This is an optimization exercise on Yosys and OpenROAD, whose aim is small area, not a production implementation.
Where RTL was checked, it was by simulation tests only, not by an equivalence proof against the original.
Some runs may be left out. An edit can pass the tests and still lose a function that they never use.
No functional check of the RTL was part of runs 4 to 10.
The clock port is modelled as an ideal driver; clocking choices that lean on that would not hold on a real chip.

===== design/flow/config.mk =====
export PLATFORM = sky130hd
export DESIGN_NAME = top_multi_sensor_lcd_uart
export DESIGN_NICKNAME = top_multi_sensor_lcd_uart
export VERILOG_FILES = /design/flow/design.v
export SDC_FILE = /design/flow/constraint.sdc
export NUM_CORES = 4
export LEC_CHECK = 0
export CAP_MARGIN = 20
export CORE_MARGIN = 2
export CORE_UTILIZATION = 40
export SLEW_MARGIN = 20

===== design/flow/constraint.sdc =====
create_clock -name core_clock -period 20.0 [get_ports {clk}]
set_input_delay 4.0000 -clock core_clock [delete_from_list [all_inputs] [get_ports {clk}]]
set_output_delay 4.0000 -clock core_clock [all_outputs]
set_load 0.01 [all_outputs]

===== design/flow/design.v =====
module uart_tx #(
    parameter CLKS_PER_BIT = 5208  
)(
    input wire       clk,
    input wire       rst_n,
    input wire       tx_start,
    input wire [7:0] tx_data,
    output reg       tx_serial,
    output reg       busy
);
    localparam IDLE  = 2'b00;
    localparam START = 2'b01;
    localparam DATA  = 2'b10;
    localparam STOP  = 2'b11;
    reg [1:0]  state;
    reg [15:0] clk_count;  
    reg [2:0]  bit_index;
    reg [7:0]  data_temp;
    always @(posedge clk or negedge rst_n) begin
        if (!rst_n) begin
            state     <= IDLE;
            tx_serial <= 1'b1;
            busy      <= 1'b0;
            clk_count <= 0;
            bit_index <= 0;
            data_temp <= 8'd0;
        end else begin
            case (state)
                IDLE: begin
                    tx_serial <= 1'b1;
                    busy      <= 1'b0;
                    clk_count <= 0;
                    bit_index <= 0;
                    if (tx_start) begin
                        data_temp <= tx_data;
                        busy      <= 1'b1;
                        state     <= START;
                    end
                end
                START: begin
                    tx_serial <= 1'b0;
                    if (clk_count < CLKS_PER_BIT - 1) begin
                        clk_count <= clk_count + 1;
                    end else begin
                        clk_count <= 0;
                        state     <= DATA;
                    end
                end
                DATA: begin
                    tx_serial <= data_temp[bit_index];
                    if (clk_count < CLKS_PER_BIT - 1) begin
                        clk_count <= clk_count + 1;
                    end else begin
                        clk_count <= 0;
                        if (bit_index < 7)
                            bit_index <= bit_index + 1;
                        else begin
                            bit_index <= 0;
                            state     <= STOP;
                        end
                    end
                end
                STOP: begin
                    tx_serial <= 1'b1;
                    if (clk_count < CLKS_PER_BIT - 1) begin
                        clk_count <= clk_count + 1;
                    end else begin
                        clk_count <= 0;
                        busy      <= 1'b0;
                        state     <= IDLE;
                    end
                end
                default: state <= IDLE;
            endcase
        end
    end
endmodule
module I2C_ADS1115 #(
    parameter [31:0] CONVERSION_DELAY = 32'd9000,
    parameter [31:0] READ_WAIT        = 32'd20000
)(
    input   system_clock,
    input   rst_n,           
    input   reset_n,         
    output  I2C_SCLK,
    input   sda_in,
    output  sda_out,
    output  sda_oe,
    output reg [15:0] adc_value,
    output reg        adc_valid
);
localparam RESET                     = 6'd0;
localparam WAIT_START                = 6'd1;
localparam START_WR_CONFIG           = 6'd2;
localparam START_WR_CONFIG_RDY       = 6'd3;
localparam START_WR_CONFIG_STB       = 6'd4;
localparam WRITE_CONFIG              = 6'd5;
localparam STOP_WR_CONFIG            = 6'd6;
localparam STOP_WR_CONFIG_RDY        = 6'd7;
localparam STOP_WR_CONFIG_STB        = 6'd8;
localparam WAIT_CONVERSION           = 6'd9;
localparam START_WR_PTR              = 6'd10;
localparam START_WR_PTR_RDY          = 6'd11;
localparam START_WR_PTR_STB          = 6'd12;
localparam WRITE_PTR                 = 6'd13;
localparam STOP_WR_PTR               = 6'd14;  
localparam STOP_WR_PTR_RDY           = 6'd15;  
localparam STOP_WR_PTR_STB           = 6'd16;  
localparam START_READ                = 6'd17;  
localparam START_READ_READY          = 6'd18;  
localparam START_READ_STABLE         = 6'd19;  
localparam READ_DATA                 = 6'd20;
localparam STOP_READ                 = 6'd21;
localparam STOP_READ_READY           = 6'd22;
localparam STOP_READ_STABLE          = 6'd23;
reg [5:0]   presentState;
reg [5:0]   nextState;
reg [31:0]  count_2;
reg         i2c_sclk_local_200khz;
reg         i2c_sclk_local_output;
reg         sda_out_en;
reg [7:0]   i2c_clock_cycles;
reg         i2c_sda_state;
reg [31:0]  counter_last;
reg [7:0]   adc_byte_high;
reg [7:0]   adc_byte_low;
localparam [7:0] cmd_write      = {7'b100_1000, 1'b0};  
localparam [7:0] cmd_read       = {7'b100_1000, 1'b1};  
localparam [7:0] ptr_convert    = 8'h00;
localparam [7:0] ptr_config     = 8'h01;
localparam [7:0] config_msb     = 8'hC3;  
localparam [7:0] config_lsb     = 8'h83;  
always @ (posedge system_clock or negedge rst_n) begin
    if (!rst_n) begin
        count_2 <= 32'd0;
        i2c_sclk_local_200khz <= 1'b1;
    end else if(count_2 == 25) begin
         i2c_sclk_local_200khz <= ~i2c_sclk_local_200khz;
         count_2 <= 32'd1;
    end else count_2 <= count_2 + 32'd1;
end
wire step = (count_2 == 25) && !i2c_sclk_local_200khz;
always @ (posedge system_clock or negedge rst_n) begin
    if (!rst_n) presentState <= RESET;
    else if (step) begin
        if(!reset_n) presentState <= RESET;
        else presentState <= nextState;
    end
end
always @ (*) begin
    case(presentState)
        WRITE_CONFIG: begin
            if( (i2c_clock_cycles >= 16 && i2c_clock_cycles <= 17) ||
                (i2c_clock_cycles >= 34 && i2c_clock_cycles <= 35) ||
                (i2c_clock_cycles >= 52 && i2c_clock_cycles <= 53) ||
                (i2c_clock_cycles >= 70 && i2c_clock_cycles <= 71) )
                sda_out_en = 1'b0;  
            else sda_out_en = 1'b1;
        end
        WRITE_PTR: begin
            if( (i2c_clock_cycles >= 16 && i2c_clock_cycles <= 17) ||
                (i2c_clock_cycles >= 34 && i2c_clock_cycles <= 35) )
                sda_out_en = 1'b0;  
            else sda_out_en = 1'b1;
        end
        READ_DATA: begin
            if( i2c_clock_cycles <= 15 ) sda_out_en = 1'b1;
            else if (i2c_clock_cycles >= 34 && i2c_clock_cycles <= 35) sda_out_en = 1'b1;
            else if (i2c_clock_cycles >= 52 && i2c_clock_cycles <= 53) sda_out_en = 1'b1;
            else sda_out_en = 1'b0;
        end
        default: sda_out_en = 1'b1;
    endcase
end
always @ (posedge system_clock or negedge rst_n) begin
    if (!rst_n) begin
        adc_byte_high <= 8'd0;
        adc_byte_low  <= 8'd0;
    end else if(step && presentState == READ_DATA && i2c_sclk_local_output == 1'b1 && sda_out_en == 1'b0) begin
        case(i2c_clock_cycles)
            19: adc_byte_high[7] <= sda_in; 21: adc_byte_high[6] <= sda_in;
            23: adc_byte_high[5] <= sda_in; 25: adc_byte_high[4] <= sda_in;
            27: adc_byte_high[3] <= sda_in; 29: adc_byte_high[2] <= sda_in;
            31: adc_byte_high[1] <= sda_in; 33: adc_byte_high[0] <= sda_in;
            37: adc_byte_low[7] <= sda_in;  39: adc_byte_low[6] <= sda_in;
            41: adc_byte_low[5] <= sda_in;  43: adc_byte_low[4] <= sda_in;
            45: adc_byte_low[3] <= sda_in;  47: adc_byte_low[2] <= sda_in;
            49: adc_byte_low[1] <= sda_in;  51: adc_byte_low[0] <= sda_in;
            default: ;
        endcase
    end
end
always @ (posedge system_clock or negedge rst_n) begin
    if (!rst_n) begin
        adc_value <= 16'd0;
        adc_valid <= 1'b0;
    end else if (step) begin
        if(!reset_n) begin
            adc_value <= 16'd0;
            adc_valid <= 1'b0;
        end
        else if(presentState == STOP_READ && nextState == STOP_READ_READY) begin
            adc_value <= {adc_byte_high, adc_byte_low};
            adc_valid <= 1'b1;
        end
        else if(presentState == STOP_READ_STABLE) begin
            adc_valid <= 1'b0;
        end
    end
end
always @ (*) begin
    i2c_sda_state = 1'b1;
    case(presentState)
        RESET, WAIT_START, WAIT_CONVERSION: i2c_sda_state = 1'b1;
        START_WR_CONFIG: i2c_sda_state = 1'b1;
        START_WR_CONFIG_RDY, START_WR_CONFIG_STB: i2c_sda_state = 1'b0;
        STOP_WR_CONFIG, STOP_WR_CONFIG_RDY: i2c_sda_state = 1'b0;
        STOP_WR_CONFIG_STB: i2c_sda_state = 1'b1;
        START_WR_PTR: i2c_sda_state = 1'b1;
        START_WR_PTR_RDY, START_WR_PTR_STB: i2c_sda_state = 1'b0;
        STOP_WR_PTR:         i2c_sda_state = 1'b0;
        STOP_WR_PTR_RDY:     i2c_sda_state = 1'b0;
        STOP_WR_PTR_STB:     i2c_sda_state = 1'b1;
        START_READ:          i2c_sda_state = 1'b1;
        START_READ_READY:    i2c_sda_state = 1'b0;
        START_READ_STABLE:   i2c_sda_state = 1'b0;
        STOP_READ, STOP_READ_READY: i2c_sda_state = 1'b0;
        STOP_READ_STABLE: i2c_sda_state = 1'b1;
        WRITE_CONFIG: begin
             case(i2c_clock_cycles)
                0,1: i2c_sda_state = cmd_write[7];   2,3: i2c_sda_state = cmd_write[6];
                4,5: i2c_sda_state = cmd_write[5];   6,7: i2c_sda_state = cmd_write[4];
                8,9: i2c_sda_state = cmd_write[3];   10,11: i2c_sda_state = cmd_write[2];
                12,13: i2c_sda_state = cmd_write[1]; 14,15: i2c_sda_state = cmd_write[0];
                18,19: i2c_sda_state = ptr_config[7]; 20,21: i2c_sda_state = ptr_config[6];
                22,23: i2c_sda_state = ptr_config[5]; 24,25: i2c_sda_state = ptr_config[4];
                26,27: i2c_sda_state = ptr_config[3]; 28,29: i2c_sda_state = ptr_config[2];
                30,31: i2c_sda_state = ptr_config[1]; 32,33: i2c_sda_state = ptr_config[0];
                36,37: i2c_sda_state = config_msb[7]; 38,39: i2c_sda_state = config_msb[6];
                40,41: i2c_sda_state = config_msb[5]; 42,43: i2c_sda_state = config_msb[4];
                44,45: i2c_sda_state = config_msb[3]; 46,47: i2c_sda_state = config_msb[2];
                48,49: i2c_sda_state = config_msb[1]; 50,51: i2c_sda_state = config_msb[0];
                54,55: i2c_sda_state = config_lsb[7]; 56,57: i2c_sda_state = config_lsb[6];
                58,59: i2c_sda_state = config_lsb[5]; 60,61: i2c_sda_state = config_lsb[4];
                62,63: i2c_sda_state = config_lsb[3]; 64,65: i2c_sda_state = config_lsb[2];
                66,67: i2c_sda_state = config_lsb[1]; 68,69: i2c_sda_state = config_lsb[0];
                default: i2c_sda_state = 1'b1;
            endcase
        end
        WRITE_PTR: begin
            case(i2c_clock_cycles)
                0,1: i2c_sda_state = cmd_write[7];   2,3: i2c_sda_state = cmd_write[6];
                4,5: i2c_sda_state = cmd_write[5];   6,7: i2c_sda_state = cmd_write[4];
                8,9: i2c_sda_state = cmd_write[3];   10,11: i2c_sda_state = cmd_write[2];
                12,13: i2c_sda_state = cmd_write[1]; 14,15: i2c_sda_state = cmd_write[0];
                18,19: i2c_sda_state = ptr_convert[7]; 20,21: i2c_sda_state = ptr_convert[6];
                22,23: i2c_sda_state = ptr_convert[5]; 24,25: i2c_sda_state = ptr_convert[4];
                26,27: i2c_sda_state = ptr_convert[3]; 28,29: i2c_sda_state = ptr_convert[2];
                30,31: i2c_sda_state = ptr_convert[1]; 32,33: i2c_sda_state = ptr_convert[0];
                default: i2c_sda_state = 1'b1;
            endcase
        end
        READ_DATA: begin
             case(i2c_clock_cycles)
                0,1: i2c_sda_state = cmd_read[7];   2,3: i2c_sda_state = cmd_read[6];
                4,5: i2c_sda_state = cmd_read[5];   6,7: i2c_sda_state = cmd_read[4];
                8,9: i2c_sda_state = cmd_read[3];   10,11: i2c_sda_state = cmd_read[2];
                12,13: i2c_sda_state = cmd_read[1]; 14,15: i2c_sda_state = cmd_read[0];
                34,35: i2c_sda_state = 1'b0;  
                52,53: i2c_sda_state = 1'b1;  
                default: i2c_sda_state = 1'b1;
            endcase
        end
        default: i2c_sda_state = 1'b1;
    endcase
end
always @ (posedge system_clock or negedge rst_n) begin
    if (!rst_n) begin
        counter_last     <= 32'd0;
        i2c_clock_cycles <= 8'd0;
    end else if (step) begin
        if(presentState == WAIT_CONVERSION || presentState == STOP_READ_STABLE) begin
             if(presentState == WAIT_CONVERSION && counter_last < CONVERSION_DELAY)
                 counter_last <= counter_last + 1;
             else if (presentState == STOP_READ_STABLE && counter_last < READ_WAIT)
                 counter_last <= counter_last + 1;
             else
                 counter_last <= 0;
        end else begin
             counter_last <= 0;
        end
        case(presentState)
            WRITE_CONFIG: i2c_clock_cycles <= (i2c_clock_cycles + 1) % 72;
            WRITE_PTR:    i2c_clock_cycles <= (i2c_clock_cycles + 1) % 36;
            READ_DATA:    i2c_clock_cycles <= (i2c_clock_cycles + 1) % 54;
            default:      i2c_clock_cycles <= 0;
        endcase
    end
end
always @ (*) begin
    case(presentState)
        RESET, WAIT_START, WAIT_CONVERSION: i2c_sclk_local_output = 1'b1;
        START_WR_CONFIG:        i2c_sclk_local_output = 1'b1;
        START_WR_CONFIG_RDY:    i2c_sclk_local_output = 1'b1;
        START_WR_CONFIG_STB:    i2c_sclk_local_output = 1'b0;
        WRITE_CONFIG:           i2c_sclk_local_output = i2c_clock_cycles[0];
        STOP_WR_CONFIG:         i2c_sclk_local_output = 1'b0;
        STOP_WR_CONFIG_RDY:     i2c_sclk_local_output = 1'b1;
        STOP_WR_CONFIG_STB:     i2c_sclk_local_output = 1'b1;
        START_WR_PTR:           i2c_sclk_local_output = 1'b1;
        START_WR_PTR_RDY:       i2c_sclk_local_output = 1'b1;
        START_WR_PTR_STB:       i2c_sclk_local_output = 1'b0;
        WRITE_PTR:              i2c_sclk_local_output = i2c_clock_cycles[0];
        STOP_WR_PTR:            i2c_sclk_local_output = 1'b0;
        STOP_WR_PTR_RDY:        i2c_sclk_local_output = 1'b1;
        STOP_WR_PTR_STB:        i2c_sclk_local_output = 1'b1;
        START_READ:             i2c_sclk_local_output = 1'b1;
        START_READ_READY:       i2c_sclk_local_output = 1'b1;
        START_READ_STABLE:      i2c_sclk_local_output = 1'b0;
        READ_DATA:              i2c_sclk_local_output = i2c_clock_cycles[0];
        STOP_READ:              i2c_sclk_local_output = 1'b0;
        STOP_READ_READY:        i2c_sclk_local_output = 1'b1;
        STOP_READ_STABLE:       i2c_sclk_local_output = 1'b1;
        default: i2c_sclk_local_output = 1'b1;
    endcase
end
always @ (*) begin
    case(presentState)
        RESET: nextState = WAIT_START;
        WAIT_START: nextState = START_WR_CONFIG;
        START_WR_CONFIG:        nextState = START_WR_CONFIG_RDY;
        START_WR_CONFIG_RDY:    nextState = START_WR_CONFIG_STB;
        START_WR_CONFIG_STB:    nextState = WRITE_CONFIG;
        WRITE_CONFIG:           if(i2c_clock_cycles == 71) nextState = STOP_WR_CONFIG;
                                else nextState = WRITE_CONFIG;
        STOP_WR_CONFIG:         nextState = STOP_WR_CONFIG_RDY;
        STOP_WR_CONFIG_RDY:     nextState = STOP_WR_CONFIG_STB;
        STOP_WR_CONFIG_STB:     nextState = WAIT_CONVERSION;
        WAIT_CONVERSION:        if(counter_last >= CONVERSION_DELAY) nextState = START_WR_PTR;
                                else nextState = WAIT_CONVERSION;
        START_WR_PTR:           nextState = START_WR_PTR_RDY;
        START_WR_PTR_RDY:       nextState = START_WR_PTR_STB;
        START_WR_PTR_STB:       nextState = WRITE_PTR;
        WRITE_PTR:              if(i2c_clock_cycles == 35) nextState = STOP_WR_PTR;
                                else nextState = WRITE_PTR;
        STOP_WR_PTR:            nextState = STOP_WR_PTR_RDY;
        STOP_WR_PTR_RDY:        nextState = STOP_WR_PTR_STB;
        STOP_WR_PTR_STB:        nextState = START_READ;
        START_READ:             nextState = START_READ_READY;
        START_READ_READY:       nextState = START_READ_STABLE;
        START_READ_STABLE:      nextState = READ_DATA;
        READ_DATA:              if(i2c_clock_cycles == 53) nextState = STOP_READ;
                                else nextState = READ_DATA;
        STOP_READ:              nextState = STOP_READ_READY;
        STOP_READ_READY:        nextState = STOP_READ_STABLE;
        STOP_READ_STABLE:       if(counter_last == 0) nextState = WAIT_START;
                                else nextState = STOP_READ_STABLE;
        default: nextState = RESET;
    endcase
end
assign I2C_SCLK = i2c_sclk_local_output;
assign sda_out  = i2c_sda_state;
assign sda_oe   = sda_out_en;
endmodule
module I2C_BH1750 #(
    parameter [31:0] READ_WAIT = 32'd18000
)(
    input   system_clock,
    input   rst_n,           
    input   reset_n,         
    output  I2C_SCLK,
    input   sda_in,
    output  sda_out,
    output  sda_oe,
    output reg [15:0] lux_value,
    output reg lux_valid
);
localparam RESET                        = 5'd0;
localparam WAIT_RDWR                    = 5'd1;
localparam START_WR                     = 5'd2;
localparam START_WR_READY               = 5'd3;
localparam START_WR_STABLE              = 5'd4;
localparam WRITE                        = 5'd5;
localparam STOP_WR                      = 5'd6;
localparam STOP_WR_READY                = 5'd7;
localparam STOP_WR_STABLE               = 5'd8;
localparam START_READ                   = 5'd9;
localparam START_READ_READY             = 5'd10;
localparam START_READ_STABLE            = 5'd11;
localparam READ                         = 5'd12;
localparam STOP_READ                    = 5'd13;
localparam STOP_READ_READY              = 5'd14;
localparam STOP_READ_STABLE             = 5'd15;
reg [3:0]   presentState;
reg [3:0]   nextState;
reg [31:0]  count_2;
reg         i2c_sclk_local_200khz;
reg         i2c_sclk_local_output;
reg         sda_out_en;
reg [7:0]   i2c_clock_cycles;
reg         i2c_sda_state;
reg         i2c_sda_hold;        
reg [31:0]  counter_last;
reg [7:0] lux_byte_high;
reg [7:0] lux_byte_low;
localparam [7:0] write_command = {7'b0100_011, 1'b0};   
localparam [7:0] read_command  = {7'b0100_011, 1'b1};   
localparam [7:0] write_configuration = 8'h11;
always @ (posedge system_clock or negedge rst_n)
begin
    if (!rst_n)
    begin
        count_2 <= 32'd0;
        i2c_sclk_local_200khz <= 1'b1;
    end
    else if(count_2 == 25)
    begin
         i2c_sclk_local_200khz <= ~i2c_sclk_local_200khz;
         count_2 <= 32'd1;
    end
    else
        count_2 <= count_2 + 32'd1;
end
wire step = (count_2 == 25) && !i2c_sclk_local_200khz;
always @ (posedge system_clock or negedge rst_n)
begin
    if (!rst_n)
        presentState <= RESET;
    else if (step)
    begin
        if(!reset_n)
            presentState <= RESET;
        else
            presentState <= nextState;
    end
end
always @ (*)
begin
	if(presentState == WRITE)
		begin
			if(i2c_clock_cycles <= 15)
				sda_out_en = 1'b1;
			else if (i2c_clock_cycles > 17 && i2c_clock_cycles <= 33)
				sda_out_en = 1'b1;
			else
				sda_out_en = 1'b0;
		end
	else if (presentState == READ)
		if(i2c_clock_cycles <= 15)
			sda_out_en = 1'b1;
		else if(i2c_clock_cycles == 34 || i2c_clock_cycles == 35 || i2c_clock_cycles == 52 ||i2c_clock_cycles == 53)
			sda_out_en = 1'b1;
		else
			sda_out_en = 1'b0;
	else
		sda_out_en = 1'b1;
end
always @ (posedge system_clock or negedge rst_n)
begin
    if (!rst_n)
    begin
        lux_byte_high <= 8'd0;
        lux_byte_low  <= 8'd0;
    end
    else if(step && presentState == READ && i2c_sclk_local_output == 1'b1 && sda_out_en == 1'b0)
    begin
        case(i2c_clock_cycles)
            19: lux_byte_high[7] <= sda_in;
            21: lux_byte_high[6] <= sda_in;
            23: lux_byte_high[5] <= sda_in;
            25: lux_byte_high[4] <= sda_in;
            27: lux_byte_high[3] <= sda_in;
            29: lux_byte_high[2] <= sda_in;
            31: lux_byte_high[1] <= sda_in;
            33: lux_byte_high[0] <= sda_in;
            37: lux_byte_low[7] <= sda_in;
            39: lux_byte_low[6] <= sda_in;
            41: lux_byte_low[5] <= sda_in;
            43: lux_byte_low[4] <= sda_in;
            45: lux_byte_low[3] <= sda_in;
            47: lux_byte_low[2] <= sda_in;
            49: lux_byte_low[1] <= sda_in;
            51: lux_byte_low[0] <= sda_in;
            default: begin end
        endcase
    end
end
always @ (posedge system_clock or negedge rst_n)
begin
    if (!rst_n)
    begin
        lux_value <= 16'd0;
        lux_valid <= 1'b0;
    end
    else if (step)
    begin
        if(!reset_n)
        begin
            lux_value <= 16'd0;
            lux_valid <= 1'b0;
        end
        else if(presentState == STOP_READ && nextState == STOP_READ_READY)
        begin
            lux_value <= {lux_byte_high, lux_byte_low};
            lux_valid <= 1'b1;
        end
        else if(presentState == STOP_READ_STABLE && counter_last == 32'd0)
        begin
            lux_valid <= 1'b0;   
        end
    end
end
always @ (posedge system_clock or negedge rst_n)
begin
    if (!rst_n)
        i2c_sda_hold <= 1'b0;
    else if (step)
        i2c_sda_hold <= i2c_sda_state;
end
always @ (*)
begin
    i2c_sda_state = i2c_sda_hold;
    case(presentState)
        RESET:
            i2c_sda_state = 1'b1;
        START_WR:
            i2c_sda_state = 1'b0;
        WRITE: begin
            case(i2c_clock_cycles)
                0: i2c_sda_state = write_command[7];
                1: i2c_sda_state = write_command[7];
                2: i2c_sda_state = write_command[6];
                3: i2c_sda_state = write_command[6];
                4: i2c_sda_state = write_command[5];
                5: i2c_sda_state = write_command[5];
                6: i2c_sda_state = write_command[4];
                7: i2c_sda_state = write_command[4];
                8: i2c_sda_state = write_command[3];
                9: i2c_sda_state = write_command[3];
                10: i2c_sda_state = write_command[2];
                11: i2c_sda_state = write_command[2];
                12: i2c_sda_state = write_command[1];
                13: i2c_sda_state = write_command[1];
                14: i2c_sda_state = write_command[0];
                15: i2c_sda_state = write_command[0];
                18: i2c_sda_state = write_configuration[7];
                19: i2c_sda_state = write_configuration[7];
                20: i2c_sda_state = write_configuration[6];
                21: i2c_sda_state = write_configuration[6];
                22: i2c_sda_state = write_configuration[5];
                23: i2c_sda_state = write_configuration[5];
                24: i2c_sda_state = write_configuration[4];
                25: i2c_sda_state = write_configuration[4];
                26: i2c_sda_state = write_configuration[3];
                27: i2c_sda_state = write_configuration[3];
                28: i2c_sda_state = write_configuration[2];
                29: i2c_sda_state = write_configuration[2];
                30: i2c_sda_state = write_configuration[1];
                31: i2c_sda_state = write_configuration[1];
                32: i2c_sda_state = write_configuration[0];
                33: i2c_sda_state = write_configuration[0];
                default: begin end
            endcase
        end
        STOP_WR:
            i2c_sda_state = 1'b0;
        STOP_WR_READY:
            i2c_sda_state = 1'b0;
        STOP_WR_STABLE:
            i2c_sda_state = 1'b1;
        START_READ:
            i2c_sda_state = 1'b0;
        READ:
        begin
            case(i2c_clock_cycles)
                0: i2c_sda_state = read_command[7];
                1: i2c_sda_state = read_command[7];
                2: i2c_sda_state = read_command[6];
                3: i2c_sda_state = read_command[6];
                4: i2c_sda_state = read_command[5];
                5: i2c_sda_state = read_command[5];
                6: i2c_sda_state = read_command[4];
                7: i2c_sda_state = read_command[4];
                8: i2c_sda_state = read_command[3];
                9: i2c_sda_state = read_command[3];
                10: i2c_sda_state = read_command[2];
                11: i2c_sda_state = read_command[2];
                12: i2c_sda_state = read_command[1];
                13: i2c_sda_state = read_command[1];
                14: i2c_sda_state = read_command[0];
                15: i2c_sda_state = read_command[0];
                34: i2c_sda_state = 1'b0;    
                35: i2c_sda_state = 1'b0;
                52: i2c_sda_state = 1'b1;    
                53: i2c_sda_state = 1'b1;
                default: begin end
            endcase
        end
        STOP_READ:
            i2c_sda_state = 1'b0;
        STOP_READ_READY:
            i2c_sda_state = 1'b0;
        STOP_READ_STABLE:
            i2c_sda_state = 1'b1;
        default: begin end   
    endcase
end
always @ (posedge system_clock or negedge rst_n)
begin
    if (!rst_n)
    begin
        i2c_sclk_local_output <= 1'b1;
        i2c_clock_cycles      <= 8'd0;
        counter_last          <= 32'd0;
    end
    else if (step)
    begin
    case(presentState)
        RESET:
            i2c_sclk_local_output   <= 1'd1;
        WAIT_RDWR:
            i2c_sclk_local_output   <= 1'd1;
        START_WR:
            i2c_sclk_local_output   <= 1'd1;
        START_WR_READY:
            i2c_sclk_local_output   <= 1'd0;
        START_WR_STABLE:
            i2c_sclk_local_output   <= i2c_sclk_local_output;
        WRITE:
            begin
                i2c_clock_cycles        <= (i2c_clock_cycles + 'd1) % 36;
                i2c_sclk_local_output   <= ~i2c_sclk_local_output;
            end
        STOP_WR:
            i2c_sclk_local_output   <= 1'd1;
        STOP_WR_READY:
            i2c_sclk_local_output   <= 1'd1;
        STOP_WR_STABLE:
            i2c_sclk_local_output   <= i2c_sclk_local_output;
        START_READ:
            i2c_sclk_local_output   <= 1'd1;
        START_READ_READY:
            i2c_sclk_local_output   <= 1'd0;
        START_READ_STABLE:
            i2c_sclk_local_output   <= i2c_sclk_local_output;
        READ:
            begin
                i2c_clock_cycles        <= (i2c_clock_cycles + 'd1) % 54;
                i2c_sclk_local_output   <= ~i2c_sclk_local_output;
            end
        STOP_READ:
            i2c_sclk_local_output   <= 1'd1;
        STOP_READ_READY:
            i2c_sclk_local_output   <= 1'd1;
        STOP_READ_STABLE:
            begin
                if(counter_last >= READ_WAIT) begin counter_last <= 0; end
                else begin counter_last <= counter_last + 32'd1; end
                i2c_sclk_local_output   <= i2c_sclk_local_output;
            end
        default:
            begin
                i2c_sclk_local_output   <= 1'd1;
            end
    endcase
    end
end
always @ (*)
begin
    case(presentState)
        RESET:              nextState = WAIT_RDWR;
        WAIT_RDWR:          nextState = START_WR;
        START_WR:           nextState = START_WR_READY;
        START_WR_READY:     nextState = START_WR_STABLE;
        START_WR_STABLE:    nextState = WRITE;
        WRITE:
            if(i2c_clock_cycles == 35)
                nextState = STOP_WR;
            else
                nextState = WRITE;
        STOP_WR:            nextState = STOP_WR_READY;
        STOP_WR_READY:      nextState = STOP_WR_STABLE;
        STOP_WR_STABLE:     nextState = START_READ;
        START_READ:         nextState = START_READ_READY;
        START_READ_READY:   nextState = START_READ_STABLE;
        START_READ_STABLE:  nextState = READ;
        READ:
            if(i2c_clock_cycles == 53)
                nextState = STOP_READ;
            else
                nextState = READ;
        STOP_READ:          nextState = STOP_READ_READY;
        STOP_READ_READY:    nextState = STOP_READ_STABLE;
        STOP_READ_STABLE:
            if(counter_last == READ_WAIT)
                nextState = START_READ;
            else
                nextState = STOP_READ_STABLE;
        default:
            nextState = RESET;
    endcase
end
assign I2C_SCLK = i2c_sclk_local_output;
assign sda_out  = i2c_sda_state;
assign sda_oe   = sda_out_en;
endmodule
module LCD1602_controller #(
    parameter NUM_COMMANDS = 4,
    parameter NUM_DATA_ALL = 32,
    parameter NUM_DATA_PERLINE = 16,
    parameter DATA_BITS = 8,
    parameter COUNT_MAX = 800000
)(
    input clk,
    input rst_n,                 
    input reset,                 
    input ready_i,
    input [15:0] number1,
    input [15:0] number2,
    output reg rs,
    output rw,
    output enable,
    output reg [DATA_BITS-1:0] data
);
    localparam IDLE                = 3'b000;
    localparam CONFIG_CMD1         = 3'b001;
    localparam WR_STATIC_TEXT_1L   = 3'b010;
    localparam CONFIG_CMD2         = 3'b011;
    localparam WR_STATIC_TEXT_2L   = 3'b100;
    localparam WR_DYN_MAIN         = 3'b101;
    localparam DYN_CURSOR_1 = 2'b00;
    localparam DYN_WR_1     = 2'b01;
    localparam DYN_CURSOR_2 = 2'b10;
    localparam DYN_WR_2     = 2'b11;
    localparam CLEAR_DISPLAY = 8'h01;
    localparam SHIFT_CURSOR_RIGHT = 8'h06;
    localparam DISPON_CURSOROFF = 8'h0C;
    localparam LINES2_MATRIX5x8_MODE8bit = 8'h38;
    localparam START_2LINE = 8'hC0;
    localparam START_AFTER_STATIC_1 = 8'h8B;
    localparam START_AFTER_STATIC_2 = 8'hCB;
    localparam NUM_DATA_DYN_1 = 5;
    localparam NUM_DATA_DYN_2 = 5;
    reg [2:0] fsm_state, next_state;
    reg [1:0] dyn_state, next_dyn_state;
    reg clk_16ms;
    reg [$clog2(COUNT_MAX)-1:0] clk_counter;
    reg [$clog2(NUM_COMMANDS)-1:0] command_counter;
    reg [$clog2(NUM_DATA_PERLINE)-1:0] data_counter;
    reg [DATA_BITS-1:0] dynamic_data_mem1 [0: NUM_DATA_DYN_1-1];
    reg [DATA_BITS-1:0] dynamic_data_mem2 [0: NUM_DATA_DYN_2-1];
    function [7:0] static_data_mem;
        input [4:0] addr;
        begin
            case (addr)
                5'd0:  static_data_mem = 8'h48;
                5'd1:  static_data_mem = 8'h75;
                5'd2:  static_data_mem = 8'h6D;
                5'd3:  static_data_mem = 8'h65;
                5'd4:  static_data_mem = 8'h64;
                5'd5:  static_data_mem = 8'h61;
                5'd6:  static_data_mem = 8'h64;
                5'd7:  static_data_mem = 8'h28;
                5'd8:  static_data_mem = 8'h25;
                5'd9:  static_data_mem = 8'h29;
                5'd16: static_data_mem = 8'h56;
                5'd17: static_data_mem = 8'h61;
                5'd18: static_data_mem = 8'h6C;
                5'd19: static_data_mem = 8'h6F;
                5'd20: static_data_mem = 8'h72;
                5'd21: static_data_mem = 8'h5F;
                5'd22: static_data_mem = 8'h4C;
                5'd23: static_data_mem = 8'h75;
                5'd24: static_data_mem = 8'h78;
                default: static_data_mem = 8'h20;
            endcase
        end
    endfunction
    function [7:0] config_mem;
        input [1:0] addr;
        begin
            case (addr)
                2'd0: config_mem = LINES2_MATRIX5x8_MODE8bit;
                2'd1: config_mem = SHIFT_CURSOR_RIGHT;
                2'd2: config_mem = DISPON_CURSOROFF;
                default: config_mem = CLEAR_DISPLAY;
            endcase
        end
    endfunction
    always @(posedge clk or negedge rst_n) begin
        if (!rst_n) begin
            clk_16ms <= 1'b0;
            clk_counter <= 'b0;
        end else if (clk_counter == COUNT_MAX-1) begin
            clk_16ms <= ~clk_16ms;
            clk_counter <= 'b0;
        end else begin
            clk_counter <= clk_counter + 1;
        end
    end
    wire step = (clk_counter == COUNT_MAX-1) && !clk_16ms;
    always @(posedge clk or negedge rst_n) begin
        if (!rst_n) begin
            fsm_state <= IDLE;
            dyn_state <= DYN_CURSOR_1;
        end else if (reset == 1'b0) begin
            fsm_state <= IDLE;
            dyn_state <= DYN_CURSOR_1;
        end else if (step) begin
            fsm_state <= next_state;
            dyn_state <= next_dyn_state;
        end
    end
    always @(*) begin
        next_state = fsm_state;
        next_dyn_state = dyn_state;
        case (fsm_state)
            IDLE: next_state = (ready_i) ? CONFIG_CMD1 : IDLE;
            CONFIG_CMD1: next_state = (command_counter == (NUM_COMMANDS-1)) ? WR_STATIC_TEXT_1L : CONFIG_CMD1;
            WR_STATIC_TEXT_1L: next_state = (data_counter == (NUM_DATA_PERLINE-1)) ? CONFIG_CMD2 : WR_STATIC_TEXT_1L;
            CONFIG_CMD2: next_state = WR_STATIC_TEXT_2L;
            WR_STATIC_TEXT_2L: next_state = (data_counter == (NUM_DATA_PERLINE-1)) ? WR_DYN_MAIN : WR_STATIC_TEXT_2L;
            WR_DYN_MAIN: begin
                next_state = WR_DYN_MAIN;
                case (dyn_state)
                    DYN_CURSOR_1: next_dyn_state = DYN_WR_1;
                    DYN_WR_1: next_dyn_state = (data_counter == (NUM_DATA_DYN_1-1)) ? DYN_CURSOR_2 : DYN_WR_1;
                    DYN_CURSOR_2: next_dyn_state = DYN_WR_2;
                    DYN_WR_2: next_dyn_state = (data_counter == (NUM_DATA_DYN_2-1)) ? DYN_CURSOR_1 : DYN_WR_2;
                    default: next_dyn_state = DYN_CURSOR_1;
                endcase
            end
            default: next_state = IDLE;
        endcase
    end
    reg [2:0] bcd_state;
    reg [4:0] bcd_counter;
    reg [35:0] shift_reg;  
    reg [15:0] bin_in;
    reg [19:0] bcd_out_1;
    reg [19:0] bcd_out_2;
    reg current_input_sel;  
    localparam BCD_IDLE  = 3'd0;
    localparam BCD_LOAD  = 3'd1;
    localparam BCD_CHECK = 3'd2;
    localparam BCD_SHIFT = 3'd3;
    localparam BCD_DONE  = 3'd4;
    function [3:0] corr;
        input [3:0] val;
        begin
            corr = (val >= 4'd5) ? (val + 4'd3) : val;
        end
    endfunction
    always @(posedge clk or negedge rst_n) begin
        if (!rst_n) begin
            bcd_state <= BCD_IDLE;
            bcd_counter <= 0;
            shift_reg <= 0;
            bin_in <= 0;
            bcd_out_1 <= 0;
            bcd_out_2 <= 0;
            current_input_sel <= 0;
        end else if (!reset) begin
            bcd_state <= BCD_IDLE;
            bcd_counter <= 0;
            shift_reg <= 0;
            bin_in <= 0;
            bcd_out_1 <= 0;
            bcd_out_2 <= 0;
            current_input_sel <= 0;
        end else begin
            case (bcd_state)
                BCD_IDLE: begin
                    if (current_input_sel == 0) begin
                        bin_in <= number1;
                    end else begin
                        bin_in <= number2;
                    end
                    bcd_state <= BCD_LOAD;
                end
                BCD_LOAD: begin
                    shift_reg <= {20'd0, bin_in};
                    bcd_counter <= 0;
                    bcd_state <= BCD_CHECK;
                end
                BCD_CHECK: begin
                    if (bcd_counter == 16) begin
                        bcd_state <= BCD_DONE;
                    end else begin
                        shift_reg[35:32] <= corr(shift_reg[35:32]);  
                        shift_reg[31:28] <= corr(shift_reg[31:28]);  
                        shift_reg[27:24] <= corr(shift_reg[27:24]);  
                        shift_reg[23:20] <= corr(shift_reg[23:20]);  
                        shift_reg[19:16] <= corr(shift_reg[19:16]);  
                        bcd_state <= BCD_SHIFT;
                    end
                end
                BCD_SHIFT: begin
                    shift_reg <= shift_reg << 1;
                    bcd_counter <= bcd_counter + 1;
                    bcd_state <= BCD_CHECK;
                end
                BCD_DONE: begin
                    if (current_input_sel == 0)
                        bcd_out_1 <= shift_reg[35:16];
                    else
                        bcd_out_2 <= shift_reg[35:16];
                    current_input_sel <= ~current_input_sel;
                    bcd_state <= BCD_IDLE;
                end
                default: bcd_state <= bcd_state;
            endcase
        end
    end
    reg [7:0] num1_t5, num1_t4, num1_t3, num1_t2, num1_t1;
    reg [7:0] num2_t5, num2_t4, num2_t3, num2_t2, num2_t1;
    reg [3:0] d4_1, d3_1, d2_1, d1_1, d0_1;
    reg [3:0] d4_2, d3_2, d2_2, d1_2, d0_2;
    always @(*) begin
        d4_1 = bcd_out_1[19:16];
        d3_1 = bcd_out_1[15:12];
        d2_1 = bcd_out_1[11:8];
        d1_1 = bcd_out_1[7:4];
        d0_1 = bcd_out_1[3:0];
        num1_t5 = (d4_1 == 0) ? 8'h20 : ("0" + d4_1);
        num1_t4 = ((d3_1 == 0) && (num1_t5 == 8'h20)) ? 8'h20 : ("0" + d3_1);
        num1_t3 = ((d2_1 == 0) && (num1_t5 == 8'h20) && (num1_t4 == 8'h20)) ? 8'h20 : ("0" + d2_1);
        num1_t2 = ((d1_1 == 0) && (num1_t5 == 8'h20) && (num1_t4 == 8'h20) && (num1_t3 == 8'h20)) ? 8'h20 : ("0" + d1_1);
        num1_t1 = "0" + d0_1;
        d4_2 = bcd_out_2[19:16];
        d3_2 = bcd_out_2[15:12];
        d2_2 = bcd_out_2[11:8];
        d1_2 = bcd_out_2[7:4];
        d0_2 = bcd_out_2[3:0];
        num2_t5 = (d4_2 == 0) ? 8'h20 : ("0" + d4_2);
        num2_t4 = ((d3_2 == 0) && (num2_t5 == 8'h20)) ? 8'h20 : ("0" + d3_2);
        num2_t3 = ((d2_2 == 0) && (num2_t5 == 8'h20) && (num2_t4 == 8'h20)) ? 8'h20 : ("0" + d2_2);
        num2_t2 = ((d1_2 == 0) && (num2_t5 == 8'h20) && (num2_t4 == 8'h20) && (num2_t3 == 8'h20)) ? 8'h20 : ("0" + d1_2);
        num2_t1 = "0" + d0_2;
        dynamic_data_mem1[0] = num1_t5;
        dynamic_data_mem1[1] = num1_t4;
        dynamic_data_mem1[2] = num1_t3;
        dynamic_data_mem1[3] = num1_t2;
        dynamic_data_mem1[4] = num1_t1;
        dynamic_data_mem2[0] = num2_t5;
        dynamic_data_mem2[1] = num2_t4;
        dynamic_data_mem2[2] = num2_t3;
        dynamic_data_mem2[3] = num2_t2;
        dynamic_data_mem2[4] = num2_t1;
    end
    always @(posedge clk or negedge rst_n) begin
        if (!rst_n) begin
            command_counter <= 0;
            data_counter <= 0;
            data <= 8'b0;
            rs <= 1'b0;
        end else if (step) begin
            if (reset == 1'b0) begin
                command_counter <= 0;
                data_counter <= 0;
                data <= 8'b0;
            end else begin
                case (fsm_state)
                    IDLE: begin
                        command_counter <= 0;
                        data_counter <= 0;
                        rs <= 1'b0;
                        data <= 8'b0;
                    end
                    CONFIG_CMD1: begin
                        rs <= 1'b0;
                        data <= config_mem(command_counter);
                        command_counter <= command_counter + 1;
                    end
                    WR_STATIC_TEXT_1L: begin
                        rs <= 1'b1;
                        data <= static_data_mem({1'b0, data_counter});
                        data_counter <= data_counter + 1;
                    end
                    CONFIG_CMD2: begin
                        rs <= 1'b0;
                        data <= START_2LINE;
                        data_counter <= 0;
                    end
                    WR_STATIC_TEXT_2L: begin
                        rs <= 1'b1;
                        data <= static_data_mem({1'b1, data_counter});
                        data_counter <= data_counter + 1;
                    end
                    WR_DYN_MAIN: begin
                        case (dyn_state)
                            DYN_CURSOR_1: begin
                                rs <= 1'b0;
                                data <= START_AFTER_STATIC_1;
                                data_counter <= 0;
                            end
                            DYN_WR_1: begin
                                rs <= 1'b1;
                                data <= dynamic_data_mem1[data_counter];
                                data_counter <= data_counter + 1;
                            end
                            DYN_CURSOR_2: begin
                                rs <= 1'b0;
                                data <= START_AFTER_STATIC_2;
                                data_counter <= 0;
                            end
                            DYN_WR_2: begin
                                rs <= 1'b1;
                                data <= dynamic_data_mem2[data_counter];
                                data_counter <= data_counter + 1;
                            end
                            default: begin
                                rs <= 1'b0;
                                data <= 8'b0;
                            end
                        endcase
                    end
                    default: begin
                        rs <= 1'b0;
                        data <= 8'b0;
                    end
                endcase
            end
        end
    end
    assign enable = clk_16ms;
    assign rw = 1'b0;
endmodule
module top_multi_sensor_lcd_uart (
    input  wire        clk,         
    input  wire        reset,       
    output wire        I2C_SCLK,
    input  wire        i2c_sda_in,
    output wire        i2c_sda_out,
    output wire        i2c_sda_oe,
    output wire        rs,
    output wire        rw,
    output wire        enable,
    output wire [7:0]  data,
    output wire        uart_tx_pin
);
parameter integer UART_CLKS_PER_BIT = 16;
parameter integer SWITCH_CYCLES     = 50_000;    
parameter integer LCD_STARTUP       = 1_000;     
parameter integer LCD_COUNT_MAX     = 16;        
parameter integer UART_GAP          = 100;       
parameter integer ADS_CONV_DELAY    = 30;        
parameter integer ADS_READ_WAIT     = 60;        
parameter integer BH_READ_WAIT      = 60;        
reg [31:0] timer_cnt;
reg        active_sensor;  
always @(posedge clk or negedge reset) begin
    if (!reset) begin
        timer_cnt     <= 0;
        active_sensor <= 0;
    end else begin
        if (timer_cnt < SWITCH_CYCLES) begin
            timer_cnt <= timer_cnt + 1;
        end else begin
            timer_cnt     <= 0;
            active_sensor <= ~active_sensor;
        end
    end
end
wire reset_ads = reset & (active_sensor == 1'b0);
wire reset_bh  = reset & (active_sensor == 1'b1);
wire        sclk_ads, sclk_bh;
wire        sda_out_ads, sda_out_bh, sda_oe_ads, sda_oe_bh;
wire [15:0] ads_raw_value, lux_raw_value;
wire        ads_valid, lux_valid;
reg  [15:0] latched_humidity, latched_lux;
assign I2C_SCLK    = (active_sensor == 1'b0) ? sclk_ads    : sclk_bh;
assign i2c_sda_out = (active_sensor == 1'b0) ? sda_out_ads : sda_out_bh;
assign i2c_sda_oe  = (active_sensor == 1'b0) ? sda_oe_ads  : sda_oe_bh;
reg [15:0] humidity_pct;
reg [15:0] ads_unsigned;
localparam [15:0] VALOR_SECO   = 16'd24000;
localparam [15:0] VALOR_HUMEDO = 16'd7500;
always @(*) begin
    if (ads_raw_value[15] == 1'b1) ads_unsigned = 16'd0;
    else ads_unsigned = ads_raw_value;
    if (ads_unsigned >= VALOR_SECO)        humidity_pct = 16'd0;
    else if (ads_unsigned <= VALOR_HUMEDO) humidity_pct = 16'd100;
    else humidity_pct = ((VALOR_SECO - ads_unsigned) * 32'd1589) >> 18;  
end
always @(posedge clk or negedge reset) begin
    if (!reset) begin
        latched_humidity <= 0;
        latched_lux      <= 0;
    end else begin
        if (ads_valid) latched_humidity <= humidity_pct;
        if (lux_valid) latched_lux      <= lux_raw_value;
    end
end
reg [15:0] uart_tx_buffer;
reg        uart_start_signal;
reg [7:0]  uart_byte_to_send;
wire       uart_busy;
reg [7:0]  sensor_id;
reg [15:0] gap_counter;
reg [3:0]  tx_state;
reg [3:0]  return_state;
localparam S_IDLE       = 4'd0;
localparam S_LOAD_ID    = 4'd1;
localparam S_LOAD_HIGH  = 4'd2;
localparam S_LOAD_LOW   = 4'd3;
localparam S_LOAD_NL    = 4'd4;
localparam S_TRIGGER_TX = 4'd5;
localparam S_WAIT_BUSY  = 4'd6;
localparam S_WAIT_DONE  = 4'd7;
localparam S_GAP        = 4'd8;
uart_tx #(.CLKS_PER_BIT(UART_CLKS_PER_BIT)) uart_inst (
    .clk       (clk),
    .rst_n     (reset),
    .tx_start  (uart_start_signal),
    .tx_data   (uart_byte_to_send),
    .tx_serial (uart_tx_pin),
    .busy      (uart_busy)
);
always @(posedge clk or negedge reset) begin
    if (!reset) begin
        tx_state          <= S_IDLE;
        uart_start_signal <= 0;
        uart_byte_to_send <= 0;
        uart_tx_buffer    <= 0;
        sensor_id         <= 0;
        gap_counter       <= 0;
        return_state      <= S_IDLE;
    end else begin
        case (tx_state)
            S_IDLE: begin
                uart_start_signal <= 0;
                if (lux_valid) begin
                    uart_tx_buffer <= lux_raw_value;
                    sensor_id      <= 8'hAA;
                    tx_state       <= S_LOAD_ID;
                end
                else if (ads_valid) begin
                    uart_tx_buffer <= humidity_pct;
                    sensor_id      <= 8'hBB;
                    tx_state       <= S_LOAD_ID;
                end
            end
            S_LOAD_ID: begin
                uart_byte_to_send <= sensor_id;
                return_state      <= S_LOAD_HIGH;
                tx_state          <= S_TRIGGER_TX;
            end
            S_LOAD_HIGH: begin
                uart_byte_to_send <= uart_tx_buffer[15:8];
                return_state      <= S_LOAD_LOW;
                tx_state          <= S_TRIGGER_TX;
            end
            S_LOAD_LOW: begin
                uart_byte_to_send <= uart_tx_buffer[7:0];
                return_state      <= S_LOAD_NL;
                tx_state          <= S_TRIGGER_TX;
            end
            S_LOAD_NL: begin
                uart_byte_to_send <= 8'h0A;
                return_state      <= S_IDLE;
                tx_state          <= S_TRIGGER_TX;
            end
            S_TRIGGER_TX: begin
                uart_start_signal <= 1;
                if (uart_busy == 1) begin
                    tx_state <= S_WAIT_DONE;
                end
            end
            S_WAIT_DONE: begin
                uart_start_signal <= 0;
                if (uart_busy == 0) begin
                    tx_state <= S_GAP;
                end
            end
            S_GAP: begin
                if (gap_counter < UART_GAP) begin
                    gap_counter <= gap_counter + 1;
                end else begin
                    gap_counter <= 0;
                    tx_state    <= return_state;
                end
            end
            default: tx_state <= S_IDLE;
        endcase
    end
end
I2C_ADS1115 #(.CONVERSION_DELAY(ADS_CONV_DELAY), .READ_WAIT(ADS_READ_WAIT)) i2c_ads (
    .system_clock(clk), .rst_n(reset), .reset_n(reset_ads),
    .I2C_SCLK(sclk_ads), .sda_in(i2c_sda_in), .sda_out(sda_out_ads), .sda_oe(sda_oe_ads),
    .adc_value(ads_raw_value), .adc_valid(ads_valid)
);
I2C_BH1750 #(.READ_WAIT(BH_READ_WAIT)) i2c_bh (
    .system_clock(clk), .rst_n(reset), .reset_n(reset_bh),
    .I2C_SCLK(sclk_bh), .sda_in(i2c_sda_in), .sda_out(sda_out_bh), .sda_oe(sda_oe_bh),
    .lux_value(lux_raw_value), .lux_valid(lux_valid)
);
reg [31:0] lcd_startup_cnt;
reg        lcd_reset_n;
always @(posedge clk or negedge reset) begin
    if (!reset) begin
        lcd_startup_cnt <= 0;
        lcd_reset_n     <= 0;
    end else if (lcd_startup_cnt < LCD_STARTUP) begin
        lcd_startup_cnt <= lcd_startup_cnt + 1;
        lcd_reset_n     <= 0;
    end else begin
        lcd_reset_n     <= 1;
    end
end
LCD1602_controller #(
    .NUM_COMMANDS(4), .NUM_DATA_ALL(32), .NUM_DATA_PERLINE(16), .DATA_BITS(8), .COUNT_MAX(LCD_COUNT_MAX)
) lcd_inst (
    .clk(clk), .rst_n(reset), .reset(lcd_reset_n), .ready_i(1'b1),
    .number1(latched_humidity), .number2(latched_lux),
    .rs(rs), .rw(rw), .enable(enable), .data(data)
);
endmodule

===== design/flow/run.sh =====
#!/bin/bash
# synth_recipe.tcl (not shown) runs the flow's synth.tcl, then flattens the netlist and writes it again
# the make line also repeats each setting of config.mk as NAME=value (left out here)
make -C /OpenROAD-flow-scripts/flow DESIGN_CONFIG=/design/flow/config.mk WORK_HOME=/design/flow/orfs CLKGATE_MAP_FILE= SYNTH_SCRIPT=/design/flow/synth_recipe.tcl finish

run_1/density.png
The die is cut into 28 by 28 equal tiles; dark purple is low, yellow is high, 0 to 100% covered.
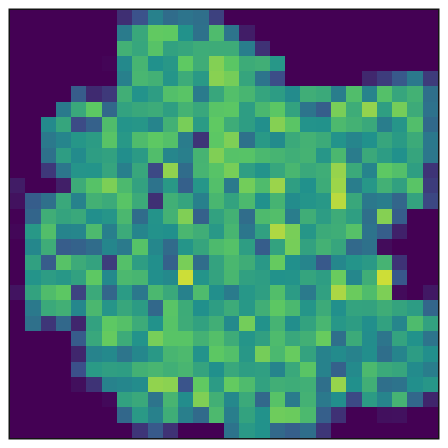
mean over tiles = 42%
nearly empty tiles = 22%
fullest tile = 92%
tiles over 75% full = 6.1%
core box area: 76080 µm²
Initial Utilization: 40.52%
final core occ: 44.94%

run_1/final_routing.png
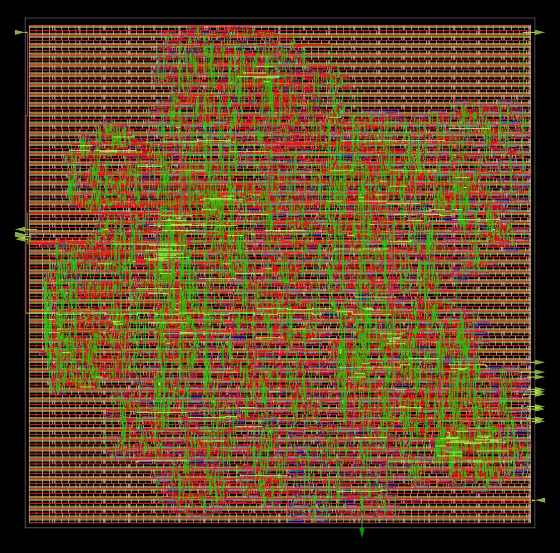
met2 WL: 28980 µm
met3 routed WL: 2082 µm
DR top layer: met4

==> out/results.tsv, run 1 <==
metric	value	unit
status	timing/DRC/antenna clean	
YS warnings	7	
max reg flops	36	
mapped cell area	30820	µm²
Netlist cell types	102	
Hold Vio Cnt, Final	0	
Post-Place Cell Area	32100	µm²
flip-flop and latch count after synthesis	522	
hold slack	0.3695	ns
CTS H-tree depth	2	
Hold Startpoint	lcd_startup_cnt[24]$_DFFE_PN0N_	
vias in the first global route	22110	
Yosys top cell by area	dfrtp_1	
clk root buf	clkbuf_16	
drt initial violations	1559	
share of layout cells above drive strength 1	7.505	%
post-synthesis sequential area ratio	42.39	%
final std cells w/o fill	4321	
clock buffer depth	3	
EDFF count, synth	0	
Setup TNS Final	0	ns
Adder-Cell Fraction of Synth Area	11.25	%
post-synthesis compound-gate area fraction	15.68	%
CP Class	reg2reg	
GPL Wtd Cong	0.8595	
Seq. cell area	13070	µm²
Diodes inserted	0	
CP required	20.51	ns
I/O Buffers	16	
slowest stage cell, crit path	or3_1	
number of max-cap violations	0	
final clock period utilization by the worst path	72.68	%
DRC viols	0	
Detailed Place HPWL	46420	µm
post-route cell area	34190	µm²
crit start category	register	
actual slew at the worst max-slew pin	1.019	ns
CTS tree	built	
syn_area_per_cell	9.467	µm²
Post-CTS Resized	0	
Clock Latency Late Sink	0.62	ns
largest net degree at the start of global routing	170	
crit path launch	i2c_ads.presentState[3]$_DFFE_PN0P_	
total CTS buffers	57	
hold_buf cts	0	
placed cells	4214	
gr usage total	16.87	%
clock slew at reported path FFs	0.06	ns
crit path DAT	15.05	ns
Die Span X	281.6	µm
RSZ-0062 raised after global routing	no	
initial antenna violation count	0	
R2R Setup Slk	5.46	ns
total grt overflow	0	
vias per cell	5.318	
die height	281.6	µm
# setup viols final	0	
Layout Area Growth over Synthesis	10.91	%
clock sinks	522	
Final nets	3492	
Top cell by count, worst path	o21a_1	
Crit. End Element	register	
synth top area cells	dfrtp_1 (42%), ha_1 (7.9%), nand2_1 (4.0%)	
WL/cell	15.21	µm
die area	79300	µm²
number of nets with antenna violations after routing	0	
Post-synth top cells	dfrtp_1 (518), nand2_1 (328), nor2_1 (311), o21ai_0 (243), ha_1 (194)	
simple-gate portion of the synthesized area	17.97	%
Fin Clk Skew	0.02237	ns
top-area cell type share of the netlist area	42.05	%
Post-Synthesis Cells	3256	
Peak Freq	0.06880	GHz
largest family of logic cells by synthesized area	simple AND/OR/NAND/NOR gates	
async set-or-reset flop fraction in the synthesized netlist	100.0	%
main flop type after synthesis	dfrtp_1	
worst-path fanout max	16	
slew margin rel.	32.03	%
# fillers	7345	
area of the multi-input gates	16760	µm²
Synth Area in XOR/XNOR	4.489	%
Tmin final	14.54	ns
fraction of synthesized area in multiplexers	4.433	%
top-count cell post-synth	dfrtp_1	
Max stage delay on crit path	0.67	ns
Reg2Reg Launch Point	i2c_ads.presentState[3]$_DFFE_PN0P_	
Max Slew Vio Count	0	
min-delay worst type	reg2reg	
num ports	18	
First-pass DRT Iterations	6	
first-pass GRT wire length	112600	µm
post-CTS setup buffers	0	
std cell rows	101	
run_1/zoom.png
The bar under the picture is 10 µm long. Window x 58 to 83, y 58 to 83 µm. Cells in grey, sequential cells in the stronger grey; small squares are vias.
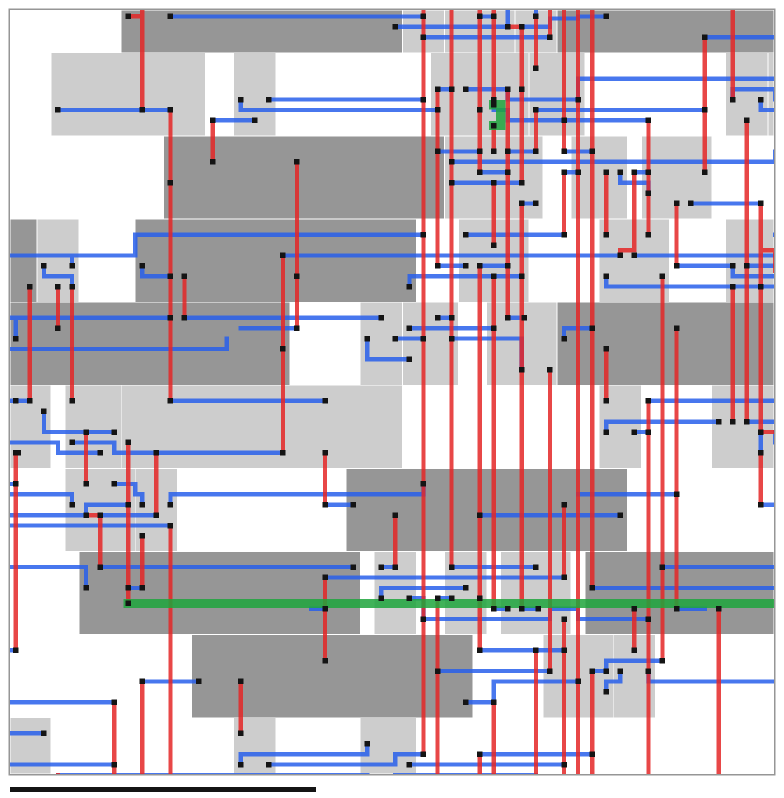
met3 -> green
met1 -> blue
met2 -> red
netlist names of flops here include = `i2c_ads.counter_last` (10)
most frequent = nor2_1 (12), dfrtp_1 (10), a21oi_1 (4)
sequential cells in the window = 10
cells with their middle in the window = 42

run_1/met1.png
The bar under the picture is 100 µm long. Supply wires on this layer in grey.
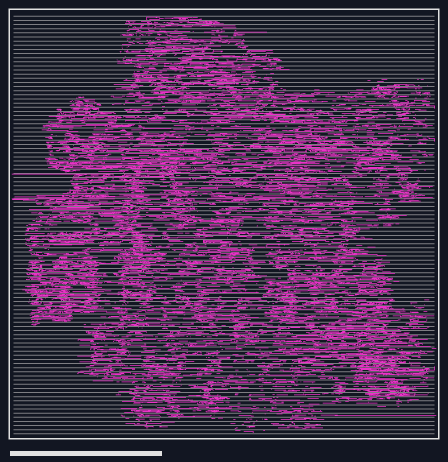
longest straight run = 66.7 µm
main direction = horizontal
nets with wire on the layer = 3254
share of all routed wire = 51%
wire length on this layer = 33.4 mm
Routed WL: 65710 µm
via count: 22978
met1 usage: 24.87%

-- run 1: stage by stage --
step,worst slack [ns],util (%)
after global placement,5.659,42.18
after global routing,4.135,44.94
after floorplan,7.403,-
after CTS,5.431,44.95
final,5.465,44.94
after detailed placement,5.480,42.19
-- run 1: cells in the final DEF, fill, tap and decap left out, types with 44 or more instances in the layout --
cell	n
dfrtp_1	518
nand2_1	328
nor2_1	310
o21ai_0	243
ha_1	194
a21oi_1	151
inv_1	150
xnor2_1	104
nand3_1	98
nor3_1	84
mux2_2	58
clkbuf_16	58
mux2i_1	57
xor2_1	54
fa_1	52
nand4_1	51
a22o_1	48
nor4_1	44
-- run 1: critical path, delay by kind of cell, from the launching register on --
kind | cells | cell delay (ns)
mux | 4 | 1.21
fa+ha+maj | 6 | 1.84
flops | 1 | 0.49
buf+inv | 3 | 0.74
compound gates | 25 | 5.07
simple gates | 19 | 5.06
-- run 1: per-layer routing --
metal	wire [µm]	global-route usage, %	share of wire (%)
met5	0	0	0
met4	1232	4.351	1.9
met3	2082	2.047	3.2
met2	28980	26.23	44
met1	33420	24.87	51
-- run 1: cell type report --
cell class	instances	area share, %
clock buffer	80	4.897
clock inverter	27	1.233
inverter	153	1.680
multi-input combinational	2463	49.04
sequential	522	38.22
tap	1030	3.769
timing repair buffer	46	1.164
-- run 1: path summary, 6_finish.rpt --
path | depth (start not counted) | endpoint
max | 57 | i2c_ads.i2c_clock_cycles[1]$_DFFE_PN0P_
min | 0 | lcd_startup_cnt[24]$_DFFE_PN0N_
min in group asynchronous | 1 | lcd_startup_cnt[12]$_DFFE_PN0N_
max reg2reg | 57 | i2c_ads.i2c_clock_cycles[1]$_DFFE_PN0P_
min reg2reg | 0 | lcd_startup_cnt[24]$_DFFE_PN0N_
max in group asynchronous | 4 | i2c_ads.adc_byte_high[6]$_DFFE_PN0P_
run_1/drive_strength.png
The bar under the picture is 100 µm long.
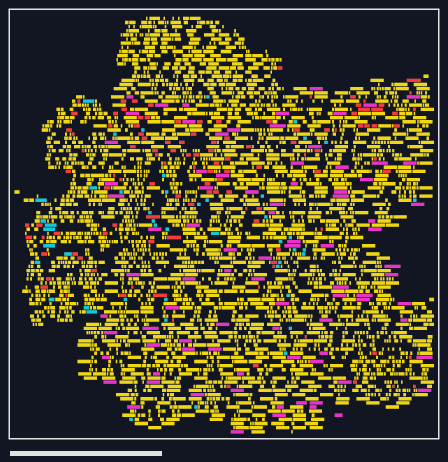

## Run 2: files that changed since run 1, shown whole
==> design/flow/design.v <==
module top_multi_sensor_lcd_uart (
    input  wire        clk,
    input  wire        reset,        
    output wire        I2C_SCLK,
    input  wire        i2c_sda_in,
    output wire        i2c_sda_out,
    output wire        i2c_sda_oe,
    output reg         rs,
    output wire        rw,
    output wire        enable,
    output reg  [7:0]  data,
    output wire        uart_tx_pin
);
reg [15:0] timer_cnt;
reg        active_sensor;            
wire timer_end = &{timer_cnt[15], timer_cnt[14], timer_cnt[9], timer_cnt[8], timer_cnt[6], timer_cnt[4]};
always @(posedge clk or negedge reset) begin
    if (!reset) begin
        timer_cnt     <= 16'd0;
        active_sensor <= 1'b0;
    end else if (timer_end) begin
        timer_cnt     <= 16'd0;
        active_sensor <= ~active_sensor;
    end else begin
        timer_cnt     <= timer_cnt + 16'd1;
    end
end
reg lcd_run;
always @(posedge clk or negedge reset) begin
    if (!reset) lcd_run <= 1'b0;
    else if (&{timer_cnt[9], timer_cnt[8], timer_cnt[7], timer_cnt[6], timer_cnt[5], timer_cnt[3]})
        lcd_run <= 1'b1;
end
reg [5:0] div50;
wire i2c_step = div50[5] & div50[4] & ~div50[1] & div50[0];      
always @(posedge clk or negedge reset) begin
    if (!reset)        div50 <= 6'd63;
    else if (i2c_step) div50 <= 6'd0;
    else               div50 <= div50 + 6'd1;
end
reg  [7:0] i2c_pos;
wire       is_bh = &i2c_pos[7:4];
wire [3:0] bh_s  = is_bh ? i2c_pos[3:0] : 4'd0;
reg  [5:0] bh_c;         
reg  [5:0] bh_w;         
reg        bh_sclk;
reg        lux_valid;
localparam B_WRITE = 4'd5, B_READ = 4'd12, B_SPR = 4'd13, B_SPRR = 4'd14, B_SPRS = 4'd15;
reg       ads_sclk, ads_oe, ads_sda, ads_cap;
reg [6:0] ac;
always @(*) begin
    ads_sclk = 1'b1; ads_oe = 1'b1; ads_sda = 1'b1; ads_cap = 1'b0; ac = 7'd0;
    if (i2c_pos >= 8'd5 && i2c_pos <= 8'd76) begin               
        ac = i2c_pos - 8'd5;
        ads_sclk = ac[0];
        ads_oe = !(ac[6:1] == 6'd8 || ac[6:1] == 6'd17 || ac[6:1] == 6'd26 || ac[6:1] == 6'd35);
        case (ac[6:1])
            6'd0: ads_sda = 1'b1; 6'd1: ads_sda = 1'b0; 6'd2: ads_sda = 1'b0; 6'd3: ads_sda = 1'b1;
            6'd4: ads_sda = 1'b0; 6'd5: ads_sda = 1'b0; 6'd6: ads_sda = 1'b0; 6'd7: ads_sda = 1'b0;
            6'd9:  ads_sda = 1'b0; 6'd10: ads_sda = 1'b0; 6'd11: ads_sda = 1'b0; 6'd12: ads_sda = 1'b0;
            6'd13: ads_sda = 1'b0; 6'd14: ads_sda = 1'b0; 6'd15: ads_sda = 1'b0; 6'd16: ads_sda = 1'b1;
            6'd18: ads_sda = 1'b1; 6'd19: ads_sda = 1'b1; 6'd20: ads_sda = 1'b0; 6'd21: ads_sda = 1'b0;
            6'd22: ads_sda = 1'b0; 6'd23: ads_sda = 1'b0; 6'd24: ads_sda = 1'b1; 6'd25: ads_sda = 1'b1;
            6'd27: ads_sda = 1'b1; 6'd28: ads_sda = 1'b0; 6'd29: ads_sda = 1'b0; 6'd30: ads_sda = 1'b0;
            6'd31: ads_sda = 1'b0; 6'd32: ads_sda = 1'b0; 6'd33: ads_sda = 1'b1; 6'd34: ads_sda = 1'b1;
            default: ads_sda = 1'b1;
        endcase
    end else if (i2c_pos >= 8'd114 && i2c_pos <= 8'd149) begin   
        ac = i2c_pos - 8'd114;
        ads_sclk = ac[0];
        ads_oe = !(ac[6:1] == 6'd8 || ac[6:1] == 6'd17);
        case (ac[6:1])
            6'd0: ads_sda = 1'b1; 6'd1: ads_sda = 1'b0; 6'd2: ads_sda = 1'b0; 6'd3: ads_sda = 1'b1;
            6'd4: ads_sda = 1'b0; 6'd5: ads_sda = 1'b0; 6'd6: ads_sda = 1'b0; 6'd7: ads_sda = 1'b0;
            6'd9:  ads_sda = 1'b0; 6'd10: ads_sda = 1'b0; 6'd11: ads_sda = 1'b0; 6'd12: ads_sda = 1'b0;
            6'd13: ads_sda = 1'b0; 6'd14: ads_sda = 1'b0; 6'd15: ads_sda = 1'b0; 6'd16: ads_sda = 1'b0;
            default: ads_sda = 1'b1;
        endcase
    end else if (i2c_pos >= 8'd156 && i2c_pos <= 8'd209) begin   
        ac = i2c_pos - 8'd156;
        ads_sclk = ac[0];
        ads_oe = (ac <= 7'd15) || ac[6:1] == 6'd17 || ac[6:1] == 6'd26;
        case (ac[6:1])
            6'd0: ads_sda = 1'b1; 6'd1: ads_sda = 1'b0; 6'd2: ads_sda = 1'b0; 6'd3: ads_sda = 1'b1;
            6'd4: ads_sda = 1'b0; 6'd5: ads_sda = 1'b0; 6'd6: ads_sda = 1'b0; 6'd7: ads_sda = 1'b1;
            6'd17: ads_sda = 1'b0;
            default: ads_sda = 1'b1;
        endcase
        ads_cap = ac[0] && ((ac >= 7'd19 && ac <= 7'd33) || (ac >= 7'd37 && ac <= 7'd51));
    end else begin
        case (i2c_pos)
            8'd4, 8'd113, 8'd155, 8'd77, 8'd150, 8'd210: ads_sclk = 1'b0;
            default: ads_sclk = 1'b1;
        endcase
        case (i2c_pos)
            8'd3, 8'd4, 8'd77, 8'd78, 8'd112, 8'd113, 8'd150, 8'd151,
            8'd154, 8'd155, 8'd210, 8'd211: ads_sda = 1'b0;
            default: ads_sda = 1'b1;
        endcase
    end
end
wire ads_valid = (i2c_pos == 8'd211) || (i2c_pos == 8'd212);
reg bh_oe, bh_sda, bh_cap;
always @(*) begin
    bh_oe = 1'b1; bh_sda = 1'b1; bh_cap = 1'b0;
    case (bh_s)
        4'd1: bh_sda = 1'b1;                        
        4'd2, 4'd3, 4'd4: bh_sda = 1'b0;            
        B_WRITE: begin
            bh_oe = (bh_c <= 6'd15) || (bh_c >= 6'd18 && bh_c <= 6'd33);
            case (bh_c[5:1])
                5'd0: bh_sda = 1'b0; 5'd1: bh_sda = 1'b1; 5'd2: bh_sda = 1'b0; 5'd3: bh_sda = 1'b0;
                5'd4: bh_sda = 1'b0; 5'd5: bh_sda = 1'b1; 5'd6: bh_sda = 1'b1; 5'd7: bh_sda = 1'b0;
                5'd9: bh_sda = 1'b0; 5'd10: bh_sda = 1'b0; 5'd11: bh_sda = 1'b0; 5'd12: bh_sda = 1'b1;
                5'd13: bh_sda = 1'b0; 5'd14: bh_sda = 1'b0; 5'd15: bh_sda = 1'b0; 5'd16: bh_sda = 1'b1;
                default: bh_sda = 1'b1;
            endcase
        end
        4'd6, 4'd7: bh_sda = 1'b0;                  
        4'd8: bh_sda = 1'b1;                        
        4'd9, 4'd10, 4'd11: bh_sda = 1'b0;          
        B_READ: begin
            bh_oe = (bh_c <= 6'd15) || bh_c[5:1] == 5'd17 || bh_c[5:1] == 5'd26;
            case (bh_c[5:1])
                5'd0: bh_sda = 1'b0; 5'd1: bh_sda = 1'b1; 5'd2: bh_sda = 1'b0; 5'd3: bh_sda = 1'b0;
                5'd4: bh_sda = 1'b0; 5'd5: bh_sda = 1'b1; 5'd6: bh_sda = 1'b1; 5'd7: bh_sda = 1'b1;
                5'd17: bh_sda = 1'b0;
                default: bh_sda = 1'b1;
            endcase
            bh_cap = bh_c[0] && ((bh_c >= 6'd19 && bh_c <= 6'd33) || (bh_c >= 6'd37 && bh_c <= 6'd51));
        end
        B_SPR, B_SPRR: bh_sda = 1'b0;
        default: bh_sda = 1'b1;
    endcase
end
assign I2C_SCLK    = active_sensor ? bh_sclk : ads_sclk;
assign i2c_sda_out = active_sensor ? bh_sda  : ads_sda;
assign i2c_sda_oe  = active_sensor ? bh_oe   : ads_oe;
always @(posedge clk or negedge reset) begin
    if (!reset) begin
        i2c_pos <= 8'd0;
    end else if (i2c_step) begin
        if (!active_sensor) begin
            if (is_bh || i2c_pos == 8'd212) i2c_pos <= 8'd1;
            else                            i2c_pos <= i2c_pos + 8'd1;
        end else if (!is_bh) begin
            i2c_pos <= 8'hF1;
        end else begin
            case (bh_s)
                B_WRITE: if (bh_c == 6'd35) i2c_pos <= 8'hF6;
                B_READ:  if (bh_c == 6'd53) i2c_pos <= 8'hFD;
                B_SPRS:  if (bh_w[5] & bh_w[4] & bh_w[3] & bh_w[2]) i2c_pos <= 8'hF9;
                default: i2c_pos <= i2c_pos + 8'd1;
            endcase
        end
    end
end
always @(posedge clk or negedge reset) begin
    if (!reset) begin
        bh_c <= 6'd0; bh_w <= 6'd0; bh_sclk <= 1'b1; lux_valid <= 1'b0;
    end else if (i2c_step) begin
        case (bh_s)
            4'd3, 4'd10: bh_sclk <= 1'b0;
            4'd4, 4'd8, 4'd11: ;
            B_WRITE: begin
                bh_sclk <= ~bh_sclk;
                bh_c    <= (bh_c >= 6'd35) ? bh_c - 6'd35 : bh_c + 6'd1;
            end
            B_READ: begin
                bh_sclk <= ~bh_sclk;
                bh_c    <= (bh_c == 6'd53) ? 6'd0 : bh_c + 6'd1;
            end
            B_SPRS: bh_w <= (bh_w[5] & bh_w[4] & bh_w[3] & bh_w[2]) ? 6'd0 : bh_w + 6'd1;
            default: bh_sclk <= 1'b1;
        endcase
        if (!active_sensor)                   lux_valid <= 1'b0;
        else if (bh_s == B_SPR)               lux_valid <= 1'b1;
        else if (bh_s == B_SPRS && bh_w == 0) lux_valid <= 1'b0;
    end
end
reg  [15:0] rx;
reg  [10:0] hacc;        
reg         hbr;         
reg         hneg;        
wire        hcalc = (i2c_pos == 8'd208) && (div50 <= 6'd25);
wire        hsub  = !div50[5] && !div50[4];                  
wire        kbit  = (16'h5DC0 >> div50[3:0]) & 1'b1;         
wire        bin   = (div50 == 6'd0) ? 1'b0 : hbr;
wire        dbit  = kbit ^ rx[0] ^ bin;
wire        bout  = (!kbit & (rx[0] | bin)) | (rx[0] & bin);
wire [11:0] hsum  = {1'b0, hacc} + ((hsub & dbit) ? 12'd1589 : 12'd0);
always @(posedge clk) begin
    if (i2c_step && (ads_cap || bh_cap))
        rx <= {rx[14:0], i2c_sda_in};
    else if (hcalc)
        rx <= {hsum[0], rx[15:1]};
end
always @(posedge clk) begin
    hacc <= hcalc ? hsum[11:1] : 11'd0;
    if (hcalc && hsub) hbr <= bout;
    if (hcalc && div50 == 6'd15) hneg <= rx[0];
end
reg [6:0] humidity;
always @(*) begin
    if (hneg)                humidity = 7'd100;
    else if (hbr)            humidity = 7'd0;
    else if (rx[15:8] > 8'd100) humidity = 7'd100;
    else                     humidity = rx[14:8];
end
reg  [15:0] latched_lux;
reg  [6:0]  latched_hum;
wire [15:0] lux_value = (i2c_pos == 8'hFE) ? rx : latched_lux;
always @(posedge clk or negedge reset) begin
    if (!reset) begin
        latched_lux <= 16'd0;
        latched_hum <= 7'd0;
    end else begin
        if (ads_valid) latched_hum <= humidity;
        if (lux_valid) latched_lux <= lux_value;
    end
end
reg [8:0]  u_cnt;        
reg [1:0]  u_byte;
reg [15:0] u_buf;
reg        u_lux;
always @(posedge clk or negedge reset) begin
    if (!reset) begin
        u_cnt <= 9'd0; u_byte <= 2'd0;
    end else if (u_cnt == 9'd0) begin
        if (lux_valid || ads_valid) begin
            u_cnt <= 9'd108; u_byte <= 2'd0;
        end
    end else if (u_cnt == 9'd372) begin
        u_cnt  <= (u_byte == 2'd3) ? 9'd0 : 9'd108;
        u_byte <= u_byte + 2'd1;
    end else begin
        u_cnt <= u_cnt + 9'd1;
    end
end
always @(posedge clk) begin
    if (u_cnt == 9'd0) begin
        u_lux <= lux_valid;
        u_buf <= lux_valid ? lux_value : {9'd0, humidity};
    end
end
reg [7:0] u_data;
always @(*) begin
    case (u_byte)
        2'd0: u_data = u_lux ? 8'hAA : 8'hBB;
        2'd1: u_data = u_buf[15:8];
        2'd2: u_data = u_buf[7:0];
        default: u_data = 8'h0A;
    endcase
end
assign uart_tx_pin = (u_cnt[8:4] == 5'b00111) ? 1'b0 :
                     (u_cnt[8:7] == 2'b01)    ? u_data[u_cnt[6:4]] : 1'b1;
reg [4:0] lcd_div;
wire lcd_step = (lcd_div == 5'd15);
assign enable = lcd_div[4];
assign rw = 1'b0;
always @(posedge clk or negedge reset) begin
    if (!reset) lcd_div <= 5'd0;
    else        lcd_div <= lcd_div + 5'd1;
end
reg        bcd_sel;
reg [5:0]  bcd_t;
reg [19:0] dd;           
reg [8:0]  bcd1;
reg [18:0] bcd2;
always @(posedge clk or negedge reset) begin
    if (!reset) begin
        bcd_sel <= 1'b0; bcd_t <= 6'd0;
    end else if (!lcd_run) begin
        bcd_sel <= 1'b0; bcd_t <= 6'd0;
    end else if (bcd_t == 6'd35) begin
        bcd_sel <= ~bcd_sel; bcd_t <= 6'd0;
    end else begin
        bcd_t <= bcd_t + 6'd1;
    end
end
function [3:0] corr;
    input [3:0] v;
    corr = (v >= 4'd5) ? v + 4'd3 : v;
endfunction
reg [19:0] ddc;
always @(*) begin
    ddc = dd;
    ddc[3:0] = corr(dd[3:0]);
    if (bcd_t[3:2] != 2'b00) ddc[7:4]   = corr(dd[7:4]);
    if (bcd_t[3])            ddc[11:8]  = corr(dd[11:8]);
    if (bcd_t[3:2] == 2'b11) ddc[15:12] = corr(dd[15:12]);
end
always @(posedge clk) begin
    if (bcd_t == 6'd0)
        dd <= {bcd_sel ? latched_lux : {9'd0, latched_hum}, 4'd0};
    else if (bcd_t[5:4] == 2'b01)
        dd <= {ddc[18:0], ddc[19]};
    if (bcd_t == 6'd35) begin
        if (bcd_sel) bcd2 <= dd[18:0];
        else         bcd1 <= dd[8:0];
    end
end
reg [5:0] lcd_pos;
always @(posedge clk or negedge reset) begin
    if (!reset)         lcd_pos <= 6'd0;
    else if (!lcd_run)  lcd_pos <= 6'd0;
    else if (lcd_step)  lcd_pos <= (lcd_pos == 6'd49) ? 6'd38 : lcd_pos + 6'd1;
end
function [7:0] static_text;
    input [4:0] a;
    case (a)
        5'd0:  static_text = 8'h48; 5'd1:  static_text = 8'h75; 5'd2:  static_text = 8'h6D;
        5'd3:  static_text = 8'h65; 5'd4:  static_text = 8'h64; 5'd5:  static_text = 8'h61;
        5'd6:  static_text = 8'h64; 5'd7:  static_text = 8'h28; 5'd8:  static_text = 8'h25;
        5'd9:  static_text = 8'h29;
        5'd16: static_text = 8'h56; 5'd17: static_text = 8'h61; 5'd18: static_text = 8'h6C;
        5'd19: static_text = 8'h6F; 5'd20: static_text = 8'h72; 5'd21: static_text = 8'h5F;
        5'd22: static_text = 8'h4C; 5'd23: static_text = 8'h75; 5'd24: static_text = 8'h78;
        default: static_text = 8'h20;
    endcase
endfunction
function [7:0] digit_char;
    input [18:0] b;
    input [2:0]  j;
    reg z4, z3, z2, z1;
    begin
        z4 = (b[18:16] == 3'd0);
        z3 = z4 && (b[15:12] == 4'd0);
        z2 = z3 && (b[11:8] == 4'd0);
        z1 = z2 && (b[7:4] == 4'd0);
        case (j)
            3'd0: digit_char = z4 ? 8'h20 : {5'b00110, b[18:16]};
            3'd1: digit_char = z3 ? 8'h20 : {4'h3, b[15:12]};
            3'd2: digit_char = z2 ? 8'h20 : {4'h3, b[11:8]};
            3'd3: digit_char = z1 ? 8'h20 : {4'h3, b[7:4]};
            default: digit_char = {4'h3, b[3:0]};
        endcase
    end
endfunction
reg       nrs;
reg [7:0] ndata;
always @(*) begin
    nrs = 1'b1; ndata = 8'h00;
    if (lcd_pos == 6'd0) begin
        nrs = 1'b0; ndata = 8'h00;
    end else if (lcd_pos <= 6'd4) begin
        nrs = 1'b0;
        case (lcd_pos[2:0])
            3'd1: ndata = 8'h38; 3'd2: ndata = 8'h06; 3'd3: ndata = 8'h0C; default: ndata = 8'h01;
        endcase
    end else if (lcd_pos <= 6'd20) begin
        ndata = static_text({1'b0, lcd_pos[3:0] - 4'd5});
    end else if (lcd_pos == 6'd21) begin
        nrs = 1'b0; ndata = 8'hC0;
    end else if (lcd_pos <= 6'd37) begin
        ndata = static_text({1'b1, lcd_pos[3:0] - 4'd6});
    end else if (lcd_pos == 6'd38) begin
        nrs = 1'b0; ndata = 8'h8B;
    end else if (lcd_pos <= 6'd43) begin
        ndata = digit_char({10'd0, bcd1}, lcd_pos[2:0] - 3'd7);
    end else if (lcd_pos == 6'd44) begin
        nrs = 1'b0; ndata = 8'hCB;
    end else begin
        ndata = digit_char(bcd2, lcd_pos[2:0] - 3'd5);
    end
end
always @(posedge clk or negedge reset) begin
    if (!reset) begin
        rs <= 1'b0; data <= 8'h00;
    end else if (lcd_step) begin
        if (!lcd_run) begin
            data <= 8'h00;
        end else begin
            rs <= nrs; data <= ndata;
        end
    end
end
endmodule
==> design/flow/config.mk <==
export PLATFORM = sky130hd
export DESIGN_NAME = top_multi_sensor_lcd_uart
export DESIGN_NICKNAME = top_multi_sensor_lcd_uart
export VERILOG_FILES = /design/flow/design.v
export SDC_FILE = /design/flow/constraint.sdc
export NUM_CORES = 4
export LEC_CHECK = 0
export ABC_AREA = 1
export CAP_MARGIN = 20
export CORE_MARGIN = 2
export CORE_UTILIZATION = 40
export CTS_BUF_LIST = sky130_fd_sc_hd__clkbuf_4
export HOLD_SLACK_MARGIN = 0
export SLEW_MARGIN = 20
run_2/drive_strength.png
The bar under the picture is 50 µm long.
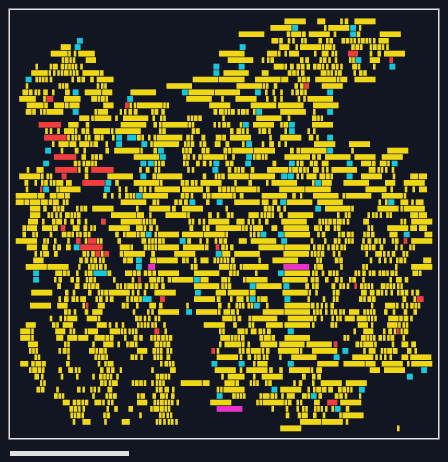
drive 2 -> red  # cells 32, share 1.9%, most used dfstp_2
drive 6 and up -> magenta  # cells 3, share 0.18%, most used bufinv_16
drive 1 or less -> yellow  # cells 1585, share 93%, most used nand2_1
drive 3 to 4 -> cyan  # cells 93, share 5.4%, most used clkbuf_4
Layout Area Growth over Synthesis: 10.67%
post-route cell area: 13750 µm²
Non-CTS buffers: 20
PnR worst setup slack: 12.30 ns

run_2/met1.png
The bar under the picture is 50 µm long. Supply wires on this layer in grey.
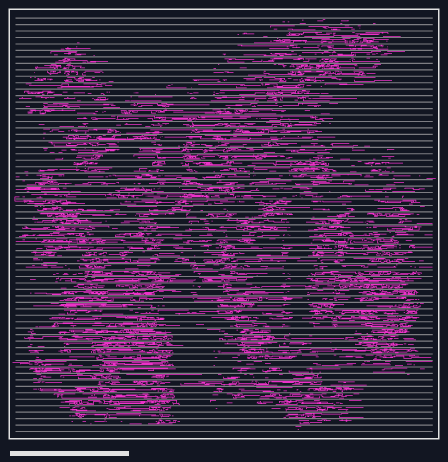
longest straight run = 47.4 µm
main direction = horizontal
share of all routed wire = 46%
Routed WL: 30360 µm
met1 usage: 24.94%
via count: 10857

==> out/results.tsv, run 2 <==
metric	value	unit	change
hold_buf cts	0		unchanged
Top cell by count, worst path	nand2_1		
Hold Vio Cnt, Final	0		unchanged
CTS H-tree depth	2		unchanged
Yosys top cell by area	dfrtp_1		
CP Class	reg2out		
GPL Wtd Cong	0.9451		+10%
Fin Clk Skew	0.08558	ns	+0.06322 ns
Peak Freq	0.1299	GHz	+89%
# setup viols final	0		unchanged
final clock period utilization by the worst path	38.50	%	-34 points
# fillers	3130		-57%
syn_area_per_cell	7.687	µm²	-19%
drt initial violations	693		-56%
hold path depth	1		+1
DRC viols	0		unchanged
reg2reg end	rx[2]$_DFFE_PP_		
slew margin rel.	40.33	%	+8.3 points
Final nets	1741		-50%
WL/cell	14.39	µm	-5.4%
vias in the first global route	10558		-52%
worst-path cell chain	inv_1 -> ha_1 -> nand2_1 -> inv_1 -> o21ai_0 -> nand2_1 -> nand3_1 -> nand2_1 -> inv_1 -> nand2_1 -> nand3_1 -> nand2_1 -> a21oi_1 -> clkdlybuf4s50_1		
clock buffer depth	3		unchanged
R2R depth	15		-74%
crit start category	register		
most common cell after layout, fill and taps aside	nand2_1		
max reg flops	20		-44%
post-CTS setup buffers	0		unchanged
flip-flop and latch count after synthesis	201		-61%
Worst Hold End	lcd_div[0]$_DFF_PN0_		
YS warnings	1		-6
Post-CTS Resized	0		unchanged
clock slew at reported path FFs	0.07	ns	about the same
crit path DAT	3.70	ns	-11.35 ns
crit path launch	i2c_pos[2]$_DFFE_PN0P_		
die height	180.2	µm	-36%
Largest regs	dd: 20 flops, bcd2: 19 flops		
actual slew at the worst max-slew pin	0.8950	ns	-0.1245 ns
async set-or-reset flop fraction in the synthesized netlist	53.23	%	-47 points
EDFF count, synth	79		+79
Hold Startpoint	lcd_div[0]$_DFF_PN0_		
total grt overflow	0		unchanged
largest net degree at the start of global routing	66		-61%
Reg2Reg Launch Point	i2c_pos[0]$_DFFE_PN0P_		
post-synthesis sequential area ratio	43.14	%	+0.75 points
I/O Buffers	16		unchanged
First-pass DRT Iterations	5		-1
Tmin final	7.701	ns	-6.835 ns
Max stage delay on crit path	0.72	ns	+0.05 ns
top-count cell post-synth	nand2_1		
Crit. End Element	primary output		
die area	32480	µm²	-59%
mapped cell area	12420	µm²	-60%
CTS tree	built		
Setup TNS Final	0	ns	unchanged
CP required	16.00	ns	-4.51 ns
gr usage total	18.91	%	+2.0 points
number of nets with antenna violations after routing	0		unchanged
share of layout cells above drive strength 1	7.472	%	-0.033 points
Detailed Place HPWL	22140	µm	-52%
status	timing/DRC/antenna clean		
commonest non-fill, non-tap cells in the layout	nand2_1 (402), inv_1 (209), nor2_1 (166)		
first-pass GRT wire length	51640	µm	-54%
Netlist cell types	56		-45%
synth top area cells	dfrtp_1 (20%), edfxtp_1 (19%), nand2_1 (12%)		
Max Slew Vio Count	0		unchanged
vias per cell	5.145		-3.2%
clock sinks	201		-61%
Post-Synthesis Cells	1616		-50%
RSZ-0062 raised after global routing	no		
main flop type after synthesis	dfrtp_1		
Die Span X	180.2	µm	-36%
clk root buf	clkbuf_4		
std cell rows	64		-37%
min-delay worst type	reg2reg		
slowest stage cell, crit path	dfrtp_1		
num ports	18		unchanged
top-area cell type share of the netlist area	20.15	%	-22 points
Post-synth top cells	nand2_1 (402), inv_1 (209), nor2_1 (166), o21ai_0 (140), nand3_1 (115)		
worst-path fanout max	16		unchanged
initial antenna violation count	1		+1
Clock Latency Late Sink	0.71	ns	+0.09 ns
number of max-cap violations	0		unchanged
total CTS buffers	57		unchanged
R2R Setup Slk	16.21	ns	+10.75 ns
run_2/density.png
The die is cut into 18 by 18 equal tiles; dark purple is low, yellow is high, 0 to 100% covered.
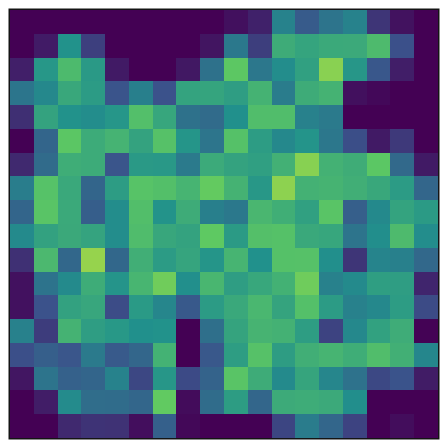
densest ninth of the die = centre
tiles over 75% full = 2.5%
nearly empty tiles = 13%
fullest tile = 84%
Initial Utilization: 40.61%
final core occ: 44.94%
core box area: 30590 µm²

run_2/zoom.png
The bar under the picture is 10 µm long. Window x 33 to 58, y 33 to 58 µm. Cells in grey, sequential cells in the stronger grey; small squares are vias.
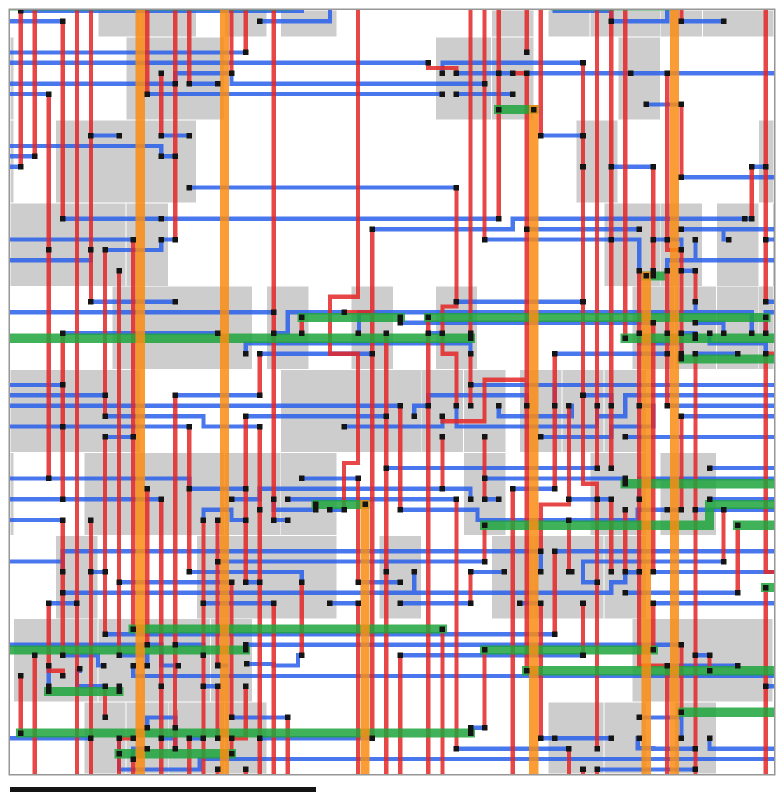
met3 -> green
met2 -> red
met1 -> blue
met4 -> orange
most frequent = nand2_1 (20), ha_1 (8), nor2_1 (6)
sequential cells in the window = 0
cells with their middle in the window = 49

run 2: cell types whose count changed after synthesis, moves of 79 or more:
cell	before	now
edfxtp_1	0	79
o21ai_0	243	140
clkbuf_1	133	17
ha_1	194	72
xnor2_1	104	3
nor2_1	311	166
dfrtp_1	518	100
run 2: how the worst max path moves through the flow:
stage                        endpoint  slack (ns)  cells after the start
final                     i2c_sda_out       12.30                     14
after global routing       i2c_sda_oe       11.99                     12
after CTS                 i2c_sda_out       12.30                     11
after detailed placement     I2C_SCLK       13.02                     12
after global placement    i2c_sda_out       13.04                     11
after floorplan           i2c_sda_out       13.95                     10
run 2: worst max-delay path: cells and delay by family, from the launching register on:
family,cells,cell delay [ns]
buf+inv,4,0.96
flops,1,0.72
simple gates,7,0.58
fa+ha+maj,1,0.35
compound gates,2,0.42
run 2: cell type report:
class / instances / area (µm²) / area share, %
repair buffers: 20 / 187.7 / 1.365
well taps: 396 / 495.5 / 3.604
clock inverters: 23 / 155.1 / 1.129
clock buffers: 84 / 630.6 / 4.587
multi-input cells: 1168 / 6102 / 44.39
flip-flops and latches: 201 / 5359 / 38.98
diodes: 1 / 2.502 / 0.01820
inverters: 217 / 814.5 / 5.925
run 2: logic make-up after synthesis:
kind of cell	synth area share, %
adder cells (fa/ha/maj)	7.413
XOR/XNOR	2.186
buffers and inverters	7.786
other	0.03019
flip-flops	43.14
AND/OR/NAND/NOR	25.64
AO/OA/AOI/OAI	13.80
run 2: metrics by stage:
step	instance area [µm²]	std cells	hold WS [ns]	setup slack, ns
after detailed placement	12960	2002	0.4440	13.02
final	13750	2110	0.4551	12.30
after CTS	13740	2109	0.4567	12.30
after global routing	13750	2110	0.4681	11.99
after floorplan	12420	1616	0.4226	13.95
after global placement	12960	2002	0.4399	13.04
run 2: metal layers:
layer | vias to the layer above | global-route usage (%) | wire length (µm)
met4 | 0 | 7.129 | 966
li1 | 5516 | - | -
met2 | 295 | 31.18 | 13920
met1 | 4975 | 24.94 | 13920
met3 | 71 | 3.173 | 1542
met5 | - | 0 | 0
run_2/final_routing.png
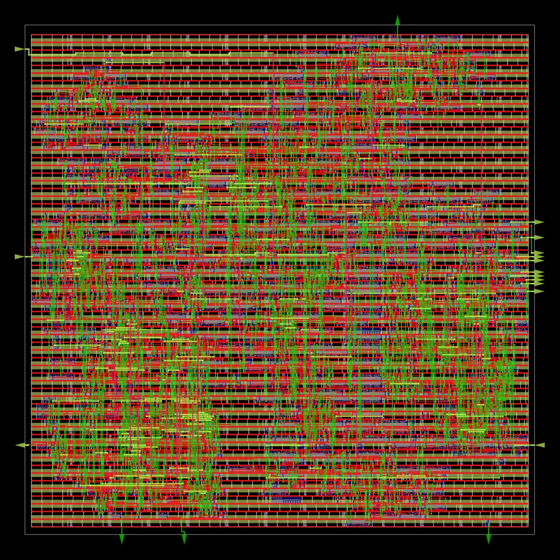

--- run 3 (diff from run 2) ---
==> design/flow/config.mk (replaced) <==
export PLATFORM = sky130hd
export DESIGN_NAME = top_multi_sensor_lcd_uart
export DESIGN_NICKNAME = top_multi_sensor_lcd_uart
export VERILOG_FILES = /design/flow/design.v
export SDC_FILE = /design/flow/constraint.sdc
export NUM_CORES = 4
export LEC_CHECK = 0
export CAP_MARGIN = 20
export CORE_MARGIN = 2
export CORE_UTILIZATION = 40
export SLEW_MARGIN = 20
run_3/final_routing.png
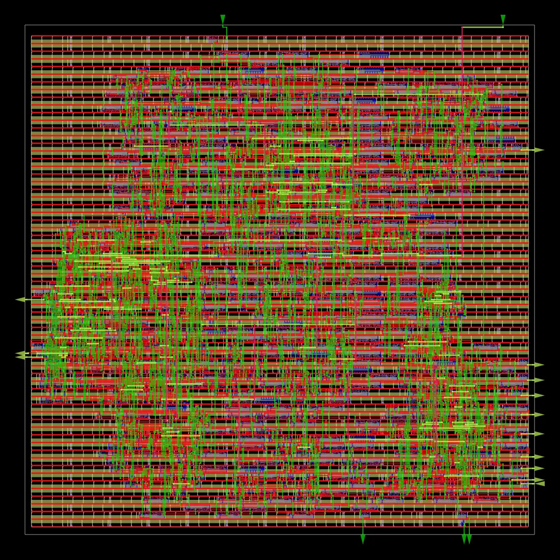
WL/cell: 16.90 µm
gr usage total: 17.59%
M1 WL: 13790 µm
Routed WL: 29140 µm

run_3/drive_strength.png
The bar under the picture is 50 µm long.
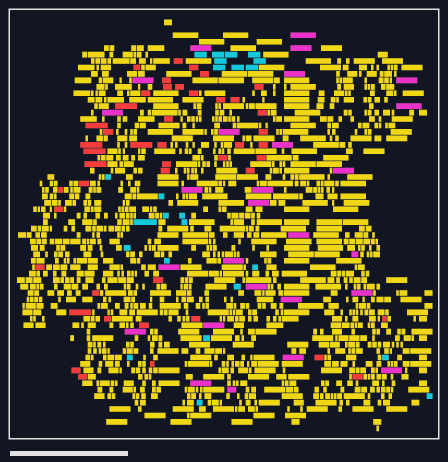
drive 6 and up -> magenta  # cells 27, share 2.0%, most used clkbuf_16
drive 3 to 4 -> cyan  # cells 24, share 1.8%, most used mux2_4
drive 2 -> red  # cells 46, share 3.5%, most used mux2_2
drive 1 or less -> yellow  # cells 1231, share 93%, most used nand2_1
post-route cell area: 13600 µm²
PnR worst setup slack: 11.38 ns
Non-CTS buffers: 23
Layout Area Growth over Synthesis: 8.899%

run_3/zoom.png
The bar under the picture is 10 µm long. Window x 33 to 58, y 33 to 58 µm. Cells in grey, sequential cells in the stronger grey; small squares are vias.
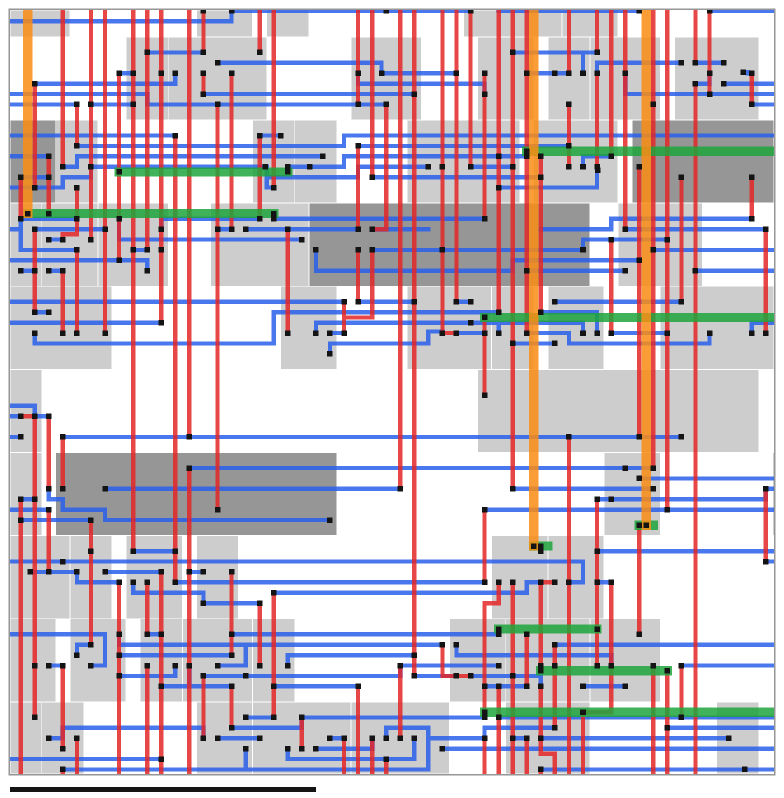
met3 -> green
met2 -> red
met1 -> blue
met4 -> orange
most frequent = o21ai_0 (6), a21oi_1 (6), nor2_1 (6)
cells with their middle in the window = 49
netlist names of flops here include = `i2c_pos` (3)
sequential cells in the window = 3

run_3/density.png
The die is cut into 18 by 18 equal tiles; dark purple is low, yellow is high, 0 to 100% covered.
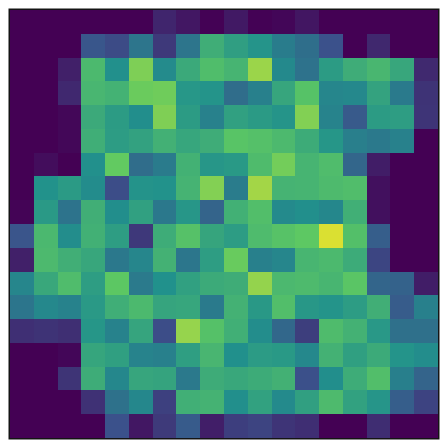
densest ninth of the die = centre
mean over tiles = 40%
emptiest ninth of the die = north-west
nearly empty tiles = 19%
fullest tile = 95%
tiles over 75% full = 4.3%
core box area: 30670 µm²
final core occ: 44.33%
Initial Utilization: 40.71%

==> out/results.tsv, run 3 <==
metric	value	unit	change
status	timing/DRC/antenna clean		
CTS tree	built		
# fillers	2979		-4.8%
share of layout cells above drive strength 1	7.304	%	-0.17 points
clk root buf	clkbuf_16		
clock buffer depth	3		unchanged
vias in the first global route	9414		-11%
Post-Synthesis Cells	1334		-17%
CP delay by family, top	simple AND/OR/NAND/NOR gates		
die area	32640	µm²	+0.49%
R2R Setup Slk	14.92	ns	-1.29 ns
YS warnings	1		unchanged
clock slew at reported path FFs	0.07	ns	about the same
Die Span X	180.7	µm	+0.24%
placed cells	1683		-16%
post-CTS setup buffers	0		unchanged
async set-or-reset flop fraction in the synthesized netlist	53.23	%	unchanged
Post-Place Cell Area	12870	µm²	-0.70%
post-synthesis sequential area ratio	42.92	%	-0.22 points
number of buffers and inverters on the critical path	2		-2
CP Class	reg2out		
Netlist cell types	82		+46%
slowest stage cell, crit path	dfrtp_1		
DRC viols	0		unchanged
via count	9790		-9.8%
CP required	16.00	ns	about the same
flip-flop and latch count after synthesis	201		unchanged
first-pass GRT wire length	48440	µm	-6.2%
Tmin final	8.620	ns	+0.9196 ns
Post-CTS Resized	0		unchanged
mapped cell area	12480	µm²	+0.50%
crit path DAT	4.62	ns	+0.92 ns
top-area cell type share of the netlist area	20.04	%	-0.10 points
initial antenna violation count	0		-1
Yosys top cell by area	dfrtp_1		
final std cells w/o fill	1724		-18%
Diodes inserted	0		-1
Post-synth top cells	nand2_1 (149), nor2_1 (113), dfrtp_1 (100), o21ai_0 (97), edfxtp_1 (79)		
GPL Wtd Cong	0.8643		-8.5%
Fin Clk Skew	0.01108	ns	-0.07450 ns
vias per cell	5.679		+10%
Detailed Place HPWL	20240	µm	-8.6%
drt initial violations	848		+22%
Setup TNS Final	0	ns	unchanged
Max Slew Vio Count	0		unchanged
synth top area cells	dfrtp_1 (20%), edfxtp_1 (19%), ha_1 (7.2%)		
post-place setup slack	12.03	ns	-0.9905 ns
total CTS buffers	23		-60%
crit start category	register		
Crit. End Element	primary output		
min-delay worst type	reg2reg		
CTS H-tree depth	1		-1
number of max-cap violations	0		unchanged
main flop type after synthesis	dfrtp_1		
hold slack	0.4528	ns	-0.002324 ns
EDFF count, synth	79		unchanged
worst-path fanout max	26		+10
Final nets	1388		-20%
std cell rows	64		unchanged
syn_area_per_cell	9.359	µm²	+22%
hold_buf cts	0		unchanged
largest net degree at the start of global routing	57		-14%
commonest non-fill, non-tap cells in the layout	nand2_1 (149), nor2_1 (113), dfrtp_1 (100)		
max reg flops	20		unchanged
slew margin rel.	34.81	%	-5.5 points
Hold Vio Cnt, Final	0		unchanged
total grt overflow	0		unchanged
top-count cell post-synth	nand2_1		
final clock period utilization by the worst path	43.10	%	+4.6 points
clock sinks	201		unchanged
num ports	18		unchanged
I/O Buffers	16		unchanged
Peak Freq	0.1160	GHz	-11%
# setup viols final	0		unchanged
Largest regs	dd: 20 flops, bcd2: 19 flops		
Clock Latency Late Sink	0.50	ns	-0.21 ns
actual slew at the worst max-slew pin	0.9778	ns	+0.08284 ns
Top cell by count, worst path	nand3_1		
number of nets with antenna violations after routing	0		unchanged
Max stage delay on crit path	0.96	ns	+0.24 ns
die height	180.7	µm	+0.24%
worst-path cell chain	clkinv_1 -> ha_1 -> nor2b_1 -> or3_1 -> nand3_1 -> nor3_1 -> and2_0 -> or4_1 -> nand3_1 -> clkdlybuf4s50_1		
most common cell after layout, fill and taps aside	nand2_1		
RSZ-0062 raised after global routing	no		
First-pass DRT Iterations	6		+1
[run 3: cell types whose count changed after synthesis, sizes merged, moves of 16 or more]
| cell | previous run | this run |
|---|---|---|
| nand2 | 405 | 150 |
| mux2 | 0 | 36 |
| nor2b | 1 | 21 |
| inv | 214 | 54 |
| clkbuf | 17 | 45 |
| o21ai | 142 | 99 |
| nand3 | 116 | 61 |
| nor2 | 171 | 113 |
| mux2i | 0 | 16 |
| nand2b | 0 | 20 |
| a21oi | 87 | 71 |
| xnor2 | 3 | 29 |
[run 3: final timing paths]
path | depth (start not counted) | to | start
worst max-delay path | 10 | i2c_sda_oe | i2c_pos[3]$_DFFE_PN0P_
worst max register to register | 9 | rx[9]$_DFFE_PP_ | i2c_pos[3]$_DFFE_PN0P_
worst min register to register | 1 | lcd_div[0]$_DFF_PN0_ | lcd_div[0]$_DFF_PN0_
min in group asynchronous | 1 | data[7]$_DFFE_PN0P_ | reset
max in group asynchronous | 2 | bcd_t[1]$_DFF_PN0_ | reset
worst min-delay path | 1 | lcd_div[0]$_DFF_PN0_ | lcd_div[0]$_DFF_PN0_
[run 3: per-layer routing]
layer,global-route usage [%],share of wire (%),up-vias
met5,0,0,-
met4,4.323,1.8,0
met3,1.819,4.4,39
met2,29.02,46,238
met1,24.79,47,4696
li1,-,-,4817
[run 3: cell type report]
class                           count  area, µm²  area share [%]
Clock buffer                       29      598.1           4.399
Clock inverter                     12      128.9          0.9479
Inverter                           56      210.2           1.546
Multi-Input combinational cell   1007       6590           48.47
Sequential cell                   201       5359           39.42
Tap cell                          396      495.5           3.644
Timing Repair Buffer               23      214.0           1.574
[run 3: kinds of logic (layout without fill, tap and decap cells)]
kind of cell	Yosys count	count (layout)	share of synthesized area, %
muxes	52	52	4.801
other	1	1	0.03004
buffers and inverters	126	120	4.289
xor gates and xnor gates	56	56	3.929
AOI/OAI and AO/OA	336	336	17.68
adders and majority gates	73	73	7.376
and+or+nand+nor	489	489	18.97
DFF	201	201	42.92
run_3/met1.png
The bar under the picture is 50 µm long. Supply wires on this layer in grey.
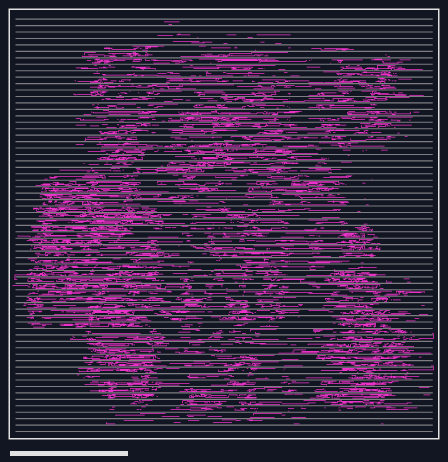

==> run 4: a larger rewrite; changed files in full <==
==> design/flow/design.v <==
module uart_logger (
    input  wire        clk,
    input  wire        reset,
    input  wire        lux_valid,
    input  wire [15:0] lux_value,
    input  wire        ads_valid,
    input  wire [6:0]  humidity,
    output wire        tx
);
reg [8:0]  u_cnt;        
reg [1:0]  u_byte;
reg [15:0] u_buf;
reg        u_lux;
always @(posedge clk or negedge reset) begin
    if (!reset) begin
        u_cnt <= 9'd0; u_byte <= 2'd0;
    end else if (u_cnt == 9'd0) begin
        if (lux_valid || ads_valid) begin
            u_cnt <= 9'd108; u_byte <= 2'd0;
        end
    end else if (u_cnt == 9'd372) begin
        u_cnt  <= (u_byte == 2'd3) ? 9'd0 : 9'd108;
        u_byte <= u_byte + 2'd1;
    end else begin
        u_cnt <= u_cnt + 9'd1;
    end
end
always @(posedge clk) begin
    if (u_cnt == 9'd0) begin
        u_lux <= lux_valid;
        u_buf <= lux_valid ? lux_value : {9'd0, humidity};
    end
end
reg [7:0] u_data;
always @(*) begin
    case (u_byte)
        2'd0: u_data = u_lux ? 8'hAA : 8'hBB;
        2'd1: u_data = u_buf[15:8];
        2'd2: u_data = u_buf[7:0];
        default: u_data = 8'h0A;
    endcase
end
assign tx = (u_cnt[8:4] == 5'b00111) ? 1'b0 :
            (u_cnt[8:7] == 2'b01)    ? u_data[u_cnt[6:4]] : 1'b1;
endmodule
module i2c_sensors (
    input  wire        clk,
    input  wire        reset,
    input  wire        active_sensor,
    input  wire [5:0]  div50,
    input  wire        i2c_step,
    input  wire        sda_in,
    output wire        sclk,
    output wire        sda_out,
    output wire        sda_oe,
    input  wire [15:0] latched_lux,
    output wire        ads_valid,
    output reg  [6:0]  humidity,
    output reg         lux_valid,
    output wire [15:0] lux_value
);
reg  [7:0] i2c_pos;
wire       is_bh = &i2c_pos[7:4];
wire [3:0] bh_s  = is_bh ? i2c_pos[3:0] : 4'd0;
reg  [5:0] bh_c;         
reg  [5:0] bh_w;         
reg        bh_sclk;
localparam B_WRITE = 4'd5, B_READ = 4'd12, B_SPR = 4'd13, B_SPRR = 4'd14, B_SPRS = 4'd15;
reg       ads_sclk, ads_oe, ads_sda, ads_cap;
reg [6:0] ac;
always @(*) begin
    ads_sclk = 1'b1; ads_oe = 1'b1; ads_sda = 1'b1; ads_cap = 1'b0; ac = 7'd0;
    if (i2c_pos >= 8'd5 && i2c_pos <= 8'd76) begin               
        ac = i2c_pos - 8'd5;
        ads_sclk = ac[0];
        ads_oe = !(ac[6:1] == 6'd8 || ac[6:1] == 6'd17 || ac[6:1] == 6'd26 || ac[6:1] == 6'd35);
        case (ac[6:1])
            6'd0: ads_sda = 1'b1; 6'd1: ads_sda = 1'b0; 6'd2: ads_sda = 1'b0; 6'd3: ads_sda = 1'b1;
            6'd4: ads_sda = 1'b0; 6'd5: ads_sda = 1'b0; 6'd6: ads_sda = 1'b0; 6'd7: ads_sda = 1'b0;
            6'd9:  ads_sda = 1'b0; 6'd10: ads_sda = 1'b0; 6'd11: ads_sda = 1'b0; 6'd12: ads_sda = 1'b0;
            6'd13: ads_sda = 1'b0; 6'd14: ads_sda = 1'b0; 6'd15: ads_sda = 1'b0; 6'd16: ads_sda = 1'b1;
            6'd18: ads_sda = 1'b1; 6'd19: ads_sda = 1'b1; 6'd20: ads_sda = 1'b0; 6'd21: ads_sda = 1'b0;
            6'd22: ads_sda = 1'b0; 6'd23: ads_sda = 1'b0; 6'd24: ads_sda = 1'b1; 6'd25: ads_sda = 1'b1;
            6'd27: ads_sda = 1'b1; 6'd28: ads_sda = 1'b0; 6'd29: ads_sda = 1'b0; 6'd30: ads_sda = 1'b0;
            6'd31: ads_sda = 1'b0; 6'd32: ads_sda = 1'b0; 6'd33: ads_sda = 1'b1; 6'd34: ads_sda = 1'b1;
            default: ads_sda = 1'b1;
        endcase
    end else if (i2c_pos >= 8'd114 && i2c_pos <= 8'd149) begin   
        ac = i2c_pos - 8'd114;
        ads_sclk = ac[0];
        ads_oe = !(ac[6:1] == 6'd8 || ac[6:1] == 6'd17);
        case (ac[6:1])
            6'd0: ads_sda = 1'b1; 6'd1: ads_sda = 1'b0; 6'd2: ads_sda = 1'b0; 6'd3: ads_sda = 1'b1;
            6'd4: ads_sda = 1'b0; 6'd5: ads_sda = 1'b0; 6'd6: ads_sda = 1'b0; 6'd7: ads_sda = 1'b0;
            6'd9:  ads_sda = 1'b0; 6'd10: ads_sda = 1'b0; 6'd11: ads_sda = 1'b0; 6'd12: ads_sda = 1'b0;
            6'd13: ads_sda = 1'b0; 6'd14: ads_sda = 1'b0; 6'd15: ads_sda = 1'b0; 6'd16: ads_sda = 1'b0;
            default: ads_sda = 1'b1;
        endcase
    end else if (i2c_pos >= 8'd156 && i2c_pos <= 8'd209) begin   
        ac = i2c_pos - 8'd156;
        ads_sclk = ac[0];
        ads_oe = (ac <= 7'd15) || ac[6:1] == 6'd17 || ac[6:1] == 6'd26;
        case (ac[6:1])
            6'd0: ads_sda = 1'b1; 6'd1: ads_sda = 1'b0; 6'd2: ads_sda = 1'b0; 6'd3: ads_sda = 1'b1;
            6'd4: ads_sda = 1'b0; 6'd5: ads_sda = 1'b0; 6'd6: ads_sda = 1'b0; 6'd7: ads_sda = 1'b1;
            6'd17: ads_sda = 1'b0;
            default: ads_sda = 1'b1;
        endcase
        ads_cap = ac[0] && ((ac >= 7'd19 && ac <= 7'd33) || (ac >= 7'd37 && ac <= 7'd51));
    end else begin
        case (i2c_pos)
            8'd4, 8'd113, 8'd155, 8'd77, 8'd150, 8'd210: ads_sclk = 1'b0;
            default: ads_sclk = 1'b1;
        endcase
        case (i2c_pos)
            8'd3, 8'd4, 8'd77, 8'd78, 8'd112, 8'd113, 8'd150, 8'd151,
            8'd154, 8'd155, 8'd210, 8'd211: ads_sda = 1'b0;
            default: ads_sda = 1'b1;
        endcase
    end
end
assign ads_valid = (i2c_pos == 8'd211) || (i2c_pos == 8'd212);
reg bh_oe, bh_sda, bh_cap;
always @(*) begin
    bh_oe = 1'b1; bh_sda = 1'b1; bh_cap = 1'b0;
    case (bh_s)
        4'd1: bh_sda = 1'b1;                        
        4'd2, 4'd3, 4'd4: bh_sda = 1'b0;            
        B_WRITE: begin
            bh_oe = (bh_c <= 6'd15) || (bh_c >= 6'd18 && bh_c <= 6'd33);
            case (bh_c[5:1])
                5'd0: bh_sda = 1'b0; 5'd1: bh_sda = 1'b1; 5'd2: bh_sda = 1'b0; 5'd3: bh_sda = 1'b0;
                5'd4: bh_sda = 1'b0; 5'd5: bh_sda = 1'b1; 5'd6: bh_sda = 1'b1; 5'd7: bh_sda = 1'b0;
                5'd9: bh_sda = 1'b0; 5'd10: bh_sda = 1'b0; 5'd11: bh_sda = 1'b0; 5'd12: bh_sda = 1'b1;
                5'd13: bh_sda = 1'b0; 5'd14: bh_sda = 1'b0; 5'd15: bh_sda = 1'b0; 5'd16: bh_sda = 1'b1;
                default: bh_sda = 1'b1;
            endcase
        end
        4'd6, 4'd7: bh_sda = 1'b0;                  
        4'd8: bh_sda = 1'b1;                        
        4'd9, 4'd10, 4'd11: bh_sda = 1'b0;          
        B_READ: begin
            bh_oe = (bh_c <= 6'd15) || bh_c[5:1] == 5'd17 || bh_c[5:1] == 5'd26;
            case (bh_c[5:1])
                5'd0: bh_sda = 1'b0; 5'd1: bh_sda = 1'b1; 5'd2: bh_sda = 1'b0; 5'd3: bh_sda = 1'b0;
                5'd4: bh_sda = 1'b0; 5'd5: bh_sda = 1'b1; 5'd6: bh_sda = 1'b1; 5'd7: bh_sda = 1'b1;
                5'd17: bh_sda = 1'b0;
                default: bh_sda = 1'b1;
            endcase
            bh_cap = bh_c[0] && ((bh_c >= 6'd19 && bh_c <= 6'd33) || (bh_c >= 6'd37 && bh_c <= 6'd51));
        end
        B_SPR, B_SPRR: bh_sda = 1'b0;
        default: bh_sda = 1'b1;
    endcase
end
assign sclk    = active_sensor ? bh_sclk : ads_sclk;
assign sda_out = active_sensor ? bh_sda  : ads_sda;
assign sda_oe  = active_sensor ? bh_oe   : ads_oe;
always @(posedge clk or negedge reset) begin
    if (!reset) begin
        i2c_pos <= 8'd0;
    end else if (i2c_step) begin
        if (!active_sensor) begin
            if (is_bh || i2c_pos == 8'd212) i2c_pos <= 8'd1;
            else                            i2c_pos <= i2c_pos + 8'd1;
        end else if (!is_bh) begin
            i2c_pos <= 8'hF1;
        end else begin
            case (bh_s)
                B_WRITE: if (bh_c == 6'd35) i2c_pos <= 8'hF6;
                B_READ:  if (bh_c == 6'd53) i2c_pos <= 8'hFD;
                B_SPRS:  if (bh_w[5] & bh_w[4] & bh_w[3] & bh_w[2]) i2c_pos <= 8'hF9;
                default: i2c_pos <= i2c_pos + 8'd1;
            endcase
        end
    end
end
always @(posedge clk or negedge reset) begin
    if (!reset) begin
        bh_c <= 6'd0; bh_w <= 6'd0; bh_sclk <= 1'b1; lux_valid <= 1'b0;
    end else if (i2c_step) begin
        case (bh_s)
            4'd3, 4'd10: bh_sclk <= 1'b0;
            4'd4, 4'd8, 4'd11: ;
            B_WRITE: begin
                bh_sclk <= ~bh_sclk;
                bh_c    <= (bh_c >= 6'd35) ? bh_c - 6'd35 : bh_c + 6'd1;
            end
            B_READ: begin
                bh_sclk <= ~bh_sclk;
                bh_c    <= (bh_c == 6'd53) ? 6'd0 : bh_c + 6'd1;
            end
            B_SPRS: bh_w <= (bh_w[5] & bh_w[4] & bh_w[3] & bh_w[2]) ? 6'd0 : bh_w + 6'd1;
            default: bh_sclk <= 1'b1;
        endcase
        if (!active_sensor)                   lux_valid <= 1'b0;
        else if (bh_s == B_SPR)               lux_valid <= 1'b1;
        else if (bh_s == B_SPRS && bh_w == 0) lux_valid <= 1'b0;
    end
end
reg  [15:0] rx;
reg  [10:0] hacc;        
reg         hbr;         
reg         hneg;        
wire        hcalc = (i2c_pos == 8'd208) && (div50 <= 6'd25);
wire        hsub  = !div50[5] && !div50[4];                  
wire        hkeep = hcalc && div50 >= 6'd18;                 
wire        kbit  = (16'h5DC0 >> div50[3:0]) & 1'b1;         
wire        xbit  = rx[div50[3:0]];
wire        bin   = (div50 == 6'd0) ? 1'b0 : hbr;
wire        dbit  = kbit ^ xbit ^ bin;
wire        bout  = (!kbit & (xbit | bin)) | (xbit & bin);
wire [11:0] hsum  = {1'b0, hacc} + ((hsub & dbit) ? 12'd1589 : 12'd0);
always @(posedge clk) begin
    if (i2c_step && (ads_cap || bh_cap) || hkeep)
        rx <= {rx[14:0], hcalc ? hsum[0] : sda_in};
end
always @(posedge clk) begin
    hacc <= hcalc ? hsum[11:1] : 11'd0;
    if (hcalc && hsub) hbr <= bout;
    if (hcalc && div50 == 6'd15) hneg <= xbit;
end
wire [7:0] hraw = {rx[0], rx[1], rx[2], rx[3], rx[4], rx[5], rx[6], rx[7]};
always @(*) begin
    if (hneg)               humidity = 7'd100;
    else if (hbr)           humidity = 7'd0;
    else if (hraw > 8'd100) humidity = 7'd100;
    else                    humidity = hraw[6:0];
end
assign lux_value = (i2c_pos == 8'hFE) ? rx : latched_lux;
endmodule
module lcd_display (
    input  wire        clk,
    input  wire        reset,
    input  wire        lcd_run,      
    input  wire [6:0]  number1,
    input  wire [15:0] number2,
    output reg         rs,
    output wire        enable,
    output reg  [7:0]  data
);
reg [4:0] lcd_div;
wire lcd_step = (lcd_div == 5'd15);
assign enable = lcd_div[4];
always @(posedge clk or negedge reset) begin
    if (!reset) lcd_div <= 5'd0;
    else        lcd_div <= lcd_div + 5'd1;
end
reg        bcd_sel;
reg [5:0]  bcd_t;
reg [19:0] dd;
reg [8:0]  bcd1;
reg [18:0] bcd2;
always @(posedge clk or negedge reset) begin
    if (!reset) begin
        bcd_sel <= 1'b0; bcd_t <= 6'd0;
    end else if (!lcd_run) begin
        bcd_sel <= 1'b0; bcd_t <= 6'd0;
    end else if (bcd_t == 6'd35) begin
        bcd_sel <= ~bcd_sel; bcd_t <= 6'd0;
    end else begin
        bcd_t <= bcd_t + 6'd1;
    end
end
function [3:0] corr;
    input [3:0] v;
    corr = (v >= 4'd5) ? v + 4'd3 : v;
endfunction
wire        dd_it = (bcd_t[5:4] == 2'b01);
wire [15:0] dd_in = bcd_sel ? number2 : {9'd0, number1};
reg  [19:0] ddc;
always @(*) begin
    ddc = dd;
    if (dd_it)                           ddc[3:0]   = corr(dd[3:0]);
    if (dd_it && bcd_t[3:2] != 2'b00)    ddc[7:4]   = corr(dd[7:4]);
    if (dd_it && bcd_t[3])               ddc[11:8]  = corr(dd[11:8]);
    if (dd_it && bcd_t[3:2] == 2'b11)    ddc[15:12] = corr(dd[15:12]);
end
always @(posedge clk) begin
    if (bcd_t == 6'd0) dd <= {dd_in[10:0], 4'd0, dd_in[15:11]};
    else               dd <= {ddc[18:0], ddc[19]};
    if (bcd_t == 6'd35) begin
        if (bcd_sel) bcd2 <= {dd[1:0], dd[19:3]};
        else         bcd1 <= dd[11:3];
    end
end
reg [5:0] lcd_pos;
always @(posedge clk or negedge reset) begin
    if (!reset)         lcd_pos <= 6'd0;
    else if (!lcd_run)  lcd_pos <= 6'd0;
    else if (lcd_step)  lcd_pos <= (lcd_pos == 6'd49) ? 6'd38 : lcd_pos + 6'd1;
end
function [7:0] static_text;
    input [4:0] a;
    case (a)
        5'd0:  static_text = 8'h48; 5'd1:  static_text = 8'h75; 5'd2:  static_text = 8'h6D;
        5'd3:  static_text = 8'h65; 5'd4:  static_text = 8'h64; 5'd5:  static_text = 8'h61;
        5'd6:  static_text = 8'h64; 5'd7:  static_text = 8'h28; 5'd8:  static_text = 8'h25;
        5'd9:  static_text = 8'h29;
        5'd16: static_text = 8'h56; 5'd17: static_text = 8'h61; 5'd18: static_text = 8'h6C;
        5'd19: static_text = 8'h6F; 5'd20: static_text = 8'h72; 5'd21: static_text = 8'h5F;
        5'd22: static_text = 8'h4C; 5'd23: static_text = 8'h75; 5'd24: static_text = 8'h78;
        default: static_text = 8'h20;
    endcase
endfunction
function [4:0] digit_of;
    input [18:0] b;
    input [2:0]  j;
    reg z4, z3, z2, z1;
    begin
        z4 = (b[18:16] == 3'd0);
        z3 = z4 && (b[15:12] == 4'd0);
        z2 = z3 && (b[11:8] == 4'd0);
        z1 = z2 && (b[7:4] == 4'd0);
        case (j)
            3'd0: digit_of = {z4, 1'b0, b[18:16]};
            3'd1: digit_of = {z3, b[15:12]};
            3'd2: digit_of = {z2, b[11:8]};
            3'd3: digit_of = {z1, b[7:4]};
            default: digit_of = {1'b0, b[3:0]};
        endcase
    end
endfunction
reg [4:0] lcd_dig;       
always @(posedge clk) begin
    if (lcd_step) begin
        if (lcd_pos >= 6'd39 && lcd_pos <= 6'd43)
            lcd_dig <= digit_of({10'd0, bcd1}, lcd_pos[2:0] - 3'd7);
        else if (lcd_pos >= 6'd45)
            lcd_dig <= digit_of(bcd2, lcd_pos[2:0] - 3'd5);
        else
            lcd_dig <= 5'b10000;     
    end
end
wire lcd_dyn = (lcd_pos == 6'd38) || (lcd_pos >= 6'd40 && lcd_pos <= 6'd44) || (lcd_pos >= 6'd46);
always @(*) begin
    rs = 1'b1; data = 8'h00;
    if (lcd_pos <= 6'd5) begin
        rs = 1'b0;
        case (lcd_pos[2:0])
            3'd2: data = 8'h38; 3'd3: data = 8'h06; 3'd4: data = 8'h0C; 3'd5: data = 8'h01;
            default: data = 8'h00;
        endcase
    end else if (lcd_pos <= 6'd21) begin
        data = static_text({1'b0, lcd_pos[3:0] - 4'd6});
    end else if (lcd_pos == 6'd22) begin
        rs = 1'b0; data = 8'hC0;
    end else if (lcd_pos <= 6'd37) begin
        data = static_text({1'b1, lcd_pos[3:0] - 4'd7});
    end else if (lcd_pos == 6'd39) begin
        rs = 1'b0; data = 8'h8B;
    end else if (lcd_pos == 6'd45) begin
        rs = 1'b0; data = 8'hCB;
    end
    if (lcd_dyn)
        data = lcd_dig[4] ? 8'h20 : {4'h3, lcd_dig[3:0]};
end
endmodule
module top_multi_sensor_lcd_uart (
    input  wire        clk,
    input  wire        reset,        
    output wire        I2C_SCLK,
    input  wire        i2c_sda_in,
    output wire        i2c_sda_out,
    output wire        i2c_sda_oe,
    output wire        rs,
    output wire        rw,
    output wire        enable,
    output wire [7:0]  data,
    output wire        uart_tx_pin
);
reg [15:0] tmr;
reg        active_sensor;            
wire       tmr_end = (tmr == 16'hBFE3);
wire       tmr_fb  = ~(tmr[15] ^ tmr[14] ^ tmr[12] ^ tmr[3]) ^ tmr_end;
always @(posedge clk or negedge reset) begin
    if (!reset) begin
        tmr           <= 16'h7FC6;
        active_sensor <= 1'b0;
    end else begin
        tmr           <= {tmr[14:0], tmr_fb};
        if (tmr_end) active_sensor <= ~active_sensor;
    end
end
reg lcd_run;
always @(posedge clk or negedge reset) begin
    if (!reset) lcd_run <= 1'b0;
    else if (tmr[13] & tmr[12] & tmr[10] & tmr[5] & ~tmr[9] & ~tmr[2] & ~tmr[1] & ~tmr[0])
        lcd_run <= 1'b1;
end
reg [5:0] div50;
wire i2c_step = div50[5] & div50[4] & ~div50[1] & div50[0];      
always @(posedge clk or negedge reset) begin
    if (!reset)        div50 <= 6'd63;
    else if (i2c_step) div50 <= 6'd0;
    else               div50 <= div50 + 6'd1;
end
wire        ads_valid, lux_valid;
wire [6:0]  humidity;
wire [15:0] lux_value;
reg  [15:0] latched_lux;
reg  [6:0]  latched_hum;
i2c_sensors u_i2c (
    .clk(clk), .reset(reset), .active_sensor(active_sensor),
    .div50(div50), .i2c_step(i2c_step),
    .sda_in(i2c_sda_in), .sclk(I2C_SCLK), .sda_out(i2c_sda_out), .sda_oe(i2c_sda_oe),
    .latched_lux(latched_lux),
    .ads_valid(ads_valid), .humidity(humidity),
    .lux_valid(lux_valid), .lux_value(lux_value)
);
always @(posedge clk or negedge reset) begin
    if (!reset) begin
        latched_lux <= 16'd0;
        latched_hum <= 7'd0;
    end else begin
        if (ads_valid) latched_hum <= humidity;
        if (lux_valid) latched_lux <= lux_value;
    end
end
uart_logger u_uart (
    .clk(clk), .reset(reset),
    .lux_valid(lux_valid), .lux_value(lux_value),
    .ads_valid(ads_valid), .humidity(humidity),
    .tx(uart_tx_pin)
);
lcd_display u_lcd (
    .clk(clk), .reset(reset), .lcd_run(lcd_run),
    .number1(latched_hum), .number2(latched_lux),
    .rs(rs), .enable(enable), .data(data)
);
assign rw = 1'b0;
endmodule
==> design/flow/config.mk <==
export PLATFORM = sky130hd
export DESIGN_NAME = top_multi_sensor_lcd_uart
export DESIGN_NICKNAME = top_multi_sensor_lcd_uart
export VERILOG_FILES = /design/flow/design.v
export SDC_FILE = /design/flow/constraint.sdc
export NUM_CORES = 4
export LEC_CHECK = 0
export CAP_MARGIN = 20
export CORE_MARGIN = 2
export CORE_UTILIZATION = 40
export CTS_BUF_LIST = sky130_fd_sc_hd__clkbuf_4 sky130_fd_sc_hd__clkbuf_8
export CTS_CLUSTER_DIAMETER = 60
export CTS_CLUSTER_SIZE = 20
export HOLD_SLACK_MARGIN = 0
export SLEW_MARGIN = 20
run_4/met1.png
The bar under the picture is 50 µm long. Supply wires on this layer in grey.
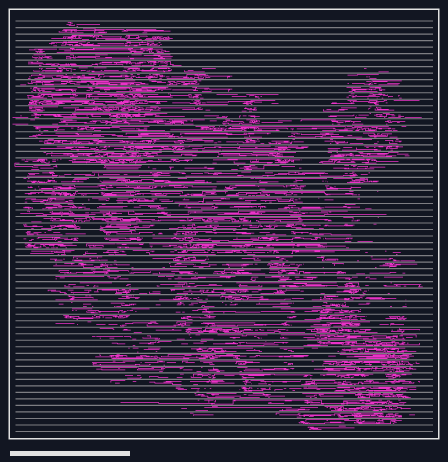
longest straight run = 61.6 µm
main direction = horizontal
share of all routed wire = 51%
nets with wire on the layer = 1231
Routed WL: 28080 µm
met1 usage: 26.96%
via count: 9425

run_4/drive_strength.png
The bar under the picture is 50 µm long.
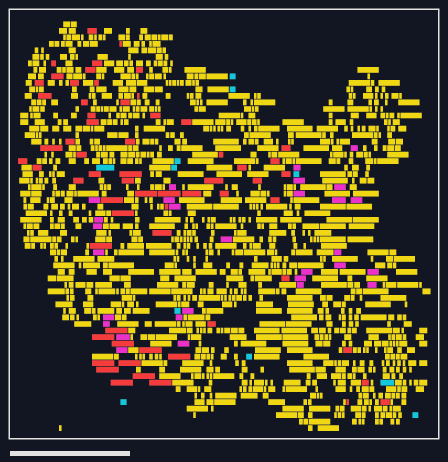
drive 3 to 4 -> cyan  # cells 11, share 0.86%, most used buf_4
drive 2 -> red  # cells 62, share 4.8%, most used dfstp_2
drive 6 and up -> magenta  # cells 29, share 2.3%, most used clkbuf_8
drive 1 or less -> yellow  # cells 1183, share 92%, most used nand2_1
PnR worst setup slack: 11.95 ns
Non-CTS buffers: 22
post-route cell area: 12920 µm²
Layout Area Growth over Synthesis: 5.884%

run_4/zoom.png
The bar under the picture is 10 µm long. Window x 32 to 57, y 32 to 57 µm. Cells in grey, sequential cells in the stronger grey; small squares are vias.
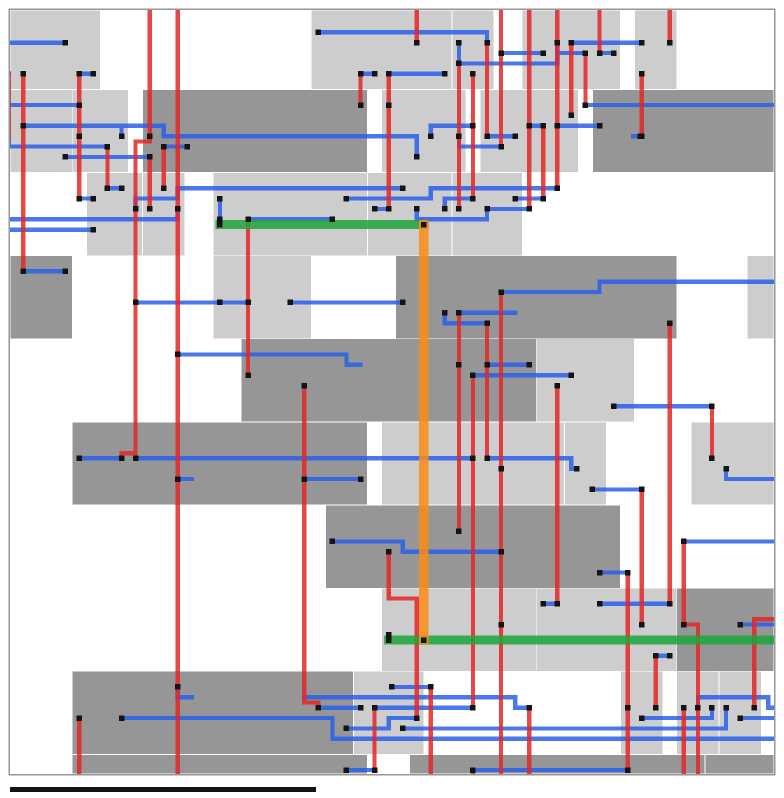
met4 -> orange
met2 -> red
met1 -> blue
met3 -> green
most frequent = xnor2_1 (4), nor2_1 (4)
netlist names of flops here include = `tmr` (5), `u_i2c.hacc` (2)
cells with their middle in the window = 32
sequential cells in the window = 7

run_4/density.png
The die is cut into 18 by 18 equal tiles; dark purple is low, yellow is high, 0 to 100% covered.
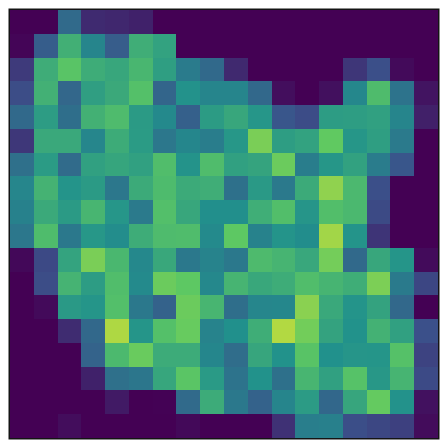
nearly empty tiles = 20%
fullest tile = 88%
tiles over 75% full = 5.2%
core box area: 29870 µm²
Initial Utilization: 40.86%
final core occ: 43.26%

==> out/results.tsv, run 4 <==
metric	value	unit	change
status	timing/DRC/antenna clean		
top-count cell post-synth	nand2_1		
RSZ-0062 raised after global routing	no		
Max stage delay on crit path	0.76	ns	-0.20 ns
EDFF count, synth	68		-14%
clock sinks	197		-2.0%
initial antenna violation count	0		unchanged
Crit. End Element	primary output		
Peak Freq	0.1242	GHz	+7.1%
hold_buf cts	0		unchanged
worst-path fanout max	17		-35%
slew margin rel.	31.61	%	-3.2 points
Die Span X	178.7	µm	-1.1%
actual slew at the worst max-slew pin	1.026	ns	+0.04794 ns
syn_area_per_cell	9.332	µm²	-0.28%
CP Class	reg2out		
Reg2Reg Launch Point	div50[0]$_DFF_PN1_		
Largest regs	u_lcd.dd: 20 flops, u_lcd.bcd2: 19 flops		
main flop type after synthesis	dfrtp_1		
die height	178.7	µm	-1.1%
Clock Latency Late Sink	0.48	ns	-0.02 ns
CTS tree	built		
num ports	18		unchanged
I/O Buffers	16		unchanged
std cell rows	63		-1.6%
most common cell after layout, fill and taps aside	nand2_1		
post-synthesis sequential area ratio	42.09	%	-0.84 points
Hold Vio Cnt, Final	0		unchanged
synth top area cells	edfxtp_1 (17%), dfrtp_1 (16%), ha_1 (7.6%)		
DRC viols	0		unchanged
Detailed Place HPWL	19750	µm	-2.4%
Post-Synthesis Cells	1308		-1.9%
R2R Setup Slk	15.66	ns	+0.74 ns
total CTS buffers	17		-26%
die area	31930	µm²	-2.2%
Yosys top cell by area	edfxtp_1		
vias per cell	5.627		-0.91%
min-delay worst type	reg2reg		
clock buffer depth	2		-1
top-area cell type share of the netlist area	16.73	%	-3.3 points
commonest non-fill, non-tap cells in the layout	nand2_1 (138), a21oi_1 (90), nor2_1 (89)		
First-pass DRT Iterations	5		-1
YS warnings	4		+3
first-pass GRT wire length	46310	µm	-4.4%
GPL Wtd Cong	0.8991		+4.0%
crit path launch	u_i2c.i2c_pos[1]$_DFFE_PN0P_		
Setup TNS Final	0	ns	unchanged
Tmin final	8.049	ns	-0.5710 ns
async set-or-reset flop fraction in the synthesized netlist	49.75	%	-3.5 points
clock slew at reported path FFs	0.12	ns	+0.05 ns
CP required	16.00	ns	about the same
mapped cell area	12210	µm²	-2.2%
share of layout cells above drive strength 1	7.938	%	+0.63 points
clk root buf	clkbuf_8		
Post-CTS Resized	0		unchanged
# setup viols final	0		unchanged
Diodes inserted	0		unchanged
run 4: logic make-up (layout without fill, tap and decap cells):
family / count (synthesis) / in the layout / synth area share [%]
simple gates: 440 / 440 / 18.11
compound gates: 361 / 361 / 19.57
flops: 197 / 197 / 42.09
buf+inv: 143 / 120 / 4.930
fa+ha+maj: 75 / 75 / 7.749
xor+xnor: 48 / 48 / 3.444
mux: 43 / 43 / 4.079
other cells: 1 / 1 / 0.03072
run 4: final timing paths:
kind,to,cells past startpoint
hold reg to reg,tmr[9]$_DFF_PN1_,0
setup reg to reg,u_i2c.hacc[10]$_SDFF_PN0_,14
hold / removal,tmr[9]$_DFF_PN1_,0
min in group asynchronous,u_uart.u_byte[1]$_DFFE_PN0P_,1
max in group asynchronous,latched_hum[3]$_DFFE_PN0P_,2
setup / recovery,i2c_sda_out,11
run 4: through the flow:
| step | hold WS, ns | setup slack [ns] | area, µm² | util (%) | instances |
|---|---|---|---|---|---|
| after floorplan | 0.3539 | 13.51 | 12210 | - | 1308 |
| after global placement | 0.3565 | 12.64 | 12540 | 41.99 | 1643 |
| after detailed placement | 0.3573 | 12.58 | 12540 | 41.99 | 1643 |
| after CTS | 0.3506 | 12.01 | 12920 | 43.26 | 1675 |
| after global routing | 0.3478 | 11.72 | 12920 | 43.26 | 1675 |
| final | 0.3492 | 11.95 | 12920 | 43.26 | 1675 |
run 4: critical path: cells and delay by family, from the launching register on:
family	cells	cell delay [ns]
buf+inv	3	0.91
fa+ha+maj	2	0.63
xor+xnor	1	0.36
compound gates	5	0.91
flops	1	0.76
run 4: final cells by class:
type	instances	area [µm²]
multi-input combinational	968	6467
fill	2884	16950
timing repair buffer	22	202.7
clock inverter	13	132.6
clock buffer	19	249.0
sequential	197	5137
tap	390	488.0
inverter	66	247.7
run 4: routing by layer:
layer	vias to the layer above	share of wire, %	wire length (µm)	global-route usage (%)
met4	0	1.8	499	4.980
met1	4533	51	14430	26.96
met5	-	0	0	0
li1	4680	-	-	-
met3	30	3.6	1007	2.969
met2	182	43	12140	27.06
run_4/final_routing.png
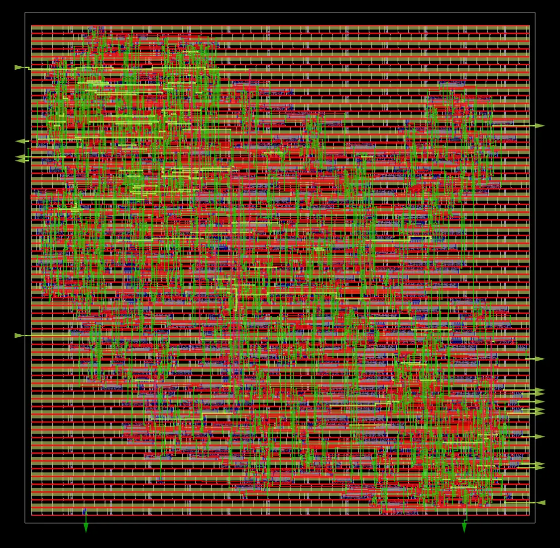

--- run 5 (diff from run 4) ---
--- a/design/flow/config.mk
+++ b/design/flow/config.mk
@@ -5,6 +5,7 @@
 export SDC_FILE = /design/flow/constraint.sdc
 export NUM_CORES = 4
 export LEC_CHECK = 0
+export ABC_AREA = 1
 export CAP_MARGIN = 20
 export CORE_MARGIN = 2
 export CORE_UTILIZATION = 40
run_5/final_routing.png
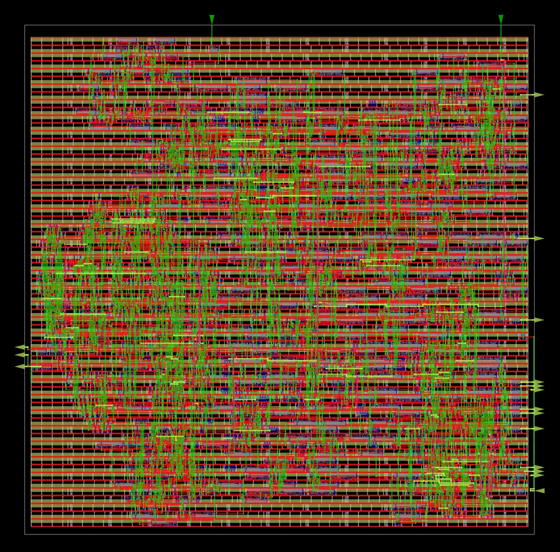
gr usage total: 18.87%
via count: 10256

run_5/density.png
The die is cut into 18 by 18 equal tiles; dark purple is low, yellow is high, 0 to 100% covered.
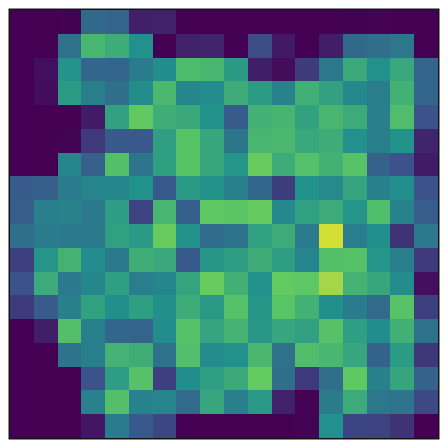
fullest tile = 94%
mean over tiles = 40%
nearly empty tiles = 15%
emptiest ninth of the die = north-west
densest ninth of the die = centre
Initial Utilization: 40.85%
final core occ: 43.85%
core box area: 29800 µm²

==> out/results.tsv, run 5 <==
metric	value	unit	change
most common cell after layout, fill and taps aside	nand2_1		
Yosys top cell by area	edfxtp_1		
critical path depth	14		+3
top-area cell type share of the netlist area	16.77	%	+0.046 points
placed cells	1964		+20%
Post-Synthesis Cells	1586		+21%
status	timing/DRC/antenna clean		
die height	178.5	µm	-0.13%
synth top area cells	edfxtp_1 (17%), dfrtp_1 (16%), nand2_1 (12%)		
First-pass DRT Iterations	7		+2
clock sinks	197		unchanged
first-pass GRT wire length	48430	µm	+4.6%
clock slew at reported path FFs	0.11	ns	about the same
post-route cell area	13070	µm²	+1.1%
final std cells w/o fill	1996		+19%
Detailed Place HPWL	21520	µm	+8.9%
post-CTS setup buffers	0		
R2R depth	16		+2
worst-path fanout max	16		-1
RSZ-0062 raised after global routing	no		
I/O Buffers	16		unchanged
Diodes inserted	0		unchanged
Crit. End Element	primary output		
initial antenna violation count	0		unchanged
# setup viols final	0		unchanged
vias per cell	5.138		-8.7%
min-delay worst type	reg2reg		
std cell rows	63		unchanged
actual slew at the worst max-slew pin	0.7607	ns	-0.2651 ns
Clock Latency Late Sink	0.48	ns	about the same
hold_buf cts	0		unchanged
Post-Place Cell Area	12690	µm²	+1.2%
Post-CTS Resized	0		unchanged
largest net degree at the start of global routing	53		
post-synthesis compound-gate area fraction	13.02	%	-6.5 points
WL/cell	14.26	µm	
fraction of synthesized area in multiplexers	0	%	-4.1 points
vias in the first global route	9791		
largest family of logic cells by synthesized area	simple AND/OR/NAND/NOR gates		
CTS tree	built		
share of layout cells above drive strength 1	6.164	%	-1.8 points
worst-path cell chain	clkinv_1 -> ha_1 -> nand2_1 -> nand2_1 -> nand2_1 -> nand2_1 -> nor2_1 -> nand2_1 -> nand2_1 -> nor2_1 -> nor2_1 -> nor2_1 -> a21oi_1 -> clkdlybuf4s50_1		
EDFF count, synth	68		unchanged
Setup TNS Final	0	ns	unchanged
simple-gate portion of the synthesized area	26.71	%	+8.6 points
flip-flop and latch count after synthesis	197		
clock buffer depth	2		unchanged
total CTS buffers	17		unchanged
total grt overflow	0		
number of max-cap violations	0		
clk root buf	clkbuf_8		
hold path depth	0		unchanged
post-place setup slack	12.87	ns	+0.2967 ns
Tmin final	7.677	ns	-0.3723 ns
die area	31840	µm²	-0.27%
hold slack	0.3718	ns	+0.02266 ns
mapped cell area	12170	µm²	-0.28%
CP Class	reg2out		
CTS H-tree depth	4		
num ports	18		unchanged
DRC viols	0		unchanged
top-count cell post-synth	nand2_1		
commonest non-fill, non-tap cells in the layout	nand2_1 (385), inv_1 (213), nor2_1 (156)		
Fin Clk Skew	0.01969	ns	
syn_area_per_cell	7.675	µm²	-18%
Max stage delay on crit path	0.71	ns	-0.05 ns
Adder-Cell Fraction of Synth Area	7.771	%	+0.022 points
Peak Freq	0.1303	GHz	+4.9%
YS warnings	4		unchanged
CP delay by family, top	buffers and inverters		
Largest regs	u_lcd.dd: 20 flops, u_lcd.bcd2: 19 flops		
CP required	16.00	ns	about the same
slew margin rel.	49.10	%	+17 points
number of buffers and inverters on the critical path	2		-1
Final nets	1671		
Hold Vio Cnt, Final	0		unchanged
async set-or-reset flop fraction in the synthesized netlist	49.75	%	unchanged
Synth Area in XOR/XNOR	2.087	%	-1.4 points
Die Span X	178.5	µm	-0.13%
main flop type after synthesis	dfrtp_1		
GPL Wtd Cong	0.9109		+1.3%
post-synthesis sequential area ratio	42.20	%	+0.12 points
Max Slew Vio Count	0		
Post-synth top cells	nand2_1 (385), inv_1 (213), nor2_1 (156), o21ai_0 (123), nand3_1 (113)		
run_5/met1.png
The bar under the picture is 50 µm long. Supply wires on this layer in grey.
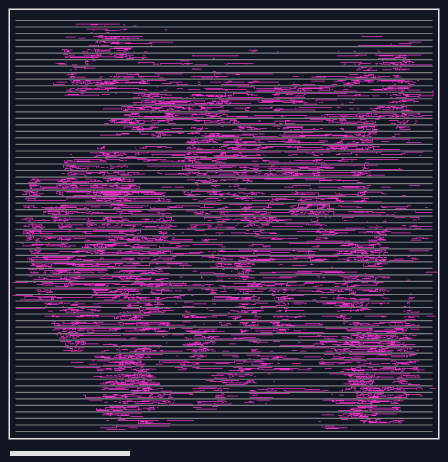
longest straight run = 44.6 µm
wire length on this layer = 13900 µm
Routed WL: 28470 µm
met1 usage: 25.48%

run_5/drive_strength.png
The bar under the picture is 50 µm long.
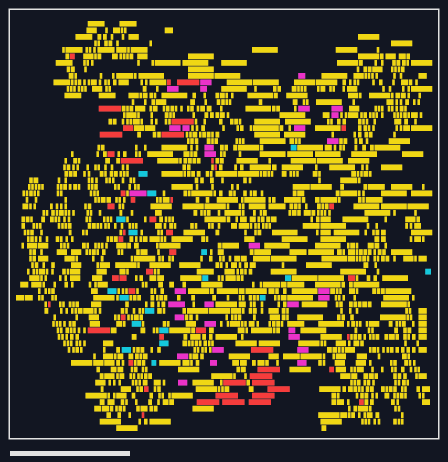
drive 2 -> red  # cells 50, share 3.1%, most used dfstp_2
drive 6 and up -> magenta  # cells 31, share 1.9%, most used clkbuf_8
drive 3 to 4 -> cyan  # cells 18, share 1.1%, most used nor2_4
drive 1 or less -> yellow  # cells 1507, share 94%, most used nand2_1
Non-CTS buffers: 19
Layout Area Growth over Synthesis: 7.339%
PnR worst setup slack: 12.32 ns

-- run 5: cell count changes in the layout (fill, tap and decap cells not counted), moves of 24 or more --
| cell | delta |
|---|---|
| a21oi_1 | -24 |
| xnor2_1 | -30 |
| o21ai_0 | +42 |
| nor2_1 | +67 |
| nand2_1 | +247 |
| inv_1 | +150 |
| nand3_1 | +72 |
-- run 5: path summary, 6_finish.rpt --
path                                                   start                            to  slack, ns
worst max register to register            div50[0]$_DFF_PN1_      u_i2c.hacc[9]$_SDFF_PN0_      16.10
worst min-delay path                        tmr[7]$_DFF_PN1_              tmr[8]$_DFF_PN1_       0.37
worst min register to register              tmr[7]$_DFF_PN1_              tmr[8]$_DFF_PN1_       0.37
max in group asynchronous                              reset  u_lcd.lcd_pos[1]$_DFFE_PN0P_      15.34
worst max-delay path            u_i2c.i2c_pos[3]$_DFFE_PN0P_                   i2c_sda_out      12.32
min in group asynchronous                              reset    u_lcd.lcd_div[4]$_DFF_PN0_       3.52
-- run 5: logic make-up after synthesis --
logic type | count (synthesis)
AOI/OAI and AO/OA | 281
DFF | 197
other | 1
adders and majority gates | 75
and+or+nand+nor | 748
buffers and inverters | 255
xor gates and xnor gates | 29
-- run 5: routing by layer --
layer,GRT usage (%),part of all wire (%),vias to the layer above
li1,-,-,5250
met1,25.48,49,4800
met2,31.68,47,175
met3,2.643,2.7,31
met4,5.115,1.3,0
met5,0,0,-
-- run 5: cell type report --
class                           instances  area [µm²]
Tap cell                              390       488.0
Inverter                              224       843.3
Multi-Input combinational cell       1134        6041
Timing Repair Buffer                   19       180.2
Clock inverter                         14       128.9
Clock buffer                           18       247.7
Sequential cell                       197        5137
Fill cell                            3000       16730
run_5/zoom.png
The bar under the picture is 10 µm long. Window x 32 to 57, y 32 to 57 µm. Cells in grey, sequential cells in the stronger grey; small squares are vias.
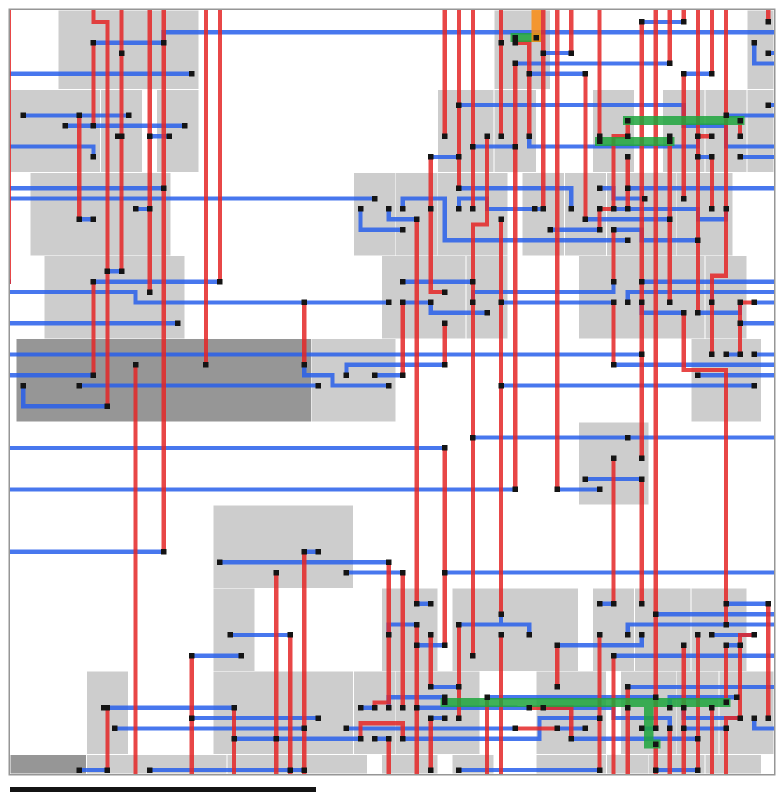

## Run 6: large edit since run 5, in outline
design/flow/design.v: 432 -> 1709 lines; modules unchanged: 0
  uart_logger: edited, 45 -> 43 lines
  i2c_sensors: edited, 186 -> 104 lines
  ads_dec: new, 272 lines
  bh_dec: new, 1037 lines
  lcd_rom: new, 83 lines
  lcd_display: edited, 127 -> 97 lines
  top_multi_sensor_lcd_uart: edited, 74 -> 73 lines
==> module top_multi_sensor_lcd_uart as of run 6 <==
module top_multi_sensor_lcd_uart (
    input  wire        clk,
    input  wire        reset,        
    output wire        I2C_SCLK,
    input  wire        i2c_sda_in,
    output wire        i2c_sda_out,
    output wire        i2c_sda_oe,
    output wire        rs,
    output wire        rw,
    output wire        enable,
    output wire [7:0]  data,
    output wire        uart_tx_pin
);
reg [15:0] tmr;
reg        active_sensor;            
wire       tmr_end = (tmr == 16'hBFE3);
wire       tmr_fb  = ~(tmr[15] ^ tmr[14] ^ tmr[12] ^ tmr[3]) ^ tmr_end;
always @(posedge clk or negedge reset) begin
    if (!reset) begin
        tmr           <= 16'h7FC6;
        active_sensor <= 1'b0;
    end else begin
        tmr           <= {tmr[14:0], tmr_fb};
        if (tmr_end) active_sensor <= ~active_sensor;
    end
end
reg lcd_run;
always @(posedge clk or negedge reset) begin
    if (!reset) lcd_run <= 1'b0;
    else if (tmr[13] & tmr[12] & tmr[10] & tmr[5] & ~tmr[9] & ~tmr[2] & ~tmr[1] & ~tmr[0])
        lcd_run <= 1'b1;
end
reg [5:0] div50;
wire i2c_step = div50[5] & div50[4] & ~div50[1] & div50[0];      
always @(posedge clk or negedge reset) begin
    if (!reset)        div50 <= 6'd63;
    else if (i2c_step) div50 <= 6'd0;
    else               div50 <= div50 + 6'd1;
end
wire        ads_valid, lux_valid, lux_load;
wire [6:0]  humidity;
wire [15:0] rx;
reg  [15:0] latched_lux;
reg  [6:0]  latched_hum;
i2c_sensors u_i2c (
    .clk(clk), .reset(reset), .active_sensor(active_sensor),
    .div50(div50), .i2c_step(i2c_step),
    .sda_in(i2c_sda_in), .sclk(I2C_SCLK), .sda_out(i2c_sda_out), .sda_oe(i2c_sda_oe),
    .ads_valid(ads_valid), .humidity(humidity),
    .lux_valid(lux_valid), .lux_load(lux_load), .rx(rx)
);
always @(posedge clk or negedge reset) begin
    if (!reset) begin
        latched_lux <= 16'd0;
        latched_hum <= 7'd0;
    end else begin
        if (ads_valid) latched_hum <= humidity;
        if (lux_load)  latched_lux <= rx;
    end
end
uart_logger u_uart (
    .clk(clk), .reset(reset),
    .lux_valid(lux_valid), .latched_lux(latched_lux),
    .ads_valid(ads_valid), .latched_hum(latched_hum),
    .tx(uart_tx_pin)
);
lcd_display u_lcd (
    .clk(clk), .reset(reset), .lcd_run(lcd_run),
    .number1(latched_hum), .number2(latched_lux),
    .rs(rs), .enable(enable), .data(data)
);
assign rw = 1'b0;
endmodule
==> module uart_logger as of run 6 <==
module uart_logger (
    input  wire        clk,
    input  wire        reset,
    input  wire        lux_valid,
    input  wire [15:0] latched_lux,
    input  wire        ads_valid,
    input  wire [6:0]  latched_hum,
    output wire        tx
);
reg [8:0]  u_cnt;        
reg [1:0]  u_byte;
reg [15:0] u_buf;
reg        u_lux;
always @(posedge clk or negedge reset) begin
    if (!reset) begin
        u_cnt <= 9'd0; u_byte <= 2'd0;
    end else if (u_cnt == 9'd0) begin
        if (lux_valid || ads_valid) begin
            u_cnt <= 9'd108; u_byte <= 2'd0;
        end
    end else if (u_cnt == 9'd372) begin
        u_cnt  <= (u_byte == 2'd3) ? 9'd0 : 9'd108;
        u_byte <= u_byte + 2'd1;
    end else begin
        u_cnt <= u_cnt + 9'd1;
    end
end
always @(posedge clk) begin
    if (u_cnt == 9'd0) u_lux <= lux_valid;
    if (u_cnt == 9'd108 && u_byte == 2'd0) u_buf <= latched_lux;
end
reg [7:0] u_data;
always @(*) begin
    case (u_byte)
        2'd0: u_data = u_lux ? 8'hAA : 8'hBB;
        2'd1: u_data = u_lux ? u_buf[15:8] : 8'h00;
        2'd2: u_data = u_lux ? u_buf[7:0] : {1'b0, latched_hum};
        default: u_data = 8'h0A;
    endcase
end
assign tx = (u_cnt[8:4] == 5'b00111) ? 1'b0 :
            (u_cnt[8:7] == 2'b01)    ? u_data[u_cnt[6:4]] : 1'b1;
endmodule
==> module i2c_sensors as of run 6 <==
module i2c_sensors (
    input  wire        clk,
    input  wire        reset,
    input  wire        active_sensor,
    input  wire [5:0]  div50,
    input  wire        i2c_step,
    input  wire        sda_in,
    output wire        sclk,
    output wire        sda_out,
    output wire        sda_oe,
    output wire        ads_valid,
    output reg  [6:0]  humidity,
    output reg         lux_valid,
    output wire        lux_load,     
    output reg  [15:0] rx
);
reg  [7:0] i2c_pos;
wire       is_bh = &i2c_pos[7:4];
wire [3:0] bh_s  = is_bh ? i2c_pos[3:0] : 4'd0;
reg  [5:0] bh_c;         
reg  [5:0] bh_w;         
reg        bh_sclk;
localparam B_WRITE = 4'd5, B_READ = 4'd12, B_SPR = 4'd13, B_SPRS = 4'd15;
wire ads_sclk, ads_oe, ads_sda, ads_cap, ads_calc, ads_last;
ads_dec u_ads (.pos(i2c_pos), .sclk(ads_sclk), .oe(ads_oe), .sda(ads_sda), .cap(ads_cap),
               .valid(ads_valid), .calc(ads_calc), .last(ads_last));
wire bh_oe, bh_sda, bh_cap;
bh_dec u_bh (.s(bh_s), .c(bh_c), .oe(bh_oe), .sda(bh_sda), .cap(bh_cap));
assign sclk    = active_sensor ? bh_sclk : ads_sclk;
assign sda_out = active_sensor ? bh_sda  : ads_sda;
assign sda_oe  = active_sensor ? bh_oe   : ads_oe;
wire bh_w60 = bh_w[5] & bh_w[4] & bh_w[3] & bh_w[2];     
always @(posedge clk or negedge reset) begin
    if (!reset) begin
        i2c_pos <= 8'd0;
    end else if (i2c_step) begin
        if (!active_sensor) begin
            if (is_bh || ads_last) i2c_pos <= 8'd1;
            else                   i2c_pos <= i2c_pos + 8'd1;
        end else if (!is_bh) begin
            i2c_pos <= 8'hF1;
        end else begin
            case (bh_s)
                B_WRITE: if (bh_c == 6'd35) i2c_pos <= 8'hF6;
                B_READ:  if (bh_c == 6'd53) i2c_pos <= 8'hFD;
                B_SPRS:  if (bh_w60)        i2c_pos <= 8'hF9;
                default: i2c_pos <= i2c_pos + 8'd1;
            endcase
        end
    end
end
always @(posedge clk or negedge reset) begin
    if (!reset) begin
        bh_c <= 6'd0; bh_w <= 6'd0; bh_sclk <= 1'b1; lux_valid <= 1'b0;
    end else if (i2c_step) begin
        case (bh_s)
            4'd3, 4'd10: bh_sclk <= 1'b0;
            4'd4, 4'd8, 4'd11: ;
            B_WRITE: begin
                bh_sclk <= ~bh_sclk;
                bh_c    <= (bh_c >= 6'd35) ? bh_c - 6'd35 : bh_c + 6'd1;
            end
            B_READ: begin
                bh_sclk <= ~bh_sclk;
                bh_c    <= (bh_c == 6'd53) ? 6'd0 : bh_c + 6'd1;
            end
            B_SPRS: bh_w <= bh_w60 ? 6'd0 : bh_w + 6'd1;
            default: bh_sclk <= 1'b1;
        endcase
        if (!active_sensor)                   lux_valid <= 1'b0;
        else if (bh_s == B_SPR)               lux_valid <= 1'b1;
        else if (bh_s == B_SPRS && bh_w == 0) lux_valid <= 1'b0;
    end
end
assign lux_load = (i2c_pos == 8'hFE);
reg  [10:0] hacc;        
reg         hbr;         
reg         hneg;        
wire        hcalc = ads_calc && (div50 <= 6'd25);
wire        hsub  = !div50[5] && !div50[4];                  
wire        hkeep = hcalc && div50 >= 6'd18;                 
wire        kbit  = (16'h5DC0 >> div50[3:0]) & 1'b1;         
wire        xbit  = rx[div50[3:0]];
wire        bin   = (div50 == 6'd0) ? 1'b0 : hbr;
wire        dbit  = kbit ^ xbit ^ bin;
wire        bout  = (!kbit & (xbit | bin)) | (xbit & bin);
wire [11:0] hsum  = {1'b0, hacc} + ((hsub & dbit) ? 12'd1589 : 12'd0);
always @(posedge clk) begin
    if (i2c_step && (ads_cap || bh_cap) || hkeep)
        rx <= {rx[14:0], hcalc ? hsum[0] : sda_in};
end
always @(posedge clk) begin
    hacc <= hcalc ? hsum[11:1] : 11'd0;
    if (hcalc && hsub) hbr <= bout;
    if (hcalc && div50 == 6'd15) hneg <= xbit;
end
wire [7:0] hraw = {rx[0], rx[1], rx[2], rx[3], rx[4], rx[5], rx[6], rx[7]};
always @(*) begin
    if (hneg)               humidity = 7'd100;
    else if (hbr)           humidity = 7'd0;
    else if (hraw > 8'd100) humidity = 7'd100;
    else                    humidity = hraw[6:0];
end
endmodule
==> module lcd_rom as of run 6 <==
module lcd_rom (
    input wire [5:0] pos,
    output reg rs,
    output reg d7,
    output reg d6,
    output reg d5,
    output reg d4,
    output reg d3,
    output reg d2,
    output reg d1,
    output reg d0,
    output reg dyn
);
always @(*) begin
    case ({pos})
        6'd0: {rs, d7, d6, d5, d4, d3, d2, d1, d0, dyn} = 10'b0000000000;
        6'd1: {rs, d7, d6, d5, d4, d3, d2, d1, d0, dyn} = 10'b0000000000;
        6'd2: {rs, d7, d6, d5, d4, d3, d2, d1, d0, dyn} = 10'b0001110000;
        6'd3: {rs, d7, d6, d5, d4, d3, d2, d1, d0, dyn} = 10'b0000001100;
        6'd4: {rs, d7, d6, d5, d4, d3, d2, d1, d0, dyn} = 10'b0000011000;
        6'd5: {rs, d7, d6, d5, d4, d3, d2, d1, d0, dyn} = 10'b0000000010;
        6'd6: {rs, d7, d6, d5, d4, d3, d2, d1, d0, dyn} = 10'b1010010000;
        6'd7: {rs, d7, d6, d5, d4, d3, d2, d1, d0, dyn} = 10'b1011101010;
        6'd8: {rs, d7, d6, d5, d4, d3, d2, d1, d0, dyn} = 10'b1011011010;
        6'd9: {rs, d7, d6, d5, d4, d3, d2, d1, d0, dyn} = 10'b1011001010;
        6'd10: {rs, d7, d6, d5, d4, d3, d2, d1, d0, dyn} = 10'b1011001000;
        6'd11: {rs, d7, d6, d5, d4, d3, d2, d1, d0, dyn} = 10'b1011000010;
        6'd12: {rs, d7, d6, d5, d4, d3, d2, d1, d0, dyn} = 10'b1011001000;
        6'd13: {rs, d7, d6, d5, d4, d3, d2, d1, d0, dyn} = 10'b1001010000;
        6'd14: {rs, d7, d6, d5, d4, d3, d2, d1, d0, dyn} = 10'b1001001010;
        6'd15: {rs, d7, d6, d5, d4, d3, d2, d1, d0, dyn} = 10'b1001010010;
        6'd16: {rs, d7, d6, d5, d4, d3, d2, d1, d0, dyn} = 10'b1001000000;
        6'd17: {rs, d7, d6, d5, d4, d3, d2, d1, d0, dyn} = 10'b1001000000;
        6'd18: {rs, d7, d6, d5, d4, d3, d2, d1, d0, dyn} = 10'b1001000000;
        6'd19: {rs, d7, d6, d5, d4, d3, d2, d1, d0, dyn} = 10'b1001000000;
        6'd20: {rs, d7, d6, d5, d4, d3, d2, d1, d0, dyn} = 10'b1001000000;
        6'd21: {rs, d7, d6, d5, d4, d3, d2, d1, d0, dyn} = 10'b1001000000;
        6'd22: {rs, d7, d6, d5, d4, d3, d2, d1, d0, dyn} = 10'b0110000000;
        6'd23: {rs, d7, d6, d5, d4, d3, d2, d1, d0, dyn} = 10'b1010101100;
        6'd24: {rs, d7, d6, d5, d4, d3, d2, d1, d0, dyn} = 10'b1011000010;
        6'd25: {rs, d7, d6, d5, d4, d3, d2, d1, d0, dyn} = 10'b1011011000;
        6'd26: {rs, d7, d6, d5, d4, d3, d2, d1, d0, dyn} = 10'b1011011110;
        6'd27: {rs, d7, d6, d5, d4, d3, d2, d1, d0, dyn} = 10'b1011100100;
        6'd28: {rs, d7, d6, d5, d4, d3, d2, d1, d0, dyn} = 10'b1010111110;
        6'd29: {rs, d7, d6, d5, d4, d3, d2, d1, d0, dyn} = 10'b1010011000;
        6'd30: {rs, d7, d6, d5, d4, d3, d2, d1, d0, dyn} = 10'b1011101010;
        6'd31: {rs, d7, d6, d5, d4, d3, d2, d1, d0, dyn} = 10'b1011110000;
        6'd32: {rs, d7, d6, d5, d4, d3, d2, d1, d0, dyn} = 10'b1001000000;
        6'd33: {rs, d7, d6, d5, d4, d3, d2, d1, d0, dyn} = 10'b1001000000;
        6'd34: {rs, d7, d6, d5, d4, d3, d2, d1, d0, dyn} = 10'b1001000000;
        6'd35: {rs, d7, d6, d5, d4, d3, d2, d1, d0, dyn} = 10'b1001000000;
        6'd36: {rs, d7, d6, d5, d4, d3, d2, d1, d0, dyn} = 10'b1001000000;
        6'd37: {rs, d7, d6, d5, d4, d3, d2, d1, d0, dyn} = 10'b1001000000;
        6'd38: {rs, d7, d6, d5, d4, d3, d2, d1, d0, dyn} = 10'b1000000001;
        6'd39: {rs, d7, d6, d5, d4, d3, d2, d1, d0, dyn} = 10'b0100010110;
        6'd40: {rs, d7, d6, d5, d4, d3, d2, d1, d0, dyn} = 10'b1000000001;
        6'd41: {rs, d7, d6, d5, d4, d3, d2, d1, d0, dyn} = 10'b1000000001;
        6'd42: {rs, d7, d6, d5, d4, d3, d2, d1, d0, dyn} = 10'b1000000001;
        6'd43: {rs, d7, d6, d5, d4, d3, d2, d1, d0, dyn} = 10'b1000000001;
        6'd44: {rs, d7, d6, d5, d4, d3, d2, d1, d0, dyn} = 10'b1000000001;
        6'd45: {rs, d7, d6, d5, d4, d3, d2, d1, d0, dyn} = 10'b0110010110;
        6'd46: {rs, d7, d6, d5, d4, d3, d2, d1, d0, dyn} = 10'b1000000001;
        6'd47: {rs, d7, d6, d5, d4, d3, d2, d1, d0, dyn} = 10'b1000000001;
        6'd48: {rs, d7, d6, d5, d4, d3, d2, d1, d0, dyn} = 10'b1000000001;
        6'd49: {rs, d7, d6, d5, d4, d3, d2, d1, d0, dyn} = 10'b1000000001;
        6'd50: {rs, d7, d6, d5, d4, d3, d2, d1, d0, dyn} = 10'b1000000001;
        6'd51: {rs, d7, d6, d5, d4, d3, d2, d1, d0, dyn} = 10'b1000000001;
        6'd52: {rs, d7, d6, d5, d4, d3, d2, d1, d0, dyn} = 10'b1000000001;
        6'd53: {rs, d7, d6, d5, d4, d3, d2, d1, d0, dyn} = 10'b1000000001;
        6'd54: {rs, d7, d6, d5, d4, d3, d2, d1, d0, dyn} = 10'b1000000001;
        6'd55: {rs, d7, d6, d5, d4, d3, d2, d1, d0, dyn} = 10'b1000000001;
        6'd56: {rs, d7, d6, d5, d4, d3, d2, d1, d0, dyn} = 10'b1000000001;
        6'd57: {rs, d7, d6, d5, d4, d3, d2, d1, d0, dyn} = 10'b1000000001;
        6'd58: {rs, d7, d6, d5, d4, d3, d2, d1, d0, dyn} = 10'b1000000001;
        6'd59: {rs, d7, d6, d5, d4, d3, d2, d1, d0, dyn} = 10'b1000000001;
        6'd60: {rs, d7, d6, d5, d4, d3, d2, d1, d0, dyn} = 10'b1000000001;
        6'd61: {rs, d7, d6, d5, d4, d3, d2, d1, d0, dyn} = 10'b1000000001;
        6'd62: {rs, d7, d6, d5, d4, d3, d2, d1, d0, dyn} = 10'b1000000001;
        6'd63: {rs, d7, d6, d5, d4, d3, d2, d1, d0, dyn} = 10'b1000000001;
        default: {rs, d7, d6, d5, d4, d3, d2, d1, d0, dyn} = 10'b0000000000;
    endcase
end
endmodule
--- a/design/flow/config.mk
+++ b/design/flow/config.mk
@@ -6,5 +6,4 @@
 export NUM_CORES = 4
 export LEC_CHECK = 0
-export ABC_AREA = 1
 export CAP_MARGIN = 20
 export CORE_MARGIN = 2
run_6/zoom.png
The bar under the picture is 10 µm long. Window x 30 to 55, y 30 to 55 µm. Cells in grey, sequential cells in the stronger grey; small squares are vias.
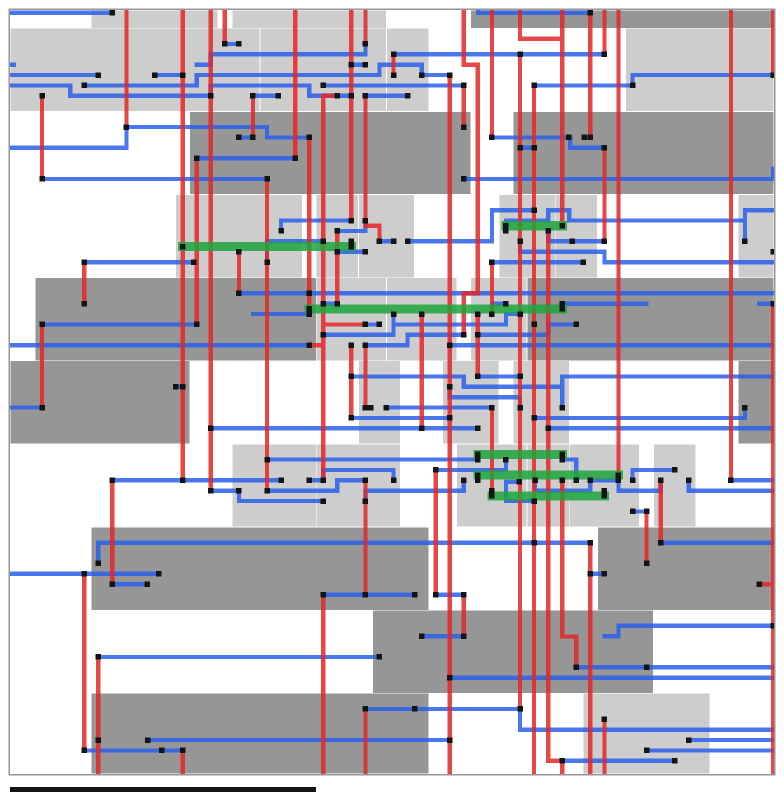
met1 -> blue
met3 -> green
met2 -> red
cells with their middle in the window = 31
sequential cells in the window = 9
most frequent = dfrtp_1 (5), a21oi_1 (4), edfxtp_1 (4)
netlist names of flops here include = `u_i2c.rx` (4), `latched_hum` (3), `latched_lux` (2)

run_6/density.png
The die is cut into 17 by 17 equal tiles; dark purple is low, yellow is high, 0 to 100% covered.
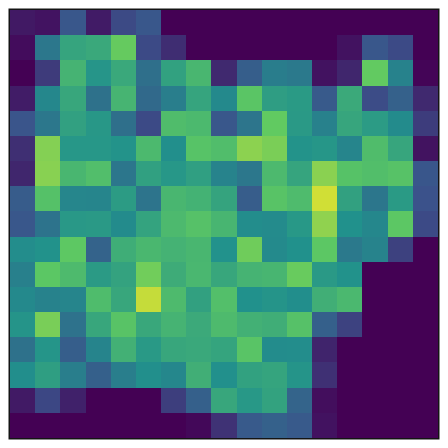
tiles over 75% full = 5.2%
emptiest ninth of the die = south-east
nearly empty tiles = 19%
Initial Utilization: 40.93%
final core occ: 43.83%
core box area: 27100 µm²

run_6/drive_strength.png
The bar under the picture is 50 µm long.
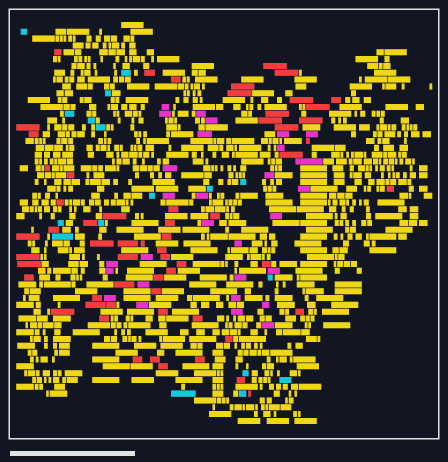
drive 2 -> red  # cells 60, share 5.5%, most used mux2_2
drive 1 or less -> yellow  # cells 986, share 90%, most used nor2_1
drive 6 and up -> magenta  # cells 29, share 2.7%, most used clkbuf_8
drive 3 to 4 -> cyan  # cells 17, share 1.6%, most used buf_4
Layout Area Growth over Synthesis: 7.083%
PnR worst setup slack: 12.40 ns

run_6/met1.png
The bar under the picture is 50 µm long. Supply wires on this layer in grey.
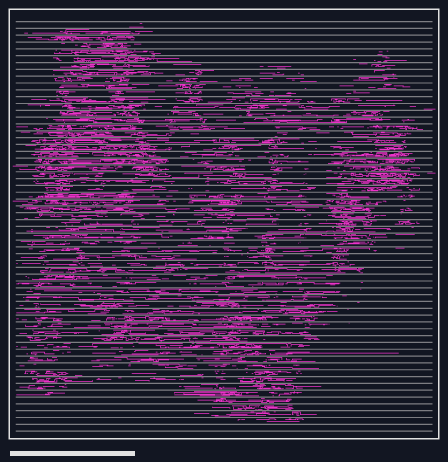
wire length on this layer = 11400 µm
share of all routed wire = 48%
met1 usage: 24.42%
via count: 8248
Routed WL: 23880 µm

==> out/results.tsv, run 6 <==
metric	value	unit	change
total CTS buffers	17		unchanged
total grt overflow	0		unchanged
final clock period utilization by the worst path	38.01	%	
Post-synth top cells	nor2_1 (84), dfrtp_1 (80), nand2_1 (77), edfxtp_1 (68), a21oi_1 (62)		
worst-path fanout max	21		+5
Fin Clk Skew	0.02631	ns	+0.006617 ns
status	timing/DRC/antenna clean		
DR top layer	met4		
vias in the first global route	7654		-22%
final std cells w/o fill	1464		-27%
main flop type after synthesis	dfrtp_1		
WL/cell	16.31	µm	+14%
mapped cell area	11090	µm²	-8.9%
CP delay by family, top	compound AO/OA/AOI/OAI gates		
share of layout cells above drive strength 1	9.707	%	+3.5 points
RSZ-0062 raised after global routing	no		
Max stage delay on crit path	0.80	ns	+0.09 ns
max reg flops	20		
async set-or-reset flop fraction in the synthesized netlist	49.75	%	unchanged
commonest non-fill, non-tap cells in the layout	nor2_1 (84), dfrtp_1 (80), nand2_1 (77)		
number of max-cap violations	0		unchanged
Post-CTS Resized	0		unchanged
CP Class	reg2out		
post-place setup slack	12.96	ns	+0.08740 ns
initial antenna violation count	0		unchanged
min-delay worst type	reg2reg		
# setup viols final	0		unchanged
clock sinks	197		unchanged
Max Slew Vio Count	0		unchanged
top-area cell type share of the netlist area	18.41	%	+1.6 points
YS warnings	7		+3
gr usage total	17.02	%	-1.8 points
placed cells	1432		-27%
worst-path cell chain	inv_1 -> ha_1 -> inv_1 -> a2111oi_0 -> a311oi_1 -> a221oi_1 -> o211a_1 -> clkdlybuf4s50_1		
CTS tree	built		
GPL Wtd Cong	0.8784		-3.6%
hold_buf cts	0		unchanged
Netlist cell types	91		
post-synthesis sequential area ratio	46.31	%	+4.1 points
crit path DAT	3.60	ns	
R2R Setup Slk	15.57	ns	-0.53 ns
Largest regs	u_lcd.dd: 20 flops, u_lcd.bcd2: 19 flops		
I/O Buffers	16		unchanged
# fillers	2596		-13%
Crit. End Element	primary output		
Tmin final	7.601	ns	-0.07550 ns
Die Span X	170.5	µm	-4.4%
clk root buf	clkbuf_8		
First-pass DRT Iterations	8		+1
clock slew at reported path FFs	0.12	ns	about the same
most common cell after layout, fill and taps aside	nor2_1		
flip-flop and latch count after synthesis	197		unchanged
vias per cell	5.634		+9.6%
post-CTS setup buffers	0		unchanged
actual slew at the worst max-slew pin	0.9624	ns	+0.2017 ns
drt initial violations	701		
Final nets	1143		-32%
EDFF count, synth	68		unchanged
Hold Vio Cnt, Final	0		unchanged
clock buffer depth	2		unchanged
std cell rows	60		-4.8%
largest net degree at the start of global routing	74		+40%
syn_area_per_cell	10.08	µm²	+31%
first-pass GRT wire length	39810	µm	-18%
synth top area cells	edfxtp_1 (18%), dfrtp_1 (18%), ha_1 (6.8%)		
Clock Latency Late Sink	0.47	ns	about the same
Yosys top cell by area	edfxtp_1		
slew margin rel.	35.84	%	-13 points
DRC viols	0		unchanged
die height	170.5	µm	-4.4%
top-count cell post-synth	nor2_1		
num ports	18		unchanged
number of nets with antenna violations after routing	0		
number of buffers and inverters on the critical path	3		+1
Top cell by count, worst path	inv_1		
Peak Freq	0.1316	GHz	+0.99%
die area	29080	µm²	-8.7%
M1 WL	11360	µm	-18%
CP required	16.00	ns	about the same
met2 WL	11060	µm	-18%
Diodes inserted	0		unchanged
Post-Synthesis Cells	1100		-31%
met3 routed WL	1088	µm	+41%
Setup TNS Final	0	ns	unchanged
Detailed Place HPWL	16830	µm	-22%
CTS H-tree depth	4		unchanged
crit start category	register		
slowest stage cell, crit path	dfrtp_1		
[run 6: cell types whose count changed after synthesis, sizes merged, moves of 24 or more]
cell,before,now
xnor2,3,27
nand3,113,38
mux2i,0,28
nand2,393,77
o21ai,143,58
nor2,167,85
inv,221,59
[run 6: worst paths after layout]
path / start / cells past startpoint / endpoint
setup / recovery: u_i2c.i2c_pos[1]$_DFFE_PN0P_ / 8 / i2c_sda_out
hold / removal: tmr[7]$_DFF_PN1_ / 0 / tmr[8]$_DFF_PN1_
setup reg to reg: div50[0]$_DFF_PN1_ / 12 / u_i2c.hacc[8]$_SDFF_PN0_
hold reg to reg: tmr[7]$_DFF_PN1_ / 0 / tmr[8]$_DFF_PN1_
max in group asynchronous: reset / 2 / u_i2c.bh_c[4]$_DFFE_PN0P_
min in group asynchronous: reset / 1 / u_i2c.bh_c[1]$_DFFE_PN0P_
[run 6: logic make-up after synthesis]
| kind of cell | after synthesis | synth area share, % |
|---|---|---|
| mux | 55 | 5.673 |
| xor+xnor | 37 | 2.921 |
| flops | 197 | 46.31 |
| simple gates | 333 | 15.34 |
| other cells | 1 | 0.03380 |
| fa+ha+maj | 61 | 6.948 |
| buf+inv | 125 | 4.872 |
| compound gates | 291 | 17.90 |
[run 6: cell type report]
cell class                      count  area, µm²  area share (%)
Tap cell                          372      465.4           3.918
Sequential cell                   197       5137           43.25
Timing Repair Buffer               23      210.2           1.770
Multi-Input combinational cell    778       5429           45.70
Inverter                           62      232.7           1.959
Clock inverter                     14      156.4           1.317
Clock buffer                       18      247.7           2.086
[run 6: metrics by stage]
stage / instance area, µm² / hold WS, ns
global placement: 11470 / 0.3546
finish: 11880 / 0.3643
global route: 11880 / 0.3627
CTS: 11880 / 0.3641
floorplan: 11090 / 0.3539
detailed placement: 11470 / 0.3578
[run 6: layer usage]
metal / global-route usage, % / up-vias
met1: 24.42 / 3963
met3: 2.406 / 30
met2: 26.93 / 259
met5: 0 / -
li1: - / 3996
met4: 4.794 / 0
run_6/final_routing.png
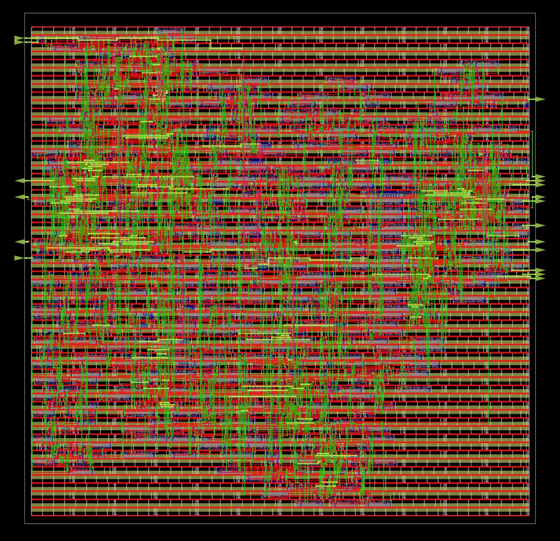

--- run 7 (diff from run 6) ---
==> design/flow/flow/run.sh (new file) <==
#!/bin/bash
# Own flow: the standard synthesis, then the combinational logic between
# the registers is mapped again by ABC with an area-oriented script (every
# register instance, its name and its cell type are kept), then the standard flow's
# standard layout steps from the synthesized netlist on.
set -euo pipefail
W=$PWD
R=$W/orfs/results/$FLOW_PLATFORM/top_multi_sensor_lcd_uart/base
LIB=$FLOW_HOME/platforms/$FLOW_PLATFORM/lib/sky130_fd_sc_hd__tt_025C_1v80.lib
YOSYS=$FLOW_HOME/../tools/install/yosys/bin/yosys
[ -x "$YOSYS" ] || YOSYS=yosys

bash standard.sh synth > log_synth_standard.txt 2>&1
cp "$R/1_2_yosys.v" netlist_standard.v

python3 flow/split_lib.py "$LIB" lib_seq.lib lib_comb.lib > log_split_lib.txt 2>&1

cat > resynth.ys <<YS
read_liberty -lib lib_seq.lib
read_liberty -ignore_miss_func lib_comb.lib
read_verilog netlist_standard.v
hierarchy -top $FLOW_TOP
flatten
opt -purge
abc -liberty $LIB -script $W/flow/resynth.abc -dont_use sky130_fd_sc_hd__lpflow_* -dont_use sky130_fd_sc_hd__probe*
opt_clean -purge
splitnets
opt_clean -purge
hilomap -singleton -hicell sky130_fd_sc_hd__conb_1 HI -locell sky130_fd_sc_hd__conb_1 LO
insbuf -buf sky130_fd_sc_hd__buf_4 A X
opt_clean -purge
tee -o resynth_stat.txt stat -liberty $LIB
write_verilog -noattr -noexpr -nohex -nodec netlist_resynth.v
YS
"$YOSYS" -q resynth.ys > log_resynth.txt 2>&1

cp netlist_resynth.v "$R/1_2_yosys.v"
rm -f "$R/1_synth.odb" "$R/1_synth.sdc"
bash standard.sh finish > log_finish.txt 2>&1
==> design/flow/flow/resynth.abc (new file) <==
strash
dch
balance
rewrite
refactor
balance
rewrite
rewrite -z
balance
refactor -z
rewrite -z
balance
dch
amap
==> design/flow/flow/split_lib.py (new file) <==
#!/usr/bin/env python3
"""Split a Liberty file into its sequential cells and its combinational cells."""
import re, sys
lib = open(sys.argv[1]).read()
idx = [m.start() for m in re.finditer(r'\n\s*cell\s*\(', lib)]
head = lib[:idx[0]]
cells = [lib[s:(idx[i + 1] if i + 1 < len(idx) else len(lib))] for i, s in enumerate(idx)]
last = cells[-1]
cells[-1] = last[:last.rstrip().rfind('}')]
seq = [c for c in cells if re.search(r'\n\s*(ff|latch|statetable)\s*\(', c)]
comb = [c for c in cells if not re.search(r'\n\s*(ff|latch|statetable)\s*\(', c)]
open(sys.argv[2], 'w').write(head + ''.join(seq) + '\n}\n')
open(sys.argv[3], 'w').write(head + ''.join(comb) + '\n}\n')
print(len(seq), 'sequential,', len(comb), 'combinational cells')
==> design/flow/standard.sh (new file) <==
#!/bin/bash
# synth_recipe.tcl (not shown) runs the flow's synth.tcl, then flattens the netlist and writes it again
# the make line also repeats each setting of config.mk as NAME=value (left out here)
make -C /OpenROAD-flow-scripts/flow DESIGN_CONFIG=/design/flow/config.mk WORK_HOME=/design/flow/orfs CLKGATE_MAP_FILE= SYNTH_SCRIPT=/design/flow/synth_recipe.tcl "${@:-finish}"
removed: design/flow/run.sh
run_7/final_routing.png
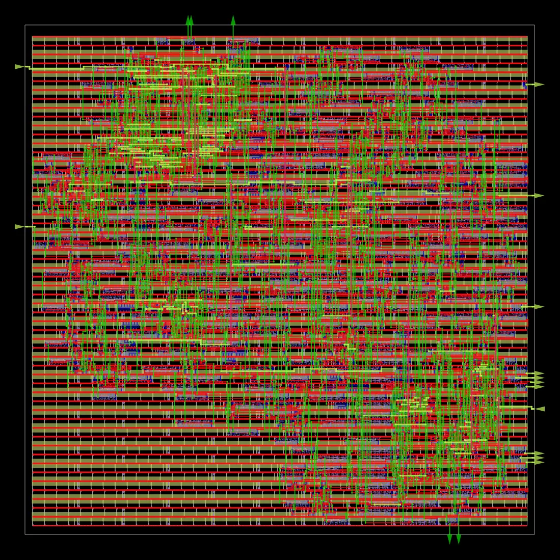
met3 routed WL: 1036 µm
gr usage total: 19.13%
met2 WL: 10490 µm
WL/cell: 16.62 µm
via count: 7642

run_7/drive_strength.png
The bar under the picture is 50 µm long.
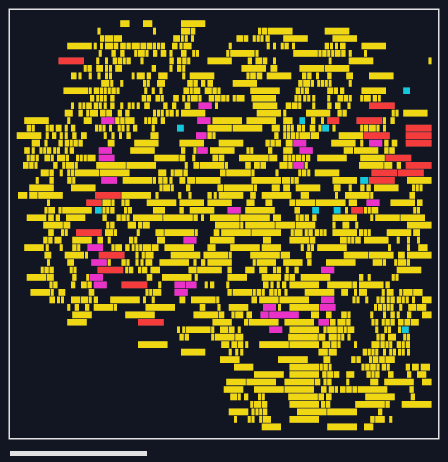
drive 6 and up -> magenta  # cells 30, share 2.8%, most used clkbuf_8
drive 1 or less -> yellow  # cells 995, share 94%, most used nor2_1
drive 3 to 4 -> cyan  # cells 9, share 0.85%, most used buf_4
drive 2 -> red  # cells 21, share 2.0%, most used dfstp_2
Non-CTS buffers: 23
PnR worst setup slack: 12.59 ns
post-route cell area: 10250 µm²
Layout Area Growth over Synthesis: 11.06%

run_7/density.png
The die is cut into 16 by 16 equal tiles; dark purple is low, yellow is high, 0 to 100% covered.
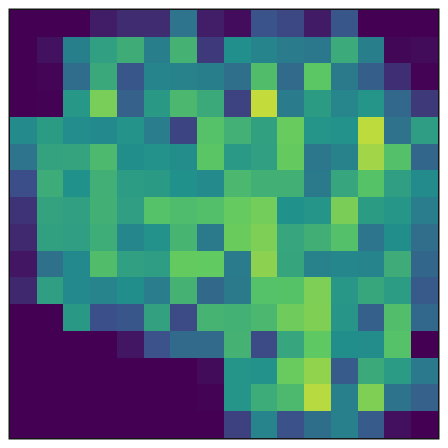
mean over tiles = 41%
emptiest ninth of the die = south-west
densest ninth of the die = centre
tiles over 75% full = 8.2%
nearly empty tiles = 17%
final core occ: 45.28%
Initial Utilization: 40.77%

run_7/met1.png
The bar under the picture is 50 µm long. Supply wires on this layer in grey.
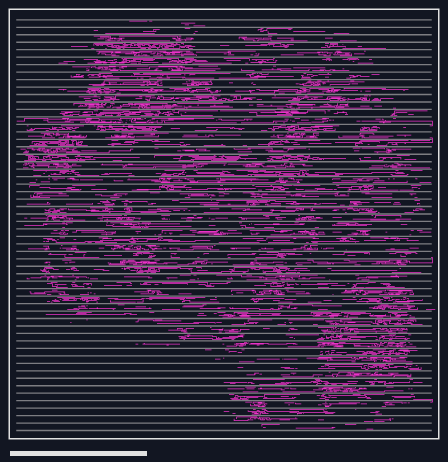
nets with wire on the layer = 1001
wire length on this layer = 10300 µm
share of all routed wire = 46%
main direction = horizontal
longest straight run = 41.6 µm
Routed WL: 22270 µm
met1 usage: 26.09%

==> out/results.tsv, run 7 <==
metric	value	unit	change
core box area	22640	µm²	-16%
vias in the first global route	7260		-5.1%
crit start category	register		
Fin Clk Skew	0.01995	ns	-0.006360 ns
clock slew at reported path FFs	0.12	ns	about the same
die area	24310	µm²	-16%
hold path depth	0		unchanged
Max Slew Vio Count	0		unchanged
min-delay worst type	reg2reg		
slew margin rel.	27.26	%	-8.6 points
clk root buf	clkbuf_8		
Hold Vio Cnt, Final	0		unchanged
Post-CTS Resized	0		unchanged
status	timing/DRC/antenna clean		
clock buffer depth	2		unchanged
slowest stage cell, crit path	dfrtp_1		
Setup TNS Final	0	ns	unchanged
num ports	18		unchanged
Crit. End Element	primary output		
Final nets	1045		-8.6%
mapped cell area	9230	µm²	-17%
Clock Latency Late Sink	0.48	ns	about the same
RSZ-0062 raised after global routing	no		
crit path DAT	3.42	ns	-0.18 ns
First-pass DRT Iterations	5		-3
actual slew at the worst max-slew pin	1.081	ns	+0.1188 ns
# setup viols final	0		unchanged
Peak Freq	0.1349	GHz	+2.5%
Post-Synthesis Cells	1001		-9.0%
CP Class	reg2out		
clock sinks	197		unchanged
first-pass GRT wire length	37120	µm	-6.8%
CP required	16.00	ns	about the same
vias per cell	5.703		+1.2%
Diodes inserted	0		unchanged
YS warnings	7		unchanged
max reg flops	20		unchanged
worst-path fanout max	14		-33%
worst-path cell chain	clkinv_1 -> nor2_1 -> clkinv_1 -> nor2_1 -> nor2_1 -> o21ai_0 -> nor3_1 -> a311oi_1 -> clkdlybuf4s50_1		
most common cell after layout, fill and taps aside	nor2_1		
largest net degree at the start of global routing	78		+5.4%
die height	155.9	µm	-8.6%
Tmin final	7.415	ns	-0.1864 ns
CP delay by family, top	buffers and inverters		
final clock period utilization by the worst path	37.07	%	-0.93 points
commonest non-fill, non-tap cells in the layout	nor2_1 (194), clkinv_1 (115), o21ai_0 (80), dfrtp_1 (80), nand2_1 (79)		
post-CTS setup buffers	0		unchanged
initial antenna violation count	0		unchanged
hold slack	0.3736	ns	+0.009267 ns
Post-Place Cell Area	9802	µm²	-15%
critical path depth	9		+1
CTS H-tree depth	4		unchanged
std cell rows	55		-8.3%
syn_area_per_cell	9.221	µm²	-8.6%
number of buffers and inverters on the critical path	3		unchanged
GPL Wtd Cong	0.9428		+7.3%
Max stage delay on crit path	0.63	ns	-0.17 ns
hold_buf cts	0		unchanged
post-place setup slack	13.15	ns	+0.1927 ns
share of layout cells above drive strength 1	5.687	%	-4.0 points
Detailed Place HPWL	16240	µm	-3.5%
total CTS buffers	17		unchanged
number of nets with antenna violations after routing	0		unchanged
drt initial violations	655		-6.6%
Largest regs	u_lcd.dd: 20 flops, u_lcd.bcd2: 19 flops		
CTS tree	built		
R2R depth	20		+8
number of max-cap violations	0		unchanged
DRC viols	0		unchanged
Top cell by count, worst path	nor2_1		
total grt overflow	0		unchanged
Die Span X	155.9	µm	-8.6%
I/O Buffers	16		unchanged
-- run 7: layout make-up --
type / count / area, µm²
inverter: 115 / 431.7
clock buffer: 17 / 234.0
timing repair buffer: 23 / 215.2
clock inverter: 15 / 202.7
multi-input combinational: 688 / 3674
tap: 285 / 356.6
fill: 2157 / 12390
sequential: 197 / 5137
-- run 7: layer usage --
layer  global-route usage, %  vias up  share of wire, %  routed length, µm
met5                       0        -                 0                  0
met4                   5.374        0               1.8                399
li1                        -     3762                 -                  -
met3                   4.222       38               4.7               1036
met1                   26.09     3626                46              10340
met2                   30.85      216                47              10490
-- run 7: metrics by stage --
step	std cells
2_1_floorplan	1001
3_3_place_gp	1307
3_5_place_dp	1307
4_1_cts	1339
5_1_grt	1340
6_report	1340
-- run 7: path summary, 6_finish.rpt --
| path | start | endpoint | slack (ns) |
|---|---|---|---|
| setup / recovery | u_i2c.i2c_pos[0]$_DFFE_PN0P_ | i2c_sda_out | 12.59 |
| hold / removal | tmr[6]$_DFF_PN1_ | tmr[7]$_DFF_PN1_ | 0.37 |
| setup reg to reg | div50[0]$_DFF_PN1_ | u_i2c.hacc[9]$_SDFF_PN0_ | 15.34 |
| hold reg to reg | tmr[6]$_DFF_PN1_ | tmr[7]$_DFF_PN1_ | 0.37 |
| max in group asynchronous | reset | latched_lux[11]$_DFFE_PN0N_ | 15.31 |
| min in group asynchronous | reset | u_lcd.lcd_pos[1]$_DFFE_PN0P_ | 3.43 |
--- run 8 (diff from run 7) ---
--- a/design/flow/flow/run.sh
+++ b/design/flow/flow/run.sh
@@ -36,4 +36,7 @@
 
 cp netlist_resynth.v "$R/1_2_yosys.v"
 rm -f "$R/1_synth.odb" "$R/1_synth.sdc"
+# port buffers: the smallest buffer cell; clock tree without dummy loads
+export BUFFER_PORTS_ARGS="-buffer_cell sky130_fd_sc_hd__buf_1"
+export CTS_ARGS="-sink_clustering_enable -repair_clock_nets -sink_clustering_size 20 -sink_clustering_max_diameter 60 -buf_list {sky130_fd_sc_hd__clkbuf_4 sky130_fd_sc_hd__clkbuf_8} -dont_use_dummy_load"
 bash standard.sh finish > log_finish.txt 2>&1
run_8/density.png
The die is cut into 16 by 16 equal tiles; dark purple is low, yellow is high, 0 to 100% covered.
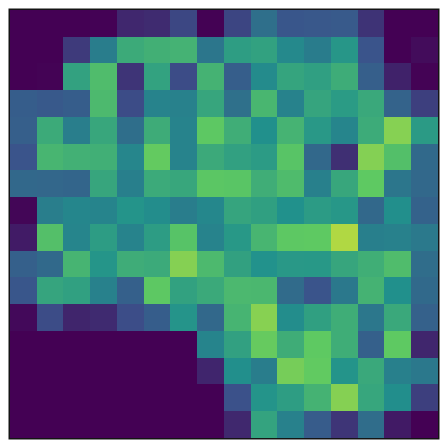
tiles over 75% full = 3.9%
nearly empty tiles = 18%
emptiest ninth of the die = south-west
fullest tile = 88%
final core occ: 43.95%
core box area: 22640 µm²

run_8/gate_families.png
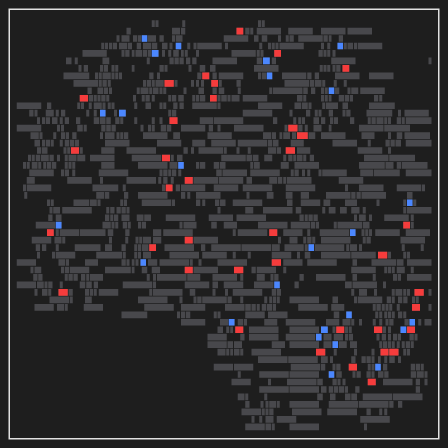
AND and OR gates -> blue  # cells 25, where all over the die
AND-OR and OR-AND gates -> red  # cells 37, where all over the die
most common cell after layout, fill and taps aside: nor2_1
multi-input gate share of total cell area: 36.92%
final std cells w/o fill: 1325

==> out/results.tsv, run 8 <==
metric	value	unit	change
status	timing/DRC/antenna clean		
hold slack	0.3531	ns	-0.02047 ns
gr usage total	18.74	%	-0.39 points
Setup TNS Final	0	ns	unchanged
Seq. cell area	5137	µm²	unchanged
Hold Vio Cnt, Final	0		unchanged
Initial Utilization	40.77	%	unchanged
drt initial violations	745		+14%
initial antenna violation count	0		unchanged
CP delay by family, top	simple AND/OR/NAND/NOR gates		
clk root buf	clkbuf_8		
total grt overflow	0		unchanged
first-pass GRT wire length	36710	µm	-1.1%
DRC viols	0		unchanged
CP required	16.00	ns	about the same
Hold Startpoint	tmr[8]$_DFF_PN1_		
worst-path fanout max	10		-4
Diodes inserted	0		unchanged
Post-CTS Resized	0		unchanged
Layout Area Growth over Synthesis	7.794	%	
area of the multi-input gates	3674	µm²	unchanged
Crit. End Element	primary output		
clock sinks	197		unchanged
clock slew at reported path FFs	0.12	ns	about the same
syn_area_per_cell	9.221	µm²	unchanged
Fin Clk Skew	0.04436	ns	+0.02442 ns
crit path DAT	3.06	ns	-0.36 ns
# fillers	2183		+1.2%
vias per cell	5.774		+1.2%
GPL Wtd Cong	0.9698		+2.9%
slew margin rel.	31.86	%	+4.6 points
I/O Buffers	16		unchanged
max reg flops	20		unchanged
die area	24310	µm²	unchanged
actual slew at the worst max-slew pin	1.013	ns	-0.06846 ns
mapped cell area	9230	µm²	unchanged
number of buffers and inverters on the critical path	4		+1
Max stage delay on crit path	0.47	ns	-0.16 ns
total CTS buffers	17		unchanged
share of layout cells above drive strength 1	4.423	%	-1.3 points
hold_buf cts	0		unchanged
via count	7650		+0.10%
Max Slew Vio Count	0		unchanged
Tmin final	7.064	ns	-0.3506 ns
number of max-cap violations	0		unchanged
number of nets with antenna violations after routing	0		unchanged
Routed WL	22150	µm	-0.53%
min-delay worst type	reg2reg		
CTS H-tree depth	4		unchanged
Clock Latency Late Sink	0.47	ns	about the same
post-CTS setup buffers	0		unchanged
# setup viols final	0		unchanged
RSZ-0062 raised after global routing	no		
YS warnings	7		unchanged
die height	155.9	µm	unchanged
Reg2Reg Launch Point	div50[0]$_DFF_PN1_		
Detailed Place HPWL	16200	µm	-0.21%
crit start category	register		
Largest regs	u_lcd.dd: 20 flops, u_lcd.bcd2: 19 flops		
worst-path cell chain	clkinv_1 -> nor2_1 -> clkinv_1 -> nor2_1 -> clkinv_1 -> nor2_1 -> o21ai_0 -> nor3_1 -> a311oi_1 -> buf_1		
crit path launch	u_i2c.i2c_pos[5]$_DFFE_PN0P_		
clock buffer depth	2		unchanged
Post-Synthesis Cells	1001		unchanged
CTS tree	built		
Final nets	1045		unchanged
final clock period utilization by the worst path	35.32	%	-1.8 points
Peak Freq	0.1416	GHz	+5.0%
slowest stage cell, crit path	dfrtp_1		
vias in the first global route	7260		unchanged
CP Class	reg2out		
Die Span X	155.9	µm	unchanged
commonest non-fill, non-tap cells in the layout	nor2_1 (194), clkinv_1 (115), o21ai_0 (80), dfrtp_1 (80), nand2_1 (79)		
WL/cell	16.72	µm	+0.60%
largest net degree at the start of global routing	52		-33%
std cell rows	55		unchanged
First-pass DRT Iterations	6		+1
num ports	18		unchanged
run_8/drive_strength.png
The bar under the picture is 50 µm long.
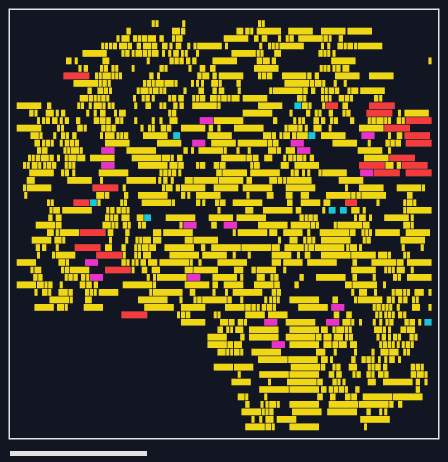
drive 3 to 4 -> cyan  # cells 8, share 0.77%, most used buf_4
drive 6 and up -> magenta  # cells 17, share 1.6%, most used clkbuf_8
drive 1 or less -> yellow  # cells 994, share 96%, most used nor2_1
drive 2 -> red  # cells 21, share 2.0%, most used dfstp_2
post-route cell area: 9950 µm²
PnR worst setup slack: 12.94 ns

run_8/final_routing.png
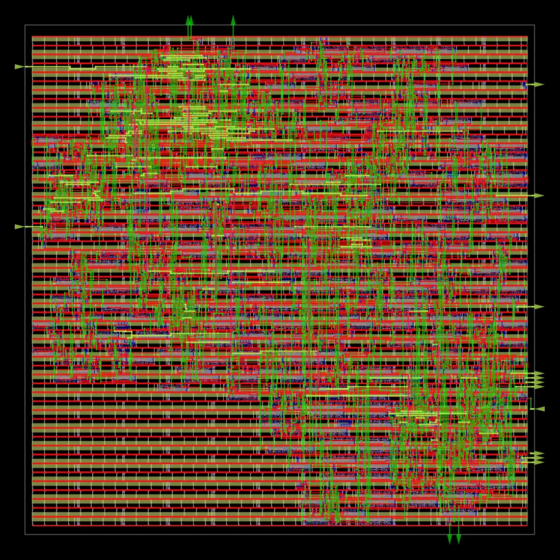
met2 WL: 10250 µm
M1 WL: 10420 µm

run 8: metrics by stage:
step | instances | instance area [µm²] | setup slack [ns]
3_5_place_dp | 1308 | 9716 | 13.54
4_1_cts | 1325 | 9950 | 13.02
2_1_floorplan | 1001 | 9230 | 13.95
6_report | 1325 | 9950 | 12.94
3_3_place_gp | 1308 | 9716 | 13.56
5_1_grt | 1325 | 9950 | 12.63
run 8: routing by layer:
metal	routed length [µm]	global-route usage, %
met1	10420	25.67
met5	0	0
met4	363	4.980
met3	1120	3.778
met2	10250	30.49
run 8: path summary, 6_finish.rpt:
| kind | end | slack, ns | depth (start not counted) |
|---|---|---|---|
| min | tmr[9]$_DFF_PN1_ | 0.35 | 0 |
| max | i2c_sda_out | 12.94 | 10 |
| min reg2reg | tmr[9]$_DFF_PN1_ | 0.35 | 0 |
| max in group asynchronous | u_i2c.i2c_pos[2]$_DFFE_PN0P_ | 15.27 | 2 |
| min in group asynchronous | tmr[15]$_DFF_PN0_ | 3.59 | 1 |
| max reg2reg | u_i2c.hacc[10]$_SDFF_PN0_ | 15.49 | 20 |
run 8: final cells by class:
cell class | instances | area share (%)
clock buffer | 17 | 2.352
inverter | 115 | 4.339
multi-input combinational | 688 | 36.92
sequential | 197 | 51.63
tap | 285 | 3.584
timing repair buffer | 23 | 1.170
run 8: worst register-to-register path, cell delays in order (launching register included):
cell and delay, ns:
dfstp_2 0.61, clkinv_1 0.23, nor2_1 0.28, clkinv_1 0.13
o21ai_0 0.15, a2111oi_0 0.08, a2111oi_0 0.41, buf_4 0.22
o21ai_0 0.08, a21oi_1 0.61, and3_1 0.32, a21o_1 0.13
nand2_1 0.07, nor2_1 0.12, a21oi_1 0.08, o21ai_0 0.16
nand3_1 0.17, nor3_1 0.20, nand2b_1 0.17, nor2_1 0.05
a211oi_1 0.15
run_8/met1.png
The bar under the picture is 50 µm long. Supply wires on this layer in grey.
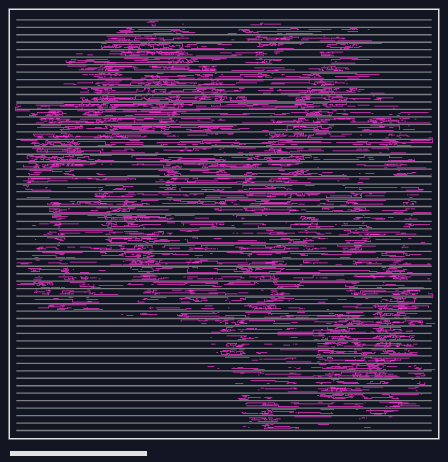

--- run 9 (diff from run 8) ---
--- a/design/flow/config.mk
+++ b/design/flow/config.mk
@@ -7,9 +7,10 @@
 export LEC_CHECK = 0
 export CAP_MARGIN = 20
 export CORE_MARGIN = 2
-export CORE_UTILIZATION = 40
+export CORE_UTILIZATION = 65
 export CTS_BUF_LIST = sky130_fd_sc_hd__clkbuf_4 sky130_fd_sc_hd__clkbuf_8
 export CTS_CLUSTER_DIAMETER = 60
 export CTS_CLUSTER_SIZE = 20
 export HOLD_SLACK_MARGIN = 0
+export PLACE_DENSITY = 0.8
 export SLEW_MARGIN = 20
run_9/met1.png
The bar under the picture is 20 µm long. Supply wires on this layer in grey.
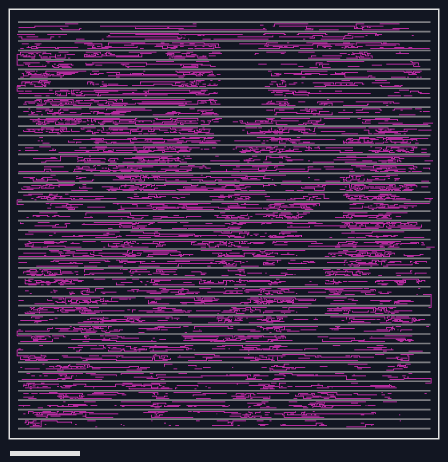
main direction = horizontal
nets with wire on the layer = 1002
wire length on this layer = 9610 µm
share of all routed wire = 42%
longest straight run = 28.1 µm
Routed WL: 22960 µm
via count: 7937

run_9/drive_strength.png
The bar under the picture is 20 µm long.
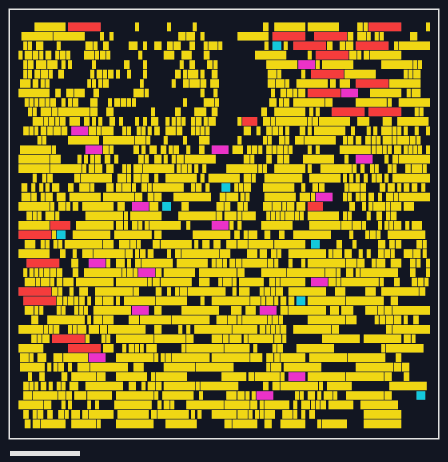
drive 1 or less -> yellow  # cells 994, share 96%, most used nor2_1
drive 3 to 4 -> cyan  # cells 7, share 0.67%, most used buf_4
drive 6 and up -> magenta  # cells 17, share 1.6%, most used clkbuf_8
drive 2 -> red  # cells 21, share 2.0%, most used dfstp_2
Non-CTS buffers: 22
Layout Area Growth over Synthesis: 6.290%

==> out/results.tsv, run 9 <==
metric	value	unit	change
slew margin rel.	29.54	%	-2.3 points
Max Slew Vio Count	0		unchanged
number of max-cap violations	0		unchanged
worst-path fanout max	14		+4
status	timing/DRC/antenna clean		
Detailed Place HPWL	16990	µm	+4.9%
total CTS buffers	17		unchanged
total grt overflow	0		unchanged
mapped cell area	9230	µm²	unchanged
reg2reg end	u_i2c.hacc[9]$_SDFF_PN0_		
post-place setup slack	13.50	ns	-0.03920 ns
largest net degree at the start of global routing	54		+3.8%
gr usage total	32.18	%	+13 points
post-CTS setup buffers	0		unchanged
crit start category	register		
clk root buf	clkbuf_8		
final std cells w/o fill	1219		-8.0%
YS warnings	7		unchanged
std cell rows	43		-22%
Fin Clk Skew	0.04611	ns	+0.001750 ns
share of layout cells above drive strength 1	4.331	%	-0.092 points
Post-Synthesis Cells	1001		unchanged
Die Span X	123.2	µm	-21%
actual slew at the worst max-slew pin	1.030	ns	+0.01757 ns
die area	15170	µm²	-38%
syn_area_per_cell	9.221	µm²	unchanged
first-pass GRT wire length	37380	µm	+1.8%
Hold Startpoint	tmr[11]$_DFF_PN1_		
RSZ-0062 raised after global routing	no		
clock buffer depth	2		unchanged
Max stage delay on crit path	0.62	ns	+0.15 ns
hold path depth	0		unchanged
commonest non-fill, non-tap cells in the layout	nor2_1 (194), clkinv_1 (115), o21ai_0 (80), dfrtp_1 (80), nand2_1 (79)		
vias in the first global route	7442		+2.5%
R2R Setup Slk	14.98	ns	-0.51 ns
worst-path cell chain	clkinv_1 -> nor2_1 -> clkinv_1 -> nor2_1 -> nor2_1 -> o21ai_0 -> nor3_1 -> a311oi_1 -> buf_1		
Hold Vio Cnt, Final	0		unchanged
initial antenna violation count	0		unchanged
num ports	18		unchanged
PnR worst setup slack	12.92	ns	-0.01770 ns
I/O Buffers	16		unchanged
Clock Latency Late Sink	0.48	ns	about the same
First-pass DRT Iterations	5		-1
Tmin final	7.082	ns	+0.01770 ns
Final nets	1044		-0.096%
most common cell after layout, fill and taps aside	nor2_1		
die height	123.2	µm	-21%
min-delay worst type	reg2reg		
Diodes inserted	0		unchanged
vias per cell	6.511		+13%
number of nets with antenna violations after routing	0		unchanged
crit path DAT	3.08	ns	+0.02 ns
clock sinks	197		unchanged
Peak Freq	0.1412	GHz	-0.25%
placed cells	1202		-8.1%
# setup viols final	0		unchanged
R2R depth	19		-5.0%
CTS tree	built		
hold_buf cts	0		unchanged
Crit. End Element	primary output		
CTS H-tree depth	4		unchanged
slowest stage cell, crit path	dfrtp_1		
max reg flops	20		unchanged
Setup TNS Final	0	ns	unchanged
Largest regs	u_lcd.dd: 20 flops, u_lcd.bcd2: 19 flops		
Post-CTS Resized	0		unchanged
Worst Hold End	tmr[12]$_DFF_PN1_		
run_9/density.png
The die is cut into 12 by 12 equal tiles; dark purple is low, yellow is high, 0 to 100% covered.
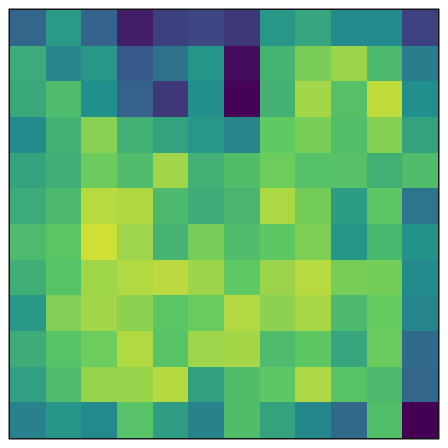
tiles over 75% full = 31%
mean over tiles = 63%
nearly empty tiles = 1.4%
Initial Utilization: 66.50%
final core occ: 70.68%
core box area: 13880 µm²

run_9/final_routing.png
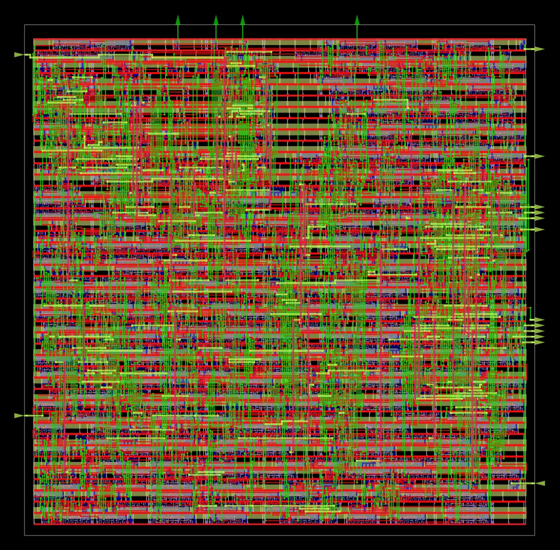
M1 WL: 9611 µm
WL/cell: 18.83 µm
met3 routed WL: 1256 µm

-- run 9: layout make-up --
cell class	instances	area [µm²]
Sequential cell	197	5137
Fill cell	1043	4070
Multi-Input combinational cell	688	3674
Inverter	115	431.7
Clock buffer	17	234.0
Tap cell	180	225.2
Timing Repair Buffer	22	108.9
-- run 9: metal layers --
| metal | GRT usage (%) | part of all wire, % | vias to the layer above |
|---|---|---|---|
| li1 | - | - | 3750 |
| met1 | 40.74 | 42 | 3776 |
| met2 | 54.43 | 49 | 334 |
| met3 | 5.812 | 5.5 | 77 |
| met4 | 13.85 | 3.6 | 0 |
| met5 | 0 | 0 | - |
-- run 9: worst max path at each step --
stage / startpoint / endpoint / cells after the start
6_report: u_i2c.i2c_pos[0]$_DFFE_PN0P_ / i2c_sda_out / 9
3_5_place_dp: u_i2c.i2c_pos[0]$_DFFE_PN0P_ / i2c_sda_out / 9
4_1_cts: u_i2c.i2c_pos[0]$_DFFE_PN0P_ / i2c_sda_out / 9
2_1_floorplan: u_i2c.i2c_pos[0]$_DFFE_PN0P_ / i2c_sda_out / 7
3_3_place_gp: u_i2c.i2c_pos[0]$_DFFE_PN0P_ / i2c_sda_oe / 11
5_1_grt: u_i2c.i2c_pos[0]$_DFFE_PN0P_ / i2c_sda_out / 9
-- run 9: through the flow --
step | hold slack (ns) | instance area [µm²]
2_1_floorplan | 0.3540 | 9230
3_3_place_gp | 0.3558 | 9577
3_5_place_dp | 0.3579 | 9577
4_1_cts | 0.3630 | 9811
5_1_grt | 0.3649 | 9811
6_report | 0.3656 | 9811
-- run 9: critical path: cells and delay by family, from the launching register on --
kind                   cells  cell delay, ns
AOI/OAI and AO/OA          2            0.34
DFF                        1            0.62
and+or+nand+nor            4            1.02
buffers and inverters      3            0.65
--- run 10 (diff from run 9) ---
--- a/design/flow/flow/run.sh
+++ b/design/flow/flow/run.sh
@@ -38,5 +38,5 @@
 rm -f "$R/1_synth.odb" "$R/1_synth.sdc"
 # port buffers: the smallest buffer cell; clock tree without dummy loads
 export BUFFER_PORTS_ARGS="-buffer_cell sky130_fd_sc_hd__buf_1"
-export CTS_ARGS="-sink_clustering_enable -repair_clock_nets -sink_clustering_size 20 -sink_clustering_max_diameter 60 -buf_list {sky130_fd_sc_hd__clkbuf_4 sky130_fd_sc_hd__clkbuf_8} -dont_use_dummy_load"
+export CTS_ARGS="-sink_clustering_enable -repair_clock_nets -sink_clustering_size 30 -sink_clustering_max_diameter 80 -buf_list {sky130_fd_sc_hd__clkbuf_8 sky130_fd_sc_hd__clkbuf_16} -dont_use_dummy_load"
 bash standard.sh finish > log_finish.txt 2>&1
--- a/design/flow/config.mk
+++ b/design/flow/config.mk
@@ -7,10 +7,9 @@
 export LEC_CHECK = 0
 export CAP_MARGIN = 20
 export CORE_MARGIN = 2
-export CORE_UTILIZATION = 65
+export CORE_UTILIZATION = 40
 export CTS_BUF_LIST = sky130_fd_sc_hd__clkbuf_4 sky130_fd_sc_hd__clkbuf_8
 export CTS_CLUSTER_DIAMETER = 60
 export CTS_CLUSTER_SIZE = 20
 export HOLD_SLACK_MARGIN = 0
-export PLACE_DENSITY = 0.8
 export SLEW_MARGIN = 20
run_10/gate_families.png
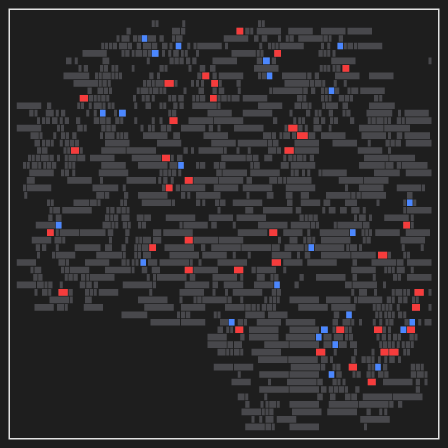
AND and OR gates -> blue  # cells 25, where all over the die
AND-OR and OR-AND gates -> red  # cells 37, where all over the die
multi-input gate share of total cell area: 36.22%

run_10/drive_strength.png
The bar under the picture is 50 µm long.
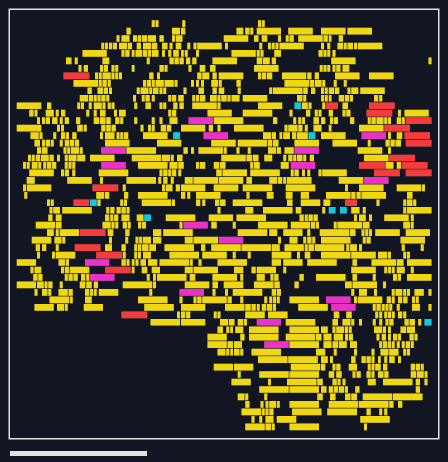
drive 2 -> red  # cells 21, share 2.0%, most used dfstp_2
drive 3 to 4 -> cyan  # cells 8, share 0.77%, most used buf_4
drive 1 or less -> yellow  # cells 994, share 96%, most used nor2_1
drive 6 and up -> magenta  # cells 17, share 1.6%, most used clkbuf_16
post-route cell area: 10140 µm²
Non-CTS buffers: 23

run_10/final_routing.png
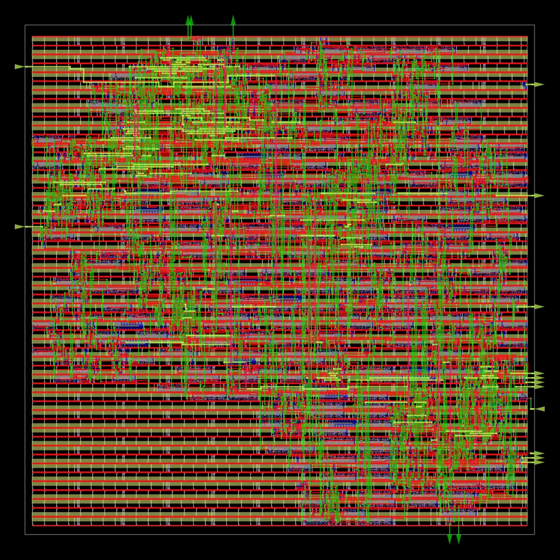
gr usage total: 18.81%
M1 WL: 10450 µm
WL/cell: 16.79 µm
met2 WL: 10280 µm

run_10/met1.png
The bar under the picture is 50 µm long. Supply wires on this layer in grey.
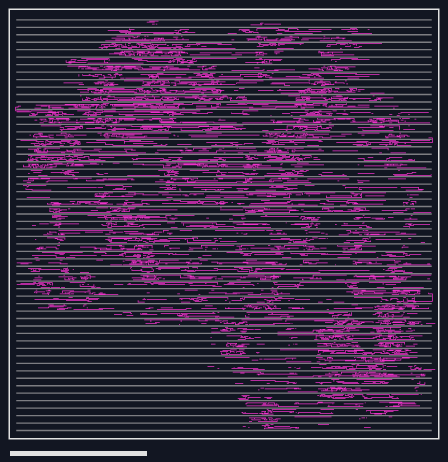
longest straight run = 43.7 µm
share of all routed wire = 47%
main direction = horizontal
met1 usage: 25.69%
via count: 7723

==> out/results.tsv, run 10 <==
metric	value	unit	change
status	timing/DRC/antenna clean		
hold_buf cts	0		unchanged
min-delay worst type	reg2reg		
Initial Utilization	40.77	%	-26 points
number of nets with antenna violations after routing	0		unchanged
most common cell after layout, fill and taps aside	nor2_1		
max reg flops	20		unchanged
mapped cell area	9230	µm²	unchanged
Largest regs	u_lcd.dd: 20 flops, u_lcd.bcd2: 19 flops		
crit path DAT	3.02	ns	-0.06 ns
# setup viols final	0		unchanged
actual slew at the worst max-slew pin	0.9950	ns	-0.03528 ns
Die Span X	155.9	µm	+27%
Final nets	1045		+0.096%
initial antenna violation count	0		unchanged
Post-Place Cell Area	9716	µm²	+1.5%
CP Class	reg2out		
std cell rows	55		+28%
vias in the first global route	7262		-2.4%
Setup TNS Final	0	ns	unchanged
crit start category	register		
commonest non-fill, non-tap cells in the layout	nor2_1 (194), clkinv_1 (115), o21ai_0 (80), dfrtp_1 (80), nand2_1 (79)		
num ports	18		unchanged
total grt overflow	0		unchanged
Crit. End Element	primary output		
Layout Area Growth over Synthesis	9.869	%	
First-pass DRT Iterations	6		+1
share of layout cells above drive strength 1	4.423	%	+0.092 points
Hold Vio Cnt, Final	0		unchanged
Post-CTS Resized	0		unchanged
Post-Synthesis Cells	1001		unchanged
Tmin final	7.024	ns	-0.05820 ns
largest net degree at the start of global routing	52		-3.7%
CTS tree	built		
I/O Buffers	16		unchanged
number of max-cap violations	0		unchanged
Peak Freq	0.1424	GHz	+0.83%
RSZ-0062 raised after global routing	no		
Max Slew Vio Count	0		unchanged
Routed WL	22250	µm	-3.1%
YS warnings	7		unchanged
Diodes inserted	0		unchanged
first-pass GRT wire length	36770	µm	-1.6%
post-CTS setup buffers	0		unchanged
die area	24310	µm²	+60%
worst-path fanout max	10		-4
vias per cell	5.829		-10%
clock sinks	197		unchanged
# fillers	2157		+110%
die height	155.9	µm	+27%
clk root buf	clkbuf_16		
CTS H-tree depth	4		unchanged
core box area	22640	µm²	+63%
total CTS buffers	17		unchanged
syn_area_per_cell	9.221	µm²	unchanged
Fin Clk Skew	0.03055	ns	-0.01556 ns
Detailed Place HPWL	16200	µm	-4.7%
Clock Latency Late Sink	0.44	ns	-0.04 ns
clock buffer depth	2		unchanged
slew margin rel.	33.05	%	+3.5 points
-- run 10: cell types whose count changed in the layout (fill, tap and decap cells not counted), sizes merged --
| cell | before | now |
|---|---|---|
| buf | 21 | 22 |
-- run 10: final timing paths --
path | from | to | slack [ns] | cells after the start
max reg2reg | div50[0]$_DFF_PN1_ | u_i2c.hacc[10]$_SDFF_PN0_ | 15.48 | 20
max | u_i2c.i2c_pos[5]$_DFFE_PN0P_ | i2c_sda_out | 12.98 | 10
min in group asynchronous | reset | tmr[15]$_DFF_PN0_ | 3.63 | 1
min reg2reg | tmr[8]$_DFF_PN1_ | tmr[9]$_DFF_PN1_ | 0.36 | 0
min | tmr[8]$_DFF_PN1_ | tmr[9]$_DFF_PN1_ | 0.36 | 0
max in group asynchronous | reset | u_i2c.i2c_pos[2]$_DFFE_PN0P_ | 15.24 | 2
-- run 10: worst max-delay path, stage by stage (launching register included) --
cell and delay, ns:
dfrtp_1 0.46, clkinv_1 0.31, nor2_1 0.38, clkinv_1 0.23, nor2_1 0.26, clkinv_1 0.14
nor2_1 0.14, o21ai_0 0.10, nor3_1 0.35, a311oi_1 0.08, buf_1 0.15
-- run 10: metal layers --
metal,vias up,GRT usage (%),part of all wire (%)
met5,-,0,0
met1,3690,25.69,47
met4,0,5.592,1.8
met3,36,3.778,5.0
met2,237,30.43,46
li1,3760,-,-
-- run 10: cell type report --
cell class | instances | area (µm²) | area share, %
flip-flops and latches | 197 | 5137 | 50.66
multi-input cells | 688 | 3674 | 36.22
inverters | 115 | 431.7 | 4.257
clock buffers | 17 | 425.4 | 4.195
well taps | 285 | 356.6 | 3.516
repair buffers | 23 | 116.4 | 1.147
-- run 10: per-stage QoR --
step	instances	utilization, %	setup slack [ns]	hold WS (ns)
after CTS	1325	44.79	13.07	0.3589
after global routing	1325	44.79	12.67	0.3572
after floorplan	1001	-	13.95	0.3540
after detailed placement	1308	42.91	13.54	0.3568
after global placement	1308	42.91	13.56	0.3557
final	1325	44.79	12.98	0.3572
run_10/density.png
The die is cut into 16 by 16 equal tiles; dark purple is low, yellow is high, 0 to 100% covered.
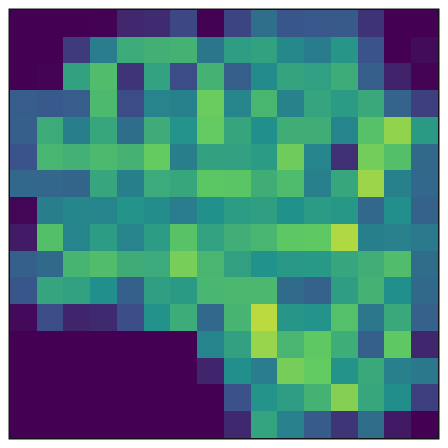

--- run 11 (diff from run 10) ---
--- a/design/flow/design.v
+++ b/design/flow/design.v
@@ -2,14 +2,14 @@
     input  wire        clk,
     input  wire        reset,
     input  wire        lux_valid,
-    input  wire [15:0] latched_lux,
+    input  wire [15:0] sbuf,         
+    output wire        sbuf_load,
     input  wire        ads_valid,
     input  wire [6:0]  latched_hum,
     output wire        tx
 );
 reg [8:0]  u_cnt;        
 reg [1:0]  u_byte;
-reg [15:0] u_buf;
 reg        u_lux;
 always @(posedge clk or negedge reset) begin
     if (!reset) begin
@@ -27,14 +27,14 @@
 end
 always @(posedge clk) begin
     if (u_cnt == 9'd0) u_lux <= lux_valid;
-    if (u_cnt == 9'd108 && u_byte == 2'd0) u_buf <= latched_lux;
 end
+assign sbuf_load = u_lux && u_cnt == 9'd108 && u_byte == 2'd0;
 reg [7:0] u_data;
 always @(*) begin
     case (u_byte)
         2'd0: u_data = u_lux ? 8'hAA : 8'hBB;
-        2'd1: u_data = u_lux ? u_buf[15:8] : 8'h00;
-        2'd2: u_data = u_lux ? u_buf[7:0] : {1'b0, latched_hum};
+        2'd1: u_data = u_lux ? sbuf[15:8] : 8'h00;
+        2'd2: u_data = u_lux ? sbuf[7:0] : {1'b0, latched_hum};
         default: u_data = 8'h0A;
     endcase
 end
@@ -55,7 +55,10 @@
     output reg  [6:0]  humidity,
     output reg         lux_valid,
     output wire        lux_load,     
-    output reg  [15:0] rx
+    output reg  [15:0] rx,
+    input  wire [15:0] latched_lux,
+    input  wire        sbuf_load,
+    output reg  [15:0] sbuf          
 );
 reg  [7:0] i2c_pos;
 wire       is_bh = &i2c_pos[7:4];
@@ -116,15 +119,14 @@
     end
 end
 assign lux_load = (i2c_pos == 8'hFE);
-reg  [10:0] hacc;        
-reg         hbr;         
-reg         hneg;        
-wire        hcalc = ads_calc && (div50 <= 6'd25);
-wire        hsub  = !div50[5] && !div50[4];                  
-wire        hkeep = hcalc && div50 >= 6'd18;                 
+wire        hcalc = ads_calc && (div50 >= 6'd16) && (div50 <= 6'd41);
+wire        hsub  = (div50[5:4] == 2'b01);                   
+wire        hfirst= (div50 == 6'd16);
+wire        hkeep = hcalc && div50 >= 6'd34;                 
 wire        kbit  = (16'h5DC0 >> div50[3:0]) & 1'b1;         
 wire        xbit  = rx[div50[3:0]];
-wire        bin   = (div50 == 6'd0) ? 1'b0 : hbr;
+wire [10:0] hacc  = hfirst ? 11'd0 : sbuf[10:0];
+wire        bin   = hfirst ? 1'b0 : sbuf[11];
 wire        dbit  = kbit ^ xbit ^ bin;
 wire        bout  = (!kbit & (xbit | bin)) | (xbit & bin);
 wire [11:0] hsum  = {1'b0, hacc} + ((hsub & dbit) ? 12'd1589 : 12'd0);
@@ -133,14 +135,18 @@
         rx <= {rx[14:0], hcalc ? hsum[0] : sda_in};
 end
 always @(posedge clk) begin
-    hacc <= hcalc ? hsum[11:1] : 11'd0;
-    if (hcalc && hsub) hbr <= bout;
-    if (hcalc && div50 == 6'd15) hneg <= xbit;
+    if (hcalc) begin
+        sbuf[10:0] <= hsum[11:1];
+        if (hsub) sbuf[11] <= bout;
+        if (div50 == 6'd31) sbuf[12] <= xbit;
+    end else if (sbuf_load) begin
+        sbuf <= latched_lux;
+    end
 end
 wire [7:0] hraw = {rx[0], rx[1], rx[2], rx[3], rx[4], rx[5], rx[6], rx[7]};
 always @(*) begin
-    if (hneg)               humidity = 7'd100;
-    else if (hbr)           humidity = 7'd0;
+    if (sbuf[12])           humidity = 7'd100;
+    else if (sbuf[11])      humidity = 7'd0;
     else if (hraw > 8'd100) humidity = 7'd100;
     else                    humidity = hraw[6:0];
 end
@@ -1556,7 +1562,7 @@
 end
 reg        bcd_sel;
 reg [5:0]  bcd_t;
-reg [19:0] dd;
+reg [18:0] dd;
 reg [8:0]  bcd1;
 reg [18:0] bcd2;
 always @(posedge clk or negedge reset) begin
@@ -1575,20 +1581,21 @@
     corr = (v >= 4'd5) ? v + 4'd3 : v;
 endfunction
 wire        dd_it = (bcd_t[5:4] == 2'b01);
+wire [3:0]  dd_k  = bcd_t[3:0];
 wire [15:0] dd_in = bcd_sel ? number2 : {9'd0, number1};
-reg  [19:0] ddc;
+reg  [18:0] ddc;
 always @(*) begin
     ddc = dd;
-    if (dd_it)                           ddc[3:0]   = corr(dd[3:0]);
-    if (dd_it && bcd_t[3:2] != 2'b00)    ddc[7:4]   = corr(dd[7:4]);
-    if (dd_it && bcd_t[3])               ddc[11:8]  = corr(dd[11:8]);
-    if (dd_it && bcd_t[3:2] == 2'b11)    ddc[15:12] = corr(dd[15:12]);
+    if (dd_it && dd_k != 4'd0) ddc[3:0]   = corr(dd[3:0]);
+    if (dd_it && dd_k >= 4'd5)  ddc[7:4]   = corr(dd[7:4]);
+    if (dd_it && dd_k >= 4'd9)  ddc[11:8]  = corr(dd[11:8]);
+    if (dd_it && dd_k >= 4'd13) ddc[15:12] = corr(dd[15:12]);
 end
 always @(posedge clk) begin
-    if (bcd_t == 6'd0) dd <= {dd_in[10:0], 4'd0, dd_in[15:11]};
-    else               dd <= {ddc[18:0], ddc[19]};
+    if (bcd_t == 6'd0) dd <= {dd_in[11:0], 3'd0, dd_in[15:12]};
+    else               dd <= {ddc[17:0], ddc[18]};
     if (bcd_t == 6'd35) begin
-        if (bcd_sel) bcd2 <= {dd[1:0], dd[19:3]};
+        if (bcd_sel) bcd2 <= {dd[2:0], dd[18:3]};
         else         bcd1 <= dd[11:3];
     end
 end
@@ -1667,15 +1674,17 @@
         lcd_run <= 1'b1;
 end
 reg [5:0] div50;
-wire i2c_step = div50[5] & div50[4] & ~div50[1] & div50[0];      
+wire i2c_step = div50[5] & div50[4] & div50[1];      
 always @(posedge clk or negedge reset) begin
-    if (!reset)        div50 <= 6'd63;
-    else if (i2c_step) div50 <= 6'd0;
+    if (!reset)        div50 <= 6'd0;
+    else if (i2c_step) div50 <= 6'd1;
     else               div50 <= div50 + 6'd1;
 end
 wire        ads_valid, lux_valid, lux_load;
 wire [6:0]  humidity;
 wire [15:0] rx;
+wire [15:0] sbuf;
+wire        sbuf_load;
 reg  [15:0] latched_lux;
 reg  [6:0]  latched_hum;
 i2c_sensors u_i2c (
@@ -1683,7 +1692,8 @@
     .div50(div50), .i2c_step(i2c_step),
     .sda_in(i2c_sda_in), .sclk(I2C_SCLK), .sda_out(i2c_sda_out), .sda_oe(i2c_sda_oe),
     .ads_valid(ads_valid), .humidity(humidity),
-    .lux_valid(lux_valid), .lux_load(lux_load), .rx(rx)
+    .lux_valid(lux_valid), .lux_load(lux_load), .rx(rx),
+    .latched_lux(latched_lux), .sbuf_load(sbuf_load), .sbuf(sbuf)
 );
 always @(posedge clk or negedge reset) begin
     if (!reset) begin
@@ -1696,7 +1706,7 @@
 end
 uart_logger u_uart (
     .clk(clk), .reset(reset),
-    .lux_valid(lux_valid), .latched_lux(latched_lux),
+    .lux_valid(lux_valid), .sbuf(sbuf), .sbuf_load(sbuf_load),
     .ads_valid(ads_valid), .latched_hum(latched_hum),
     .tx(uart_tx_pin)
 );
--- a/design/flow/flow/run.sh
+++ b/design/flow/flow/run.sh
@@ -38,5 +38,5 @@
 rm -f "$R/1_synth.odb" "$R/1_synth.sdc"
 # port buffers: the smallest buffer cell; clock tree without dummy loads
 export BUFFER_PORTS_ARGS="-buffer_cell sky130_fd_sc_hd__buf_1"
-export CTS_ARGS="-sink_clustering_enable -repair_clock_nets -sink_clustering_size 30 -sink_clustering_max_diameter 80 -buf_list {sky130_fd_sc_hd__clkbuf_8 sky130_fd_sc_hd__clkbuf_16} -dont_use_dummy_load"
+export CTS_ARGS="-sink_clustering_enable -repair_clock_nets -sink_clustering_size 20 -sink_clustering_max_diameter 60 -buf_list {sky130_fd_sc_hd__clkbuf_4 sky130_fd_sc_hd__clkbuf_8} -dont_use_dummy_load"
 bash standard.sh finish > log_finish.txt 2>&1
run_11/density.png
The die is cut into 16 by 16 equal tiles; dark purple is low, yellow is high, 0 to 100% covered.
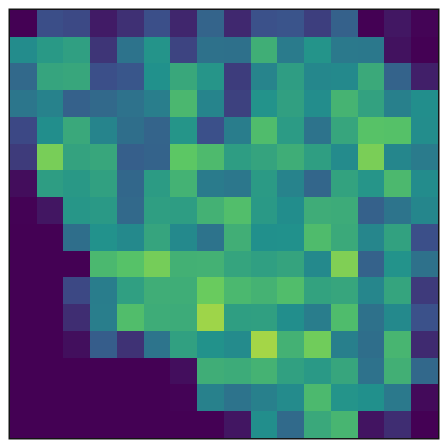
nearly empty tiles = 15%
tiles over 75% full = 3.1%
mean over tiles = 39%
fullest tile = 86%
final core occ: 43.69%
Initial Utilization: 40.61%
core box area: 22500 µm²

run_11/drive_strength.png
The bar under the picture is 50 µm long.
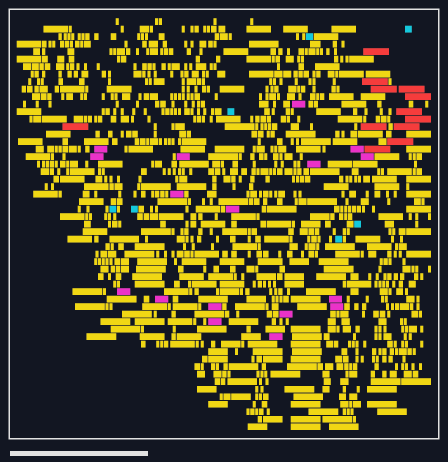
drive 3 to 4 -> cyan  # cells 7, share 0.65%, most used buf_4
drive 1 or less -> yellow  # cells 1046, share 97%, most used nor2_1
drive 6 and up -> magenta  # cells 17, share 1.6%, most used clkbuf_8
drive 2 -> red  # cells 12, share 1.1%, most used dfstp_2
Non-CTS buffers: 22
PnR worst setup slack: 12.61 ns
post-route cell area: 9831 µm²
Layout Area Growth over Synthesis: 7.571%

run_11/met1.png
The bar under the picture is 50 µm long. Supply wires on this layer in grey.
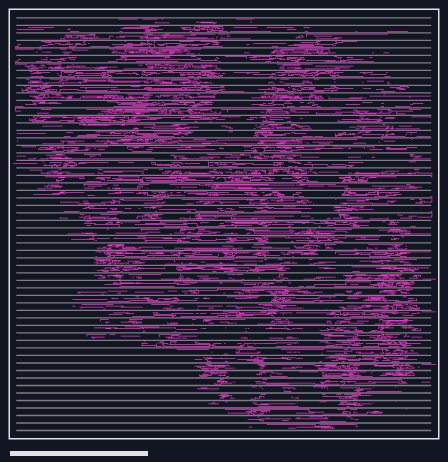
wire length on this layer = 10800 µm
nets with wire on the layer = 1040
main direction = horizontal
share of all routed wire = 47%
longest straight run = 30.8 µm
via count: 7784
met1 usage: 26.77%
Routed WL: 23240 µm

run_11/final_routing.png
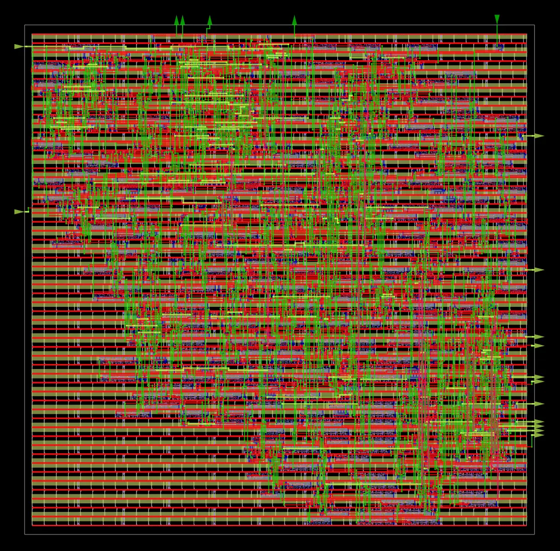
WL/cell: 17.00 µm
met2 WL: 10730 µm
gr usage total: 19.98%
M1 WL: 10830 µm
met3 routed WL: 1067 µm

==> out/results.tsv, run 11 <==
metric	value	unit	change
status	timing/DRC/antenna clean		
post-CTS setup buffers	0		unchanged
# setup viols final	0		unchanged
clk root buf	clkbuf_8		
Post-CTS Resized	0		unchanged
YS warnings	7		unchanged
vias per cell	5.694		-2.3%
Diodes inserted	0		unchanged
Top cell by count, worst path	clkinv_1		
Crit. End Element	primary output		
worst-path fanout max	10		unchanged
Detailed Place HPWL	17580	µm	+8.5%
post-place setup slack	13.18	ns	-0.3645 ns
std cell rows	55		unchanged
final std cells w/o fill	1367		+3.2%
clock buffer depth	2		unchanged
number of max-cap violations	0		unchanged
I/O Buffers	16		unchanged
first-pass GRT wire length	38400	µm	+4.4%
share of layout cells above drive strength 1	3.327	%	-1.1 points
Final nets	1087		+4.0%
crit path DAT	3.39	ns	+0.37 ns
hold slack	0.3483	ns	-0.008904 ns
total CTS buffers	17		unchanged
die height	155.2	µm	-0.48%
slowest stage cell, crit path	nor2_1		
most common cell after layout, fill and taps aside	nor2_1		
syn_area_per_cell	8.754	µm²	-5.1%
Reg2Reg Launch Point	div50[0]$_DFF_PN0_		
Max stage delay on crit path	0.47	ns	about the same
CP Class	reg2out		
CTS H-tree depth	4		unchanged
die area	24070	µm²	-0.97%
Post-Place Cell Area	9597	µm²	-1.2%
vias in the first global route	7506		+3.4%
num ports	18		unchanged
hold_buf cts	0		unchanged
Die Span X	155.2	µm	-0.48%
min-delay worst type	reg2reg		
Peak Freq	0.1354	GHz	-4.9%
Largest regs	u_lcd.bcd2: 19 flops, u_lcd.dd: 19 flops		
Clock Latency Late Sink	0.47	ns	+0.03 ns
Max Slew Vio Count	0		unchanged
Fin Clk Skew	0.04533	ns	+0.01478 ns
slew margin rel.	47.31	%	+14 points
clock sinks	183		-7.1%
crit path launch	u_i2c.i2c_pos[0]$_DFFE_PN0P_		
CTS tree	built		
initial antenna violation count	0		unchanged
total grt overflow	0		unchanged
commonest non-fill, non-tap cells in the layout	nor2_1 (238), clkinv_1 (144), nand2_1 (87)		
crit start category	register		
Hold Startpoint	tmr[10]$_DFF_PN1_		
Tmin final	7.387	ns	+0.3626 ns
Hold Vio Cnt, Final	0		unchanged
mapped cell area	9139	µm²	-0.99%
actual slew at the worst max-slew pin	0.7874	ns	-0.2076 ns
number of nets with antenna violations after routing	0		unchanged
worst-path cell chain	clkinv_1 -> nor2_1 -> clkinv_1 -> nor2_1 -> clkinv_1 -> nor2_1 -> clkinv_1 -> a31oi_1 -> buf_1		
-- run 11: worst max-delay path, delay by kind of cell (launching register included) --
family	cells	cell delay [ns]
AOI/OAI and AO/OA	1	0.20
and+or+nand+nor	3	1.14
buffers and inverters	5	1.14
DFF	1	0.46
-- run 11: layer usage --
| metal | global-route usage, % | routed length (µm) | up-vias |
|---|---|---|---|
| li1 | - | - | 3847 |
| met1 | 26.77 | 10830 | 3687 |
| met2 | 32.38 | 10730 | 210 |
| met3 | 4.095 | 1067 | 40 |
| met4 | 6.922 | 613 | 0 |
| met5 | 0 | 0 | - |
-- run 11: cell type report --
type	instances	area, µm²
flip-flops and latches	183	4830
repair buffers	22	108.9
fillers	2269	12670
inverters	144	540.5
well taps	285	356.6
multi-input cells	716	3761
clock buffers	17	234.0
-- run 11: worst paths after layout --
check | end | slack [ns] | cells past startpoint
setup / recovery | i2c_sda_out | 12.61 | 9
min in group asynchronous | tmr[15]$_DFF_PN0_ | 3.57 | 1
hold reg to reg | tmr[11]$_DFF_PN1_ | 0.35 | 0
hold / removal | tmr[11]$_DFF_PN1_ | 0.35 | 0
setup reg to reg | u_i2c.sbuf[9]$_DFFE_PP_ | 14.91 | 25
max in group asynchronous | u_i2c.bh_w[0]$_DFFE_PN0P_ | 15.28 | 2
run_11/zoom.png
The bar under the picture is 10 µm long. Window x 26 to 51, y 26 to 51 µm. Cells in grey, sequential cells in the stronger grey; small squares are vias.
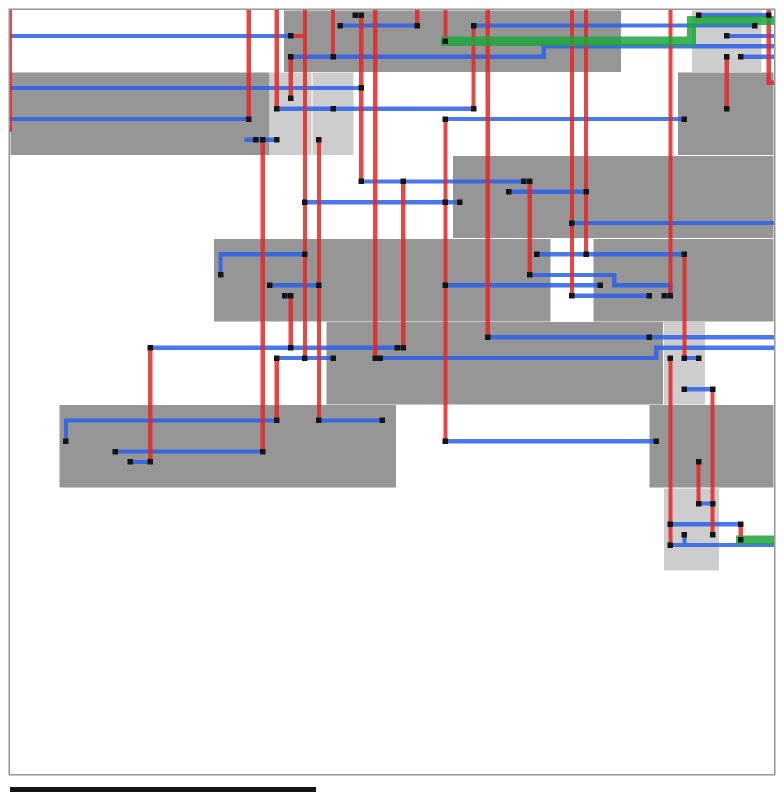

--- run 12 (diff from run 11) ---
--- a/design/flow/design.v
+++ b/design/flow/design.v
@@ -1565,10 +1565,8 @@
 reg [18:0] dd;
 reg [8:0]  bcd1;
 reg [18:0] bcd2;
-always @(posedge clk or negedge reset) begin
-    if (!reset) begin
-        bcd_sel <= 1'b0; bcd_t <= 6'd0;
-    end else if (!lcd_run) begin
+always @(posedge clk) begin
+    if (!lcd_run) begin
         bcd_sel <= 1'b0; bcd_t <= 6'd0;
     end else if (bcd_t == 6'd35) begin
         bcd_sel <= ~bcd_sel; bcd_t <= 6'd0;
==> design/flow/flow/run.sh (replaced) <==
#!/bin/bash
# Own flow: the standard synthesis; then the combinational logic between
# the registers is mapped again by ABC with area-oriented scripts (every
# register instance keeps its name and cell type) and the smallest result is
# kept; then the standard layout steps from the synthesized netlist on,
# with the smallest buffer cell on the ports and a clock tree without dummy
# loads.
set -euo pipefail
W=$PWD
R=$W/orfs/results/$FLOW_PLATFORM/top_multi_sensor_lcd_uart/base
LIB=$FLOW_HOME/platforms/$FLOW_PLATFORM/lib/sky130_fd_sc_hd__tt_025C_1v80.lib
YOSYS=$FLOW_HOME/../tools/install/yosys/bin/yosys
[ -x "$YOSYS" ] || YOSYS=yosys

bash standard.sh synth > log_synth_standard.txt 2>&1
cp "$R/1_2_yosys.v" netlist_standard.v

python3 flow/split_lib.py "$LIB" lib_seq.lib lib_comb.lib > log_split_lib.txt 2>&1

for v in a b c d e; do
  cat > resynth_$v.ys <<YS
read_liberty -lib lib_seq.lib
read_liberty -ignore_miss_func lib_comb.lib
read_verilog netlist_standard.v
hierarchy -top $FLOW_TOP
flatten
opt -purge
abc -liberty $LIB -script $W/flow/abc_$v.script -dont_use sky130_fd_sc_hd__lpflow_* -dont_use sky130_fd_sc_hd__probe*
opt_clean -purge
splitnets
opt_clean -purge
hilomap -singleton -hicell sky130_fd_sc_hd__conb_1 HI -locell sky130_fd_sc_hd__conb_1 LO
insbuf -buf sky130_fd_sc_hd__buf_4 A X
opt_clean -purge
tee -o resynth_stat_$v.txt stat -liberty $LIB
write_verilog -noattr -noexpr -nohex -nodec netlist_resynth_$v.v
YS
  ( "$YOSYS" -q resynth_$v.ys > log_resynth_$v.txt 2>&1 || true ) &
done
wait

best=""; best_area=""
for v in a b c d e; do
  [ -s netlist_resynth_$v.v ] || continue
  a=$(awk '/Chip area for module/ {print $NF}' resynth_stat_$v.txt)
  [ -n "$a" ] || continue
  if [ -z "$best" ] || awk -v x="$a" -v y="$best_area" 'BEGIN{exit !(x<y)}'; then best=$v; best_area=$a; fi
done
echo "resynthesis variant $best, area $best_area" > log_resynth_choice.txt
[ -n "$best" ]

cp netlist_resynth_$best.v "$R/1_2_yosys.v"
rm -f "$R/1_synth.odb" "$R/1_synth.sdc"
export BUFFER_PORTS_ARGS="-buffer_cell sky130_fd_sc_hd__buf_1"
export CTS_ARGS="-sink_clustering_enable -repair_clock_nets -sink_clustering_size 20 -sink_clustering_max_diameter 60 -buf_list {sky130_fd_sc_hd__clkbuf_4 sky130_fd_sc_hd__clkbuf_8} -dont_use_dummy_load"
bash standard.sh finish > log_finish.txt 2>&1
==> design/flow/flow/abc_a.script (new file) <==
strash
&get -n
&deepsyn -T 60
&put
dch
amap
==> design/flow/flow/abc_b.script (new file) <==
strash
&get -n
&deepsyn -T 60
&dch -f
&nf -R 1000
&put
==> design/flow/flow/abc_c.script (new file) <==
strash
&get -n
&deepsyn -T 60 -S 4
&put
dch
amap
==> design/flow/flow/abc_d.script (new file) <==
strash
dch
balance
rewrite
refactor
balance
rewrite
rewrite -z
balance
refactor -z
rewrite -z
balance
dch
amap
==> design/flow/flow/abc_e.script (new file) <==
strash
&get -n
&deepsyn -T 60 -S 5
&put
dch
amap
removed: design/flow/flow/resynth.abc
run_12/zoom.png
The bar under the picture is 10 µm long. Window x 25 to 50, y 25 to 50 µm. Cells in grey, sequential cells in the stronger grey; small squares are vias.
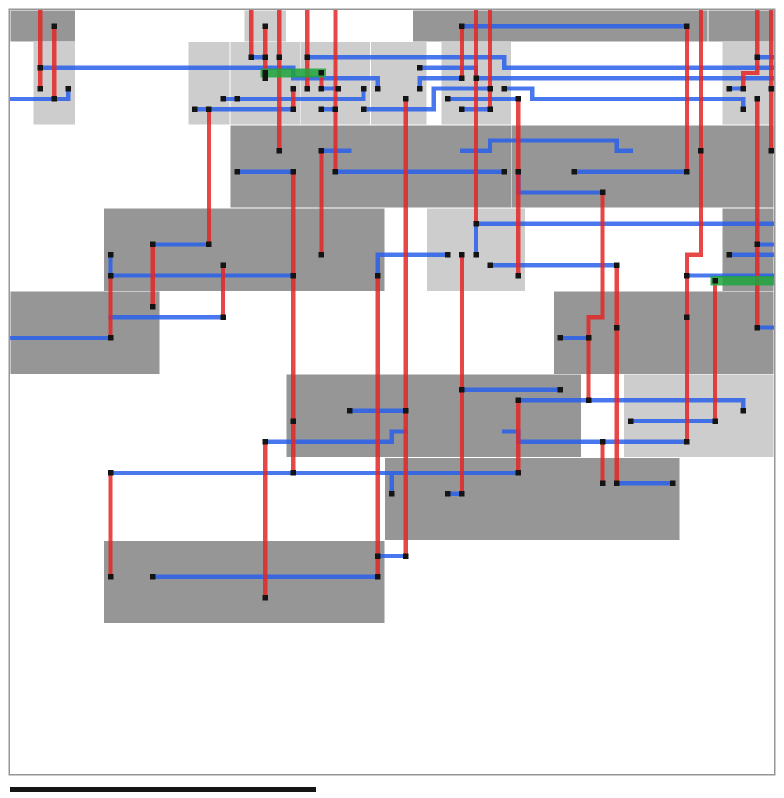
met3 -> green
met2 -> red
met1 -> blue
cells with their middle in the window = 17
sequential cells in the window = 8
netlist names of flops here include = `tmr` (8)
most frequent = dfstp_2 (4), dfrtp_1 (4), nand3_1 (2)

run_12/density.png
The die is cut into 15 by 15 equal tiles; dark purple is low, yellow is high, 0 to 100% covered.
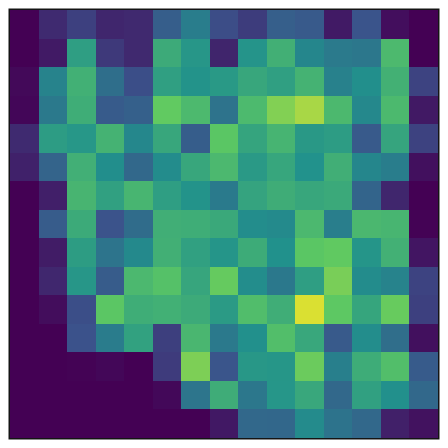
emptiest ninth of the die = south-west
densest ninth of the die = centre
tiles over 75% full = 4.4%
mean over tiles = 39%
nearly empty tiles = 14%
fullest tile = 95%
final core occ: 44.26%
core box area: 21090 µm²
Initial Utilization: 41.01%

run_12/met1.png
The bar under the picture is 50 µm long. Supply wires on this layer in grey.
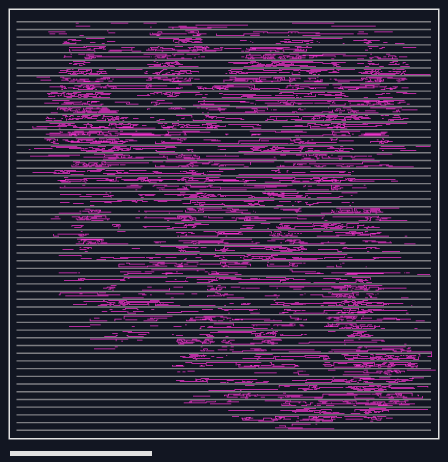
main direction = horizontal
longest straight run = 39.6 µm
wire length on this layer = 9820 µm
Routed WL: 21520 µm
via count: 7224
met1 usage: 27.60%

run_12/drive_strength.png
The bar under the picture is 50 µm long.
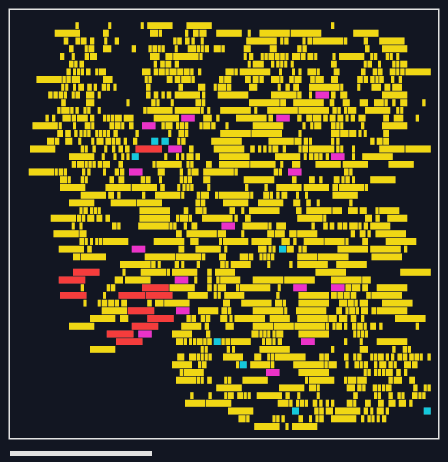
drive 1 or less -> yellow  # cells 944, share 96%, most used nor2_1
drive 3 to 4 -> cyan  # cells 8, share 0.82%, most used buf_4
drive 6 and up -> magenta  # cells 17, share 1.7%, most used clkbuf_8
drive 2 -> red  # cells 12, share 1.2%, most used dfstp_2
PnR worst setup slack: 12.51 ns
Layout Area Growth over Synthesis: 7.944%
post-route cell area: 9334 µm²
Non-CTS buffers: 23

==> out/results.tsv, run 12 <==
metric	value	unit	change
status	timing/DRC/antenna clean		
actual slew at the worst max-slew pin	0.8954	ns	+0.1080 ns
Max Slew Vio Count	0		unchanged
vias per cell	5.752		+1.0%
Crit. End Element	primary output		
DR top layer	met4		
I/O Buffers	16		unchanged
M1 WL	9824	µm	-9.3%
total CTS buffers	17		unchanged
mapped cell area	8647	µm²	-5.4%
vias in the first global route	6804		-9.4%
Clock Latency Late Sink	0.46	ns	about the same
Tmin final	7.490	ns	+0.1030 ns
die area	22810	µm²	-5.2%
hold slack	0.3396	ns	-0.008675 ns
Diodes inserted	0		unchanged
YS warnings	7		unchanged
slew margin rel.	39.84	%	-7.5 points
critical path depth	11		+2
CP delay by family, top	simple AND/OR/NAND/NOR gates		
gr usage total	20.05	%	+0.071 points
Reg2Reg Launch Point	div50[1]$_DFF_PN0_		
Post-CTS Resized	0		unchanged
CP Class	reg2out		
number of buffers and inverters on the critical path	3		-2
initial antenna violation count	0		unchanged
final std cells w/o fill	1256		-8.1%
WL/cell	17.13	µm	+0.76%
number of max-cap violations	0		unchanged
CTS tree	built		
post-CTS setup buffers	0		unchanged
R2R depth	19		-24%
share of layout cells above drive strength 1	3.772	%	+0.44 points
die height	151.0	µm	-2.7%
crit path DAT	3.49	ns	+0.10 ns
clock buffer depth	2		unchanged
crit path launch	u_i2c.i2c_pos[6]$_DFFE_PN0P_		
met2 WL	10210	µm	-4.8%
met3 routed WL	1048	µm	-1.8%
Die Span X	151.0	µm	-2.7%
Worst Setup EP	I2C_SCLK		
CTS H-tree depth	4		unchanged
R2R Setup Slk	15.66	ns	+0.75 ns
std cell rows	53		-3.6%
syn_area_per_cell	9.179	µm²	+4.9%
most common cell after layout, fill and taps aside	nor2_1		
slowest stage cell, crit path	nor3_1		
Max stage delay on crit path	0.61	ns	+0.14 ns
worst-path cell chain	clkinv_1 -> nor3_1 -> clkinv_1 -> nor2_1 -> nor2_1 -> a221oi_1 -> nor3_1 -> a211oi_1 -> a311oi_1 -> a21oi_1 -> buf_1		
Detailed Place HPWL	16040	µm	-8.7%
Largest regs	u_lcd.bcd2: 19 flops, u_lcd.dd: 19 flops		
number of nets with antenna violations after routing	0		unchanged
reg2reg end	u_i2c.sbuf[9]$_DFFE_PP_		
DRC viols	0		
Fin Clk Skew	0.02121	ns	-0.02412 ns
crit start category	register		
num ports	18		unchanged
commonest non-fill, non-tap cells in the layout	nor2_1 (182), clkinv_1 (126), dfrtp_1 (79)		
clock sinks	183		unchanged
Post-Place Cell Area	9100	µm²	-5.2%
==> run 12: routing by layer <==
layer  GRT usage, %  vias up
met5              0        -
met4          6.822        0
met3          3.705       34
met2          32.02      221
met1          27.60     3443
li1               -     3526
==> run 12: worst min path at each step <==
stage                      start                 to  slack, ns  cells after the start
2_1_floorplan   tmr[4]$_DFF_PN0_   tmr[5]$_DFF_PN0_       0.35                      0
3_3_place_gp    tmr[6]$_DFF_PN1_   tmr[7]$_DFF_PN1_       0.36                      0
3_5_place_dp   tmr[10]$_DFF_PN1_  tmr[11]$_DFF_PN1_       0.36                      0
4_1_cts         tmr[8]$_DFF_PN1_   tmr[9]$_DFF_PN1_       0.34                      0
5_1_grt        tmr[11]$_DFF_PN1_  tmr[12]$_DFF_PN1_       0.34                      0
6_report       tmr[11]$_DFF_PN1_  tmr[12]$_DFF_PN1_       0.34                      0
==> run 12: worst reg2reg max path, cell delays in order (launching register included) <==
cell and delay (ns):
dfrtp_1 0.39, clkinv_1 0.14, nor2_1 0.36, a2111oi_0 0.19
o21ai_0 0.12, o21ai_0 0.11, a22oi_1 0.29, clkinv_1 0.18
o211ai_1 0.56, clkinv_1 0.25, o21ai_0 0.15, or2_0 0.20
nor2_1 0.08, nor2_1 0.16, nand3_1 0.15, nor2_1 0.17
or2_0 0.17, or2_0 0.20, a21o_1 0.11, a32oi_1 0.08
==> run 12: final cells by class <==
cell class              count  area, µm²
fillers                  2094      11750
flip-flops and latches    183       4795
multi-input cells         632       3372
inverters                 126      473.0
well taps                 275      344.1
clock buffers              17      234.0
repair buffers             23      116.4
==> run 12: through the flow <==
step	setup WS, ns
after floorplan	13.70
after global placement	13.18
after detailed placement	13.07
after CTS	12.55
after global routing	12.19
final	12.51
run_12/final_routing.png
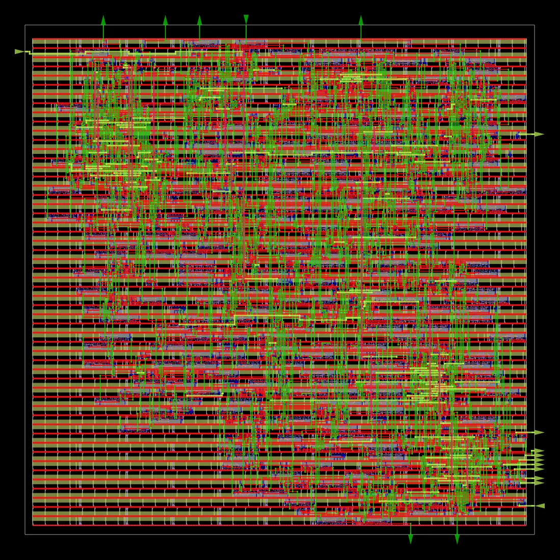

--- run 13 (diff from run 12) ---
--- a/design/flow/design.v
+++ b/design/flow/design.v
@@ -1565,8 +1565,10 @@
 reg [18:0] dd;
 reg [8:0]  bcd1;
 reg [18:0] bcd2;
-always @(posedge clk) begin
-    if (!lcd_run) begin
+always @(posedge clk or negedge reset) begin
+    if (!reset) begin
+        bcd_sel <= 1'b0; bcd_t <= 6'd0;
+    end else if (!lcd_run) begin
         bcd_sel <= 1'b0; bcd_t <= 6'd0;
     end else if (bcd_t == 6'd35) begin
         bcd_sel <= ~bcd_sel; bcd_t <= 6'd0;
--- a/design/flow/flow/run.sh
+++ b/design/flow/flow/run.sh
@@ -17,7 +17,7 @@
 
 python3 flow/split_lib.py "$LIB" lib_seq.lib lib_comb.lib > log_split_lib.txt 2>&1
 
-for v in a b c d e; do
+for v in a b c d; do
   cat > resynth_$v.ys <<YS
 read_liberty -lib lib_seq.lib
 read_liberty -ignore_miss_func lib_comb.lib
@@ -40,7 +40,7 @@
 wait
 
 best=""; best_area=""
-for v in a b c d e; do
+for v in a b c d; do
   [ -s netlist_resynth_$v.v ] || continue
   a=$(awk '/Chip area for module/ {print $NF}' resynth_stat_$v.txt)
   [ -n "$a" ] || continue
==> design/flow/flow/abc_c.script (replaced) <==
strash
&get -n
&deepsyn -T 60 -S 3
&put
dch
amap
removed: design/flow/flow/abc_e.script
run_13/final_routing.png
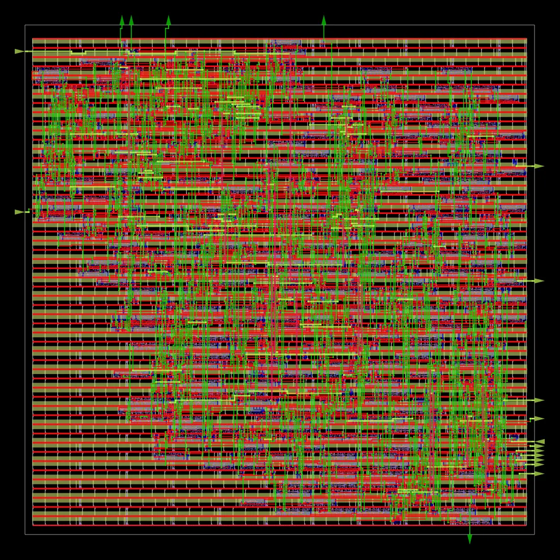
Routed WL: 21740 µm
M1 WL: 10060 µm
via count: 7123
gr usage total: 20.26%

run_13/met1.png
The bar under the picture is 50 µm long. Supply wires on this layer in grey.
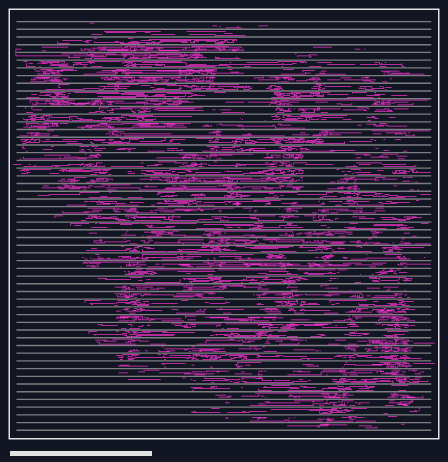
wire length on this layer = 10100 µm
share of all routed wire = 46%
main direction = horizontal
met1 usage: 27.42%

==> out/results.tsv, run 13 <==
metric	value	unit	change
drt initial violations	714		
vias per cell	5.667		-1.5%
mapped cell area	8640	µm²	about the same
status	timing/DRC/antenna clean		
die height	151.0	µm	about the same
crit path DAT	3.25	ns	-0.24 ns
R2R Setup Slk	15.97	ns	+0.31 ns
CTS H-tree depth	4		unchanged
clock sinks	183		unchanged
post-place setup slack	13.30	ns	+0.2309 ns
share of layout cells above drive strength 1	3.768	%	-0.0038 points
commonest non-fill, non-tap cells in the layout	nor2_1 (179), clkinv_1 (122), nand2_1 (87)		
DRC viols	0		unchanged
# fillers	2038		-2.7%
most common cell after layout, fill and taps aside	nor2_1		
total CTS buffers	17		unchanged
worst-path cell chain	clkinv_1 -> nor2_1 -> clkinv_1 -> nor2_1 -> clkinv_1 -> nand2_1 -> a32oi_1 -> a2111oi_0 -> a211oi_1 -> a21oi_1 -> buf_1		
I/O Buffers	16		unchanged
Die Span X	151.0	µm	about the same
Diodes inserted	0		unchanged
clock buffer depth	2		unchanged
die area	22790	µm²	about the same
CTS tree	built		
initial antenna violation count	0		unchanged
final std cells w/o fill	1257		+0.080%
post-CTS setup buffers	0		unchanged
Fin Clk Skew	0.04200	ns	+0.02079 ns
CP delay by family, top	compound AO/OA/AOI/OAI gates		
PnR worst setup slack	12.75	ns	+0.2402 ns
WL/cell	17.29	µm	+0.96%
crit start category	register		
Crit. End Element	primary output		
slew margin rel.	41.46	%	+1.6 points
placed cells	1240		
core box area	21090	µm²	unchanged
vias in the first global route	6829		+0.37%
YS warnings	7		unchanged
Layout Area Growth over Synthesis	7.951	%	about the same
syn_area_per_cell	9.162	µm²	-0.19%
Max stage delay on crit path	0.52	ns	-0.09 ns
Post-CTS Resized	0		unchanged
Hold Vio Cnt, Final	0		
Detailed Place HPWL	16440	µm	+2.5%
Max Slew Vio Count	0		unchanged
Largest regs	u_lcd.bcd2: 19 flops, u_lcd.dd: 19 flops		
slowest stage cell, crit path	dfrtp_1		
Clock Latency Late Sink	0.47	ns	about the same
actual slew at the worst max-slew pin	0.8713	ns	-0.02412 ns
hold_buf cts	0		
Tmin final	7.249	ns	-0.2402 ns
num ports	18		unchanged
GPL Wtd Cong	0.8843		
number of nets with antenna violations after routing	0		unchanged
run_13/density.png
The die is cut into 15 by 15 equal tiles; dark purple is low, yellow is high, 0 to 100% covered.
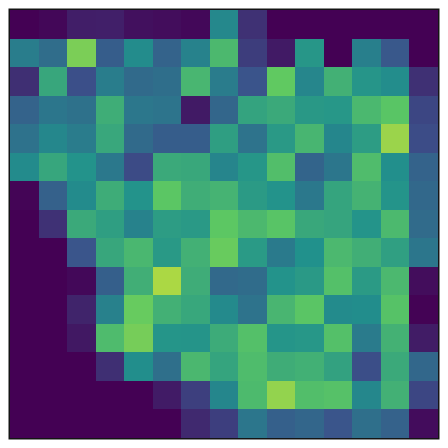
tiles over 75% full = 3.6%
mean over tiles = 39%
densest ninth of the die = centre
emptiest ninth of the die = south-west
Initial Utilization: 40.97%
final core occ: 44.23%

run_13/zoom.png
The bar under the picture is 10 µm long. Window x 25 to 50, y 25 to 50 µm. Cells in grey, sequential cells in the stronger grey; small squares are vias.
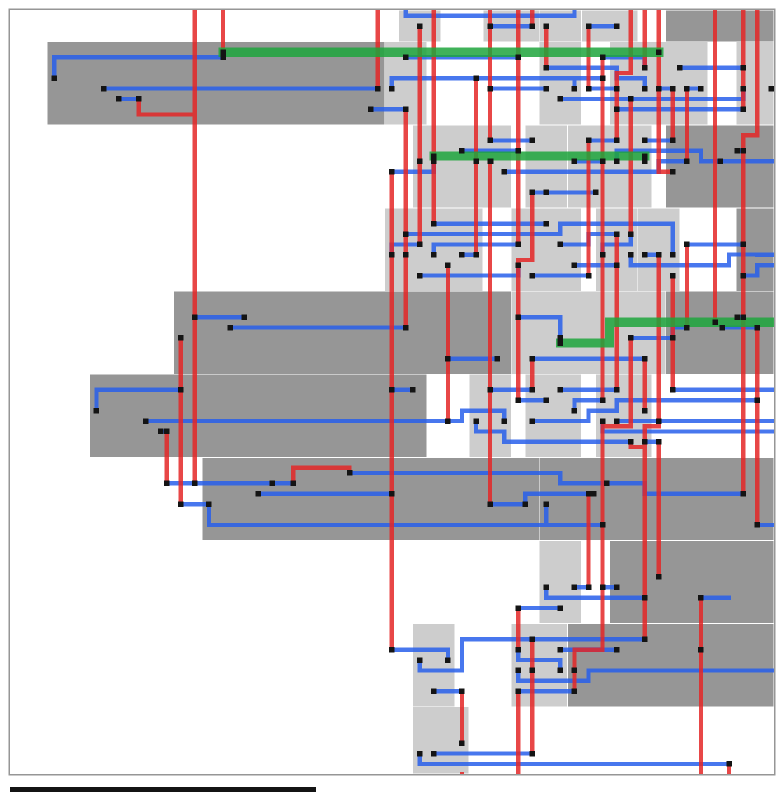
met3 -> green
met1 -> blue
met2 -> red
netlist names of flops here include = `u_i2c.rx` (5), `latched_lux` (2)
most frequent = nand2_1 (5), edfxtp_1 (5), o21ai_0 (3)
sequential cells in the window = 7
cells with their middle in the window = 26

[run 13: cell type report]
cell class                      count  area (µm²)  share of cell area [%]
Inverter                          122       457.9                   4.910
Clock buffer                       17       234.0                   2.509
Timing Repair Buffer               23       116.4                   1.248
Multi-Input combinational cell    637        3344                   35.86
Sequential cell                   183        4830                   51.78
Tap cell                          275       344.1                   3.689
[run 13: routing by layer]
| metal | GRT usage, % | vias up | part of all wire (%) |
|---|---|---|---|
| met3 | 4.096 | 37 | 3.6 |
| met2 | 32.89 | 167 | 48 |
| li1 | - | 3484 | - |
| met5 | 0 | - | 0 |
| met1 | 27.42 | 3435 | 46 |
| met4 | 6.402 | 0 | 2.0 |
[run 13: worst paths after layout]
kind | cells past startpoint | start | end
hold reg to reg | 0 | tmr[10]$_DFF_PN1_ | tmr[11]$_DFF_PN1_
min in group asynchronous | 1 | reset | u_lcd.lcd_pos[2]$_DFFE_PN0P_
setup reg to reg | 15 | div50[2]$_DFF_PN0_ | u_i2c.sbuf[9]$_DFFE_PP_
max in group asynchronous | 2 | reset | u_i2c.i2c_pos[6]$_DFFE_PN0P_
setup / recovery | 11 | u_i2c.i2c_pos[3]$_DFFE_PN0P_ | i2c_sda_oe
hold / removal | 0 | tmr[10]$_DFF_PN1_ | tmr[11]$_DFF_PN1_
[run 13: stage by stage]
step | utilization (%) | hold WS (ns) | instance area [µm²]
floorplan | - | 0.3540 | 8640
global placement | 43.12 | 0.3567 | 9092
detailed placement | 43.12 | 0.3583 | 9092
CTS | 44.23 | 0.3461 | 9326
global route | 44.23 | 0.3384 | 9326
finish | 44.23 | 0.3466 | 9326
run_13/drive_strength.png
The bar under the picture is 50 µm long.
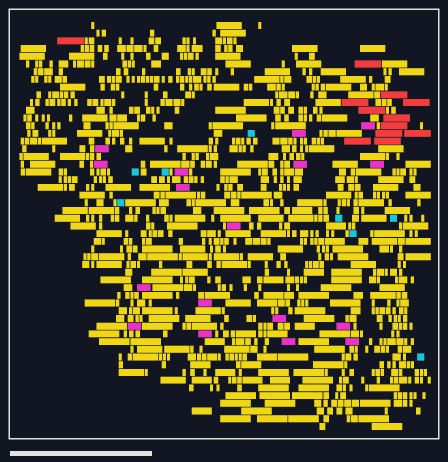

--- run 14 (diff from run 13) ---
--- a/design/flow/design.v
+++ b/design/flow/design.v
@@ -1565,10 +1565,8 @@
 reg [18:0] dd;
 reg [8:0]  bcd1;
 reg [18:0] bcd2;
-always @(posedge clk or negedge reset) begin
-    if (!reset) begin
-        bcd_sel <= 1'b0; bcd_t <= 6'd0;
-    end else if (!lcd_run) begin
+always @(posedge clk) begin
+    if (!lcd_run) begin
         bcd_sel <= 1'b0; bcd_t <= 6'd0;
     end else if (bcd_t == 6'd35) begin
         bcd_sel <= ~bcd_sel; bcd_t <= 6'd0;
--- a/design/flow/flow/run.sh
+++ b/design/flow/flow/run.sh
@@ -3,8 +3,8 @@
 # the registers is mapped again by ABC with area-oriented scripts (every
 # register instance keeps its name and cell type) and the smallest result is
 # kept; then the standard layout steps from the synthesized netlist on,
-# with the smallest buffer cell on the ports and a clock tree without dummy
-# loads.
+# with the smallest buffer cell on the ports, a clock tree without dummy loads
+# and clock leaf buffers downsized where the clock slew allows.
 set -euo pipefail
 W=$PWD
 R=$W/orfs/results/$FLOW_PLATFORM/top_multi_sensor_lcd_uart/base
@@ -17,7 +17,8 @@
 
 python3 flow/split_lib.py "$LIB" lib_seq.lib lib_comb.lib > log_split_lib.txt 2>&1
 
-for v in a b c d; do
+resynth() {
+  local v=$1
   cat > resynth_$v.ys <<YS
 read_liberty -lib lib_seq.lib
 read_liberty -ignore_miss_func lib_comb.lib
@@ -35,14 +36,17 @@
 tee -o resynth_stat_$v.txt stat -liberty $LIB
 write_verilog -noattr -noexpr -nohex -nodec netlist_resynth_$v.v
 YS
-  ( "$YOSYS" -q resynth_$v.ys > log_resynth_$v.txt 2>&1 || true ) &
-done
-wait
+  "$YOSYS" -q resynth_$v.ys > log_resynth_$v.txt 2>&1 || true
+}
+
+VARIANTS="base s1 s2 s3 s4 s5 s6 s7 s8"
+for v in base s1 s2 s3 s4; do resynth $v & done; wait
+for v in s5 s6 s7 s8; do resynth $v & done; wait
 
 best=""; best_area=""
-for v in a b c d; do
+for v in $VARIANTS; do
   [ -s netlist_resynth_$v.v ] || continue
-  a=$(awk '/Chip area for module/ {print $NF}' resynth_stat_$v.txt)
+  a=$(awk '/Chip area for module/ {print $NF}' resynth_stat_$v.txt 2>/dev/null || true)
   [ -n "$a" ] || continue
   if [ -z "$best" ] || awk -v x="$a" -v y="$best_area" 'BEGIN{exit !(x<y)}'; then best=$v; best_area=$a; fi
 done
@@ -53,4 +57,5 @@
 rm -f "$R/1_synth.odb" "$R/1_synth.sdc"
 export BUFFER_PORTS_ARGS="-buffer_cell sky130_fd_sc_hd__buf_1"
 export CTS_ARGS="-sink_clustering_enable -repair_clock_nets -sink_clustering_size 20 -sink_clustering_max_diameter 60 -buf_list {sky130_fd_sc_hd__clkbuf_4 sky130_fd_sc_hd__clkbuf_8} -dont_use_dummy_load"
+export POST_CTS_TCL=$W/flow/downsize.tcl
 bash standard.sh finish > log_finish.txt 2>&1
==> design/flow/flow/abc_base.script (new file) <==
strash
dch
balance
rewrite
refactor
balance
rewrite
rewrite -z
balance
refactor -z
rewrite -z
balance
dch
amap
==> design/flow/flow/abc_s1.script (new file) <==
strash
&get -n
&deepsyn -T 90 -S 1
&put
dch
amap
==> design/flow/flow/abc_s2.script (new file) <==
strash
&get -n
&deepsyn -T 90 -S 2
&put
dch
amap
==> design/flow/flow/abc_s3.script (new file) <==
strash
&get -n
&deepsyn -T 90 -S 3
&put
dch
amap
==> design/flow/flow/abc_s4.script (new file) <==
strash
&get -n
&deepsyn -T 90 -S 4
&put
dch
amap
==> design/flow/flow/abc_s5.script (new file) <==
strash
&get -n
&deepsyn -T 90 -S 5
&put
dch
amap
==> design/flow/flow/abc_s6.script (new file) <==
strash
&get -n
&deepsyn -T 90 -S 6
&put
dch
amap
==> design/flow/flow/abc_s7.script (new file) <==
strash
&get -n
&deepsyn -T 90 -S 7
&put
dch
amap
==> design/flow/flow/abc_s8.script (new file) <==
strash
&get -n
&deepsyn -T 90 -S 8
&put
dch
amap
==> design/flow/flow/downsize.tcl (new file) <==
proc clk_pins_worst_slew { inst } {
  set w 0
  set onet [get_nets -of_objects [get_pins [get_full_name $inst]/X]]
  foreach p [get_pins -of_objects $onet -filter "direction == input"] {
    set s [get_property $p slew_max]
    if {$s > $w} { set w $s }
  }
  return $w
}
proc downsize_clock_leaves { from to limit } {
  estimate_parasitics -placement
  set n 0
  foreach inst [get_cells *] {
    if {[get_property $inst ref_name] != $from} continue
    set before [clk_pins_worst_slew $inst]
    replace_cell $inst $to
    estimate_parasitics -placement
    set after [clk_pins_worst_slew $inst]
    # the buffer feeding this one must stay fine too
    if {$after > $limit} {
      replace_cell $inst $from
      estimate_parasitics -placement
    } else {
      incr n
    }
  }
  puts "downsize_clock_leaves: $n buffers $from -> $to"
}

downsize_clock_leaves sky130_fd_sc_hd__clkbuf_8 sky130_fd_sc_hd__clkbuf_4 0.115
--- a/design/flow/config.mk
+++ b/design/flow/config.mk
@@ -5,11 +5,11 @@
 export SDC_FILE = /design/flow/constraint.sdc
 export NUM_CORES = 4
 export LEC_CHECK = 0
-export CAP_MARGIN = 20
+export CAP_MARGIN = 0
 export CORE_MARGIN = 2
 export CORE_UTILIZATION = 40
 export CTS_BUF_LIST = sky130_fd_sc_hd__clkbuf_4 sky130_fd_sc_hd__clkbuf_8
 export CTS_CLUSTER_DIAMETER = 60
 export CTS_CLUSTER_SIZE = 20
 export HOLD_SLACK_MARGIN = 0
-export SLEW_MARGIN = 20
+export SLEW_MARGIN = 0
removed: design/flow/flow/abc_a.script
removed: design/flow/flow/abc_b.script
removed: design/flow/flow/abc_c.script
removed: design/flow/flow/abc_d.script
run_14/drive_strength.png
The bar under the picture is 50 µm long.
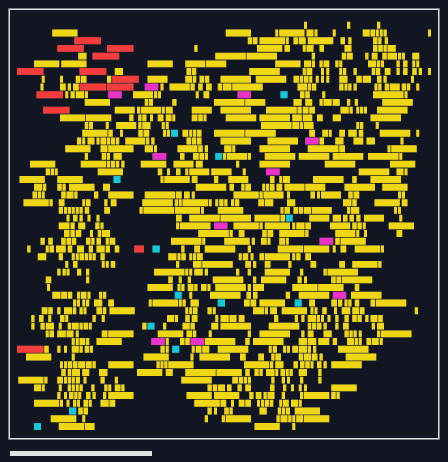
drive 3 to 4 -> cyan  # cells 13, share 1.3%, most used clkbuf_4
drive 2 -> red  # cells 13, share 1.3%, most used dfstp_2
drive 6 and up -> magenta  # cells 11, share 1.1%, most used clkbuf_8
drive 1 or less -> yellow  # cells 944, share 96%, most used nor2_1
Non-CTS buffers: 22
post-route cell area: 9279 µm²
PnR worst setup slack: 12.63 ns
Layout Area Growth over Synthesis: 7.494%

run_14/final_routing.png
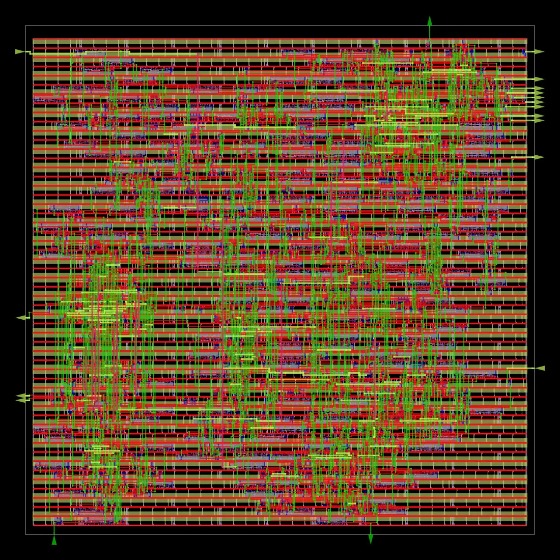
gr usage total: 20.45%
met2 WL: 9958 µm
met3 routed WL: 1033 µm

==> out/results.tsv, run 14 <==
metric	value	unit	change
status	timing/DRC/antenna clean		
Clock Latency Late Sink	0.46	ns	about the same
Worst Setup EP	i2c_sda_oe		
syn_area_per_cell	9.154	µm²	about the same
met1 usage	29.27	%	+1.9 points
clock sinks	183		unchanged
R2R Setup Slk	15.20	ns	-0.77 ns
Diodes inserted	0		unchanged
GR Util met3	4.036	%	-0.060 points
area of the multi-input gates	3328	µm²	-0.49%
post-place setup slack	13.14	ns	-0.1570 ns
Non-clock buffer share	1.173	%	-0.075 points
slew margin rel.	35.91	%	-5.6 points
multi-input gate share of total cell area	35.87	%	about the same
core box area	21090	µm²	unchanged
CLK BUF	17		unchanged
commonest non-fill, non-tap cells in the layout	nor2_1 (154), clkinv_1 (135), nand2_1 (81)		
CTS tree	built		
Seq. cell area	4795	µm²	-0.73%
WL/cell	17.43	µm	+0.77%
multi-input combinational cell count	624		-2.0%
Detailed Place HPWL	16490	µm	+0.31%
final std cells w/o fill	1256		-0.080%
Post-Place Cell Area	9082	µm²	-0.11%
crit path DAT	3.37	ns	+0.12 ns
DRC viols	0		unchanged
YS warnings	7		unchanged
Tmin final	7.372	ns	+0.1230 ns
Routed WL	21890	µm	+0.69%
via count	7208		+1.2%
actual slew at the worst max-slew pin	0.9540	ns	+0.08271 ns
share of layout cells above drive strength 1	3.772	%	+0.0038 points
Crit. End Element	primary output		
run_14/zoom.png
The bar under the picture is 10 µm long. Window x 25 to 50, y 25 to 50 µm. Cells in grey, sequential cells in the stronger grey; small squares are vias.
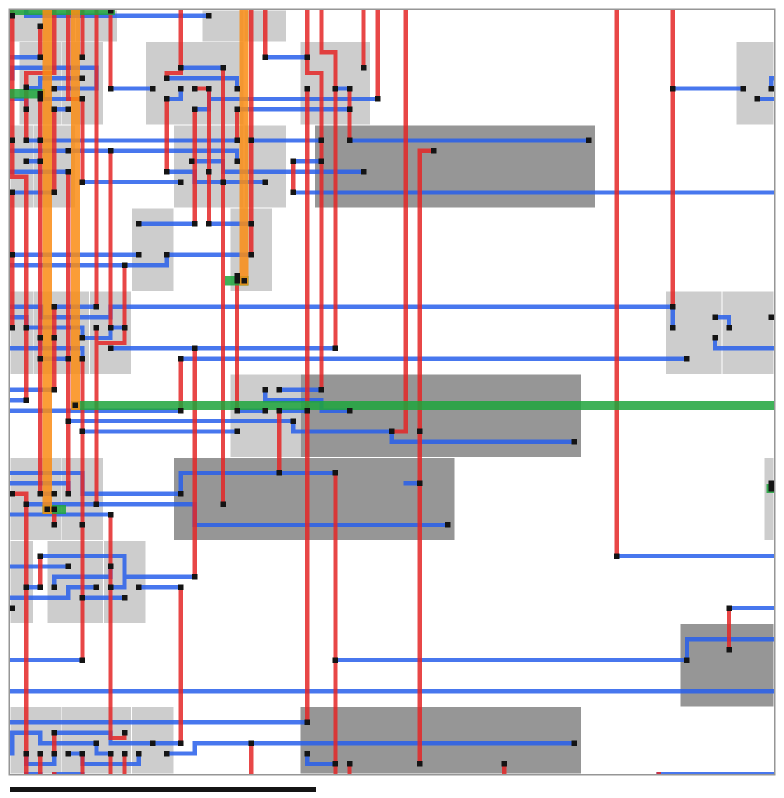
met4 -> orange
met3 -> green
met1 -> blue
met2 -> red
netlist names of flops here include = `u_i2c.i2c_pos` (3), `u_i2c.bh_c` (1)
most frequent = nor2_1 (6), clkinv_1 (5), dfrtp_1 (4)
sequential cells in the window = 4
cells with their middle in the window = 29

run_14/density.png
The die is cut into 15 by 15 equal tiles; dark purple is low, yellow is high, 0 to 100% covered.
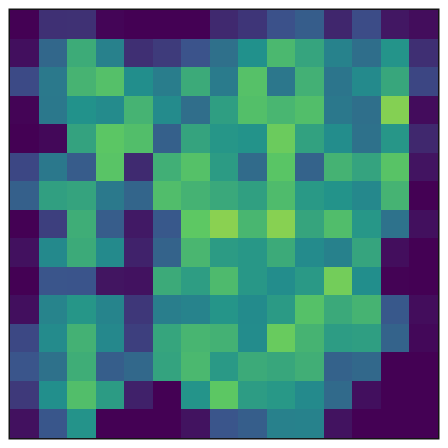
densest ninth of the die = centre
tiles over 75% full = 2.7%
nearly empty tiles = 11%
fullest tile = 82%
mean over tiles = 39%
Initial Utilization: 40.93%
final core occ: 44.00%

==> run 14: how the worst min path moves through the flow <==
| stage | slack (ns) | endpoint | from | cells past startpoint |
|---|---|---|---|---|
| 2_1_floorplan | 0.35 | tmr[5]$_DFF_PN0_ | tmr[4]$_DFF_PN0_ | 0 |
| 3_3_place_gp | 0.36 | tmr[14]$_DFF_PN1_ | tmr[13]$_DFF_PN1_ | 0 |
| 3_5_place_dp | 0.36 | tmr[7]$_DFF_PN1_ | tmr[6]$_DFF_PN1_ | 0 |
| 5_1_grt | 0.38 | tmr[7]$_DFF_PN1_ | tmr[6]$_DFF_PN1_ | 0 |
| 6_report | 0.37 | tmr[7]$_DFF_PN1_ | tmr[6]$_DFF_PN1_ | 0 |
==> run 14: routing by layer <==
metal  routed length, µm  part of all wire (%)
met3                1033                   4.7
met4                 493                   2.3
met5                   0                     0
met1               10410                    48
met2                9958                    45
==> run 14: worst max-delay path, cell delays in order (launching register included) <==
cell and delay, ns:
dfrtp_1 0.52, clkinv_1 0.27, nor2_1 0.30, clkinv_1 0.18, nand2_1 0.13, o22ai_1 0.08
a2111oi_0 0.57, nand3_1 0.15, a31oi_1 0.24, clkinv_1 0.09, o32ai_1 0.23, buf_1 0.19

[separate check: timing with driven ports]
Ports are ideal in the flow. The routed layouts listed here were re-timed in OpenROAD.
Step 1: set_driving_cell puts a clkbuf_16 on clk and a buf_2 on each other input, an assumption about the parent block.
Step 2 adds t to the input delays and takes it off the output delays; t is the mean of the earliest and latest rising clock arrival at the registers after step 1. Input paths then give back, and output paths get back, about the clock's delay inside the block.
Slacks: no drivers / after step 1 / after step 2; pairs: no drivers / after step 1.
| run | shift t [ns] | slack for setup (ns) | cell pins on the clock port's net |
|---|---|---|---|
| run 1 | 0.671 | 5.465 / 5.465 / 5.465 | 1 |
| run 2 | 0.717 | 12.299 / 12.256 / 12.973 | 1 |
| run 3 | 0.546 | 11.380 / 11.333 / 11.878 | 1 |
| run 4 | 0.512 | 11.951 / 11.904 / 12.416 | 1 |
| run 5 | 0.518 | 12.323 / 12.276 / 12.795 | 1 |
| run 6 | 0.502 | 12.399 / 12.355 / 12.857 | 1 |
| run 7 | 0.508 | 12.585 / 12.543 / 13.051 | 1 |
| run 8 | 0.494 | 12.936 / 12.892 / 13.386 | 1 |
| run 9 | 0.499 | 12.918 / 12.878 / 13.377 | 1 |
| run 10 | 0.474 | 12.976 / 12.926 / 13.399 | 1 |
| run 11 | 0.491 | 12.613 / 12.570 / 13.060 | 1 |
| run 12 | 0.494 | 12.510 / 12.467 / 12.961 | 1 |
| run 13 | 0.490 | 12.751 / 12.709 / 13.199 | 1 |
| run 14 | 0.483 | 12.628 / 12.589 / 13.072 | 1 |
After both steps every run listed still meets setup and hold.
